Source: an optimization exercise on an open RTL-to-GDS flow (aim: a short achievable clock period and few clock cycles). Production flows keep margins and buffers that such runs may drop. In this exercise RTL edits were held to simulation tests only and were not proved equivalent to the original. Some runs may be left out. An edit can pass the tests and still lose a function that they never use. Power and IR drop assume default switching activity.

**flow/run.sh**
```bash
#!/bin/bash
# The standard layout, with fast buffers (instead of the default pick, a delay
# cell) on the input and output ports. make's output goes to make.log here.
set -euo pipefail
bash standard.sh finish "BUFFER_PORTS_ARGS=-buffer_cell sky130_fd_sc_hd__buf_4" > make.log 2>&1
```
**standard.sh**
```bash
#!/bin/bash
# synth_recipe.tcl (not shown) runs the flow's synth.tcl, then flattens the netlist and writes it again
# the make line also repeats each setting of config.mk as NAME=value (left out here)
make -C /OpenROAD-flow-scripts/flow DESIGN_CONFIG=/design/flow/config.mk WORK_HOME=/design/flow/orfs CLKGATE_MAP_FILE= SYNTH_SCRIPT=/design/flow/synth_recipe.tcl "${@:-finish}"
```
**config.mk**
```make
export PLATFORM = sky130hd
export DESIGN_NAME = pipeline_top
export DESIGN_NICKNAME = pipeline_top
export VERILOG_FILES = /design/flow/design.v
export SDC_FILE = /design/flow/constraint.sdc
export NUM_CORES = 4
export LEC_CHECK = 0
export CAP_MARGIN = 40
export CORE_MARGIN = 2
export CORE_UTILIZATION = 45
export GPL_ROUTABILITY_DRIVEN = 1
export GPL_TIMING_DRIVEN = 1
export SLEW_MARGIN = 40
export SYNTH_HIERARCHICAL = 1
```
**constraint.sdc**
```tcl
create_clock -name core_clock -period 30.0 [get_ports {clk}]
set_input_delay 6.0000 -clock core_clock [delete_from_list [all_inputs] [get_ports {clk}]]
set_output_delay 6.0000 -clock core_clock [all_outputs]
set_load 0.01 [all_outputs]
```
**design.v**
```verilog
module mul_tree (
  input [31:0] a, b,
  output [191:0] rows
);
  wire t1, t2, t3, t4, t5, t6, t7, t8, t9, t10, t11, t12, t13, t14, t15, t16, t17, t18, t19, t20, t21, t22, t23, t24, t25, t26, t27, t28, t29, t30, t31, t32, t33, t34, t35, t36, t37, t38, t39, t40, t41, t42, t43, t44, t45, t46, t47, t48, t49, t50, t51, t52, t53, t54, t55, t56, t57, t58, t59, t60, t61, t62, t63, t64, t65, t66, t67, t68, t69, t70, t71, t72, t73, t74, t75, t76, t77, t78, t79, t80, t81, t82, t83, t84, t85, t86, t87, t88, t89, t90, t91, t92, t93, t94, t95, t96, t97, t98, t99, t100, t101, t102, t103, t104, t105, t106, t107, t108, t109, t110, t111, t112, t113, t114, t115, t116, t117, t118, t119, t120, t121, t122, t123, t124, t125, t126, t127, t128, t129, t130, t131, t132, t133, t134, t135, t136, t137, t138, t139, t140, t141, t142, t143, t144, t145, t146, t147, t148, t149, t150, t151, t152, t153, t154, t155, t156, t157, t158, t159, t160, t161, t162, t163, t164, t165, t166, t167, t168, t169, t170, t171, t172, t173, t174, t175, t176, t177, t178, t179, t180, t181, t182, t183, t184, t185, t186, t187, t188, t189, t190, t191, t192, t193, t194, t195, t196, t197, t198, t199, t200, t201, t202, t203, t204, t205, t206, t207, t208, t209, t210, t211, t212, t213, t214, t215, t216, t217, t218, t219, t220, t221, t222, t223, t224, t225, t226, t227, t228, t229, t230, t231, t232, t233, t234, t235, t236, t237, t238, t239, t240, t241, t242, t243, t244, t245, t246, t247, t248, t249, t250, t251, t252, t253, t254, t255, t256, t257, t258, t259, t260, t261, t262, t263, t264, t265, t266, t267, t268, t269, t270, t271, t272, t273, t274, t275, t276, t277, t278, t279, t280, t281, t282, t283, t284, t285, t286, t287, t288, t289, t290, t291, t292, t293, t294, t295, t296, t297, t298, t299, t300, t301, t302, t303, t304, t305, t306, t307, t308, t309, t310, t311, t312, t313, t314, t315, t316, t317, t318, t319, t320, t321, t322, t323, t324, t325, t326, t327, t328, t329, t330, t331, t332, t333, t334, t335, t336, t337, t338, t339, t340, t341, t342, t343, t344, t345, t346, t347, t348, t349, t350, t351, t352, t353, t354, t355, t356, t357, t358, t359, t360, t361, t362, t363, t364, t365, t366, t367, t368, t369, t370, t371, t372, t373, t374, t375, t376, t377, t378, t379, t380, t381, t382, t383, t384, t385, t386, t387, t388, t389, t390, t391, t392, t393, t394, t395, t396, t397, t398, t399, t400, t401, t402, t403, t404, t405, t406, t407, t408, t409, t410, t411, t412, t413, t414, t415, t416, t417, t418, t419, t420, t421, t422, t423, t424, t425, t426, t427, t428, t429, t430, t431, t432, t433, t434, t435, t436, t437, t438, t439, t440, t441, t442, t443, t444, t445, t446, t447, t448, t449, t450, t451, t452, t453, t454, t455, t456, t457, t458, t459, t460, t461, t462, t463, t464, t465, t466, t467, t468, t469, t470, t471, t472, t473, t474, t475, t476, t477, t478, t479, t480, t481, t482, t483, t484, t485, t486, t487, t488, t489, t490, t491, t492, t493, t494, t495, t496, t497, t498, t499, t500, t501, t502, t503, t504, t505, t506, t507, t508, t509, t510, t511, t512, t513, t514, t515, t516, t517, t518, t519, t520, t521, t522, t523, t524, t525, t526, t527, t528, t529, t530, t531, t532, t533, t534, t535, t536, t537, t538, t539, t540, t541, t542, t543, t544, t545, t546, t547, t548, t549, t550, t551, t552, t553, t554, t555, t556, t557, t558, t559, t560, t561, t562, t563, t564, t565, t566, t567, t568, t569, t570, t571, t572, t573, t574, t575, t576, t577, t578, t579, t580, t581, t582, t583, t584, t585, t586, t587, t588, t589, t590, t591, t592, t593, t594, t595, t596, t597, t598, t599, t600, t601, t602, t603, t604, t605, t606, t607, t608, t609, t610, t611, t612, t613, t614, t615, t616, t617, t618, t619, t620, t621, t622, t623, t624, t625, t626, t627, t628, t629, t630, t631, t632, t633, t634, t635, t636, t637, t638, t639, t640, t641, t642, t643, t644, t645, t646, t647, t648, t649, t650, t651, t652, t653, t654, t655, t656, t657, t658, t659, t660, t661, t662, t663, t664, t665, t666, t667, t668, t669, t670, t671, t672, t673, t674, t675, t676, t677, t678, t679, t680, t681, t682, t683, t684, t685, t686, t687, t688, t689, t690, t691, t692, t693, t694, t695, t696, t697, t698, t699, t700, t701, t702;
  assign t1 = (a[28] & b[0]) ^ (a[27] & b[1]);
  assign t2 = (a[28] & b[0]) & (a[27] & b[1]);
  assign t3 = (a[29] & b[0]) ^ (a[28] & b[1]) ^ (a[27] & b[2]);
  assign t4 = ((a[29] & b[0]) & (a[28] & b[1])) | ((a[29] & b[0]) & (a[27] & b[2])) | ((a[28] & b[1]) & (a[27] & b[2]));
  assign t5 = (a[26] & b[3]) ^ (a[25] & b[4]);
  assign t6 = (a[26] & b[3]) & (a[25] & b[4]);
  assign t7 = (a[30] & b[0]) ^ (a[29] & b[1]) ^ (a[28] & b[2]);
  assign t8 = ((a[30] & b[0]) & (a[29] & b[1])) | ((a[30] & b[0]) & (a[28] & b[2])) | ((a[29] & b[1]) & (a[28] & b[2]));
  assign t9 = (a[27] & b[3]) ^ (a[26] & b[4]) ^ (a[25] & b[5]);
  assign t10 = ((a[27] & b[3]) & (a[26] & b[4])) | ((a[27] & b[3]) & (a[25] & b[5])) | ((a[26] & b[4]) & (a[25] & b[5]));
  assign t11 = (a[24] & b[6]) ^ (a[23] & b[7]);
  assign t12 = (a[24] & b[6]) & (a[23] & b[7]);
  assign t13 = (a[31] & b[0]) ^ (a[30] & b[1]) ^ (a[29] & b[2]);
  assign t14 = ((a[31] & b[0]) & (a[30] & b[1])) | ((a[31] & b[0]) & (a[29] & b[2])) | ((a[30] & b[1]) & (a[29] & b[2]));
  assign t15 = (a[28] & b[3]) ^ (a[27] & b[4]) ^ (a[26] & b[5]);
  assign t16 = ((a[28] & b[3]) & (a[27] & b[4])) | ((a[28] & b[3]) & (a[26] & b[5])) | ((a[27] & b[4]) & (a[26] & b[5]));
  assign t17 = (a[25] & b[6]) ^ (a[24] & b[7]) ^ (a[23] & b[8]);
  assign t18 = ((a[25] & b[6]) & (a[24] & b[7])) | ((a[25] & b[6]) & (a[23] & b[8])) | ((a[24] & b[7]) & (a[23] & b[8]));
  assign t19 = (a[22] & b[9]) ^ (a[21] & b[10]);
  assign t20 = (a[22] & b[9]) & (a[21] & b[10]);
  assign t21 = (a[19] & b[0]) ^ (a[18] & b[1]);
  assign t22 = (a[19] & b[0]) & (a[18] & b[1]);
  assign t23 = (a[20] & b[0]) ^ (a[19] & b[1]) ^ (a[18] & b[2]);
  assign t24 = ((a[20] & b[0]) & (a[19] & b[1])) | ((a[20] & b[0]) & (a[18] & b[2])) | ((a[19] & b[1]) & (a[18] & b[2]));
  assign t25 = (a[17] & b[3]) ^ (a[16] & b[4]);
  assign t26 = (a[17] & b[3]) & (a[16] & b[4]);
  assign t27 = (a[21] & b[0]) ^ (a[20] & b[1]) ^ (a[19] & b[2]);
  assign t28 = ((a[21] & b[0]) & (a[20] & b[1])) | ((a[21] & b[0]) & (a[19] & b[2])) | ((a[20] & b[1]) & (a[19] & b[2]));
  assign t29 = (a[18] & b[3]) ^ (a[17] & b[4]) ^ (a[16] & b[5]);
  assign t30 = ((a[18] & b[3]) & (a[17] & b[4])) | ((a[18] & b[3]) & (a[16] & b[5])) | ((a[17] & b[4]) & (a[16] & b[5]));
  assign t31 = (a[15] & b[6]) ^ (a[14] & b[7]);
  assign t32 = (a[15] & b[6]) & (a[14] & b[7]);
  assign t33 = (a[22] & b[0]) ^ (a[21] & b[1]) ^ (a[20] & b[2]);
  assign t34 = ((a[22] & b[0]) & (a[21] & b[1])) | ((a[22] & b[0]) & (a[20] & b[2])) | ((a[21] & b[1]) & (a[20] & b[2]));
  assign t35 = (a[19] & b[3]) ^ (a[18] & b[4]) ^ (a[17] & b[5]);
  assign t36 = ((a[19] & b[3]) & (a[18] & b[4])) | ((a[19] & b[3]) & (a[17] & b[5])) | ((a[18] & b[4]) & (a[17] & b[5]));
  assign t37 = (a[16] & b[6]) ^ (a[15] & b[7]) ^ (a[14] & b[8]);
  assign t38 = ((a[16] & b[6]) & (a[15] & b[7])) | ((a[16] & b[6]) & (a[14] & b[8])) | ((a[15] & b[7]) & (a[14] & b[8]));
  assign t39 = (a[13] & b[9]) ^ (a[12] & b[10]);
  assign t40 = (a[13] & b[9]) & (a[12] & b[10]);
  assign t41 = (a[23] & b[0]) ^ (a[22] & b[1]) ^ (a[21] & b[2]);
  assign t42 = ((a[23] & b[0]) & (a[22] & b[1])) | ((a[23] & b[0]) & (a[21] & b[2])) | ((a[22] & b[1]) & (a[21] & b[2]));
  assign t43 = (a[20] & b[3]) ^ (a[19] & b[4]) ^ (a[18] & b[5]);
  assign t44 = ((a[20] & b[3]) & (a[19] & b[4])) | ((a[20] & b[3]) & (a[18] & b[5])) | ((a[19] & b[4]) & (a[18] & b[5]));
  assign t45 = (a[17] & b[6]) ^ (a[16] & b[7]) ^ (a[15] & b[8]);
  assign t46 = ((a[17] & b[6]) & (a[16] & b[7])) | ((a[17] & b[6]) & (a[15] & b[8])) | ((a[16] & b[7]) & (a[15] & b[8]));
  assign t47 = (a[14] & b[9]) ^ (a[13] & b[10]) ^ (a[12] & b[11]);
  assign t48 = ((a[14] & b[9]) & (a[13] & b[10])) | ((a[14] & b[9]) & (a[12] & b[11])) | ((a[13] & b[10]) & (a[12] & b[11]));
  assign t49 = (a[11] & b[12]) ^ (a[10] & b[13]);
  assign t50 = (a[11] & b[12]) & (a[10] & b[13]);
  assign t51 = (a[24] & b[0]) ^ (a[23] & b[1]) ^ (a[22] & b[2]);
  assign t52 = ((a[24] & b[0]) & (a[23] & b[1])) | ((a[24] & b[0]) & (a[22] & b[2])) | ((a[23] & b[1]) & (a[22] & b[2]));
  assign t53 = (a[21] & b[3]) ^ (a[20] & b[4]) ^ (a[19] & b[5]);
  assign t54 = ((a[21] & b[3]) & (a[20] & b[4])) | ((a[21] & b[3]) & (a[19] & b[5])) | ((a[20] & b[4]) & (a[19] & b[5]));
  assign t55 = (a[18] & b[6]) ^ (a[17] & b[7]) ^ (a[16] & b[8]);
  assign t56 = ((a[18] & b[6]) & (a[17] & b[7])) | ((a[18] & b[6]) & (a[16] & b[8])) | ((a[17] & b[7]) & (a[16] & b[8]));
  assign t57 = (a[15] & b[9]) ^ (a[14] & b[10]) ^ (a[13] & b[11]);
  assign t58 = ((a[15] & b[9]) & (a[14] & b[10])) | ((a[15] & b[9]) & (a[13] & b[11])) | ((a[14] & b[10]) & (a[13] & b[11]));
  assign t59 = (a[12] & b[12]) ^ (a[11] & b[13]) ^ (a[10] & b[14]);
  assign t60 = ((a[12] & b[12]) & (a[11] & b[13])) | ((a[12] & b[12]) & (a[10] & b[14])) | ((a[11] & b[13]) & (a[10] & b[14]));
  assign t61 = (a[9] & b[15]) ^ (a[8] & b[16]);
  assign t62 = (a[9] & b[15]) & (a[8] & b[16]);
  assign t63 = (a[25] & b[0]) ^ (a[24] & b[1]) ^ (a[23] & b[2]);
  assign t64 = ((a[25] & b[0]) & (a[24] & b[1])) | ((a[25] & b[0]) & (a[23] & b[2])) | ((a[24] & b[1]) & (a[23] & b[2]));
  assign t65 = (a[22] & b[3]) ^ (a[21] & b[4]) ^ (a[20] & b[5]);
  assign t66 = ((a[22] & b[3]) & (a[21] & b[4])) | ((a[22] & b[3]) & (a[20] & b[5])) | ((a[21] & b[4]) & (a[20] & b[5]));
  assign t67 = (a[19] & b[6]) ^ (a[18] & b[7]) ^ (a[17] & b[8]);
  assign t68 = ((a[19] & b[6]) & (a[18] & b[7])) | ((a[19] & b[6]) & (a[17] & b[8])) | ((a[18] & b[7]) & (a[17] & b[8]));
  assign t69 = (a[16] & b[9]) ^ (a[15] & b[10]) ^ (a[14] & b[11]);
  assign t70 = ((a[16] & b[9]) & (a[15] & b[10])) | ((a[16] & b[9]) & (a[14] & b[11])) | ((a[15] & b[10]) & (a[14] & b[11]));
  assign t71 = (a[13] & b[12]) ^ (a[12] & b[13]) ^ (a[11] & b[14]);
  assign t72 = ((a[13] & b[12]) & (a[12] & b[13])) | ((a[13] & b[12]) & (a[11] & b[14])) | ((a[12] & b[13]) & (a[11] & b[14]));
  assign t73 = (a[10] & b[15]) ^ (a[9] & b[16]) ^ (a[8] & b[17]);
  assign t74 = ((a[10] & b[15]) & (a[9] & b[16])) | ((a[10] & b[15]) & (a[8] & b[17])) | ((a[9] & b[16]) & (a[8] & b[17]));
  assign t75 = (a[7] & b[18]) ^ (a[6] & b[19]);
  assign t76 = (a[7] & b[18]) & (a[6] & b[19]);
  assign t77 = (a[26] & b[0]) ^ (a[25] & b[1]) ^ (a[24] & b[2]);
  assign t78 = ((a[26] & b[0]) & (a[25] & b[1])) | ((a[26] & b[0]) & (a[24] & b[2])) | ((a[25] & b[1]) & (a[24] & b[2]));
  assign t79 = (a[23] & b[3]) ^ (a[22] & b[4]) ^ (a[21] & b[5]);
  assign t80 = ((a[23] & b[3]) & (a[22] & b[4])) | ((a[23] & b[3]) & (a[21] & b[5])) | ((a[22] & b[4]) & (a[21] & b[5]));
  assign t81 = (a[20] & b[6]) ^ (a[19] & b[7]) ^ (a[18] & b[8]);
  assign t82 = ((a[20] & b[6]) & (a[19] & b[7])) | ((a[20] & b[6]) & (a[18] & b[8])) | ((a[19] & b[7]) & (a[18] & b[8]));
  assign t83 = (a[17] & b[9]) ^ (a[16] & b[10]) ^ (a[15] & b[11]);
  assign t84 = ((a[17] & b[9]) & (a[16] & b[10])) | ((a[17] & b[9]) & (a[15] & b[11])) | ((a[16] & b[10]) & (a[15] & b[11]));
  assign t85 = (a[14] & b[12]) ^ (a[13] & b[13]) ^ (a[12] & b[14]);
  assign t86 = ((a[14] & b[12]) & (a[13] & b[13])) | ((a[14] & b[12]) & (a[12] & b[14])) | ((a[13] & b[13]) & (a[12] & b[14]));
  assign t87 = (a[11] & b[15]) ^ (a[10] & b[16]) ^ (a[9] & b[17]);
  assign t88 = ((a[11] & b[15]) & (a[10] & b[16])) | ((a[11] & b[15]) & (a[9] & b[17])) | ((a[10] & b[16]) & (a[9] & b[17]));
  assign t89 = (a[8] & b[18]) ^ (a[7] & b[19]) ^ (a[6] & b[20]);
  assign t90 = ((a[8] & b[18]) & (a[7] & b[19])) | ((a[8] & b[18]) & (a[6] & b[20])) | ((a[7] & b[19]) & (a[6] & b[20]));
  assign t91 = (a[5] & b[21]) ^ (a[4] & b[22]);
  assign t92 = (a[5] & b[21]) & (a[4] & b[22]);
  assign t93 = (a[27] & b[0]) ^ (a[26] & b[1]) ^ (a[25] & b[2]);
  assign t94 = ((a[27] & b[0]) & (a[26] & b[1])) | ((a[27] & b[0]) & (a[25] & b[2])) | ((a[26] & b[1]) & (a[25] & b[2]));
  assign t95 = (a[24] & b[3]) ^ (a[23] & b[4]) ^ (a[22] & b[5]);
  assign t96 = ((a[24] & b[3]) & (a[23] & b[4])) | ((a[24] & b[3]) & (a[22] & b[5])) | ((a[23] & b[4]) & (a[22] & b[5]));
  assign t97 = (a[21] & b[6]) ^ (a[20] & b[7]) ^ (a[19] & b[8]);
  assign t98 = ((a[21] & b[6]) & (a[20] & b[7])) | ((a[21] & b[6]) & (a[19] & b[8])) | ((a[20] & b[7]) & (a[19] & b[8]));
  assign t99 = (a[18] & b[9]) ^ (a[17] & b[10]) ^ (a[16] & b[11]);
  assign t100 = ((a[18] & b[9]) & (a[17] & b[10])) | ((a[18] & b[9]) & (a[16] & b[11])) | ((a[17] & b[10]) & (a[16] & b[11]));
  assign t101 = (a[15] & b[12]) ^ (a[14] & b[13]) ^ (a[13] & b[14]);
  assign t102 = ((a[15] & b[12]) & (a[14] & b[13])) | ((a[15] & b[12]) & (a[13] & b[14])) | ((a[14] & b[13]) & (a[13] & b[14]));
  assign t103 = (a[12] & b[15]) ^ (a[11] & b[16]) ^ (a[10] & b[17]);
  assign t104 = ((a[12] & b[15]) & (a[11] & b[16])) | ((a[12] & b[15]) & (a[10] & b[17])) | ((a[11] & b[16]) & (a[10] & b[17]));
  assign t105 = (a[9] & b[18]) ^ (a[8] & b[19]) ^ (a[7] & b[20]);
  assign t106 = ((a[9] & b[18]) & (a[8] & b[19])) | ((a[9] & b[18]) & (a[7] & b[20])) | ((a[8] & b[19]) & (a[7] & b[20]));
  assign t107 = (a[6] & b[21]) ^ (a[5] & b[22]) ^ (a[4] & b[23]);
  assign t108 = ((a[6] & b[21]) & (a[5] & b[22])) | ((a[6] & b[21]) & (a[4] & b[23])) | ((a[5] & b[22]) & (a[4] & b[23]));
  assign t109 = (a[3] & b[24]) ^ (a[2] & b[25]);
  assign t110 = (a[3] & b[24]) & (a[2] & b[25]);
  assign t111 = t1 ^ (a[26] & b[2]) ^ (a[25] & b[3]);
  assign t112 = (t1 & (a[26] & b[2])) | (t1 & (a[25] & b[3])) | ((a[26] & b[2]) & (a[25] & b[3]));
  assign t113 = (a[24] & b[4]) ^ (a[23] & b[5]) ^ (a[22] & b[6]);
  assign t114 = ((a[24] & b[4]) & (a[23] & b[5])) | ((a[24] & b[4]) & (a[22] & b[6])) | ((a[23] & b[5]) & (a[22] & b[6]));
  assign t115 = (a[21] & b[7]) ^ (a[20] & b[8]) ^ (a[19] & b[9]);
  assign t116 = ((a[21] & b[7]) & (a[20] & b[8])) | ((a[21] & b[7]) & (a[19] & b[9])) | ((a[20] & b[8]) & (a[19] & b[9]));
  assign t117 = (a[18] & b[10]) ^ (a[17] & b[11]) ^ (a[16] & b[12]);
  assign t118 = ((a[18] & b[10]) & (a[17] & b[11])) | ((a[18] & b[10]) & (a[16] & b[12])) | ((a[17] & b[11]) & (a[16] & b[12]));
  assign t119 = (a[15] & b[13]) ^ (a[14] & b[14]) ^ (a[13] & b[15]);
  assign t120 = ((a[15] & b[13]) & (a[14] & b[14])) | ((a[15] & b[13]) & (a[13] & b[15])) | ((a[14] & b[14]) & (a[13] & b[15]));
  assign t121 = (a[12] & b[16]) ^ (a[11] & b[17]) ^ (a[10] & b[18]);
  assign t122 = ((a[12] & b[16]) & (a[11] & b[17])) | ((a[12] & b[16]) & (a[10] & b[18])) | ((a[11] & b[17]) & (a[10] & b[18]));
  assign t123 = (a[9] & b[19]) ^ (a[8] & b[20]) ^ (a[7] & b[21]);
  assign t124 = ((a[9] & b[19]) & (a[8] & b[20])) | ((a[9] & b[19]) & (a[7] & b[21])) | ((a[8] & b[20]) & (a[7] & b[21]));
  assign t125 = (a[6] & b[22]) ^ (a[5] & b[23]) ^ (a[4] & b[24]);
  assign t126 = ((a[6] & b[22]) & (a[5] & b[23])) | ((a[6] & b[22]) & (a[4] & b[24])) | ((a[5] & b[23]) & (a[4] & b[24]));
  assign t127 = (a[3] & b[25]) ^ (a[2] & b[26]) ^ (a[1] & b[27]);
  assign t128 = ((a[3] & b[25]) & (a[2] & b[26])) | ((a[3] & b[25]) & (a[1] & b[27])) | ((a[2] & b[26]) & (a[1] & b[27]));
  assign t129 = t3 ^ t5 ^ (a[24] & b[5]);
  assign t130 = (t3 & t5) | (t3 & (a[24] & b[5])) | (t5 & (a[24] & b[5]));
  assign t131 = (a[23] & b[6]) ^ (a[22] & b[7]) ^ (a[21] & b[8]);
  assign t132 = ((a[23] & b[6]) & (a[22] & b[7])) | ((a[23] & b[6]) & (a[21] & b[8])) | ((a[22] & b[7]) & (a[21] & b[8]));
  assign t133 = (a[20] & b[9]) ^ (a[19] & b[10]) ^ (a[18] & b[11]);
  assign t134 = ((a[20] & b[9]) & (a[19] & b[10])) | ((a[20] & b[9]) & (a[18] & b[11])) | ((a[19] & b[10]) & (a[18] & b[11]));
  assign t135 = (a[17] & b[12]) ^ (a[16] & b[13]) ^ (a[15] & b[14]);
  assign t136 = ((a[17] & b[12]) & (a[16] & b[13])) | ((a[17] & b[12]) & (a[15] & b[14])) | ((a[16] & b[13]) & (a[15] & b[14]));
  assign t137 = (a[14] & b[15]) ^ (a[13] & b[16]) ^ (a[12] & b[17]);
  assign t138 = ((a[14] & b[15]) & (a[13] & b[16])) | ((a[14] & b[15]) & (a[12] & b[17])) | ((a[13] & b[16]) & (a[12] & b[17]));
  assign t139 = (a[11] & b[18]) ^ (a[10] & b[19]) ^ (a[9] & b[20]);
  assign t140 = ((a[11] & b[18]) & (a[10] & b[19])) | ((a[11] & b[18]) & (a[9] & b[20])) | ((a[10] & b[19]) & (a[9] & b[20]));
  assign t141 = (a[8] & b[21]) ^ (a[7] & b[22]) ^ (a[6] & b[23]);
  assign t142 = ((a[8] & b[21]) & (a[7] & b[22])) | ((a[8] & b[21]) & (a[6] & b[23])) | ((a[7] & b[22]) & (a[6] & b[23]));
  assign t143 = (a[5] & b[24]) ^ (a[4] & b[25]) ^ (a[3] & b[26]);
  assign t144 = ((a[5] & b[24]) & (a[4] & b[25])) | ((a[5] & b[24]) & (a[3] & b[26])) | ((a[4] & b[25]) & (a[3] & b[26]));
  assign t145 = (a[2] & b[27]) ^ (a[1] & b[28]) ^ (a[0] & b[29]);
  assign t146 = ((a[2] & b[27]) & (a[1] & b[28])) | ((a[2] & b[27]) & (a[0] & b[29])) | ((a[1] & b[28]) & (a[0] & b[29]));
  assign t147 = t7 ^ t9 ^ t11;
  assign t148 = (t7 & t9) | (t7 & t11) | (t9 & t11);
  assign t149 = (a[22] & b[8]) ^ (a[21] & b[9]) ^ (a[20] & b[10]);
  assign t150 = ((a[22] & b[8]) & (a[21] & b[9])) | ((a[22] & b[8]) & (a[20] & b[10])) | ((a[21] & b[9]) & (a[20] & b[10]));
  assign t151 = (a[19] & b[11]) ^ (a[18] & b[12]) ^ (a[17] & b[13]);
  assign t152 = ((a[19] & b[11]) & (a[18] & b[12])) | ((a[19] & b[11]) & (a[17] & b[13])) | ((a[18] & b[12]) & (a[17] & b[13]));
  assign t153 = (a[16] & b[14]) ^ (a[15] & b[15]) ^ (a[14] & b[16]);
  assign t154 = ((a[16] & b[14]) & (a[15] & b[15])) | ((a[16] & b[14]) & (a[14] & b[16])) | ((a[15] & b[15]) & (a[14] & b[16]));
  assign t155 = (a[13] & b[17]) ^ (a[12] & b[18]) ^ (a[11] & b[19]);
  assign t156 = ((a[13] & b[17]) & (a[12] & b[18])) | ((a[13] & b[17]) & (a[11] & b[19])) | ((a[12] & b[18]) & (a[11] & b[19]));
  assign t157 = (a[10] & b[20]) ^ (a[9] & b[21]) ^ (a[8] & b[22]);
  assign t158 = ((a[10] & b[20]) & (a[9] & b[21])) | ((a[10] & b[20]) & (a[8] & b[22])) | ((a[9] & b[21]) & (a[8] & b[22]));
  assign t159 = (a[7] & b[23]) ^ (a[6] & b[24]) ^ (a[5] & b[25]);
  assign t160 = ((a[7] & b[23]) & (a[6] & b[24])) | ((a[7] & b[23]) & (a[5] & b[25])) | ((a[6] & b[24]) & (a[5] & b[25]));
  assign t161 = (a[4] & b[26]) ^ (a[3] & b[27]) ^ (a[2] & b[28]);
  assign t162 = ((a[4] & b[26]) & (a[3] & b[27])) | ((a[4] & b[26]) & (a[2] & b[28])) | ((a[3] & b[27]) & (a[2] & b[28]));
  assign t163 = (a[1] & b[29]) ^ (a[0] & b[30]) ^ t4;
  assign t164 = ((a[1] & b[29]) & (a[0] & b[30])) | ((a[1] & b[29]) & t4) | ((a[0] & b[30]) & t4);
  assign t165 = t13 ^ t15 ^ t17;
  assign t166 = (t13 & t15) | (t13 & t17) | (t15 & t17);
  assign t167 = t19 ^ (a[20] & b[11]) ^ (a[19] & b[12]);
  assign t168 = (t19 & (a[20] & b[11])) | (t19 & (a[19] & b[12])) | ((a[20] & b[11]) & (a[19] & b[12]));
  assign t169 = (a[18] & b[13]) ^ (a[17] & b[14]) ^ (a[16] & b[15]);
  assign t170 = ((a[18] & b[13]) & (a[17] & b[14])) | ((a[18] & b[13]) & (a[16] & b[15])) | ((a[17] & b[14]) & (a[16] & b[15]));
  assign t171 = (a[15] & b[16]) ^ (a[14] & b[17]) ^ (a[13] & b[18]);
  assign t172 = ((a[15] & b[16]) & (a[14] & b[17])) | ((a[15] & b[16]) & (a[13] & b[18])) | ((a[14] & b[17]) & (a[13] & b[18]));
  assign t173 = (a[12] & b[19]) ^ (a[11] & b[20]) ^ (a[10] & b[21]);
  assign t174 = ((a[12] & b[19]) & (a[11] & b[20])) | ((a[12] & b[19]) & (a[10] & b[21])) | ((a[11] & b[20]) & (a[10] & b[21]));
  assign t175 = (a[9] & b[22]) ^ (a[8] & b[23]) ^ (a[7] & b[24]);
  assign t176 = ((a[9] & b[22]) & (a[8] & b[23])) | ((a[9] & b[22]) & (a[7] & b[24])) | ((a[8] & b[23]) & (a[7] & b[24]));
  assign t177 = (a[6] & b[25]) ^ (a[5] & b[26]) ^ (a[4] & b[27]);
  assign t178 = ((a[6] & b[25]) & (a[5] & b[26])) | ((a[6] & b[25]) & (a[4] & b[27])) | ((a[5] & b[26]) & (a[4] & b[27]));
  assign t179 = (a[3] & b[28]) ^ (a[2] & b[29]) ^ (a[1] & b[30]);
  assign t180 = ((a[3] & b[28]) & (a[2] & b[29])) | ((a[3] & b[28]) & (a[1] & b[30])) | ((a[2] & b[29]) & (a[1] & b[30]));
  assign t181 = (a[0] & b[31]) ^ t8 ^ t10;
  assign t182 = ((a[0] & b[31]) & t8) | ((a[0] & b[31]) & t10) | (t8 & t10);
  assign t183 = (a[13] & b[0]) ^ (a[12] & b[1]);
  assign t184 = (a[13] & b[0]) & (a[12] & b[1]);
  assign t185 = (a[14] & b[0]) ^ (a[13] & b[1]) ^ (a[12] & b[2]);
  assign t186 = ((a[14] & b[0]) & (a[13] & b[1])) | ((a[14] & b[0]) & (a[12] & b[2])) | ((a[13] & b[1]) & (a[12] & b[2]));
  assign t187 = (a[11] & b[3]) ^ (a[10] & b[4]);
  assign t188 = (a[11] & b[3]) & (a[10] & b[4]);
  assign t189 = (a[15] & b[0]) ^ (a[14] & b[1]) ^ (a[13] & b[2]);
  assign t190 = ((a[15] & b[0]) & (a[14] & b[1])) | ((a[15] & b[0]) & (a[13] & b[2])) | ((a[14] & b[1]) & (a[13] & b[2]));
  assign t191 = (a[12] & b[3]) ^ (a[11] & b[4]) ^ (a[10] & b[5]);
  assign t192 = ((a[12] & b[3]) & (a[11] & b[4])) | ((a[12] & b[3]) & (a[10] & b[5])) | ((a[11] & b[4]) & (a[10] & b[5]));
  assign t193 = (a[9] & b[6]) ^ (a[8] & b[7]);
  assign t194 = (a[9] & b[6]) & (a[8] & b[7]);
  assign t195 = (a[16] & b[0]) ^ (a[15] & b[1]) ^ (a[14] & b[2]);
  assign t196 = ((a[16] & b[0]) & (a[15] & b[1])) | ((a[16] & b[0]) & (a[14] & b[2])) | ((a[15] & b[1]) & (a[14] & b[2]));
  assign t197 = (a[13] & b[3]) ^ (a[12] & b[4]) ^ (a[11] & b[5]);
  assign t198 = ((a[13] & b[3]) & (a[12] & b[4])) | ((a[13] & b[3]) & (a[11] & b[5])) | ((a[12] & b[4]) & (a[11] & b[5]));
  assign t199 = (a[10] & b[6]) ^ (a[9] & b[7]) ^ (a[8] & b[8]);
  assign t200 = ((a[10] & b[6]) & (a[9] & b[7])) | ((a[10] & b[6]) & (a[8] & b[8])) | ((a[9] & b[7]) & (a[8] & b[8]));
  assign t201 = (a[7] & b[9]) ^ (a[6] & b[10]);
  assign t202 = (a[7] & b[9]) & (a[6] & b[10]);
  assign t203 = (a[17] & b[0]) ^ (a[16] & b[1]) ^ (a[15] & b[2]);
  assign t204 = ((a[17] & b[0]) & (a[16] & b[1])) | ((a[17] & b[0]) & (a[15] & b[2])) | ((a[16] & b[1]) & (a[15] & b[2]));
  assign t205 = (a[14] & b[3]) ^ (a[13] & b[4]) ^ (a[12] & b[5]);
  assign t206 = ((a[14] & b[3]) & (a[13] & b[4])) | ((a[14] & b[3]) & (a[12] & b[5])) | ((a[13] & b[4]) & (a[12] & b[5]));
  assign t207 = (a[11] & b[6]) ^ (a[10] & b[7]) ^ (a[9] & b[8]);
  assign t208 = ((a[11] & b[6]) & (a[10] & b[7])) | ((a[11] & b[6]) & (a[9] & b[8])) | ((a[10] & b[7]) & (a[9] & b[8]));
  assign t209 = (a[8] & b[9]) ^ (a[7] & b[10]) ^ (a[6] & b[11]);
  assign t210 = ((a[8] & b[9]) & (a[7] & b[10])) | ((a[8] & b[9]) & (a[6] & b[11])) | ((a[7] & b[10]) & (a[6] & b[11]));
  assign t211 = (a[5] & b[12]) ^ (a[4] & b[13]);
  assign t212 = (a[5] & b[12]) & (a[4] & b[13]);
  assign t213 = (a[18] & b[0]) ^ (a[17] & b[1]) ^ (a[16] & b[2]);
  assign t214 = ((a[18] & b[0]) & (a[17] & b[1])) | ((a[18] & b[0]) & (a[16] & b[2])) | ((a[17] & b[1]) & (a[16] & b[2]));
  assign t215 = (a[15] & b[3]) ^ (a[14] & b[4]) ^ (a[13] & b[5]);
  assign t216 = ((a[15] & b[3]) & (a[14] & b[4])) | ((a[15] & b[3]) & (a[13] & b[5])) | ((a[14] & b[4]) & (a[13] & b[5]));
  assign t217 = (a[12] & b[6]) ^ (a[11] & b[7]) ^ (a[10] & b[8]);
  assign t218 = ((a[12] & b[6]) & (a[11] & b[7])) | ((a[12] & b[6]) & (a[10] & b[8])) | ((a[11] & b[7]) & (a[10] & b[8]));
  assign t219 = (a[9] & b[9]) ^ (a[8] & b[10]) ^ (a[7] & b[11]);
  assign t220 = ((a[9] & b[9]) & (a[8] & b[10])) | ((a[9] & b[9]) & (a[7] & b[11])) | ((a[8] & b[10]) & (a[7] & b[11]));
  assign t221 = (a[6] & b[12]) ^ (a[5] & b[13]) ^ (a[4] & b[14]);
  assign t222 = ((a[6] & b[12]) & (a[5] & b[13])) | ((a[6] & b[12]) & (a[4] & b[14])) | ((a[5] & b[13]) & (a[4] & b[14]));
  assign t223 = (a[3] & b[15]) ^ (a[2] & b[16]);
  assign t224 = (a[3] & b[15]) & (a[2] & b[16]);
  assign t225 = t21 ^ (a[17] & b[2]) ^ (a[16] & b[3]);
  assign t226 = (t21 & (a[17] & b[2])) | (t21 & (a[16] & b[3])) | ((a[17] & b[2]) & (a[16] & b[3]));
  assign t227 = (a[15] & b[4]) ^ (a[14] & b[5]) ^ (a[13] & b[6]);
  assign t228 = ((a[15] & b[4]) & (a[14] & b[5])) | ((a[15] & b[4]) & (a[13] & b[6])) | ((a[14] & b[5]) & (a[13] & b[6]));
  assign t229 = (a[12] & b[7]) ^ (a[11] & b[8]) ^ (a[10] & b[9]);
  assign t230 = ((a[12] & b[7]) & (a[11] & b[8])) | ((a[12] & b[7]) & (a[10] & b[9])) | ((a[11] & b[8]) & (a[10] & b[9]));
  assign t231 = (a[9] & b[10]) ^ (a[8] & b[11]) ^ (a[7] & b[12]);
  assign t232 = ((a[9] & b[10]) & (a[8] & b[11])) | ((a[9] & b[10]) & (a[7] & b[12])) | ((a[8] & b[11]) & (a[7] & b[12]));
  assign t233 = (a[6] & b[13]) ^ (a[5] & b[14]) ^ (a[4] & b[15]);
  assign t234 = ((a[6] & b[13]) & (a[5] & b[14])) | ((a[6] & b[13]) & (a[4] & b[15])) | ((a[5] & b[14]) & (a[4] & b[15]));
  assign t235 = (a[3] & b[16]) ^ (a[2] & b[17]) ^ (a[1] & b[18]);
  assign t236 = ((a[3] & b[16]) & (a[2] & b[17])) | ((a[3] & b[16]) & (a[1] & b[18])) | ((a[2] & b[17]) & (a[1] & b[18]));
  assign t237 = t23 ^ t25 ^ (a[15] & b[5]);
  assign t238 = (t23 & t25) | (t23 & (a[15] & b[5])) | (t25 & (a[15] & b[5]));
  assign t239 = (a[14] & b[6]) ^ (a[13] & b[7]) ^ (a[12] & b[8]);
  assign t240 = ((a[14] & b[6]) & (a[13] & b[7])) | ((a[14] & b[6]) & (a[12] & b[8])) | ((a[13] & b[7]) & (a[12] & b[8]));
  assign t241 = (a[11] & b[9]) ^ (a[10] & b[10]) ^ (a[9] & b[11]);
  assign t242 = ((a[11] & b[9]) & (a[10] & b[10])) | ((a[11] & b[9]) & (a[9] & b[11])) | ((a[10] & b[10]) & (a[9] & b[11]));
  assign t243 = (a[8] & b[12]) ^ (a[7] & b[13]) ^ (a[6] & b[14]);
  assign t244 = ((a[8] & b[12]) & (a[7] & b[13])) | ((a[8] & b[12]) & (a[6] & b[14])) | ((a[7] & b[13]) & (a[6] & b[14]));
  assign t245 = (a[5] & b[15]) ^ (a[4] & b[16]) ^ (a[3] & b[17]);
  assign t246 = ((a[5] & b[15]) & (a[4] & b[16])) | ((a[5] & b[15]) & (a[3] & b[17])) | ((a[4] & b[16]) & (a[3] & b[17]));
  assign t247 = (a[2] & b[18]) ^ (a[1] & b[19]) ^ (a[0] & b[20]);
  assign t248 = ((a[2] & b[18]) & (a[1] & b[19])) | ((a[2] & b[18]) & (a[0] & b[20])) | ((a[1] & b[19]) & (a[0] & b[20]));
  assign t249 = t27 ^ t29 ^ t31;
  assign t250 = (t27 & t29) | (t27 & t31) | (t29 & t31);
  assign t251 = (a[13] & b[8]) ^ (a[12] & b[9]) ^ (a[11] & b[10]);
  assign t252 = ((a[13] & b[8]) & (a[12] & b[9])) | ((a[13] & b[8]) & (a[11] & b[10])) | ((a[12] & b[9]) & (a[11] & b[10]));
  assign t253 = (a[10] & b[11]) ^ (a[9] & b[12]) ^ (a[8] & b[13]);
  assign t254 = ((a[10] & b[11]) & (a[9] & b[12])) | ((a[10] & b[11]) & (a[8] & b[13])) | ((a[9] & b[12]) & (a[8] & b[13]));
  assign t255 = (a[7] & b[14]) ^ (a[6] & b[15]) ^ (a[5] & b[16]);
  assign t256 = ((a[7] & b[14]) & (a[6] & b[15])) | ((a[7] & b[14]) & (a[5] & b[16])) | ((a[6] & b[15]) & (a[5] & b[16]));
  assign t257 = (a[4] & b[17]) ^ (a[3] & b[18]) ^ (a[2] & b[19]);
  assign t258 = ((a[4] & b[17]) & (a[3] & b[18])) | ((a[4] & b[17]) & (a[2] & b[19])) | ((a[3] & b[18]) & (a[2] & b[19]));
  assign t259 = (a[1] & b[20]) ^ (a[0] & b[21]) ^ t24;
  assign t260 = ((a[1] & b[20]) & (a[0] & b[21])) | ((a[1] & b[20]) & t24) | ((a[0] & b[21]) & t24);
  assign t261 = t33 ^ t35 ^ t37;
  assign t262 = (t33 & t35) | (t33 & t37) | (t35 & t37);
  assign t263 = t39 ^ (a[11] & b[11]) ^ (a[10] & b[12]);
  assign t264 = (t39 & (a[11] & b[11])) | (t39 & (a[10] & b[12])) | ((a[11] & b[11]) & (a[10] & b[12]));
  assign t265 = (a[9] & b[13]) ^ (a[8] & b[14]) ^ (a[7] & b[15]);
  assign t266 = ((a[9] & b[13]) & (a[8] & b[14])) | ((a[9] & b[13]) & (a[7] & b[15])) | ((a[8] & b[14]) & (a[7] & b[15]));
  assign t267 = (a[6] & b[16]) ^ (a[5] & b[17]) ^ (a[4] & b[18]);
  assign t268 = ((a[6] & b[16]) & (a[5] & b[17])) | ((a[6] & b[16]) & (a[4] & b[18])) | ((a[5] & b[17]) & (a[4] & b[18]));
  assign t269 = (a[3] & b[19]) ^ (a[2] & b[20]) ^ (a[1] & b[21]);
  assign t270 = ((a[3] & b[19]) & (a[2] & b[20])) | ((a[3] & b[19]) & (a[1] & b[21])) | ((a[2] & b[20]) & (a[1] & b[21]));
  assign t271 = (a[0] & b[22]) ^ t28 ^ t30;
  assign t272 = ((a[0] & b[22]) & t28) | ((a[0] & b[22]) & t30) | (t28 & t30);
  assign t273 = t41 ^ t43 ^ t45;
  assign t274 = (t41 & t43) | (t41 & t45) | (t43 & t45);
  assign t275 = t47 ^ t49 ^ (a[9] & b[14]);
  assign t276 = (t47 & t49) | (t47 & (a[9] & b[14])) | (t49 & (a[9] & b[14]));
  assign t277 = (a[8] & b[15]) ^ (a[7] & b[16]) ^ (a[6] & b[17]);
  assign t278 = ((a[8] & b[15]) & (a[7] & b[16])) | ((a[8] & b[15]) & (a[6] & b[17])) | ((a[7] & b[16]) & (a[6] & b[17]));
  assign t279 = (a[5] & b[18]) ^ (a[4] & b[19]) ^ (a[3] & b[20]);
  assign t280 = ((a[5] & b[18]) & (a[4] & b[19])) | ((a[5] & b[18]) & (a[3] & b[20])) | ((a[4] & b[19]) & (a[3] & b[20]));
  assign t281 = (a[2] & b[21]) ^ (a[1] & b[22]) ^ (a[0] & b[23]);
  assign t282 = ((a[2] & b[21]) & (a[1] & b[22])) | ((a[2] & b[21]) & (a[0] & b[23])) | ((a[1] & b[22]) & (a[0] & b[23]));
  assign t283 = t34 ^ t36 ^ t38;
  assign t284 = (t34 & t36) | (t34 & t38) | (t36 & t38);
  assign t285 = t51 ^ t53 ^ t55;
  assign t286 = (t51 & t53) | (t51 & t55) | (t53 & t55);
  assign t287 = t57 ^ t59 ^ t61;
  assign t288 = (t57 & t59) | (t57 & t61) | (t59 & t61);
  assign t289 = (a[7] & b[17]) ^ (a[6] & b[18]) ^ (a[5] & b[19]);
  assign t290 = ((a[7] & b[17]) & (a[6] & b[18])) | ((a[7] & b[17]) & (a[5] & b[19])) | ((a[6] & b[18]) & (a[5] & b[19]));
  assign t291 = (a[4] & b[20]) ^ (a[3] & b[21]) ^ (a[2] & b[22]);
  assign t292 = ((a[4] & b[20]) & (a[3] & b[21])) | ((a[4] & b[20]) & (a[2] & b[22])) | ((a[3] & b[21]) & (a[2] & b[22]));
  assign t293 = (a[1] & b[23]) ^ (a[0] & b[24]) ^ t42;
  assign t294 = ((a[1] & b[23]) & (a[0] & b[24])) | ((a[1] & b[23]) & t42) | ((a[0] & b[24]) & t42);
  assign t295 = t44 ^ t46 ^ t48;
  assign t296 = (t44 & t46) | (t44 & t48) | (t46 & t48);
  assign t297 = t63 ^ t65 ^ t67;
  assign t298 = (t63 & t65) | (t63 & t67) | (t65 & t67);
  assign t299 = t69 ^ t71 ^ t73;
  assign t300 = (t69 & t71) | (t69 & t73) | (t71 & t73);
  assign t301 = t75 ^ (a[5] & b[20]) ^ (a[4] & b[21]);
  assign t302 = (t75 & (a[5] & b[20])) | (t75 & (a[4] & b[21])) | ((a[5] & b[20]) & (a[4] & b[21]));
  assign t303 = (a[3] & b[22]) ^ (a[2] & b[23]) ^ (a[1] & b[24]);
  assign t304 = ((a[3] & b[22]) & (a[2] & b[23])) | ((a[3] & b[22]) & (a[1] & b[24])) | ((a[2] & b[23]) & (a[1] & b[24]));
  assign t305 = (a[0] & b[25]) ^ t52 ^ t54;
  assign t306 = ((a[0] & b[25]) & t52) | ((a[0] & b[25]) & t54) | (t52 & t54);
  assign t307 = t56 ^ t58 ^ t60;
  assign t308 = (t56 & t58) | (t56 & t60) | (t58 & t60);
  assign t309 = t77 ^ t79 ^ t81;
  assign t310 = (t77 & t79) | (t77 & t81) | (t79 & t81);
  assign t311 = t83 ^ t85 ^ t87;
  assign t312 = (t83 & t85) | (t83 & t87) | (t85 & t87);
  assign t313 = t89 ^ t91 ^ (a[3] & b[23]);
  assign t314 = (t89 & t91) | (t89 & (a[3] & b[23])) | (t91 & (a[3] & b[23]));
  assign t315 = (a[2] & b[24]) ^ (a[1] & b[25]) ^ (a[0] & b[26]);
  assign t316 = ((a[2] & b[24]) & (a[1] & b[25])) | ((a[2] & b[24]) & (a[0] & b[26])) | ((a[1] & b[25]) & (a[0] & b[26]));
  assign t317 = t64 ^ t66 ^ t68;
  assign t318 = (t64 & t66) | (t64 & t68) | (t66 & t68);
  assign t319 = t70 ^ t72 ^ t74;
  assign t320 = (t70 & t72) | (t70 & t74) | (t72 & t74);
  assign t321 = t93 ^ t95 ^ t97;
  assign t322 = (t93 & t95) | (t93 & t97) | (t95 & t97);
  assign t323 = t99 ^ t101 ^ t103;
  assign t324 = (t99 & t101) | (t99 & t103) | (t101 & t103);
  assign t325 = t105 ^ t107 ^ t109;
  assign t326 = (t105 & t107) | (t105 & t109) | (t107 & t109);
  assign t327 = (a[1] & b[26]) ^ (a[0] & b[27]) ^ t78;
  assign t328 = ((a[1] & b[26]) & (a[0] & b[27])) | ((a[1] & b[26]) & t78) | ((a[0] & b[27]) & t78);
  assign t329 = t80 ^ t82 ^ t84;
  assign t330 = (t80 & t82) | (t80 & t84) | (t82 & t84);
  assign t331 = t86 ^ t88 ^ t90;
  assign t332 = (t86 & t88) | (t86 & t90) | (t88 & t90);
  assign t333 = t111 ^ t113 ^ t115;
  assign t334 = (t111 & t113) | (t111 & t115) | (t113 & t115);
  assign t335 = t117 ^ t119 ^ t121;
  assign t336 = (t117 & t119) | (t117 & t121) | (t119 & t121);
  assign t337 = t123 ^ t125 ^ t127;
  assign t338 = (t123 & t125) | (t123 & t127) | (t125 & t127);
  assign t339 = (a[0] & b[28]) ^ t94 ^ t96;
  assign t340 = ((a[0] & b[28]) & t94) | ((a[0] & b[28]) & t96) | (t94 & t96);
  assign t341 = t98 ^ t100 ^ t102;
  assign t342 = (t98 & t100) | (t98 & t102) | (t100 & t102);
  assign t343 = t104 ^ t106 ^ t108;
  assign t344 = (t104 & t106) | (t104 & t108) | (t106 & t108);
  assign t345 = t129 ^ t131 ^ t133;
  assign t346 = (t129 & t131) | (t129 & t133) | (t131 & t133);
  assign t347 = t135 ^ t137 ^ t139;
  assign t348 = (t135 & t137) | (t135 & t139) | (t137 & t139);
  assign t349 = t141 ^ t143 ^ t145;
  assign t350 = (t141 & t143) | (t141 & t145) | (t143 & t145);
  assign t351 = t2 ^ t112 ^ t114;
  assign t352 = (t2 & t112) | (t2 & t114) | (t112 & t114);
  assign t353 = t116 ^ t118 ^ t120;
  assign t354 = (t116 & t118) | (t116 & t120) | (t118 & t120);
  assign t355 = t122 ^ t124 ^ t126;
  assign t356 = (t122 & t124) | (t122 & t126) | (t124 & t126);
  assign t357 = t147 ^ t149 ^ t151;
  assign t358 = (t147 & t149) | (t147 & t151) | (t149 & t151);
  assign t359 = t153 ^ t155 ^ t157;
  assign t360 = (t153 & t155) | (t153 & t157) | (t155 & t157);
  assign t361 = t159 ^ t161 ^ t163;
  assign t362 = (t159 & t161) | (t159 & t163) | (t161 & t163);
  assign t363 = t6 ^ t130 ^ t132;
  assign t364 = (t6 & t130) | (t6 & t132) | (t130 & t132);
  assign t365 = t134 ^ t136 ^ t138;
  assign t366 = (t134 & t136) | (t134 & t138) | (t136 & t138);
  assign t367 = t140 ^ t142 ^ t144;
  assign t368 = (t140 & t142) | (t140 & t144) | (t142 & t144);
  assign t369 = t165 ^ t167 ^ t169;
  assign t370 = (t165 & t167) | (t165 & t169) | (t167 & t169);
  assign t371 = t171 ^ t173 ^ t175;
  assign t372 = (t171 & t173) | (t171 & t175) | (t173 & t175);
  assign t373 = t177 ^ t179 ^ t181;
  assign t374 = (t177 & t179) | (t177 & t181) | (t179 & t181);
  assign t375 = t12 ^ t148 ^ t150;
  assign t376 = (t12 & t148) | (t12 & t150) | (t148 & t150);
  assign t377 = t152 ^ t154 ^ t156;
  assign t378 = (t152 & t154) | (t152 & t156) | (t154 & t156);
  assign t379 = t158 ^ t160 ^ t162;
  assign t380 = (t158 & t160) | (t158 & t162) | (t160 & t162);
  assign t381 = (a[9] & b[0]) ^ (a[8] & b[1]);
  assign t382 = (a[9] & b[0]) & (a[8] & b[1]);
  assign t383 = (a[10] & b[0]) ^ (a[9] & b[1]) ^ (a[8] & b[2]);
  assign t384 = ((a[10] & b[0]) & (a[9] & b[1])) | ((a[10] & b[0]) & (a[8] & b[2])) | ((a[9] & b[1]) & (a[8] & b[2]));
  assign t385 = (a[7] & b[3]) ^ (a[6] & b[4]);
  assign t386 = (a[7] & b[3]) & (a[6] & b[4]);
  assign t387 = (a[11] & b[0]) ^ (a[10] & b[1]) ^ (a[9] & b[2]);
  assign t388 = ((a[11] & b[0]) & (a[10] & b[1])) | ((a[11] & b[0]) & (a[9] & b[2])) | ((a[10] & b[1]) & (a[9] & b[2]));
  assign t389 = (a[8] & b[3]) ^ (a[7] & b[4]) ^ (a[6] & b[5]);
  assign t390 = ((a[8] & b[3]) & (a[7] & b[4])) | ((a[8] & b[3]) & (a[6] & b[5])) | ((a[7] & b[4]) & (a[6] & b[5]));
  assign t391 = (a[5] & b[6]) ^ (a[4] & b[7]);
  assign t392 = (a[5] & b[6]) & (a[4] & b[7]);
  assign t393 = (a[12] & b[0]) ^ (a[11] & b[1]) ^ (a[10] & b[2]);
  assign t394 = ((a[12] & b[0]) & (a[11] & b[1])) | ((a[12] & b[0]) & (a[10] & b[2])) | ((a[11] & b[1]) & (a[10] & b[2]));
  assign t395 = (a[9] & b[3]) ^ (a[8] & b[4]) ^ (a[7] & b[5]);
  assign t396 = ((a[9] & b[3]) & (a[8] & b[4])) | ((a[9] & b[3]) & (a[7] & b[5])) | ((a[8] & b[4]) & (a[7] & b[5]));
  assign t397 = (a[6] & b[6]) ^ (a[5] & b[7]) ^ (a[4] & b[8]);
  assign t398 = ((a[6] & b[6]) & (a[5] & b[7])) | ((a[6] & b[6]) & (a[4] & b[8])) | ((a[5] & b[7]) & (a[4] & b[8]));
  assign t399 = (a[3] & b[9]) ^ (a[2] & b[10]);
  assign t400 = (a[3] & b[9]) & (a[2] & b[10]);
  assign t401 = t183 ^ (a[11] & b[2]) ^ (a[10] & b[3]);
  assign t402 = (t183 & (a[11] & b[2])) | (t183 & (a[10] & b[3])) | ((a[11] & b[2]) & (a[10] & b[3]));
  assign t403 = (a[9] & b[4]) ^ (a[8] & b[5]) ^ (a[7] & b[6]);
  assign t404 = ((a[9] & b[4]) & (a[8] & b[5])) | ((a[9] & b[4]) & (a[7] & b[6])) | ((a[8] & b[5]) & (a[7] & b[6]));
  assign t405 = (a[6] & b[7]) ^ (a[5] & b[8]) ^ (a[4] & b[9]);
  assign t406 = ((a[6] & b[7]) & (a[5] & b[8])) | ((a[6] & b[7]) & (a[4] & b[9])) | ((a[5] & b[8]) & (a[4] & b[9]));
  assign t407 = (a[3] & b[10]) ^ (a[2] & b[11]) ^ (a[1] & b[12]);
  assign t408 = ((a[3] & b[10]) & (a[2] & b[11])) | ((a[3] & b[10]) & (a[1] & b[12])) | ((a[2] & b[11]) & (a[1] & b[12]));
  assign t409 = t185 ^ t187 ^ (a[9] & b[5]);
  assign t410 = (t185 & t187) | (t185 & (a[9] & b[5])) | (t187 & (a[9] & b[5]));
  assign t411 = (a[8] & b[6]) ^ (a[7] & b[7]) ^ (a[6] & b[8]);
  assign t412 = ((a[8] & b[6]) & (a[7] & b[7])) | ((a[8] & b[6]) & (a[6] & b[8])) | ((a[7] & b[7]) & (a[6] & b[8]));
  assign t413 = (a[5] & b[9]) ^ (a[4] & b[10]) ^ (a[3] & b[11]);
  assign t414 = ((a[5] & b[9]) & (a[4] & b[10])) | ((a[5] & b[9]) & (a[3] & b[11])) | ((a[4] & b[10]) & (a[3] & b[11]));
  assign t415 = (a[2] & b[12]) ^ (a[1] & b[13]) ^ (a[0] & b[14]);
  assign t416 = ((a[2] & b[12]) & (a[1] & b[13])) | ((a[2] & b[12]) & (a[0] & b[14])) | ((a[1] & b[13]) & (a[0] & b[14]));
  assign t417 = t189 ^ t191 ^ t193;
  assign t418 = (t189 & t191) | (t189 & t193) | (t191 & t193);
  assign t419 = (a[7] & b[8]) ^ (a[6] & b[9]) ^ (a[5] & b[10]);
  assign t420 = ((a[7] & b[8]) & (a[6] & b[9])) | ((a[7] & b[8]) & (a[5] & b[10])) | ((a[6] & b[9]) & (a[5] & b[10]));
  assign t421 = (a[4] & b[11]) ^ (a[3] & b[12]) ^ (a[2] & b[13]);
  assign t422 = ((a[4] & b[11]) & (a[3] & b[12])) | ((a[4] & b[11]) & (a[2] & b[13])) | ((a[3] & b[12]) & (a[2] & b[13]));
  assign t423 = (a[1] & b[14]) ^ (a[0] & b[15]) ^ t186;
  assign t424 = ((a[1] & b[14]) & (a[0] & b[15])) | ((a[1] & b[14]) & t186) | ((a[0] & b[15]) & t186);
  assign t425 = t195 ^ t197 ^ t199;
  assign t426 = (t195 & t197) | (t195 & t199) | (t197 & t199);
  assign t427 = t201 ^ (a[5] & b[11]) ^ (a[4] & b[12]);
  assign t428 = (t201 & (a[5] & b[11])) | (t201 & (a[4] & b[12])) | ((a[5] & b[11]) & (a[4] & b[12]));
  assign t429 = (a[3] & b[13]) ^ (a[2] & b[14]) ^ (a[1] & b[15]);
  assign t430 = ((a[3] & b[13]) & (a[2] & b[14])) | ((a[3] & b[13]) & (a[1] & b[15])) | ((a[2] & b[14]) & (a[1] & b[15]));
  assign t431 = (a[0] & b[16]) ^ t190 ^ t192;
  assign t432 = ((a[0] & b[16]) & t190) | ((a[0] & b[16]) & t192) | (t190 & t192);
  assign t433 = t203 ^ t205 ^ t207;
  assign t434 = (t203 & t205) | (t203 & t207) | (t205 & t207);
  assign t435 = t209 ^ t211 ^ (a[3] & b[14]);
  assign t436 = (t209 & t211) | (t209 & (a[3] & b[14])) | (t211 & (a[3] & b[14]));
  assign t437 = (a[2] & b[15]) ^ (a[1] & b[16]) ^ (a[0] & b[17]);
  assign t438 = ((a[2] & b[15]) & (a[1] & b[16])) | ((a[2] & b[15]) & (a[0] & b[17])) | ((a[1] & b[16]) & (a[0] & b[17]));
  assign t439 = t196 ^ t198 ^ t200;
  assign t440 = (t196 & t198) | (t196 & t200) | (t198 & t200);
  assign t441 = t213 ^ t215 ^ t217;
  assign t442 = (t213 & t215) | (t213 & t217) | (t215 & t217);
  assign t443 = t219 ^ t221 ^ t223;
  assign t444 = (t219 & t221) | (t219 & t223) | (t221 & t223);
  assign t445 = (a[1] & b[17]) ^ (a[0] & b[18]) ^ t204;
  assign t446 = ((a[1] & b[17]) & (a[0] & b[18])) | ((a[1] & b[17]) & t204) | ((a[0] & b[18]) & t204);
  assign t447 = t206 ^ t208 ^ t210;
  assign t448 = (t206 & t208) | (t206 & t210) | (t208 & t210);
  assign t449 = t225 ^ t227 ^ t229;
  assign t450 = (t225 & t227) | (t225 & t229) | (t227 & t229);
  assign t451 = t231 ^ t233 ^ t235;
  assign t452 = (t231 & t233) | (t231 & t235) | (t233 & t235);
  assign t453 = (a[0] & b[19]) ^ t214 ^ t216;
  assign t454 = ((a[0] & b[19]) & t214) | ((a[0] & b[19]) & t216) | (t214 & t216);
  assign t455 = t218 ^ t220 ^ t222;
  assign t456 = (t218 & t220) | (t218 & t222) | (t220 & t222);
  assign t457 = t237 ^ t239 ^ t241;
  assign t458 = (t237 & t239) | (t237 & t241) | (t239 & t241);
  assign t459 = t243 ^ t245 ^ t247;
  assign t460 = (t243 & t245) | (t243 & t247) | (t245 & t247);
  assign t461 = t22 ^ t226 ^ t228;
  assign t462 = (t22 & t226) | (t22 & t228) | (t226 & t228);
  assign t463 = t230 ^ t232 ^ t234;
  assign t464 = (t230 & t232) | (t230 & t234) | (t232 & t234);
  assign t465 = t249 ^ t251 ^ t253;
  assign t466 = (t249 & t251) | (t249 & t253) | (t251 & t253);
  assign t467 = t255 ^ t257 ^ t259;
  assign t468 = (t255 & t257) | (t255 & t259) | (t257 & t259);
  assign t469 = t26 ^ t238 ^ t240;
  assign t470 = (t26 & t238) | (t26 & t240) | (t238 & t240);
  assign t471 = t242 ^ t244 ^ t246;
  assign t472 = (t242 & t244) | (t242 & t246) | (t244 & t246);
  assign t473 = t261 ^ t263 ^ t265;
  assign t474 = (t261 & t263) | (t261 & t265) | (t263 & t265);
  assign t475 = t267 ^ t269 ^ t271;
  assign t476 = (t267 & t269) | (t267 & t271) | (t269 & t271);
  assign t477 = t32 ^ t250 ^ t252;
  assign t478 = (t32 & t250) | (t32 & t252) | (t250 & t252);
  assign t479 = t254 ^ t256 ^ t258;
  assign t480 = (t254 & t256) | (t254 & t258) | (t256 & t258);
  assign t481 = t273 ^ t275 ^ t277;
  assign t482 = (t273 & t275) | (t273 & t277) | (t275 & t277);
  assign t483 = t279 ^ t281 ^ t283;
  assign t484 = (t279 & t281) | (t279 & t283) | (t281 & t283);
  assign t485 = t40 ^ t262 ^ t264;
  assign t486 = (t40 & t262) | (t40 & t264) | (t262 & t264);
  assign t487 = t266 ^ t268 ^ t270;
  assign t488 = (t266 & t268) | (t266 & t270) | (t268 & t270);
  assign t489 = t285 ^ t287 ^ t289;
  assign t490 = (t285 & t287) | (t285 & t289) | (t287 & t289);
  assign t491 = t291 ^ t293 ^ t295;
  assign t492 = (t291 & t293) | (t291 & t295) | (t293 & t295);
  assign t493 = t50 ^ t274 ^ t276;
  assign t494 = (t50 & t274) | (t50 & t276) | (t274 & t276);
  assign t495 = t278 ^ t280 ^ t282;
  assign t496 = (t278 & t280) | (t278 & t282) | (t280 & t282);
  assign t497 = t297 ^ t299 ^ t301;
  assign t498 = (t297 & t299) | (t297 & t301) | (t299 & t301);
  assign t499 = t303 ^ t305 ^ t307;
  assign t500 = (t303 & t305) | (t303 & t307) | (t305 & t307);
  assign t501 = t62 ^ t286 ^ t288;
  assign t502 = (t62 & t286) | (t62 & t288) | (t286 & t288);
  assign t503 = t290 ^ t292 ^ t294;
  assign t504 = (t290 & t292) | (t290 & t294) | (t292 & t294);
  assign t505 = t309 ^ t311 ^ t313;
  assign t506 = (t309 & t311) | (t309 & t313) | (t311 & t313);
  assign t507 = t315 ^ t317 ^ t319;
  assign t508 = (t315 & t317) | (t315 & t319) | (t317 & t319);
  assign t509 = t76 ^ t298 ^ t300;
  assign t510 = (t76 & t298) | (t76 & t300) | (t298 & t300);
  assign t511 = t302 ^ t304 ^ t306;
  assign t512 = (t302 & t304) | (t302 & t306) | (t304 & t306);
  assign t513 = t321 ^ t323 ^ t325;
  assign t514 = (t321 & t323) | (t321 & t325) | (t323 & t325);
  assign t515 = t327 ^ t329 ^ t331;
  assign t516 = (t327 & t329) | (t327 & t331) | (t329 & t331);
  assign t517 = t92 ^ t310 ^ t312;
  assign t518 = (t92 & t310) | (t92 & t312) | (t310 & t312);
  assign t519 = t314 ^ t316 ^ t318;
  assign t520 = (t314 & t316) | (t314 & t318) | (t316 & t318);
  assign t521 = t333 ^ t335 ^ t337;
  assign t522 = (t333 & t335) | (t333 & t337) | (t335 & t337);
  assign t523 = t339 ^ t341 ^ t343;
  assign t524 = (t339 & t341) | (t339 & t343) | (t341 & t343);
  assign t525 = t110 ^ t322 ^ t324;
  assign t526 = (t110 & t322) | (t110 & t324) | (t322 & t324);
  assign t527 = t326 ^ t328 ^ t330;
  assign t528 = (t326 & t328) | (t326 & t330) | (t328 & t330);
  assign t529 = t345 ^ t347 ^ t349;
  assign t530 = (t345 & t347) | (t345 & t349) | (t347 & t349);
  assign t531 = t351 ^ t353 ^ t355;
  assign t532 = (t351 & t353) | (t351 & t355) | (t353 & t355);
  assign t533 = t128 ^ t334 ^ t336;
  assign t534 = (t128 & t334) | (t128 & t336) | (t334 & t336);
  assign t535 = t338 ^ t340 ^ t342;
  assign t536 = (t338 & t340) | (t338 & t342) | (t340 & t342);
  assign t537 = t357 ^ t359 ^ t361;
  assign t538 = (t357 & t359) | (t357 & t361) | (t359 & t361);
  assign t539 = t363 ^ t365 ^ t367;
  assign t540 = (t363 & t365) | (t363 & t367) | (t365 & t367);
  assign t541 = t146 ^ t346 ^ t348;
  assign t542 = (t146 & t346) | (t146 & t348) | (t346 & t348);
  assign t543 = t350 ^ t352 ^ t354;
  assign t544 = (t350 & t352) | (t350 & t354) | (t352 & t354);
  assign t545 = t369 ^ t371 ^ t373;
  assign t546 = (t369 & t371) | (t369 & t373) | (t371 & t373);
  assign t547 = t375 ^ t377 ^ t379;
  assign t548 = (t375 & t377) | (t375 & t379) | (t377 & t379);
  assign t549 = t164 ^ t358 ^ t360;
  assign t550 = (t164 & t358) | (t164 & t360) | (t358 & t360);
  assign t551 = t362 ^ t364 ^ t366;
  assign t552 = (t362 & t364) | (t362 & t366) | (t364 & t366);
  assign t553 = (a[6] & b[0]) ^ (a[5] & b[1]);
  assign t554 = (a[6] & b[0]) & (a[5] & b[1]);
  assign t555 = (a[7] & b[0]) ^ (a[6] & b[1]) ^ (a[5] & b[2]);
  assign t556 = ((a[7] & b[0]) & (a[6] & b[1])) | ((a[7] & b[0]) & (a[5] & b[2])) | ((a[6] & b[1]) & (a[5] & b[2]));
  assign t557 = (a[4] & b[3]) ^ (a[3] & b[4]);
  assign t558 = (a[4] & b[3]) & (a[3] & b[4]);
  assign t559 = (a[8] & b[0]) ^ (a[7] & b[1]) ^ (a[6] & b[2]);
  assign t560 = ((a[8] & b[0]) & (a[7] & b[1])) | ((a[8] & b[0]) & (a[6] & b[2])) | ((a[7] & b[1]) & (a[6] & b[2]));
  assign t561 = (a[5] & b[3]) ^ (a[4] & b[4]) ^ (a[3] & b[5]);
  assign t562 = ((a[5] & b[3]) & (a[4] & b[4])) | ((a[5] & b[3]) & (a[3] & b[5])) | ((a[4] & b[4]) & (a[3] & b[5]));
  assign t563 = (a[2] & b[6]) ^ (a[1] & b[7]);
  assign t564 = (a[2] & b[6]) & (a[1] & b[7]);
  assign t565 = t381 ^ (a[7] & b[2]) ^ (a[6] & b[3]);
  assign t566 = (t381 & (a[7] & b[2])) | (t381 & (a[6] & b[3])) | ((a[7] & b[2]) & (a[6] & b[3]));
  assign t567 = (a[5] & b[4]) ^ (a[4] & b[5]) ^ (a[3] & b[6]);
  assign t568 = ((a[5] & b[4]) & (a[4] & b[5])) | ((a[5] & b[4]) & (a[3] & b[6])) | ((a[4] & b[5]) & (a[3] & b[6]));
  assign t569 = (a[2] & b[7]) ^ (a[1] & b[8]) ^ (a[0] & b[9]);
  assign t570 = ((a[2] & b[7]) & (a[1] & b[8])) | ((a[2] & b[7]) & (a[0] & b[9])) | ((a[1] & b[8]) & (a[0] & b[9]));
  assign t571 = t383 ^ t385 ^ (a[5] & b[5]);
  assign t572 = (t383 & t385) | (t383 & (a[5] & b[5])) | (t385 & (a[5] & b[5]));
  assign t573 = (a[4] & b[6]) ^ (a[3] & b[7]) ^ (a[2] & b[8]);
  assign t574 = ((a[4] & b[6]) & (a[3] & b[7])) | ((a[4] & b[6]) & (a[2] & b[8])) | ((a[3] & b[7]) & (a[2] & b[8]));
  assign t575 = (a[1] & b[9]) ^ (a[0] & b[10]) ^ t382;
  assign t576 = ((a[1] & b[9]) & (a[0] & b[10])) | ((a[1] & b[9]) & t382) | ((a[0] & b[10]) & t382);
  assign t577 = t387 ^ t389 ^ t391;
  assign t578 = (t387 & t389) | (t387 & t391) | (t389 & t391);
  assign t579 = (a[3] & b[8]) ^ (a[2] & b[9]) ^ (a[1] & b[10]);
  assign t580 = ((a[3] & b[8]) & (a[2] & b[9])) | ((a[3] & b[8]) & (a[1] & b[10])) | ((a[2] & b[9]) & (a[1] & b[10]));
  assign t581 = (a[0] & b[11]) ^ t384 ^ t386;
  assign t582 = ((a[0] & b[11]) & t384) | ((a[0] & b[11]) & t386) | (t384 & t386);
  assign t583 = t393 ^ t395 ^ t397;
  assign t584 = (t393 & t395) | (t393 & t397) | (t395 & t397);
  assign t585 = t399 ^ (a[1] & b[11]) ^ (a[0] & b[12]);
  assign t586 = (t399 & (a[1] & b[11])) | (t399 & (a[0] & b[12])) | ((a[1] & b[11]) & (a[0] & b[12]));
  assign t587 = t388 ^ t390 ^ t392;
  assign t588 = (t388 & t390) | (t388 & t392) | (t390 & t392);
  assign t589 = t401 ^ t403 ^ t405;
  assign t590 = (t401 & t403) | (t401 & t405) | (t403 & t405);
  assign t591 = t407 ^ (a[0] & b[13]) ^ t394;
  assign t592 = (t407 & (a[0] & b[13])) | (t407 & t394) | ((a[0] & b[13]) & t394);
  assign t593 = t396 ^ t398 ^ t400;
  assign t594 = (t396 & t398) | (t396 & t400) | (t398 & t400);
  assign t595 = t409 ^ t411 ^ t413;
  assign t596 = (t409 & t411) | (t409 & t413) | (t411 & t413);
  assign t597 = t415 ^ t184 ^ t402;
  assign t598 = (t415 & t184) | (t415 & t402) | (t184 & t402);
  assign t599 = t404 ^ t406 ^ t408;
  assign t600 = (t404 & t406) | (t404 & t408) | (t406 & t408);
  assign t601 = t417 ^ t419 ^ t421;
  assign t602 = (t417 & t419) | (t417 & t421) | (t419 & t421);
  assign t603 = t423 ^ t188 ^ t410;
  assign t604 = (t423 & t188) | (t423 & t410) | (t188 & t410);
  assign t605 = t412 ^ t414 ^ t416;
  assign t606 = (t412 & t414) | (t412 & t416) | (t414 & t416);
  assign t607 = t425 ^ t427 ^ t429;
  assign t608 = (t425 & t427) | (t425 & t429) | (t427 & t429);
  assign t609 = t431 ^ t194 ^ t418;
  assign t610 = (t431 & t194) | (t431 & t418) | (t194 & t418);
  assign t611 = t420 ^ t422 ^ t424;
  assign t612 = (t420 & t422) | (t420 & t424) | (t422 & t424);
  assign t613 = t433 ^ t435 ^ t437;
  assign t614 = (t433 & t435) | (t433 & t437) | (t435 & t437);
  assign t615 = t439 ^ t202 ^ t426;
  assign t616 = (t439 & t202) | (t439 & t426) | (t202 & t426);
  assign t617 = t428 ^ t430 ^ t432;
  assign t618 = (t428 & t430) | (t428 & t432) | (t430 & t432);
  assign t619 = t441 ^ t443 ^ t445;
  assign t620 = (t441 & t443) | (t441 & t445) | (t443 & t445);
  assign t621 = t447 ^ t212 ^ t434;
  assign t622 = (t447 & t212) | (t447 & t434) | (t212 & t434);
  assign t623 = t436 ^ t438 ^ t440;
  assign t624 = (t436 & t438) | (t436 & t440) | (t438 & t440);
  assign t625 = t449 ^ t451 ^ t453;
  assign t626 = (t449 & t451) | (t449 & t453) | (t451 & t453);
  assign t627 = t455 ^ t224 ^ t442;
  assign t628 = (t455 & t224) | (t455 & t442) | (t224 & t442);
  assign t629 = t444 ^ t446 ^ t448;
  assign t630 = (t444 & t446) | (t444 & t448) | (t446 & t448);
  assign t631 = t457 ^ t459 ^ t461;
  assign t632 = (t457 & t459) | (t457 & t461) | (t459 & t461);
  assign t633 = t463 ^ t236 ^ t450;
  assign t634 = (t463 & t236) | (t463 & t450) | (t236 & t450);
  assign t635 = t452 ^ t454 ^ t456;
  assign t636 = (t452 & t454) | (t452 & t456) | (t454 & t456);
  assign t637 = t465 ^ t467 ^ t469;
  assign t638 = (t465 & t467) | (t465 & t469) | (t467 & t469);
  assign t639 = t471 ^ t248 ^ t458;
  assign t640 = (t471 & t248) | (t471 & t458) | (t248 & t458);
  assign t641 = t460 ^ t462 ^ t464;
  assign t642 = (t460 & t462) | (t460 & t464) | (t462 & t464);
  assign t643 = t473 ^ t475 ^ t477;
  assign t644 = (t473 & t475) | (t473 & t477) | (t475 & t477);
  assign t645 = t479 ^ t260 ^ t466;
  assign t646 = (t479 & t260) | (t479 & t466) | (t260 & t466);
  assign t647 = t468 ^ t470 ^ t472;
  assign t648 = (t468 & t470) | (t468 & t472) | (t470 & t472);
  assign t649 = t481 ^ t483 ^ t485;
  assign t650 = (t481 & t483) | (t481 & t485) | (t483 & t485);
  assign t651 = t487 ^ t272 ^ t474;
  assign t652 = (t487 & t272) | (t487 & t474) | (t272 & t474);
  assign t653 = t476 ^ t478 ^ t480;
  assign t654 = (t476 & t478) | (t476 & t480) | (t478 & t480);
  assign t655 = t489 ^ t491 ^ t493;
  assign t656 = (t489 & t491) | (t489 & t493) | (t491 & t493);
  assign t657 = t495 ^ t284 ^ t482;
  assign t658 = (t495 & t284) | (t495 & t482) | (t284 & t482);
  assign t659 = t484 ^ t486 ^ t488;
  assign t660 = (t484 & t486) | (t484 & t488) | (t486 & t488);
  assign t661 = t497 ^ t499 ^ t501;
  assign t662 = (t497 & t499) | (t497 & t501) | (t499 & t501);
  assign t663 = t503 ^ t296 ^ t490;
  assign t664 = (t503 & t296) | (t503 & t490) | (t296 & t490);
  assign t665 = t492 ^ t494 ^ t496;
  assign t666 = (t492 & t494) | (t492 & t496) | (t494 & t496);
  assign t667 = t505 ^ t507 ^ t509;
  assign t668 = (t505 & t507) | (t505 & t509) | (t507 & t509);
  assign t669 = t511 ^ t308 ^ t498;
  assign t670 = (t511 & t308) | (t511 & t498) | (t308 & t498);
  assign t671 = t500 ^ t502 ^ t504;
  assign t672 = (t500 & t502) | (t500 & t504) | (t502 & t504);
  assign t673 = t513 ^ t515 ^ t517;
  assign t674 = (t513 & t515) | (t513 & t517) | (t515 & t517);
  assign t675 = t519 ^ t320 ^ t506;
  assign t676 = (t519 & t320) | (t519 & t506) | (t320 & t506);
  assign t677 = t508 ^ t510 ^ t512;
  assign t678 = (t508 & t510) | (t508 & t512) | (t510 & t512);
  assign t679 = t521 ^ t523 ^ t525;
  assign t680 = (t521 & t523) | (t521 & t525) | (t523 & t525);
  assign t681 = t527 ^ t332 ^ t514;
  assign t682 = (t527 & t332) | (t527 & t514) | (t332 & t514);
  assign t683 = t516 ^ t518 ^ t520;
  assign t684 = (t516 & t518) | (t516 & t520) | (t518 & t520);
  assign t685 = t529 ^ t531 ^ t533;
  assign t686 = (t529 & t531) | (t529 & t533) | (t531 & t533);
  assign t687 = t535 ^ t344 ^ t522;
  assign t688 = (t535 & t344) | (t535 & t522) | (t344 & t522);
  assign t689 = t524 ^ t526 ^ t528;
  assign t690 = (t524 & t526) | (t524 & t528) | (t526 & t528);
  assign t691 = t537 ^ t539 ^ t541;
  assign t692 = (t537 & t539) | (t537 & t541) | (t539 & t541);
  assign t693 = t543 ^ t356 ^ t530;
  assign t694 = (t543 & t356) | (t543 & t530) | (t356 & t530);
  assign t695 = t532 ^ t534 ^ t536;
  assign t696 = (t532 & t534) | (t532 & t536) | (t534 & t536);
  assign t697 = t545 ^ t547 ^ t549;
  assign t698 = (t545 & t547) | (t545 & t549) | (t547 & t549);
  assign t699 = t551 ^ t368 ^ t538;
  assign t700 = (t551 & t368) | (t551 & t538) | (t368 & t538);
  assign t701 = t540 ^ t542 ^ t544;
  assign t702 = (t540 & t542) | (t540 & t544) | (t542 & t544);
  assign rows[0] = (a[0] & b[0]);
  assign rows[1] = (a[1] & b[0]);
  assign rows[2] = (a[2] & b[0]);
  assign rows[3] = (a[3] & b[0]);
  assign rows[4] = (a[4] & b[0]);
  assign rows[5] = (a[5] & b[0]);
  assign rows[6] = t553;
  assign rows[7] = t555;
  assign rows[8] = t559;
  assign rows[9] = t565;
  assign rows[10] = t571;
  assign rows[11] = t577;
  assign rows[12] = t583;
  assign rows[13] = t589;
  assign rows[14] = t595;
  assign rows[15] = t601;
  assign rows[16] = t607;
  assign rows[17] = t613;
  assign rows[18] = t619;
  assign rows[19] = t625;
  assign rows[20] = t631;
  assign rows[21] = t637;
  assign rows[22] = t643;
  assign rows[23] = t649;
  assign rows[24] = t655;
  assign rows[25] = t661;
  assign rows[26] = t667;
  assign rows[27] = t673;
  assign rows[28] = t679;
  assign rows[29] = t685;
  assign rows[30] = t691;
  assign rows[31] = t697;
  assign rows[32] = 1'b0;
  assign rows[33] = (a[0] & b[1]);
  assign rows[34] = (a[1] & b[1]);
  assign rows[35] = (a[2] & b[1]);
  assign rows[36] = (a[3] & b[1]);
  assign rows[37] = (a[4] & b[1]);
  assign rows[38] = (a[4] & b[2]);
  assign rows[39] = t557;
  assign rows[40] = t561;
  assign rows[41] = t567;
  assign rows[42] = t573;
  assign rows[43] = t579;
  assign rows[44] = t585;
  assign rows[45] = t591;
  assign rows[46] = t597;
  assign rows[47] = t603;
  assign rows[48] = t609;
  assign rows[49] = t615;
  assign rows[50] = t621;
  assign rows[51] = t627;
  assign rows[52] = t633;
  assign rows[53] = t639;
  assign rows[54] = t645;
  assign rows[55] = t651;
  assign rows[56] = t657;
  assign rows[57] = t663;
  assign rows[58] = t669;
  assign rows[59] = t675;
  assign rows[60] = t681;
  assign rows[61] = t687;
  assign rows[62] = t693;
  assign rows[63] = t699;
  assign rows[64] = 1'b0;
  assign rows[65] = 1'b0;
  assign rows[66] = (a[0] & b[2]);
  assign rows[67] = (a[1] & b[2]);
  assign rows[68] = (a[2] & b[2]);
  assign rows[69] = (a[3] & b[2]);
  assign rows[70] = (a[3] & b[3]);
  assign rows[71] = (a[2] & b[5]);
  assign rows[72] = t563;
  assign rows[73] = t569;
  assign rows[74] = t575;
  assign rows[75] = t581;
  assign rows[76] = t587;
  assign rows[77] = t593;
  assign rows[78] = t599;
  assign rows[79] = t605;
  assign rows[80] = t611;
  assign rows[81] = t617;
  assign rows[82] = t623;
  assign rows[83] = t629;
  assign rows[84] = t635;
  assign rows[85] = t641;
  assign rows[86] = t647;
  assign rows[87] = t653;
  assign rows[88] = t659;
  assign rows[89] = t665;
  assign rows[90] = t671;
  assign rows[91] = t677;
  assign rows[92] = t683;
  assign rows[93] = t689;
  assign rows[94] = t695;
  assign rows[95] = t701;
  assign rows[96] = 1'b0;
  assign rows[97] = 1'b0;
  assign rows[98] = 1'b0;
  assign rows[99] = (a[0] & b[3]);
  assign rows[100] = (a[1] & b[3]);
  assign rows[101] = (a[2] & b[3]);
  assign rows[102] = (a[2] & b[4]);
  assign rows[103] = (a[1] & b[6]);
  assign rows[104] = (a[0] & b[8]);
  assign rows[105] = t560;
  assign rows[106] = t566;
  assign rows[107] = t572;
  assign rows[108] = t578;
  assign rows[109] = t584;
  assign rows[110] = t590;
  assign rows[111] = t596;
  assign rows[112] = t602;
  assign rows[113] = t608;
  assign rows[114] = t614;
  assign rows[115] = t620;
  assign rows[116] = t626;
  assign rows[117] = t632;
  assign rows[118] = t638;
  assign rows[119] = t644;
  assign rows[120] = t650;
  assign rows[121] = t656;
  assign rows[122] = t662;
  assign rows[123] = t668;
  assign rows[124] = t674;
  assign rows[125] = t680;
  assign rows[126] = t686;
  assign rows[127] = t692;
  assign rows[128] = 1'b0;
  assign rows[129] = 1'b0;
  assign rows[130] = 1'b0;
  assign rows[131] = 1'b0;
  assign rows[132] = (a[0] & b[4]);
  assign rows[133] = (a[1] & b[4]);
  assign rows[134] = (a[1] & b[5]);
  assign rows[135] = (a[0] & b[7]);
  assign rows[136] = t556;
  assign rows[137] = t562;
  assign rows[138] = t568;
  assign rows[139] = t574;
  assign rows[140] = t580;
  assign rows[141] = t586;
  assign rows[142] = t592;
  assign rows[143] = t598;
  assign rows[144] = t604;
  assign rows[145] = t610;
  assign rows[146] = t616;
  assign rows[147] = t622;
  assign rows[148] = t628;
  assign rows[149] = t634;
  assign rows[150] = t640;
  assign rows[151] = t646;
  assign rows[152] = t652;
  assign rows[153] = t658;
  assign rows[154] = t664;
  assign rows[155] = t670;
  assign rows[156] = t676;
  assign rows[157] = t682;
  assign rows[158] = t688;
  assign rows[159] = t694;
  assign rows[160] = 1'b0;
  assign rows[161] = 1'b0;
  assign rows[162] = 1'b0;
  assign rows[163] = 1'b0;
  assign rows[164] = 1'b0;
  assign rows[165] = (a[0] & b[5]);
  assign rows[166] = (a[0] & b[6]);
  assign rows[167] = t554;
  assign rows[168] = t558;
  assign rows[169] = t564;
  assign rows[170] = t570;
  assign rows[171] = t576;
  assign rows[172] = t582;
  assign rows[173] = t588;
  assign rows[174] = t594;
  assign rows[175] = t600;
  assign rows[176] = t606;
  assign rows[177] = t612;
  assign rows[178] = t618;
  assign rows[179] = t624;
  assign rows[180] = t630;
  assign rows[181] = t636;
  assign rows[182] = t642;
  assign rows[183] = t648;
  assign rows[184] = t654;
  assign rows[185] = t660;
  assign rows[186] = t666;
  assign rows[187] = t672;
  assign rows[188] = t678;
  assign rows[189] = t684;
  assign rows[190] = t690;
  assign rows[191] = t696;
endmodule
module mul_final (
  input [191:0] rows,
  output [31:0] p
);
  wire t1, t2, t3, t4, t5, t6, t7, t8, t9, t10, t11, t12, t13, t14, t15, t16, t17, t18, t19, t20, t21, t22, t23, t24, t25, t26, t27, t28, t29, t30, t31, t32, t33, t34, t35, t36, t37, t38, t39, t40, t41, t42, t43, t44, t45, t46, t47, t48, t49, t50, t51, t52, t53, t54, t55, t56, t57, t58, t59, t60, t61, t62, t63, t64, t65, t66, t67, t68, t69, t70, t71, t72, t73, t74, t75, t76, t77, t78, t79, t80, t81, t82, t83, t84, t85, t86, t87, t88, t89, t90, t91, t92, t93, t94, t95, t96, t97, t98, t99, t100, t101, t102, t103, t104, t105, t106, t107, t108, t109, t110, t111, t112, t113, t114, t115, t116, t117, t118, t119, t120, t121, t122, t123, t124, t125, t126, t127, t128, t129, t130, t131, t132, t133, t134, t135, t136, t137, t138, t139, t140, t141, t142, t143, t144, t145, t146, t147, t148, t149, t150, t151, t152, t153, t154, t155, t156, t157, t158, t159, t160, t161, t162, t163, t164, t165, t166, t167, t168, t169, t170, t171, t172, t173, t174, t175, t176, t177, t178, t179, t180, t181, t182, t183, t184, t185, t186, t187, t188, t189, t190, t191, t192, t193, t194, t195, t196, t197, t198, t199, t200, t201, t202, t203, t204, t205, t206, t207, t208, t209, t210, t211, t212, t213, t214, t215, t216, t217, t218, t219, t220, t221, t222, t223, t224, t225, t226, t227, t228, t229, t230, t231, t232, t233, t234, t235, t236, t237, t238, t239, t240, t241, t242, t243, t244, t245, t246, t247, t248, t249, t250, t251, t252, t253, t254;
  assign t1 = rows[0] ^ rows[32] ^ rows[64];
  assign t2 = (rows[0] & rows[32]) | (rows[0] & rows[64]) | (rows[32] & rows[64]);
  assign t3 = rows[1] ^ rows[33] ^ rows[65];
  assign t4 = (rows[1] & rows[33]) | (rows[1] & rows[65]) | (rows[33] & rows[65]);
  assign t5 = rows[97] ^ rows[129];
  assign t6 = rows[97] & rows[129];
  assign t7 = rows[2] ^ rows[34] ^ rows[66];
  assign t8 = (rows[2] & rows[34]) | (rows[2] & rows[66]) | (rows[34] & rows[66]);
  assign t9 = rows[98] ^ rows[130] ^ rows[162];
  assign t10 = (rows[98] & rows[130]) | (rows[98] & rows[162]) | (rows[130] & rows[162]);
  assign t11 = rows[3] ^ rows[35] ^ rows[67];
  assign t12 = (rows[3] & rows[35]) | (rows[3] & rows[67]) | (rows[35] & rows[67]);
  assign t13 = rows[99] ^ rows[131] ^ rows[163];
  assign t14 = (rows[99] & rows[131]) | (rows[99] & rows[163]) | (rows[131] & rows[163]);
  assign t15 = rows[4] ^ rows[36] ^ rows[68];
  assign t16 = (rows[4] & rows[36]) | (rows[4] & rows[68]) | (rows[36] & rows[68]);
  assign t17 = rows[100] ^ rows[132] ^ rows[164];
  assign t18 = (rows[100] & rows[132]) | (rows[100] & rows[164]) | (rows[132] & rows[164]);
  assign t19 = rows[5] ^ rows[37] ^ rows[69];
  assign t20 = (rows[5] & rows[37]) | (rows[5] & rows[69]) | (rows[37] & rows[69]);
  assign t21 = rows[101] ^ rows[133] ^ rows[165];
  assign t22 = (rows[101] & rows[133]) | (rows[101] & rows[165]) | (rows[133] & rows[165]);
  assign t23 = rows[6] ^ rows[38] ^ rows[70];
  assign t24 = (rows[6] & rows[38]) | (rows[6] & rows[70]) | (rows[38] & rows[70]);
  assign t25 = rows[102] ^ rows[134] ^ rows[166];
  assign t26 = (rows[102] & rows[134]) | (rows[102] & rows[166]) | (rows[134] & rows[166]);
  assign t27 = rows[7] ^ rows[39] ^ rows[71];
  assign t28 = (rows[7] & rows[39]) | (rows[7] & rows[71]) | (rows[39] & rows[71]);
  assign t29 = rows[103] ^ rows[135] ^ rows[167];
  assign t30 = (rows[103] & rows[135]) | (rows[103] & rows[167]) | (rows[135] & rows[167]);
  assign t31 = rows[8] ^ rows[40] ^ rows[72];
  assign t32 = (rows[8] & rows[40]) | (rows[8] & rows[72]) | (rows[40] & rows[72]);
  assign t33 = rows[104] ^ rows[136] ^ rows[168];
  assign t34 = (rows[104] & rows[136]) | (rows[104] & rows[168]) | (rows[136] & rows[168]);
  assign t35 = rows[9] ^ rows[41] ^ rows[73];
  assign t36 = (rows[9] & rows[41]) | (rows[9] & rows[73]) | (rows[41] & rows[73]);
  assign t37 = rows[105] ^ rows[137] ^ rows[169];
  assign t38 = (rows[105] & rows[137]) | (rows[105] & rows[169]) | (rows[137] & rows[169]);
  assign t39 = rows[10] ^ rows[42] ^ rows[74];
  assign t40 = (rows[10] & rows[42]) | (rows[10] & rows[74]) | (rows[42] & rows[74]);
  assign t41 = rows[106] ^ rows[138] ^ rows[170];
  assign t42 = (rows[106] & rows[138]) | (rows[106] & rows[170]) | (rows[138] & rows[170]);
  assign t43 = rows[11] ^ rows[43] ^ rows[75];
  assign t44 = (rows[11] & rows[43]) | (rows[11] & rows[75]) | (rows[43] & rows[75]);
  assign t45 = rows[107] ^ rows[139] ^ rows[171];
  assign t46 = (rows[107] & rows[139]) | (rows[107] & rows[171]) | (rows[139] & rows[171]);
  assign t47 = rows[12] ^ rows[44] ^ rows[76];
  assign t48 = (rows[12] & rows[44]) | (rows[12] & rows[76]) | (rows[44] & rows[76]);
  assign t49 = rows[108] ^ rows[140] ^ rows[172];
  assign t50 = (rows[108] & rows[140]) | (rows[108] & rows[172]) | (rows[140] & rows[172]);
  assign t51 = rows[13] ^ rows[45] ^ rows[77];
  assign t52 = (rows[13] & rows[45]) | (rows[13] & rows[77]) | (rows[45] & rows[77]);
  assign t53 = rows[109] ^ rows[141] ^ rows[173];
  assign t54 = (rows[109] & rows[141]) | (rows[109] & rows[173]) | (rows[141] & rows[173]);
  assign t55 = rows[14] ^ rows[46] ^ rows[78];
  assign t56 = (rows[14] & rows[46]) | (rows[14] & rows[78]) | (rows[46] & rows[78]);
  assign t57 = rows[110] ^ rows[142] ^ rows[174];
  assign t58 = (rows[110] & rows[142]) | (rows[110] & rows[174]) | (rows[142] & rows[174]);
  assign t59 = rows[15] ^ rows[47] ^ rows[79];
  assign t60 = (rows[15] & rows[47]) | (rows[15] & rows[79]) | (rows[47] & rows[79]);
  assign t61 = rows[111] ^ rows[143] ^ rows[175];
  assign t62 = (rows[111] & rows[143]) | (rows[111] & rows[175]) | (rows[143] & rows[175]);
  assign t63 = rows[16] ^ rows[48] ^ rows[80];
  assign t64 = (rows[16] & rows[48]) | (rows[16] & rows[80]) | (rows[48] & rows[80]);
  assign t65 = rows[112] ^ rows[144] ^ rows[176];
  assign t66 = (rows[112] & rows[144]) | (rows[112] & rows[176]) | (rows[144] & rows[176]);
  assign t67 = rows[17] ^ rows[49] ^ rows[81];
  assign t68 = (rows[17] & rows[49]) | (rows[17] & rows[81]) | (rows[49] & rows[81]);
  assign t69 = rows[113] ^ rows[145] ^ rows[177];
  assign t70 = (rows[113] & rows[145]) | (rows[113] & rows[177]) | (rows[145] & rows[177]);
  assign t71 = rows[18] ^ rows[50] ^ rows[82];
  assign t72 = (rows[18] & rows[50]) | (rows[18] & rows[82]) | (rows[50] & rows[82]);
  assign t73 = rows[114] ^ rows[146] ^ rows[178];
  assign t74 = (rows[114] & rows[146]) | (rows[114] & rows[178]) | (rows[146] & rows[178]);
  assign t75 = rows[19] ^ rows[51] ^ rows[83];
  assign t76 = (rows[19] & rows[51]) | (rows[19] & rows[83]) | (rows[51] & rows[83]);
  assign t77 = rows[115] ^ rows[147] ^ rows[179];
  assign t78 = (rows[115] & rows[147]) | (rows[115] & rows[179]) | (rows[147] & rows[179]);
  assign t79 = rows[20] ^ rows[52] ^ rows[84];
  assign t80 = (rows[20] & rows[52]) | (rows[20] & rows[84]) | (rows[52] & rows[84]);
  assign t81 = rows[116] ^ rows[148] ^ rows[180];
  assign t82 = (rows[116] & rows[148]) | (rows[116] & rows[180]) | (rows[148] & rows[180]);
  assign t83 = rows[21] ^ rows[53] ^ rows[85];
  assign t84 = (rows[21] & rows[53]) | (rows[21] & rows[85]) | (rows[53] & rows[85]);
  assign t85 = rows[117] ^ rows[149] ^ rows[181];
  assign t86 = (rows[117] & rows[149]) | (rows[117] & rows[181]) | (rows[149] & rows[181]);
  assign t87 = rows[22] ^ rows[54] ^ rows[86];
  assign t88 = (rows[22] & rows[54]) | (rows[22] & rows[86]) | (rows[54] & rows[86]);
  assign t89 = rows[118] ^ rows[150] ^ rows[182];
  assign t90 = (rows[118] & rows[150]) | (rows[118] & rows[182]) | (rows[150] & rows[182]);
  assign t91 = rows[23] ^ rows[55] ^ rows[87];
  assign t92 = (rows[23] & rows[55]) | (rows[23] & rows[87]) | (rows[55] & rows[87]);
  assign t93 = rows[119] ^ rows[151] ^ rows[183];
  assign t94 = (rows[119] & rows[151]) | (rows[119] & rows[183]) | (rows[151] & rows[183]);
  assign t95 = rows[24] ^ rows[56] ^ rows[88];
  assign t96 = (rows[24] & rows[56]) | (rows[24] & rows[88]) | (rows[56] & rows[88]);
  assign t97 = rows[120] ^ rows[152] ^ rows[184];
  assign t98 = (rows[120] & rows[152]) | (rows[120] & rows[184]) | (rows[152] & rows[184]);
  assign t99 = rows[25] ^ rows[57] ^ rows[89];
  assign t100 = (rows[25] & rows[57]) | (rows[25] & rows[89]) | (rows[57] & rows[89]);
  assign t101 = rows[121] ^ rows[153] ^ rows[185];
  assign t102 = (rows[121] & rows[153]) | (rows[121] & rows[185]) | (rows[153] & rows[185]);
  assign t103 = rows[26] ^ rows[58] ^ rows[90];
  assign t104 = (rows[26] & rows[58]) | (rows[26] & rows[90]) | (rows[58] & rows[90]);
  assign t105 = rows[122] ^ rows[154] ^ rows[186];
  assign t106 = (rows[122] & rows[154]) | (rows[122] & rows[186]) | (rows[154] & rows[186]);
  assign t107 = rows[27] ^ rows[59] ^ rows[91];
  assign t108 = (rows[27] & rows[59]) | (rows[27] & rows[91]) | (rows[59] & rows[91]);
  assign t109 = rows[123] ^ rows[155] ^ rows[187];
  assign t110 = (rows[123] & rows[155]) | (rows[123] & rows[187]) | (rows[155] & rows[187]);
  assign t111 = rows[28] ^ rows[60] ^ rows[92];
  assign t112 = (rows[28] & rows[60]) | (rows[28] & rows[92]) | (rows[60] & rows[92]);
  assign t113 = rows[124] ^ rows[156] ^ rows[188];
  assign t114 = (rows[124] & rows[156]) | (rows[124] & rows[188]) | (rows[156] & rows[188]);
  assign t115 = rows[29] ^ rows[61] ^ rows[93];
  assign t116 = (rows[29] & rows[61]) | (rows[29] & rows[93]) | (rows[61] & rows[93]);
  assign t117 = rows[125] ^ rows[157] ^ rows[189];
  assign t118 = (rows[125] & rows[157]) | (rows[125] & rows[189]) | (rows[157] & rows[189]);
  assign t119 = rows[30] ^ rows[62] ^ rows[94];
  assign t120 = (rows[30] & rows[62]) | (rows[30] & rows[94]) | (rows[62] & rows[94]);
  assign t121 = rows[126] ^ rows[158] ^ rows[190];
  assign t122 = (rows[126] & rows[158]) | (rows[126] & rows[190]) | (rows[158] & rows[190]);
  assign t123 = rows[31] ^ rows[63] ^ rows[95];
  assign t124 = (rows[31] & rows[63]) | (rows[31] & rows[95]) | (rows[63] & rows[95]);
  assign t125 = rows[127] ^ rows[159] ^ rows[191];
  assign t126 = (rows[127] & rows[159]) | (rows[127] & rows[191]) | (rows[159] & rows[191]);
  assign t127 = t1 ^ rows[96];
  assign t128 = t1 & rows[96];
  assign t129 = t3 ^ t5 ^ rows[161];
  assign t130 = (t3 & t5) | (t3 & rows[161]) | (t5 & rows[161]);
  assign t131 = t7 ^ t9 ^ t4;
  assign t132 = (t7 & t9) | (t7 & t4) | (t9 & t4);
  assign t133 = t11 ^ t13 ^ t8;
  assign t134 = (t11 & t13) | (t11 & t8) | (t13 & t8);
  assign t135 = t15 ^ t17 ^ t12;
  assign t136 = (t15 & t17) | (t15 & t12) | (t17 & t12);
  assign t137 = t19 ^ t21 ^ t16;
  assign t138 = (t19 & t21) | (t19 & t16) | (t21 & t16);
  assign t139 = t23 ^ t25 ^ t20;
  assign t140 = (t23 & t25) | (t23 & t20) | (t25 & t20);
  assign t141 = t27 ^ t29 ^ t24;
  assign t142 = (t27 & t29) | (t27 & t24) | (t29 & t24);
  assign t143 = t31 ^ t33 ^ t28;
  assign t144 = (t31 & t33) | (t31 & t28) | (t33 & t28);
  assign t145 = t35 ^ t37 ^ t32;
  assign t146 = (t35 & t37) | (t35 & t32) | (t37 & t32);
  assign t147 = t39 ^ t41 ^ t36;
  assign t148 = (t39 & t41) | (t39 & t36) | (t41 & t36);
  assign t149 = t43 ^ t45 ^ t40;
  assign t150 = (t43 & t45) | (t43 & t40) | (t45 & t40);
  assign t151 = t47 ^ t49 ^ t44;
  assign t152 = (t47 & t49) | (t47 & t44) | (t49 & t44);
  assign t153 = t51 ^ t53 ^ t48;
  assign t154 = (t51 & t53) | (t51 & t48) | (t53 & t48);
  assign t155 = t55 ^ t57 ^ t52;
  assign t156 = (t55 & t57) | (t55 & t52) | (t57 & t52);
  assign t157 = t59 ^ t61 ^ t56;
  assign t158 = (t59 & t61) | (t59 & t56) | (t61 & t56);
  assign t159 = t63 ^ t65 ^ t60;
  assign t160 = (t63 & t65) | (t63 & t60) | (t65 & t60);
  assign t161 = t67 ^ t69 ^ t64;
  assign t162 = (t67 & t69) | (t67 & t64) | (t69 & t64);
  assign t163 = t71 ^ t73 ^ t68;
  assign t164 = (t71 & t73) | (t71 & t68) | (t73 & t68);
  assign t165 = t75 ^ t77 ^ t72;
  assign t166 = (t75 & t77) | (t75 & t72) | (t77 & t72);
  assign t167 = t79 ^ t81 ^ t76;
  assign t168 = (t79 & t81) | (t79 & t76) | (t81 & t76);
  assign t169 = t83 ^ t85 ^ t80;
  assign t170 = (t83 & t85) | (t83 & t80) | (t85 & t80);
  assign t171 = t87 ^ t89 ^ t84;
  assign t172 = (t87 & t89) | (t87 & t84) | (t89 & t84);
  assign t173 = t91 ^ t93 ^ t88;
  assign t174 = (t91 & t93) | (t91 & t88) | (t93 & t88);
  assign t175 = t95 ^ t97 ^ t92;
  assign t176 = (t95 & t97) | (t95 & t92) | (t97 & t92);
  assign t177 = t99 ^ t101 ^ t96;
  assign t178 = (t99 & t101) | (t99 & t96) | (t101 & t96);
  assign t179 = t103 ^ t105 ^ t100;
  assign t180 = (t103 & t105) | (t103 & t100) | (t105 & t100);
  assign t181 = t107 ^ t109 ^ t104;
  assign t182 = (t107 & t109) | (t107 & t104) | (t109 & t104);
  assign t183 = t111 ^ t113 ^ t108;
  assign t184 = (t111 & t113) | (t111 & t108) | (t113 & t108);
  assign t185 = t115 ^ t117 ^ t112;
  assign t186 = (t115 & t117) | (t115 & t112) | (t117 & t112);
  assign t187 = t119 ^ t121 ^ t116;
  assign t188 = (t119 & t121) | (t119 & t116) | (t121 & t116);
  assign t189 = t123 ^ t125 ^ t120;
  assign t190 = (t123 & t125) | (t123 & t120) | (t125 & t120);
  assign t191 = t127 ^ rows[128];
  assign t192 = t127 & rows[128];
  assign t193 = t129 ^ t2 ^ t128;
  assign t194 = (t129 & t2) | (t129 & t128) | (t2 & t128);
  assign t195 = t131 ^ t6 ^ t130;
  assign t196 = (t131 & t6) | (t131 & t130) | (t6 & t130);
  assign t197 = t133 ^ t10 ^ t132;
  assign t198 = (t133 & t10) | (t133 & t132) | (t10 & t132);
  assign t199 = t135 ^ t14 ^ t134;
  assign t200 = (t135 & t14) | (t135 & t134) | (t14 & t134);
  assign t201 = t137 ^ t18 ^ t136;
  assign t202 = (t137 & t18) | (t137 & t136) | (t18 & t136);
  assign t203 = t139 ^ t22 ^ t138;
  assign t204 = (t139 & t22) | (t139 & t138) | (t22 & t138);
  assign t205 = t141 ^ t26 ^ t140;
  assign t206 = (t141 & t26) | (t141 & t140) | (t26 & t140);
  assign t207 = t143 ^ t30 ^ t142;
  assign t208 = (t143 & t30) | (t143 & t142) | (t30 & t142);
  assign t209 = t145 ^ t34 ^ t144;
  assign t210 = (t145 & t34) | (t145 & t144) | (t34 & t144);
  assign t211 = t147 ^ t38 ^ t146;
  assign t212 = (t147 & t38) | (t147 & t146) | (t38 & t146);
  assign t213 = t149 ^ t42 ^ t148;
  assign t214 = (t149 & t42) | (t149 & t148) | (t42 & t148);
  assign t215 = t151 ^ t46 ^ t150;
  assign t216 = (t151 & t46) | (t151 & t150) | (t46 & t150);
  assign t217 = t153 ^ t50 ^ t152;
  assign t218 = (t153 & t50) | (t153 & t152) | (t50 & t152);
  assign t219 = t155 ^ t54 ^ t154;
  assign t220 = (t155 & t54) | (t155 & t154) | (t54 & t154);
  assign t221 = t157 ^ t58 ^ t156;
  assign t222 = (t157 & t58) | (t157 & t156) | (t58 & t156);
  assign t223 = t159 ^ t62 ^ t158;
  assign t224 = (t159 & t62) | (t159 & t158) | (t62 & t158);
  assign t225 = t161 ^ t66 ^ t160;
  assign t226 = (t161 & t66) | (t161 & t160) | (t66 & t160);
  assign t227 = t163 ^ t70 ^ t162;
  assign t228 = (t163 & t70) | (t163 & t162) | (t70 & t162);
  assign t229 = t165 ^ t74 ^ t164;
  assign t230 = (t165 & t74) | (t165 & t164) | (t74 & t164);
  assign t231 = t167 ^ t78 ^ t166;
  assign t232 = (t167 & t78) | (t167 & t166) | (t78 & t166);
  assign t233 = t169 ^ t82 ^ t168;
  assign t234 = (t169 & t82) | (t169 & t168) | (t82 & t168);
  assign t235 = t171 ^ t86 ^ t170;
  assign t236 = (t171 & t86) | (t171 & t170) | (t86 & t170);
  assign t237 = t173 ^ t90 ^ t172;
  assign t238 = (t173 & t90) | (t173 & t172) | (t90 & t172);
  assign t239 = t175 ^ t94 ^ t174;
  assign t240 = (t175 & t94) | (t175 & t174) | (t94 & t174);
  assign t241 = t177 ^ t98 ^ t176;
  assign t242 = (t177 & t98) | (t177 & t176) | (t98 & t176);
  assign t243 = t179 ^ t102 ^ t178;
  assign t244 = (t179 & t102) | (t179 & t178) | (t102 & t178);
  assign t245 = t181 ^ t106 ^ t180;
  assign t246 = (t181 & t106) | (t181 & t180) | (t106 & t180);
  assign t247 = t183 ^ t110 ^ t182;
  assign t248 = (t183 & t110) | (t183 & t182) | (t110 & t182);
  assign t249 = t185 ^ t114 ^ t184;
  assign t250 = (t185 & t114) | (t185 & t184) | (t114 & t184);
  assign t251 = t187 ^ t118 ^ t186;
  assign t252 = (t187 & t118) | (t187 & t186) | (t118 & t186);
  assign t253 = t189 ^ t122 ^ t188;
  assign t254 = (t189 & t122) | (t189 & t188) | (t122 & t188);
  wire [31:0] x, y;
  assign x[0] = t191;
  assign y[0] = rows[160];
  assign x[1] = t193;
  assign y[1] = t192;
  assign x[2] = t195;
  assign y[2] = t194;
  assign x[3] = t197;
  assign y[3] = t196;
  assign x[4] = t199;
  assign y[4] = t198;
  assign x[5] = t201;
  assign y[5] = t200;
  assign x[6] = t203;
  assign y[6] = t202;
  assign x[7] = t205;
  assign y[7] = t204;
  assign x[8] = t207;
  assign y[8] = t206;
  assign x[9] = t209;
  assign y[9] = t208;
  assign x[10] = t211;
  assign y[10] = t210;
  assign x[11] = t213;
  assign y[11] = t212;
  assign x[12] = t215;
  assign y[12] = t214;
  assign x[13] = t217;
  assign y[13] = t216;
  assign x[14] = t219;
  assign y[14] = t218;
  assign x[15] = t221;
  assign y[15] = t220;
  assign x[16] = t223;
  assign y[16] = t222;
  assign x[17] = t225;
  assign y[17] = t224;
  assign x[18] = t227;
  assign y[18] = t226;
  assign x[19] = t229;
  assign y[19] = t228;
  assign x[20] = t231;
  assign y[20] = t230;
  assign x[21] = t233;
  assign y[21] = t232;
  assign x[22] = t235;
  assign y[22] = t234;
  assign x[23] = t237;
  assign y[23] = t236;
  assign x[24] = t239;
  assign y[24] = t238;
  assign x[25] = t241;
  assign y[25] = t240;
  assign x[26] = t243;
  assign y[26] = t242;
  assign x[27] = t245;
  assign y[27] = t244;
  assign x[28] = t247;
  assign y[28] = t246;
  assign x[29] = t249;
  assign y[29] = t248;
  assign x[30] = t251;
  assign y[30] = t250;
  assign x[31] = t253;
  assign y[31] = t252;
  assign p = x + y;
endmodule
module pipeline_top (
    input clk, rstn,
    output reg halt_out,
    output [31:0] imem_addr,
    input [31:0] imem_rdata,
    output [31:0] dmem_addr,
    output [31:0] dmem_wdata,
    output [1:0] dmem_size,
    output dmem_we,
    input [31:0] dmem_rdata
);
reg  [9:0]  pc_f;             
reg  [9:0]  ia_f;             
reg         lc_v;
reg  [4:0]  lc_rd;
reg  [11:0] lc_val;
reg         kc_v;
reg  [4:0]  kc_rd;
reg  [31:0] kc_val;
reg         v_d;
reg  [31:0] ir_d;
reg  [9:0]  pc_d;
reg         pt_d;             
reg  [31:1] sel1_d, sel2_d;   
reg         eq1e, eq1m, eq1w, eq2e, eq2m, eq2w;
reg         v_e, wr_e, ld_e, st_e, mul_e, halt_e;
reg  [4:0]  rd_e;
reg  [31:0] a_e, b_e, imm_e, res_d_e;
reg  [31:0] ma_e, mb_e;       
reg         fa_w_e, fb_w_e;   
reg         bimm_e;           
reg         early_e;          
reg         sub_e, sra_e;
reg         add_e;            
reg  [2:0]  f3_e;             
reg  [2:0]  mf3_e;            
reg         chk_e;            
reg         pred_e;           
reg  [9:0]  alt_e;            
reg         wr_m, ld_m, mul_m;
reg         we_m;             
reg  [4:0]  rd_m;
reg  [31:0] res_m;
reg  [31:0] da_m;             
reg  [31:0] sd_m;             
reg  [1:0]  ds_m;             
reg  [2:0]  f3_m;
reg  [191:0] rows_m;
reg         wr_w;
reg  [4:0]  rd_w;
reg  [31:0] res_w;
reg  [31:0] rf [1:31];
reg         stopped;          
integer r, k;
wire [31:0] wb_w = res_w;
always @(posedge clk) begin
    if (wr_w) rf[rd_w] <= wb_w;
end
wire [31:0] a_x = fa_w_e ? wb_w : a_e;
wire [31:0] b_x = fb_w_e ? wb_w : b_e;
wire [31:0] bo_x = bimm_e ? imm_e : b_x;
wire [31:0] q_x = sub_e ? ~bo_x : bo_x;     
wire [31:0] sum_x = a_x + q_x + {31'b0, sub_e};
wire        lt_x  = $signed(a_x) < $signed(bo_x);
wire        ltu_x = a_x < bo_x;
wire [31:0] sll_x = a_x << bo_x[4:0];
wire [31:0] srl_x = $signed({sra_e & a_x[31], a_x}) >>> bo_x[4:0];
reg  [31:0] alu_x;
always @(*) begin
    case (f3_e)
        3'd0: alu_x = sum_x;
        3'd1: alu_x = sll_x;
        3'd2: alu_x = {31'b0, lt_x};
        3'd3: alu_x = {31'b0, ltu_x};
        3'd4: alu_x = a_x ^ bo_x;
        3'd5: alu_x = srl_x;
        3'd6: alu_x = a_x | bo_x;
        default: alu_x = a_x & bo_x;
    endcase
end
wire [31:0] res_x = early_e ? res_d_e : alu_x;
wire eq_x   = a_x == b_x;
wire blt_x  = $signed(a_x) < $signed(b_x);
wire bltu_x = a_x < b_x;
wire cond_x = mf3_e[2] ? ((mf3_e[1] ? bltu_x : blt_x) ^ mf3_e[0]) : (eq_x ^ mf3_e[0]);
wire e_mis  = v_e & chk_e & (cond_x != pred_e);
wire [191:0] rows_x;
wire [31:0] ma_x = fa_w_e ? wb_w : ma_e;
wire [31:0] mb_x = fb_w_e ? wb_w : mb_e;
mul_tree MT (.a(ma_x), .b(mb_x), .rows(rows_x));
wire [6:0] op_d = ir_d[6:0];
wire [2:0] f3_d = ir_d[14:12];
wire [4:0] rs1_d = ir_d[19:15];
wire [4:0] rs2_d = ir_d[24:20];
wire [4:0] rd_d = ir_d[11:7];
wire is_op_d    = op_d == 7'b0110011;
wire is_opi_d   = op_d == 7'b0010011;
wire is_st_d    = op_d == 7'b0100011;
wire is_ld_d    = op_d == 7'b0000011;
wire is_br_d    = op_d == 7'b1100011;
wire is_jalr_d  = op_d == 7'b1100111;
wire is_jal_d   = op_d == 7'b1101111;
wire is_auipc_d = op_d == 7'b0010111;
wire is_lui_d   = op_d == 7'b0110111;
wire is_halt_d  = ~(is_op_d | is_opi_d | is_st_d | is_ld_d | is_br_d | is_jalr_d |
                    is_jal_d | is_auipc_d | is_lui_d);
wire is_mul_d   = is_op_d & ir_d[25];
wire use1_d = is_op_d | is_opi_d | is_st_d | is_ld_d | is_br_d | is_jalr_d;
wire use2_d = is_op_d | is_st_d | is_br_d;
wire wr_d   = (is_op_d | is_opi_d | is_ld_d | is_jalr_d | is_jal_d | is_auipc_d | is_lui_d) &
              (rd_d != 5'd0);
wire [31:0] immI = {{20{ir_d[31]}}, ir_d[31:20]};
wire [31:0] immS = {{20{ir_d[31]}}, ir_d[31:25], ir_d[11:7]};
wire [31:0] immU = {ir_d[31:12], 12'b0};
wire m_late = ld_m | mul_m;                 
wire e_slow = ~early_e;                     
wire m1_e = v_e & eq1e;
wire m2_e = v_e & eq2e;
wire m1_m = eq1m;
wire m2_m = eq2m;
wire m1_w = eq1w;
wire m2_w = eq2w;
reg  [31:0] rf1, rf2;
always @(*) begin
    rf1 = 32'b0;
    rf2 = 32'b0;
    for (r = 1; r < 32; r = r + 1) begin
        rf1 = rf1 | (rf[r] & {32{sel1_d[r]}});
        rf2 = rf2 | (rf[r] & {32{sel2_d[r]}});
    end
end
wire [31:0] f1_d = m1_e ? res_d_e : m1_m ? res_m : m1_w ? wb_w : rf1;
wire [31:0] f2_d = m2_e ? res_d_e : m2_m ? res_m : m2_w ? wb_w : rf2;
wire ok1_d = ~(m1_e & e_slow) & ~(~m1_e & m1_m & m_late);
wire ok2_d = ~(m2_e & e_slow) & ~(~m2_e & m2_m & m_late);
wire [31:0] a_d = (m1_e & e_slow) ? res_x : f1_d;
wire [31:0] b_d = (m2_e & e_slow) ? res_x : f2_d;
wire d_wait = (use1_d & m1_e & (ld_e | mul_e)) | (use2_d & m2_e & (ld_e | mul_e)) |
              (is_jalr_d & ~ok1_d);
wire eq_d  = f1_d == f2_d;
wire lt_d  = $signed(f1_d) < $signed(f2_d);
wire ltu_d = f1_d < f2_d;
wire cond_d = f3_d[2] ? ((f3_d[1] ? ltu_d : lt_d) ^ f3_d[0]) : (eq_d ^ f3_d[0]);
wire        s1_d = m1_e & e_slow & ~m2_e;    
wire        s2_d = m2_e & e_slow & ~m1_e;
wire [31:0] so_d = s1_d ? f2_d : f1_d;      
wire [31:0] qe_d = (bimm_e ? imm_e : b_e) ^ {32{sub_e}};
wire [31:0] sx_d = a_e ^ qe_d ^ so_d;       
wire [31:0] sm_d = (a_e & qe_d) | (a_e & sx_d) | (qe_d & sx_d);
wire        seq_d = (sx_d[0] == sub_e) & (sx_d[31:1] == sm_d[30:0]);
wire        sok_d = (s1_d | s2_d) & add_e & ~f3_d[2] & ~fa_w_e & ~fb_w_e;
wire rs_same_d = rs1_d == rs2_d;
wire br_fast_d = (ok1_d & ok2_d) | sok_d | rs_same_d;
wire br_cond_d = rs_same_d ? (f3_d[2] ? f3_d[0] : ~f3_d[0]) :
                 (ok1_d & ok2_d) ? cond_d : (seq_d ^ f3_d[0]);
wire br_pred_d = pt_d;                              
wire br_take_d = br_fast_d ? br_cond_d : br_pred_d;
wire [9:0] pc1_d   = pc_d + 10'd1;
wire [9:0] brtgt_d = pc_d + {ir_d[7], ir_d[30:25], ir_d[11:9]};
wire [9:0] jtgt_d  = pc_d + {ir_d[19:12], ir_d[20], ir_d[30:22]};
wire [11:0] jrsum_d = f1_d[11:0] + ir_d[31:20];
wire [9:0] jrtgt_d = jrsum_d[11:2];
wire take_d = is_jal_d | is_jalr_d | (is_br_d & br_take_d);
wire d_ok    = v_d & ~e_mis & ~stopped;
wire d_stall = v_d & ~stopped & d_wait;         
wire d_go    = d_ok & ~d_wait;                  
wire jr_ok   = pt_d & (jrtgt_d == pc_f);            
wire d_redir = d_go & (is_jalr_d ? ~jr_ok : (take_d ^ pt_d));
wire d_halt  = d_go & is_halt_d;
wire d_end   = v_d & ~stopped & ~d_wait & is_halt_d;    
wire        d_const = v_d & ~stopped & (is_lui_d | is_auipc_d) & (rd_d != 5'd0);
wire        d_kill  = v_d & ~stopped & wr_d & (rd_d == lc_rd);
wire        lk_v    = d_const | (lc_v & ~d_kill);
wire [4:0]  lk_rd   = d_const ? rd_d : lc_rd;
wire [11:0] lk_val  = d_const ? (is_auipc_d ? {pc_d, 2'b00} : 12'd0) : lc_val;
wire [9:0]  pc_nxt, ia_nxt;    
wire        pt_f;              
wire        d_addi  = v_d & ~stopped & is_opi_d & (f3_d == 3'd0) & (rd_d != 5'd0);
wire        d_kset  = d_addi & ((rs1_d == 5'd0) | (kc_v & (rs1_d == kc_rd)));
wire        d_kkill = v_d & ~stopped & wr_d & (rd_d == kc_rd);
wire        kk_v    = d_kset | (kc_v & ~d_kkill);
wire [4:0]  kk_rd   = d_kset ? rd_d : kc_rd;
wire [31:0] kk_val  = d_kset ? (((rs1_d == 5'd0) ? 32'd0 : kc_val) + immI) : kc_val;
wire        kk_zero = kk_val == 32'd0;
fpred FP (.pc(pc_f), .ins(imem_rdata), .lk_v(lk_v), .lk_rd(lk_rd), .lk_val(lk_val),
          .kk_v(kk_v), .kk_rd(kk_rd), .kk_zero(kk_zero), .kk_neg(kk_val[31]),
          .use_p(use_p), .oth_p(oth_p), .use_i(use_i), .oth_i(oth_i),
          .nxt_p(pc_nxt), .nxt_i(ia_nxt), .taken(pt_f));
wire [31:0] prod_m;
mul_final MF (.rows(rows_m), .p(prod_m));
reg  [31:0] ld_val_m;
always @(*) begin
    case (f3_m[1:0])
        2'b00: begin
            case (res_m[1:0])
                2'd0: ld_val_m[7:0] = dmem_rdata[7:0];
                2'd1: ld_val_m[7:0] = dmem_rdata[15:8];
                2'd2: ld_val_m[7:0] = dmem_rdata[23:16];
                default: ld_val_m[7:0] = dmem_rdata[31:24];
            endcase
            ld_val_m[31:8] = {24{~f3_m[2] & ld_val_m[7]}};
        end
        2'b01: begin
            ld_val_m[15:0] = res_m[1] ? dmem_rdata[31:16] : dmem_rdata[15:0];
            ld_val_m[31:16] = {16{~f3_m[2] & ld_val_m[15]}};
        end
        default: ld_val_m = dmem_rdata;
    endcase
end
assign dmem_addr  = da_m;
assign dmem_wdata = sd_m;
assign dmem_size  = ds_m;
assign dmem_we    = we_m;
assign imem_addr  = {20'b0, ia_f, 2'b00};
wire       f_hold = d_stall | stopped | d_end;
wire       d_brv   = v_d & is_br_d;
wire       d_jrmis = v_d & is_jalr_d & ~jr_ok;
wire       d_jmis  = v_d & is_jal_d & ~pt_d;
wire       use_seq = ~e_mis & (d_brv ? (br_take_d == pt_d) : ~(d_jrmis | d_jmis));
wire [9:0] oth_nxt = e_mis ? alt_e : d_brv ? (pt_d ? pc1_d : brtgt_d) : d_jrmis ? jrtgt_d : jtgt_d;
wire       en_p    = e_mis | ~f_hold;
wire       en_i    = e_mis | ~d_stall;
wire       use_p   = use_seq & en_p;
wire [9:0] oth_p   = en_p ? oth_nxt : pc_f;
wire       use_i   = rstn & use_seq & en_i;
wire [9:0] oth_i   = ~rstn ? 10'd0 : en_i ? oth_nxt : ia_f;
always @(posedge clk or negedge rstn) begin
    if (!rstn) begin
        pc_f <= 10'd0;
        lc_v <= 1'b0;
        lc_rd <= 5'd0;
        lc_val <= 12'd0;
        kc_v <= 1'b0;
        kc_rd <= 5'd0;
        kc_val <= 32'd0;
        v_d <= 1'b0;
        ir_d <= 32'b0;
        pc_d <= 10'd0;
        pt_d <= 1'b0;
        sel1_d <= 31'b0;
        sel2_d <= 31'b0;
        eq1e <= 1'b0; eq1m <= 1'b0; eq1w <= 1'b0;
        eq2e <= 1'b0; eq2m <= 1'b0; eq2w <= 1'b0;
        v_e <= 1'b0; wr_e <= 1'b0; ld_e <= 1'b0; st_e <= 1'b0; mul_e <= 1'b0;
        halt_e <= 1'b0; chk_e <= 1'b0;
        rd_e <= 5'd0;
        fa_w_e <= 1'b0; fb_w_e <= 1'b0;
        wr_m <= 1'b0; ld_m <= 1'b0; mul_m <= 1'b0; rd_m <= 5'd0;
        wr_w <= 1'b0; rd_w <= 5'd0;
        stopped <= 1'b0;
    end else begin
        pc_f <= pc_nxt;
        if (~f_hold) begin
            ir_d <= imem_rdata;
            pc_d <= pc_f;
            pt_d <= pt_f;
            eq1e <= wr_d & (rd_d == imem_rdata[19:15]);
            eq2e <= wr_d & (rd_d == imem_rdata[24:20]);
            eq1m <= v_e & wr_e & (rd_e == imem_rdata[19:15]);
            eq2m <= v_e & wr_e & (rd_e == imem_rdata[24:20]);
            eq1w <= wr_m & (rd_m == imem_rdata[19:15]);
            eq2w <= wr_m & (rd_m == imem_rdata[24:20]);
            for (r = 1; r < 32; r = r + 1) begin
                sel1_d[r] <= imem_rdata[19:15] == r;
                sel2_d[r] <= imem_rdata[24:20] == r;
            end
        end
        if (f_hold) begin
            eq1e <= 1'b0;
            eq2e <= 1'b0;
            eq1m <= m1_e;
            eq2m <= m2_e;
            eq1w <= m1_m;
            eq2w <= m2_m;
        end
        v_d <= e_mis ? 1'b0 : f_hold ? (v_d & ~stopped & ~d_end) : ~d_redir;
        if (d_halt) stopped <= 1'b1;
        if (d_go) begin
            lc_v <= lk_v;
            lc_rd <= lk_rd;
            lc_val <= lk_val;
            kc_v <= kk_v;
            kc_rd <= kk_rd;
            kc_val <= kk_val;
        end
        v_e    <= d_go;
        wr_e   <= d_go & wr_d;
        ld_e   <= d_go & is_ld_d;
        st_e   <= d_go & is_st_d;
        mul_e  <= d_go & is_mul_d;
        halt_e <= d_go & is_halt_d;
        chk_e  <= d_go & is_br_d & ~br_fast_d;
        rd_e   <= rd_d;
        fa_w_e <= d_go & use1_d & ~m1_e & m1_m & m_late;
        fb_w_e <= d_go & use2_d & ~m2_e & m2_m & m_late;
        wr_m  <= v_e & wr_e;
        ld_m  <= v_e & ld_e;
        mul_m <= v_e & mul_e;
        rd_m  <= rd_e;
        wr_w <= wr_m;
        rd_w <= rd_m;
    end
end
always @(posedge clk) begin
    ia_f <= ia_nxt;                 
    if (!rstn) begin
        we_m <= 1'b0;
        halt_out <= 1'b0;
    end else begin
        we_m <= v_e & st_e;
        halt_out <= halt_out | (v_e & halt_e) |
                    (d_halt & ~(v_e & st_e));
    end
end
always @(posedge clk) begin
    a_e <= a_d;
    if (is_mul_d) begin
        ma_e <= a_d;
        mb_e <= b_d;
    end
    b_e <= b_d;
    imm_e <= is_st_d ? immS : immI;
    res_d_e <= is_lui_d ? immU :
               is_auipc_d ? {ir_d[31:12], pc_d, 2'b00} :
               {19'b0, pc_d + 11'd1, 2'b00};
    early_e <= is_lui_d | is_auipc_d | is_jal_d | is_jalr_d;
    bimm_e <= ~is_op_d;
    sub_e <= is_op_d & ir_d[30] & (f3_d == 3'd0);
    add_e <= (is_op_d | is_opi_d) & (f3_d == 3'd0) & ~is_mul_d;
    sra_e <= ir_d[30];
    f3_e <= (is_ld_d | is_st_d) ? 3'd0 : f3_d;
    mf3_e <= f3_d;
    pred_e <= br_pred_d;
    alt_e <= br_pred_d ? pc1_d : brtgt_d;
    res_m <= res_x;
    da_m <= sum_x;                  
    sd_m <= b_x;
    ds_m <= mf3_e[1:0];
    f3_m <= ld_e ? mf3_e : 3'd0;
    rows_m <= rows_x;
    res_w <= ld_m ? ld_val_m : mul_m ? prod_m : res_m;
end
endmodule
module fpred (
    input  [9:0]  pc,
    input  [31:0] ins,
    input         lk_v,
    input  [4:0]  lk_rd,
    input  [11:0] lk_val,
    input         kk_v,
    input  [4:0]  kk_rd,
    input         kk_zero,
    input         kk_neg,
    input         use_p,       
    input  [9:0]  oth_p,
    input         use_i,       
    input  [9:0]  oth_i,
    output [9:0]  nxt_p,
    output [9:0]  nxt_i,
    output        taken
);
wire [6:0]  op  = ins[6:0];
wire        jal = op == 7'b1101111;
wire        br  = op == 7'b1100011;
wire        kn  = kk_v & (ins[19:15] == kk_rd) & (ins[24:20] == 5'd0) & ~ins[13];
wire        kt  = (ins[14] ? kk_neg : kk_zero) ^ ins[12];
wire        bb  = br & (kn ? kt : ins[31]);
wire        jr  = (op == 7'b1100111) & lk_v & (ins[19:15] == lk_rd);
wire [9:0]  jt  = pc + {ins[19:12], ins[20], ins[30:22]};
wire [9:0]  bt  = pc + {ins[7], ins[30:25], ins[11:9]};
wire [11:0] js  = lk_val + ins[31:20];
wire [9:0]  p1  = pc + 10'd1;
wire [9:0]  nxt = ({10{jal}} & jt) | ({10{bb}} & bt) | ({10{jr}} & js[11:2]) |
             ({10{~(jal | bb | jr)}} & p1);
assign taken = jal | bb | jr;
assign nxt_p = use_p ? nxt : oth_p;
assign nxt_i = use_i ? nxt : oth_i;
endmodule
```
Fig. 1: run 1, where the registers sit
Other sequential cells in the stronger grey, the rest of the logic in the fainter grey.
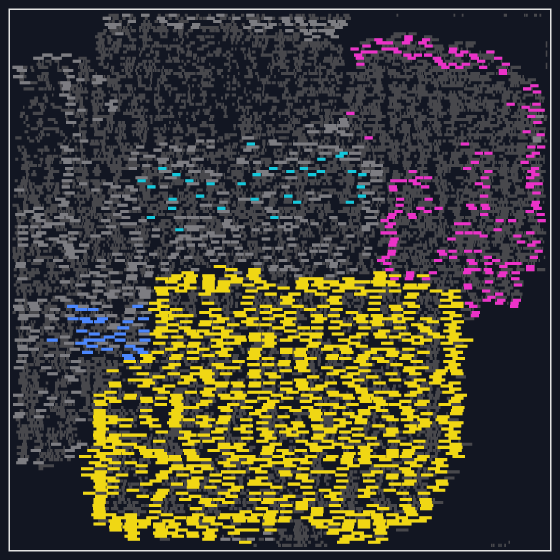
Key: yellow = rf [placed flops 992]; cyan = a_e [placed flops 32]; blue = sel1_d [placed flops 31, where west]; magenta = rows_m [placed flops 192]
P_seq: 0.00320 W
Sequential cell area: 46300 sq um
Seq/total area: 41.01%
fin util: 50.25%

Fig. 2: run 1, wire density map
The die is cut into 24 by 24 equal tiles; black is low, pale yellow is high, scaled to the fullest tile. Values are wire area over tile area, all layers added.
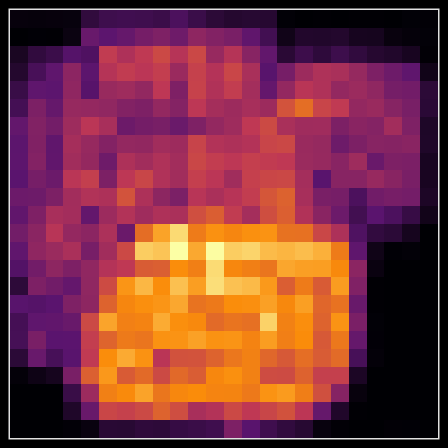
32% of the tiles are over half the peak. The emptiest ninth of the die: south-east. 13% of the tiles are nearly empty.
DRT Wirelength: 451.6 mm
via count: 85300
routed wire length per instance: 35.86 microns
gr usage total: 38.38%

Fig. 3: run 1, PDN straps and rails
Pins as bars on the die edge.
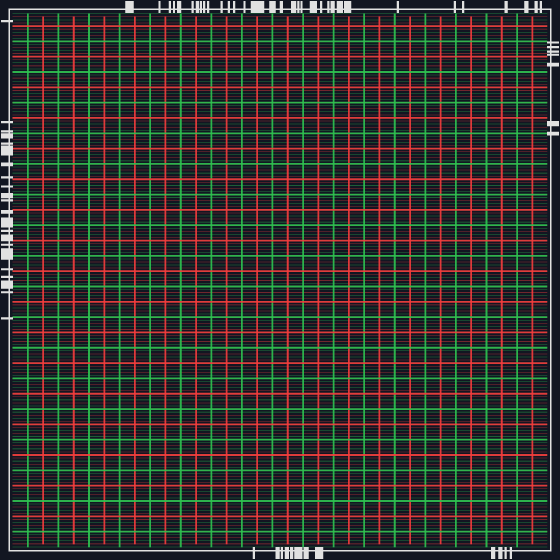
Key: red = VDD; green = VSS
34 straps on met5. 34 straps on met4. The core has 174 rows. 166 signal pins sit on the boundary.
Die X: 479.4 microns
core area: 224700 sq um
worst vdd ir: 0.06625 mV
Die Height: 479.4 microns

Fig. 4: run 1, ports around the boundary
The bar under the picture is 100 microns long. Pins as bars across the die edge, other pins in grey.
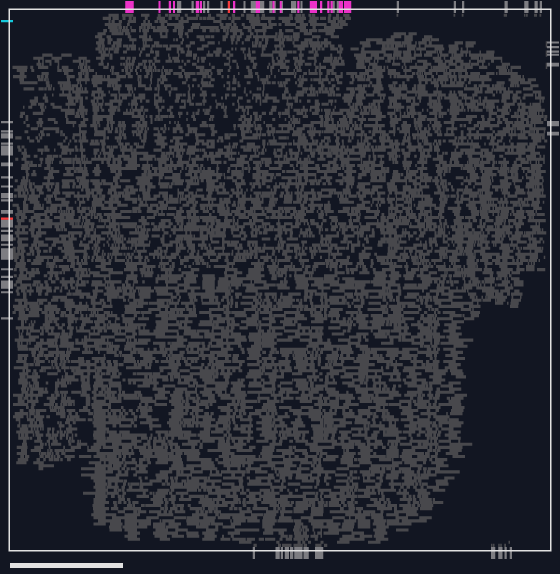
Key: cyan = clk [pins 1, direction input, edge west]; magenta = dmem_addr [pins 32, direction output, edge north]; red = dmem_size [pins 2, direction output, edge 1 west, 1 north]
All pins by edge: 71 north, 51 west, 33 south, 11 east.
port bufs: 143

[run 1: how the worst max path moves through the flow]
stage                     slack, ps           endpoint
final                         22010    ia_f[4]$_DFF_P_
after global routing          22130    ia_f[5]$_DFF_P_
after CTS                     22290  pc_f[5]$_DFF_PN0_
after detailed placement      21420  pc_f[5]$_DFF_PN0_
after global placement        21520    ia_f[5]$_DFF_P_
after floorplan               22160  pc_f[7]$_DFF_PN0_
[run 1: where the power goes]
part           total (W)  leakage (nW)  switching, W  internal [W]
Combinational    0.00435          25.4       0.00292       0.00144
Clock            0.00242          3.12       0.00105       0.00137
Sequential       0.00320          16.1      0.000270       0.00293
[run 1: per-module statistics from Yosys (local to each module, per instance)]
module	copies in the design	cells inside
pipeline_top	1	7181
fpred	1	277
mul_tree	1	1423
mul_final	1	636
[run 1: cells by family after synthesis]
| logic type | share of synthesized area, % |
|---|---|
| flops | 45.41 |
| compound gates | 16.93 |
| mux | 3.683 |
| simple gates | 10.77 |
| buf+inv | 6.801 |
| other cells | 0.007386 |
| fa+ha+maj | 13.13 |
| xor+xnor | 3.268 |
[run 1: layer usage]
| layer | up-vias | part of all wire, % | global-route usage (%) |
|---|---|---|---|
| met4 | 14 | 8.2 | 23.82 |
| li1 | 33970 | - | - |
| met1 | 41810 | 36 | 49.05 |
| met5 | - | 0.039 | 0 |
| met2 | 7495 | 40 | 54.15 |
| met3 | 2013 | 15 | 15.29 |
[run 1: per-stage QoR]
| stage | utilization (%) | setup WS (ps) | instance area [sq um] | power, W |
|---|---|---|---|---|
| finish | 50.25 | 22010 | 112900 | 0.009974 |
| global route | 50.24 | 22130 | 112900 | 0.01033 |
| CTS | 50.14 | 22290 | 112700 | 0.009797 |
| detailed placement | 47.31 | 21420 | 106300 | 0.007396 |
| global placement | 47.11 | 21520 | 105800 | 0.007334 |
| floorplan | - | 22160 | 101800 | 0.005612 |
[run 1: layout make-up]
| class | count | area [sq um] |
|---|---|---|
| well taps | 2992 | 3744 |
| multi-input cells | 6175 | 49560 |
| inverters | 896 | 3363 |
| repair buffers | 438 | 3528 |
| diodes | 16 | 40.04 |
| fillers | 20100 | 111800 |
| flip-flops and latches | 1727 | 46300 |
| clock buffers | 227 | 5027 |
| clock inverters | 122 | 1333 |
==> flow_summary_export.csv, run 1 <==
group,metric,value,unit
status,status,"timing/DRC/antenna clean",
cts,holdBufCountCts,0,
setup_path,crit_fanout,21,
final_layout,final_cells,12590,
logic_synthesis,synth.top_cells.by_count,"edfxtp_1 (1056), inv_1 (888), nand2_1 (690), clkbuf_1 (495), dfxtp_1 (464)",
setup_path,r2r-end,"ia_f[4]$_DFF_P_",
logic_synthesis,ys.flop_type,"edfxtp_1",
logic_synthesis,yosys.area.top_type,"edfxtp_1",
logic_synthesis,netlist_area,101700,sq um
setup_path,setup.worst_path.start,"eq1w$_DFF_PN0_",
setup_path,slowest_stage,"dfrtp_2",
cts,cts.sinks,1727,
setup_path,cpPeakStageDelay,930,ps
timing,holdWs,445.7,ps
worst_hold_path,worstHoldStart,"rd_e[3]$_DFF_PN0_",
worst_hold_path,hp-class,"flip-flop to flip-flop",
timing,fin_skew,56.73,ps
logic_synthesis,synth_edf_count,1056,
setup_path,path_common_cell,"buf_4",
grt,grt_max_degree,120,
final_layout,nets,10280,
timing,period_share,26.65,%
placement,place_hpwl,285.4,mm
setup_path,cp-start-kind,"flip-flop",
drt,avgViaCountPerCell,6.774,
power,cellPowerDensity,88.34,nW/um^2
setup_path,worstPathCellList,"buf_4, inv_1, buf_4, o32ai_1, o211ai_1, o21ai_0, inv_1, ha_1, a21o_1, a21o_1, a211oi_1, o21ai_0, a221oi_1, a21boi_0, mux2i_1, nor3_1, o31ai_2, xor2_1, xor2_1, a211oi_2, buf_4, nor2_1, a31oi_1",
final_layout,area_delta_synth_final,11.03,%
cts,postCtsSetupRepairBufs,0,
logic_synthesis,synth-seq-cells,1727,
setup_path,crit_required,30780,ps
final_layout,drive_gt1_share,11.62,%
cts,cts.clk_slew.worst_paths,60,ps
placement,dp_cells,12220,
setup_path,critical_path_buf_inv_count,5,
drt,drt_first_pass_iters,11,
cts,root_buffer,"clkbuf_16",
worst_hold_path,worst_hold_path.endpoint,"rd_m[3]$_DFF_PN0_",
placement,routabilityCongestion,1.010,
timing,max_slew.worst_pin.slew,1078,ps
logic_synthesis,avgSynthCellArea,10.68,sq um
logic_synthesis,ys_async_sr_fraction,11.99,%
setup_path,reg2regPathDepth,23,
drt,drc_errors,0,
cts,cts_made_buffers,186,
timing,tns,0,ps
timing,report.final.slew_viol_count,0,
cts,cts_resized,0,
setup_path,worst-r2r-setup-slack,22010,ps
floorplanning,start_util,45.26,%
final_layout,regMostFlops,"rf",
Testbench counts for the RTL of run 1, summed over its fixed seeds: cycles 40,375.
==> run 2: changes to the inputs <==
--- a/design.v
+++ b/design.v
@@ -1240,6 +1240,7 @@
 reg         lc_v;
 reg  [4:0]  lc_rd;
 reg  [11:0] lc_val;
+reg  [11:0] jv_d;             
 reg         kc_v;
 reg  [4:0]  kc_rd;
 reg  [31:0] kc_val;
@@ -1390,7 +1391,7 @@
 wire d_ok    = v_d & ~e_mis & ~stopped;
 wire d_stall = v_d & ~stopped & d_wait;         
 wire d_go    = d_ok & ~d_wait;                  
-wire jr_ok   = pt_d & (jrtgt_d == pc_f);            
+wire jr_ok   = pt_d & (f1_d[11:0] == jv_d);         
 wire d_redir = d_go & (is_jalr_d ? ~jr_ok : (take_d ^ pt_d));
 wire d_halt  = d_go & is_halt_d;
 wire d_end   = v_d & ~stopped & ~d_wait & is_halt_d;    
@@ -1463,6 +1464,7 @@
         ir_d <= 32'b0;
         pc_d <= 10'd0;
         pt_d <= 1'b0;
+        jv_d <= 12'd0;
         sel1_d <= 31'b0;
         sel2_d <= 31'b0;
         eq1e <= 1'b0; eq1m <= 1'b0; eq1w <= 1'b0;
@@ -1480,6 +1482,7 @@
             ir_d <= imem_rdata;
             pc_d <= pc_f;
             pt_d <= pt_f;
+            jv_d <= lk_val;
             eq1e <= wr_d & (rd_d == imem_rdata[19:15]);
             eq2e <= wr_d & (rd_d == imem_rdata[24:20]);
             eq1m <= v_e & wr_e & (rd_e == imem_rdata[19:15]);
Fig. 5: run 2, routing congestion
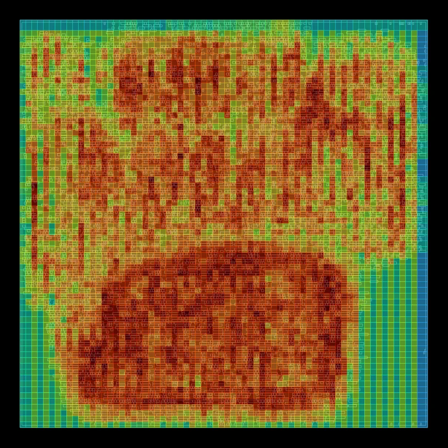
GR Layer Usage met2: 55.59%
GRT met1 Usage: 51.88%
GRT busiest layer: met2
fin util: 50.08%

Fig. 6: run 2, wire density map
The die is cut into 24 by 24 equal tiles; black is low, pale yellow is high, scaled to the fullest tile. Values are wire area over tile area, all layers added.
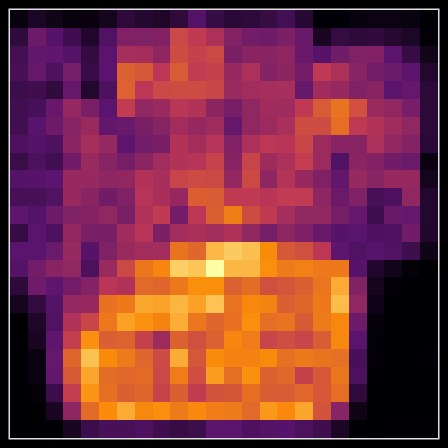
32% of the tiles are over half the peak. The mean over all tiles is 0.37. 9.2% of the tiles are nearly empty. The fullest tile reaches 0.97. The densest ninth of the die: south.
gr usage total: 39.46%
DRT Wirelength: 467.9 mm
routed wire length per instance: 36.57 microns

==> run 2 against run 1 <==
Compared with the run above: still clean; power shrank 9.2%; final cell count grew 1.6%; sequential cell count grew 12; combinational power shrank 18%; non-clock buffer count grew 27; first-iteration DRC count shrank 2.8%; via count grew 1.8%; global-route usage grew 1.1 points; register-to-register slack gained 390 ps; design area grew 0.73%; die area grew 0.87%; synthesized cell count grew 1.9%; largest cell class unchanged; highest routed layer unchanged.
==> flow_summary_export.csv, run 2 <==
group,metric,value,unit
cts,holdBufCountCts,0,
timing,tns,0,ps
cts,cts.clk_slew.worst_paths,60,ps
logic_synthesis,synth_top_family_by_area,"compound AO/OA/AOI/OAI gates",
cts,cts_resized,0,
setup_path,cpPeakStageDelay,760,ps
drt,met3_length,69.65,mm
setup_path,crit_required,30700,ps
drt,dr_wl_met2,188.8,mm
placement,place_hpwl,296.1,mm
setup_path,slowest_stage,"or4_1",
logic_synthesis,yosys.area.top_type,"edfxtp_1",
setup_path,critical_path_buf_inv_count,3,
placement,post-place-ws,21510,ps
logic_synthesis,synth_xor_area_share,3.085,%
drt,drc_errors,0,
timing,period_share,25.34,%
timing,report.final.slew_viol_count,0,
final_layout,area_delta_synth_final,10.85,%
final_layout,multi_input_area,49990,sq um
drt,dr.max_layer_used,"met5",
logic_synthesis,synth_edf_count,1056,
logic_synthesis,netlist_area,102600,sq um
logic_synthesis,ys_async_sr_fraction,12.59,%
drt,avgViaCountPerCell,6.784,
logic_synthesis,avgSynthCellArea,10.58,sq um
final_layout,regMostFlops,"rf",
logic_synthesis,ys.flop_type,"edfxtp_1",
floorplanning,start_util,45.18,%
timing,fin_ws,22400,ps
placement,routabilityCongestion,0.9843,
floorplanning,core,227100,sq um
setup_path,worstPathCellList,"buf_4, buf_4, a22o_1, a221oi_1, nand3_1, or4_1, a221oi_1, mux2i_1, fa_1, xor2_1, nand4_1, nor4_1, nand4_1, a211oi_2, nor3_1, o21ai_0, mux2_2, a221oi_1, nor2_1, buf_4, nor2_1, a31oi_1",
status,status,"timing/DRC/antenna clean",
logic_synthesis,synth.top_cells.by_count,"edfxtp_1 (1056), inv_1 (887), nand2_1 (826), clkbuf_1 (476)",
worst_hold_path,worstHoldStart,"rd_e[0]$_DFF_PN0_",
power,ir_drop,0.06419,mV
power,cellPowerDensity,79.63,nW/um^2
drt,drt_first_pass_iters,14,
cts,postCtsSetupRepairBufs,0,
Testbench counts for the RTL of run 2, summed over its fixed seeds: cycles 40,375.
## run 2: per-stage QoR
| step | instances | instance area [sq um] | utilization, % | hold WS, ps | power (W) |
|---|---|---|---|---|---|
| 2_1_floorplan | 9732 | 102700 | - | 345.4 | 0.005050 |
| 3_3_place_gp | 12420 | 106800 | 47.04 | 433.8 | 0.006536 |
| 3_5_place_dp | 12430 | 107300 | 47.24 | 415.7 | 0.006578 |
| 4_1_cts | 12770 | 113400 | 49.95 | 437.1 | 0.008915 |
| 5_1_grt | 12780 | 113700 | 50.07 | 434.6 | 0.009321 |
| 6_report | 12800 | 113700 | 50.08 | 438.0 | 0.009056 |
## run 2: worst paths after layout
kind                                          end
setup / recovery                  ia_f[4]$_DFF_P_
hold / removal                  rd_m[0]$_DFF_PN0_
setup reg to reg                  ia_f[4]$_DFF_P_
hold reg to reg                 rd_m[0]$_DFF_PN0_
max in group asynchronous   sel2_d[4]$_DFFE_PN0P_
min in group asynchronous  kc_val[28]$_DFFE_PN0P_
## run 2: area by class of cell
type,count,share of cell area (%)
Tap cell,3009,3.311
Timing Repair Buffer,465,3.371
Inverter,890,2.938
Multi-Input combinational cell,6332,43.96
Sequential cell,1739,40.98
Antenna cell,18,0.03961
Clock inverter,108,0.9814
Clock buffer,236,4.421
## run 2: cell families after synthesis
group,Yosys count
other,2
AND/OR/NAND/NOR,2309
XOR/XNOR,358
buffers and inverters,1661
flip-flops,1739
adder cells (fa/ha/maj),792
AO/OA/AOI/OAI,2500
multiplexers,336
## run 2: where the power goes
group,total (W),internal [W],switching (W)
logic,0.00356,0.00116,0.00241
registers,0.00313,0.00292,0.000218
clock network,0.00236,0.00132,0.00104
## run 2: per-module statistics from Yosys, one instance, submodules excluded
module / area (sq um) / cells / flip-flops and latches
fpred: 1954 / 277 / 0
mul_final: 5177 / 636 / 0
mul_tree: 12230 / 1423 / 0
pipeline_top: 83220 / 7361 / 1739
## run 2: routing by layer
| metal | track usage (%) | vias up |
|---|---|---|
| li1 | - | 34600 |
| met4 | 23.25 | 14 |
| met3 | 14.29 | 1955 |
| met5 | 0.4350 | - |
| met2 | 55.59 | 7586 |
| met1 | 51.88 | 42660 |
==> run 3: changes to the inputs <==
--- a/config.mk
+++ b/config.mk
@@ -7,7 +7,7 @@
 export LEC_CHECK = 0
 export CAP_MARGIN = 40
 export CORE_MARGIN = 2
-export CORE_UTILIZATION = 45
+export CORE_UTILIZATION = 55
 export GPL_ROUTABILITY_DRIVEN = 1
 export GPL_TIMING_DRIVEN = 1
 export SLEW_MARGIN = 40
Fig. 7: run 3, where the registers sit
Other sequential cells in the stronger grey, the rest of the logic in the fainter grey.
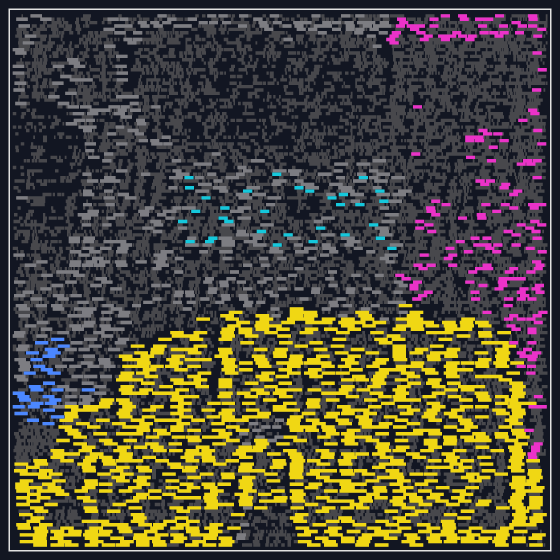
Key: yellow = rf [placed flops 992]; cyan = a_e [placed flops 32]; blue = sel1_d [placed flops 31]; magenta = rows_m [placed flops 192]
Another 492 sequential cells are not coloured.
Sequential cell area: 46620 sq um
Seq/total area: 41.28%
P_seq: 0.00316 W
fin util: 60.91%

Fig. 8: run 3, routing congestion
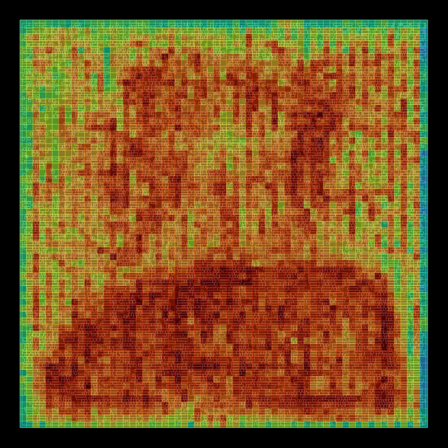
GRT met1 Usage: 59.83%
gr usage total: 46.50%
GR Layer Usage met2: 64.63%
routed wire length per instance: 36.85 microns

==> run 3 against run 2 <==
Compared with the run above: critical path depth stayed put; synthesized area did not move; sequential cell count unchanged; non-clock buffer count unchanged; synthesized cell count did not move; maximum frequency down 3.7%; worst setup slack lost 290 ps; critical endpoint is now pc_f[6]$_DFF_PN0_; largest cell class unchanged; highest routed layer unchanged.
==> flow_summary_export.csv, run 3 <==
group,metric,value,unit
power,p_comb_share,38.9,%
power,swShare,40.46,%
logic_synthesis,netlist_area,102600,sq um
drt,vias,87390,
logic_synthesis,synth-seq-cells,1739,
cts,cts.clk_slew.worst_paths,60,ps
power,power.total,0.008995,W
logic_synthesis,synth_fa_ha_area_share,13.01,%
setup_path,cpPeakStageDelay,660,ps
floorplanning,core,185400,sq um
cts,root_buffer,"clkbuf_16",
floorplanning,die_h,435.9,microns
placement,dp_cells,11900,
cts,cts.sinks,1739,
setup_path,worstPathCellList,"buf_4, buf_4, inv_1, buf_4, nor2_1, a211oi_1, o21ai_0, o21ai_0, fa_1, xnor2_1, nand4_1, nor4_1, nand4_1, a211oi_1, nor3_1, o21ai_0, mux2_2, a221oi_1, nor2_1, buf_4, nor2_1, a21oi_1",
setup_path,critical_path_buf_inv_count,5,
logic_synthesis,ys.flop_type,"edfxtp_1",
final_layout,area_delta_synth_final,10.10,%
placement,place_hpwl,284.8,mm
final_layout,drive_gt1_share,10.94,%
timing,tns,0,ps
status,status,"timing/DRC/antenna clean",
timing,max_slew.worst_pin.slew,1100,ps
setup_path,cp-start-kind,"flip-flop",
cts,holdBufCountCts,0,
logic_synthesis,synth_xor_area_share,3.085,%
logic_synthesis,avgSynthCellArea,10.58,sq um
grt,use_met3,19.39,%
final_layout,nets,10470,
drt,drt_wl_total,452.0,mm
floorplanning,die_width,435.9,microns
cts,postCtsSetupRepairBufs,0,
logic_synthesis,synth_top_family_by_area,"compound AO/OA/AOI/OAI gates",
logic_synthesis,synth_compound_area_share,17.15,%
drt,avgViaCountPerCell,7.125,
power,p_seq_share,35.1,%
power,ir_drop,0.06366,mV
floorplanning,start_util,55.32,%
setup_path,setup.worst_path.start,"eq1w$_DFF_PN0_",
timing,fin_skew,76.08,ps
worst_hold_path,worstHoldStart,"rd_e[3]$_DFF_PN0_",
setup_path,crit_required,30720,ps
grt,grt_max_degree,126,
cts,cts_resized,0,
setup_path,crit_fanout,26,
logic_synthesis,synth.top_cells.by_count,"edfxtp_1 (1056), inv_1 (887), nand2_1 (826), clkbuf_1 (476)",
grt,grt-busiest-layer,"met2",
-- run 3: cell counts after synthesis --
No cell type changed its count.
-- run 3: cell type report --
cell class | instances | share of cell area [%]
Sequential cell | 1739 | 41.28
Multi-Input combinational cell | 6332 | 44.28
Tap cell | 2480 | 2.748
Clock buffer | 250 | 4.440
Clock inverter | 94 | 0.9938
Antenna cell | 15 | 0.03324
Inverter | 890 | 2.958
Timing Repair Buffer | 465 | 3.273
-- run 3: power by group through the flow --
stage | logic, W | clock network [W] | registers, W
3_3_place_gp | 0.00329 | 0 | 0.00319
5_1_grt | 0.00366 | 0.00243 | 0.00316
2_1_floorplan | 0.00187 | 0 | 0.00318
4_1_cts | 0.00335 | 0.00234 | 0.00314
3_5_place_dp | 0.00332 | 0 | 0.00319
6_report | 0.00350 | 0.00234 | 0.00316
-- run 3: metrics by stage --
stage               instance area (sq um)  util (%)  setup slack (ps)
global placement                   106200     57.27             21530
floorplan                          102700         -             22160
finish                             112900     60.91             22110
CTS                                112700     60.77             22470
detailed placement                 106600     57.46             21590
global route                       112900     60.89             22170
-- run 3: cell families (layout without fill, tap and decap cells) --
| family | count (synthesis) | count (layout) |
|---|---|---|
| other | 2 | 52 |
| and+or+nand+nor | 2309 | 2309 |
| muxes | 336 | 336 |
| DFF | 1739 | 1739 |
| xor gates and xnor gates | 358 | 358 |
| adders and majority gates | 792 | 792 |
| AOI/OAI and AO/OA | 2500 | 2500 |
| buffers and inverters | 1661 | 1699 |
-- run 3: worst register-to-register path: stages, from the launching register on --
cell and delay, ps:
dfrtp_2 340, buf_4 660, buf_4 580, inv_1 410, buf_4 490, nor2_1 270
a211oi_1 120, o21ai_0 470, o21ai_0 280, fa_1 520, xnor2_1 430, nand4_1 140
nor4_1 270, nand4_1 200, a211oi_1 660, nor3_1 190, o21ai_0 290, mux2_2 390
a221oi_1 480, nor2_1 110, buf_4 230, nor2_1 160, a21oi_1 50
-- run 3: worst paths after layout --
path	depth (start not counted)	endpoint	slack (ps)
max reg2reg	22	pc_f[6]$_DFF_PN0_	22110
max in group asynchronous	2	sel1_d[1]$_DFFE_PN0P_	23580
max	22	pc_f[6]$_DFF_PN0_	22110
min reg2reg	0	rd_m[3]$_DFF_PN0_	460
min	0	rd_m[3]$_DFF_PN0_	460
min in group asynchronous	1	kc_val[14]$_DFFE_PN0P_	5130
==> run 4: changes to the inputs <==
--- a/config.mk
+++ b/config.mk
@@ -5,10 +5,10 @@
 export SDC_FILE = /design/flow/constraint.sdc
 export NUM_CORES = 4
 export LEC_CHECK = 0
-export CAP_MARGIN = 40
+export CAP_MARGIN = 65
 export CORE_MARGIN = 2
-export CORE_UTILIZATION = 55
+export CORE_UTILIZATION = 50
 export GPL_ROUTABILITY_DRIVEN = 1
 export GPL_TIMING_DRIVEN = 1
-export SLEW_MARGIN = 40
+export SLEW_MARGIN = 65
 export SYNTH_HIERARCHICAL = 1
Fig. 9: run 4, ports around the boundary
The bar under the picture is 100 microns long. Pins as bars across the die edge, other pins in grey.
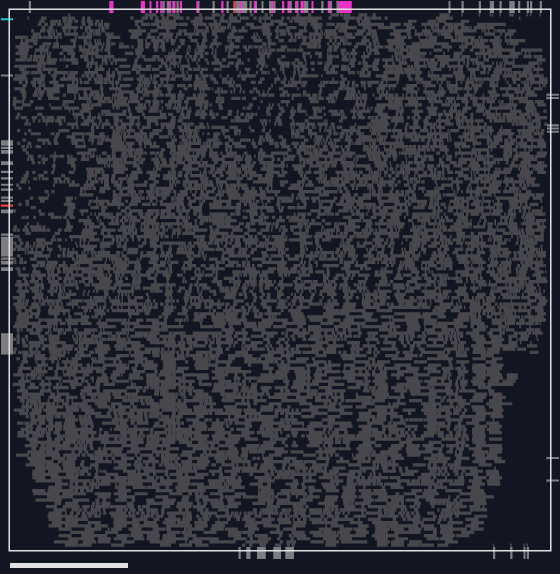
Key: magenta = dmem_addr [pins 32, direction output, edge north]; red = dmem_size [pins 2, direction output, edge 1 west, 1 north]; cyan = clk [pins 1, direction input, edge west]
Die X: 457.0 microns
Die Height: 457.0 microns

Fig. 10: run 4, wire density map
The die is cut into 23 by 23 equal tiles; black is low, pale yellow is high, scaled to the fullest tile. Values are wire area over tile area, all layers added.
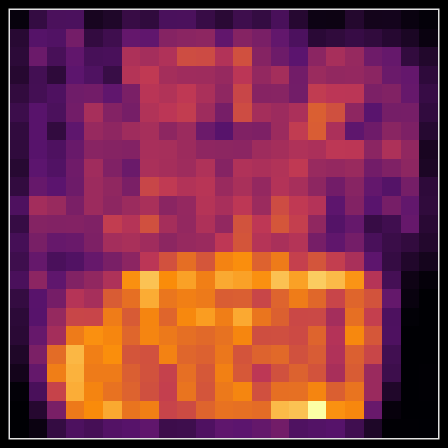
30% of the tiles are over half the peak. The mean over all tiles is 0.41. 4.2% of the tiles are nearly empty. The densest ninth of the die: south. The emptiest ninth of the die: north-west. The fullest tile reaches 1.0.
DRT Wirelength: 457.2 mm
gr usage total: 42.82%
via count: 87320

==> run 4 against run 3 <==
Compared with the run above: via count about the same; synthesized area unchanged; register-to-register slack better by 560 ps; sequential share of layout area decreased by 1.3 points; still clean; die area rose by 9.9%; sequential cell count did not move; final cell count grew 2.7%; largest power group unchanged; critical path depth decreased by 11; maximum frequency is 4.5% higher.
==> flow_summary_export.csv, run 4 <==
group,metric,value,unit
logic_synthesis,synth_seq_area_share,45.31,%
timing,fin_skew,89.39,ps
logic_synthesis,ys_async_sr_fraction,12.59,%
power,cellPowerDensity,79.26,nW/um^2
worst_hold_path,hp-class,"flip-flop to flip-flop",
grt,use_met3,16.04,%
timing,max_slew.worst_pin.slew,639.6,ps
timing,report.final.slew_viol_count,0,
power,power.total,0.009255,W
drt,wire_per_inst,36.30,microns
cts,cts_resized,0,
logic_synthesis,synth_edf_count,1056,
drt,drc_errors,0,
setup_path,critical_path_class,"input pin to flip-flop",
logic_synthesis,synth.top_cells.by_count,"edfxtp_1 (1056), inv_1 (887), nand2_1 (826), clkbuf_1 (476)",
logic_synthesis,netlist_area,102600,sq um
cts,postCtsSetupRepairBufs,0,
floorplanning,start_util,50.19,%
logic_synthesis,synth-seq-cells,1739,
placement,portBuffers,143,
cts,cts_tree,"built",
final_layout,drive_gt1_share,13.69,%
drt,avgViaCountPerCell,6.934,
grt,overflow,0,
final_layout,nets,10580,
power,ir_drop,0.06457,mV
floorplanning,core,204400,sq um
logic_synthesis,avgSynthCellArea,10.58,sq um
power,power.leakage,47.00,nW
placement,routabilityCongestion,1.014,
grt,met2_usage,59.79,%
cts,cts.clk_slew.worst_paths,60,ps
cts,cts_made_buffers,188,
cts,root_buffer,"clkbuf_16",
grt,grt-busiest-layer,"met2",
logic_synthesis,ys.flop_type,"edfxtp_1",
timing,holdWs,449.0,ps
cts,cts.sinks,1739,
setup_path,cp-start-kind,"input pin",
setup_path,crit_required,30760,ps
timing,period_share,25.18,%
logic_synthesis,yosys.area.top_type,"edfxtp_1",
grt,grt_max_degree,62,
cts,holdBufCountCts,0,
final_layout,area_delta_synth_final,13.84,%
status,status,"timing/DRC/antenna clean",
grt,grt_first_pass_wirelength,634.7,mm
grt,grtUsageMet1,55.41,%
drt,drt_first_pass_iters,14,
final_layout,regMostFlops,"rf",
## run 4: worst max-delay path, cell delays in order
cell      delay [ps]
buf_4            110
ha_1             170
inv_1             60
fa_1             400
nand2b_1         210
a211oi_1         470
nor2_1           130
o21ai_0          220
xor2_1           110
a221oi_2         310
a31oi_1          130
## run 4: layout make-up
class	instances	area [sq um]
clock inverters	121	1445
repair buffers	572	5779
inverters	890	3343
multi-input cells	6332	51050
fillers	17280	87600
well taps	2688	3363
diodes	19	47.55
flip-flops and latches	1739	46660
clock buffers	232	5086
## run 4: kinds of logic (layout without fill, tap and decap cells)
logic type,Yosys count,count (layout),share of synthesized area (%)
AOI/OAI and AO/OA,2500,2500,17.15
and+or+nand+nor,2309,2309,11.21
DFF,1739,1739,45.31
buffers and inverters,1661,1815,6.794
adders and majority gates,792,792,13.01
xor gates and xnor gates,358,358,3.085
muxes,336,336,3.432
other,2,56,0.007321
## run 4: per-layer routing
| metal | vias to the layer above | share of wire [%] |
|---|---|---|
| li1 | 34810 | - |
| met1 | 42530 | 36 |
| met2 | 7792 | 40 |
| met3 | 2156 | 15 |
| met4 | 22 | 8.7 |
| met5 | - | 0.059 |
## run 4: final timing paths
kind	start	to	slack, ps	cells after the start
min reg2reg	rd_e[0]$_DFF_PN0_	rd_m[0]$_DFF_PN0_	450	0
max	imem_rdata[9]	ia_f[8]$_DFF_P_	22450	11
min	rd_e[0]$_DFF_PN0_	rd_m[0]$_DFF_PN0_	450	0
max in group asynchronous	rstn	sel2_d[12]$_DFFE_PN0P_	23470	5
min in group asynchronous	rstn	kc_val[31]$_DFFE_PN0P_	5030	1
max reg2reg	sel1_d[3]$_DFFE_PN0P_	ia_f[8]$_DFF_P_	22670	23
## run 4: modules after synthesis (local to each module, per instance)
module        cells inside  flops+latches  area [sq um]  times used
mul_tree              1423              0         12230           1
pipeline_top          7361           1739         83220           1
mul_final              636              0          5177           1
fpred                  277              0          1954           1
## run 4: stage by stage
stage,utilization [%],cell area [sq um],setup WS (ps),cells
2_1_floorplan,-,102700,22160,9732
3_5_place_dp,53.56,109500,21560,12190
6_report,57.14,116800,22450,12590
3_3_place_gp,52.12,106500,21480,12110
5_1_grt,57.12,116700,22290,12580
4_1_cts,56.76,116000,22490,12540
## run 4: report_power, final
| part | switching, W | internal, W |
|---|---|---|
| logic | 0.00240 | 0.00123 |
| registers | 0.000231 | 0.00292 |
| clock network | 0.00108 | 0.00140 |
==> run 5: changes to the inputs <==
--- a/config.mk
+++ b/config.mk
@@ -5,10 +5,10 @@
 export SDC_FILE = /design/flow/constraint.sdc
 export NUM_CORES = 4
 export LEC_CHECK = 0
-export CAP_MARGIN = 65
+export CAP_MARGIN = 80
 export CORE_MARGIN = 2
 export CORE_UTILIZATION = 50
 export GPL_ROUTABILITY_DRIVEN = 1
 export GPL_TIMING_DRIVEN = 1
-export SLEW_MARGIN = 65
+export SLEW_MARGIN = 80
 export SYNTH_HIERARCHICAL = 1
Fig. 11: run 5, ports around the boundary
The bar under the picture is 100 microns long. Pins as bars across the die edge, other pins in grey.
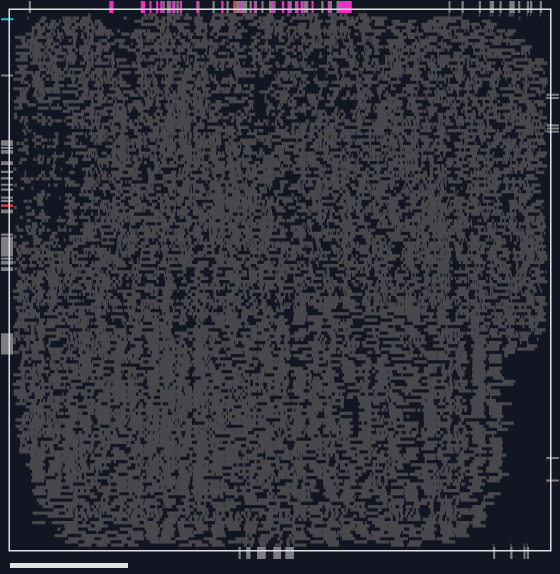
Key: cyan = clk [pins 1, direction input, edge west]; red = dmem_size [pins 2, direction output, edge 1 west, 1 north]; magenta = dmem_addr [pins 32, direction output, edge north]

Fig. 12: run 5, wire density map
The die is cut into 23 by 23 equal tiles; black is low, pale yellow is high, scaled to the fullest tile. Values are wire area over tile area, all layers added.
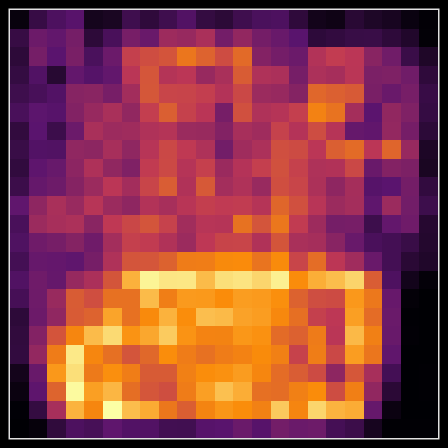
4.3% of the tiles are nearly empty. The densest ninth of the die: south. 39% of the tiles are over half the peak. The mean over all tiles is 0.41. The fullest tile reaches 0.93.
gr usage total: 43.56%
via count: 90000

==> run 5 against run 4 <==
Compared with the run above: first-iteration DRC count grew 1.5%; worst setup slack lost 120 ps; clock power about the same; via count is 3.1% higher; sequential power about the same; count of clock-buffer cells in the layout grew 4; combinational power grew about 20%; critical endpoint unchanged; largest power group unchanged; die area stayed put; highest routed layer unchanged; register-to-register slack worse by 340 ps; wire length increased by 1.7%; design area up 10%.
==> flow_summary_export.csv, run 5 <==
group,metric,value,unit
status,status,"timing/DRC/antenna clean",
logic_synthesis,synth_seq_area_share,45.31,%
setup_path,crit_fanout,14,
setup_path,critical_path_class,"flip-flop to flip-flop",
power,ir_drop,0.06807,mV
final_layout,area_delta_synth_final,25.29,%
drt,wire_per_inst,35.65,microns
logic_synthesis,ys.flop_type,"edfxtp_1",
timing,report.final.slew_viol_count,0,
power,clkPwrFrac,24.9,%
timing,fin_ws,22330,ps
power,swShare,40.05,%
setup_path,r2r-end,"ia_f[8]$_DFF_P_",
floorplanning,die_width,457.0,microns
placement,portBuffers,143,
worst_hold_path,worstHoldStart,"rd_e[0]$_DFF_PN0_",
cts,cts.sinks,1739,
floorplanning,die_h,457.0,microns
power,power.leakage,51.00,nW
placement,place_hpwl,334.5,mm
setup_path,cp-start-kind,"flip-flop",
logic_synthesis,synth-seq-cells,1739,
placement,routabilityCongestion,1.014,
cts,holdBufCountCts,0,
cts,cts_made_buffers,188,
logic_synthesis,yosys.area.top_type,"edfxtp_1",
worst_hold_path,hp-class,"flip-flop to flip-flop",
logic_synthesis,yosys.area_share.simple,11.21,%
timing,fin_skew,95.94,ps
logic_synthesis,netlist_area,102600,sq um
logic_synthesis,ys_async_sr_fraction,12.59,%
cts,cts_resized,0,
-- run 5: cell counts after synthesis --
Identical to the previous run, type by type.
-- run 5: per-module statistics from Yosys, one instance, submodules excluded --
| module | cells inside | area, sq um | copies in the design | flops+latches |
|---|---|---|---|---|
| fpred | 277 | 1954 | 1 | 0 |
| mul_tree | 1423 | 12230 | 1 | 0 |
| mul_final | 636 | 5177 | 1 | 0 |
| pipeline_top | 7361 | 83220 | 1 | 1739 |
-- run 5: per-layer routing --
layer | part of all wire (%) | vias to the layer above
met5 | 0.048 | -
met4 | 8.8 | 20
met3 | 15 | 2236
met2 | 40 | 8212
met1 | 35 | 43720
li1 | - | 35820
-- run 5: layout make-up --
type                            instances  area (sq um)  area share, %
Inverter                              890          3361          2.615
Antenna cell                           15         37.54        0.02921
Multi-Input combinational cell       6332         55270          43.00
Sequential cell                      1739         46800          36.41
Tap cell                             2688          3363          2.617
Clock buffer                          236          5037          3.919
Timing Repair Buffer                 1027         13100          10.19
Clock inverter                        119          1555          1.210
-- run 5: cells by family (layout without fill, tap and decap cells) --
| group | Yosys count | after routing |
|---|---|---|
| compound gates | 2500 | 2500 |
| simple gates | 2309 | 2309 |
| flops | 1739 | 1739 |
| buf+inv | 1661 | 2272 |
| fa+ha+maj | 792 | 792 |
| xor+xnor | 358 | 358 |
| mux | 336 | 336 |
| other cells | 2 | 52 |
-- run 5: metrics by stage --
| stage | cell area [sq um] | hold WS (ps) | utilization [%] | instances |
|---|---|---|---|---|
| final | 128500 | 454.9 | 62.88 | 13050 |
| after global routing | 128500 | 460.9 | 62.88 | 13040 |
| after CTS | 126600 | 456.8 | 61.95 | 12980 |
| after detailed placement | 120000 | 440.3 | 58.73 | 12630 |
| after global placement | 106500 | 443.3 | 52.12 | 12110 |
| after floorplan | 102700 | 345.4 | - | 9732 |
-- run 5: critical path, stage by stage, from the launching register on --
cell             delay (ps)
dfrtp_4                 600
buf_6                   250
buf_6                   250
a22o_1                  220
a221oi_1                220
clkdlybuf4s50_1         560
nand3_1                  70
or4_1                   700
a221oi_1                360
buf_4                   200
mux2i_1                  90
fa_1                    440
xor2_1                  200
nand4_1                 130
nor4_2                  300
clkdlybuf4s25_1         350
nand4_1                 230
and4b_1                 450
nor3_2                   90
o21ai_1                 230
mux2_2                  400
a221oi_4                220
clkdlybuf4s18_2         290
buf_1                   160
nor2_4                   60
buf_2                   180
nor2_1                  120
a31oi_1                  60

==> port drivers added, routing unchanged <==
Ports are ideal in the flow. The routed layouts listed here were re-timed in OpenROAD. Step 1, drivers: a clkbuf_16 drives clk and a buf_2 each remaining input, both assumed. Step 2 moves the port delays by t, midway between the first and last clock arrival at a register: inputs arrive t later, outputs are due t later. That takes back most of the time a late clock gives input paths. a / b / c = ideal / step 1 / step 2; a / b = the first two.
run | t, ns | setup slack, ns | clock arrival spread, ns
run 1 | 0.958 | 22.005 / 22.005 / 21.405 | 0.062 / 0.062
run 2 | 0.960 | 22.398 / 22.398 / 21.533 | 0.062 / 0.062
run 3 | 0.949 | 22.108 / 22.108 / 21.512 | 0.082 / 0.081
run 4 | 0.972 | 22.446 / 22.439 / 21.541 | 0.098 / 0.098
run 5 | 0.978 | 22.329 / 22.329 / 21.595 | 0.102 / 0.101
After both steps every run listed still meets setup and hold. The setup slack of run 4, which loses most, moves by -0.007 ns with the drivers and by -0.905 ns with both steps.
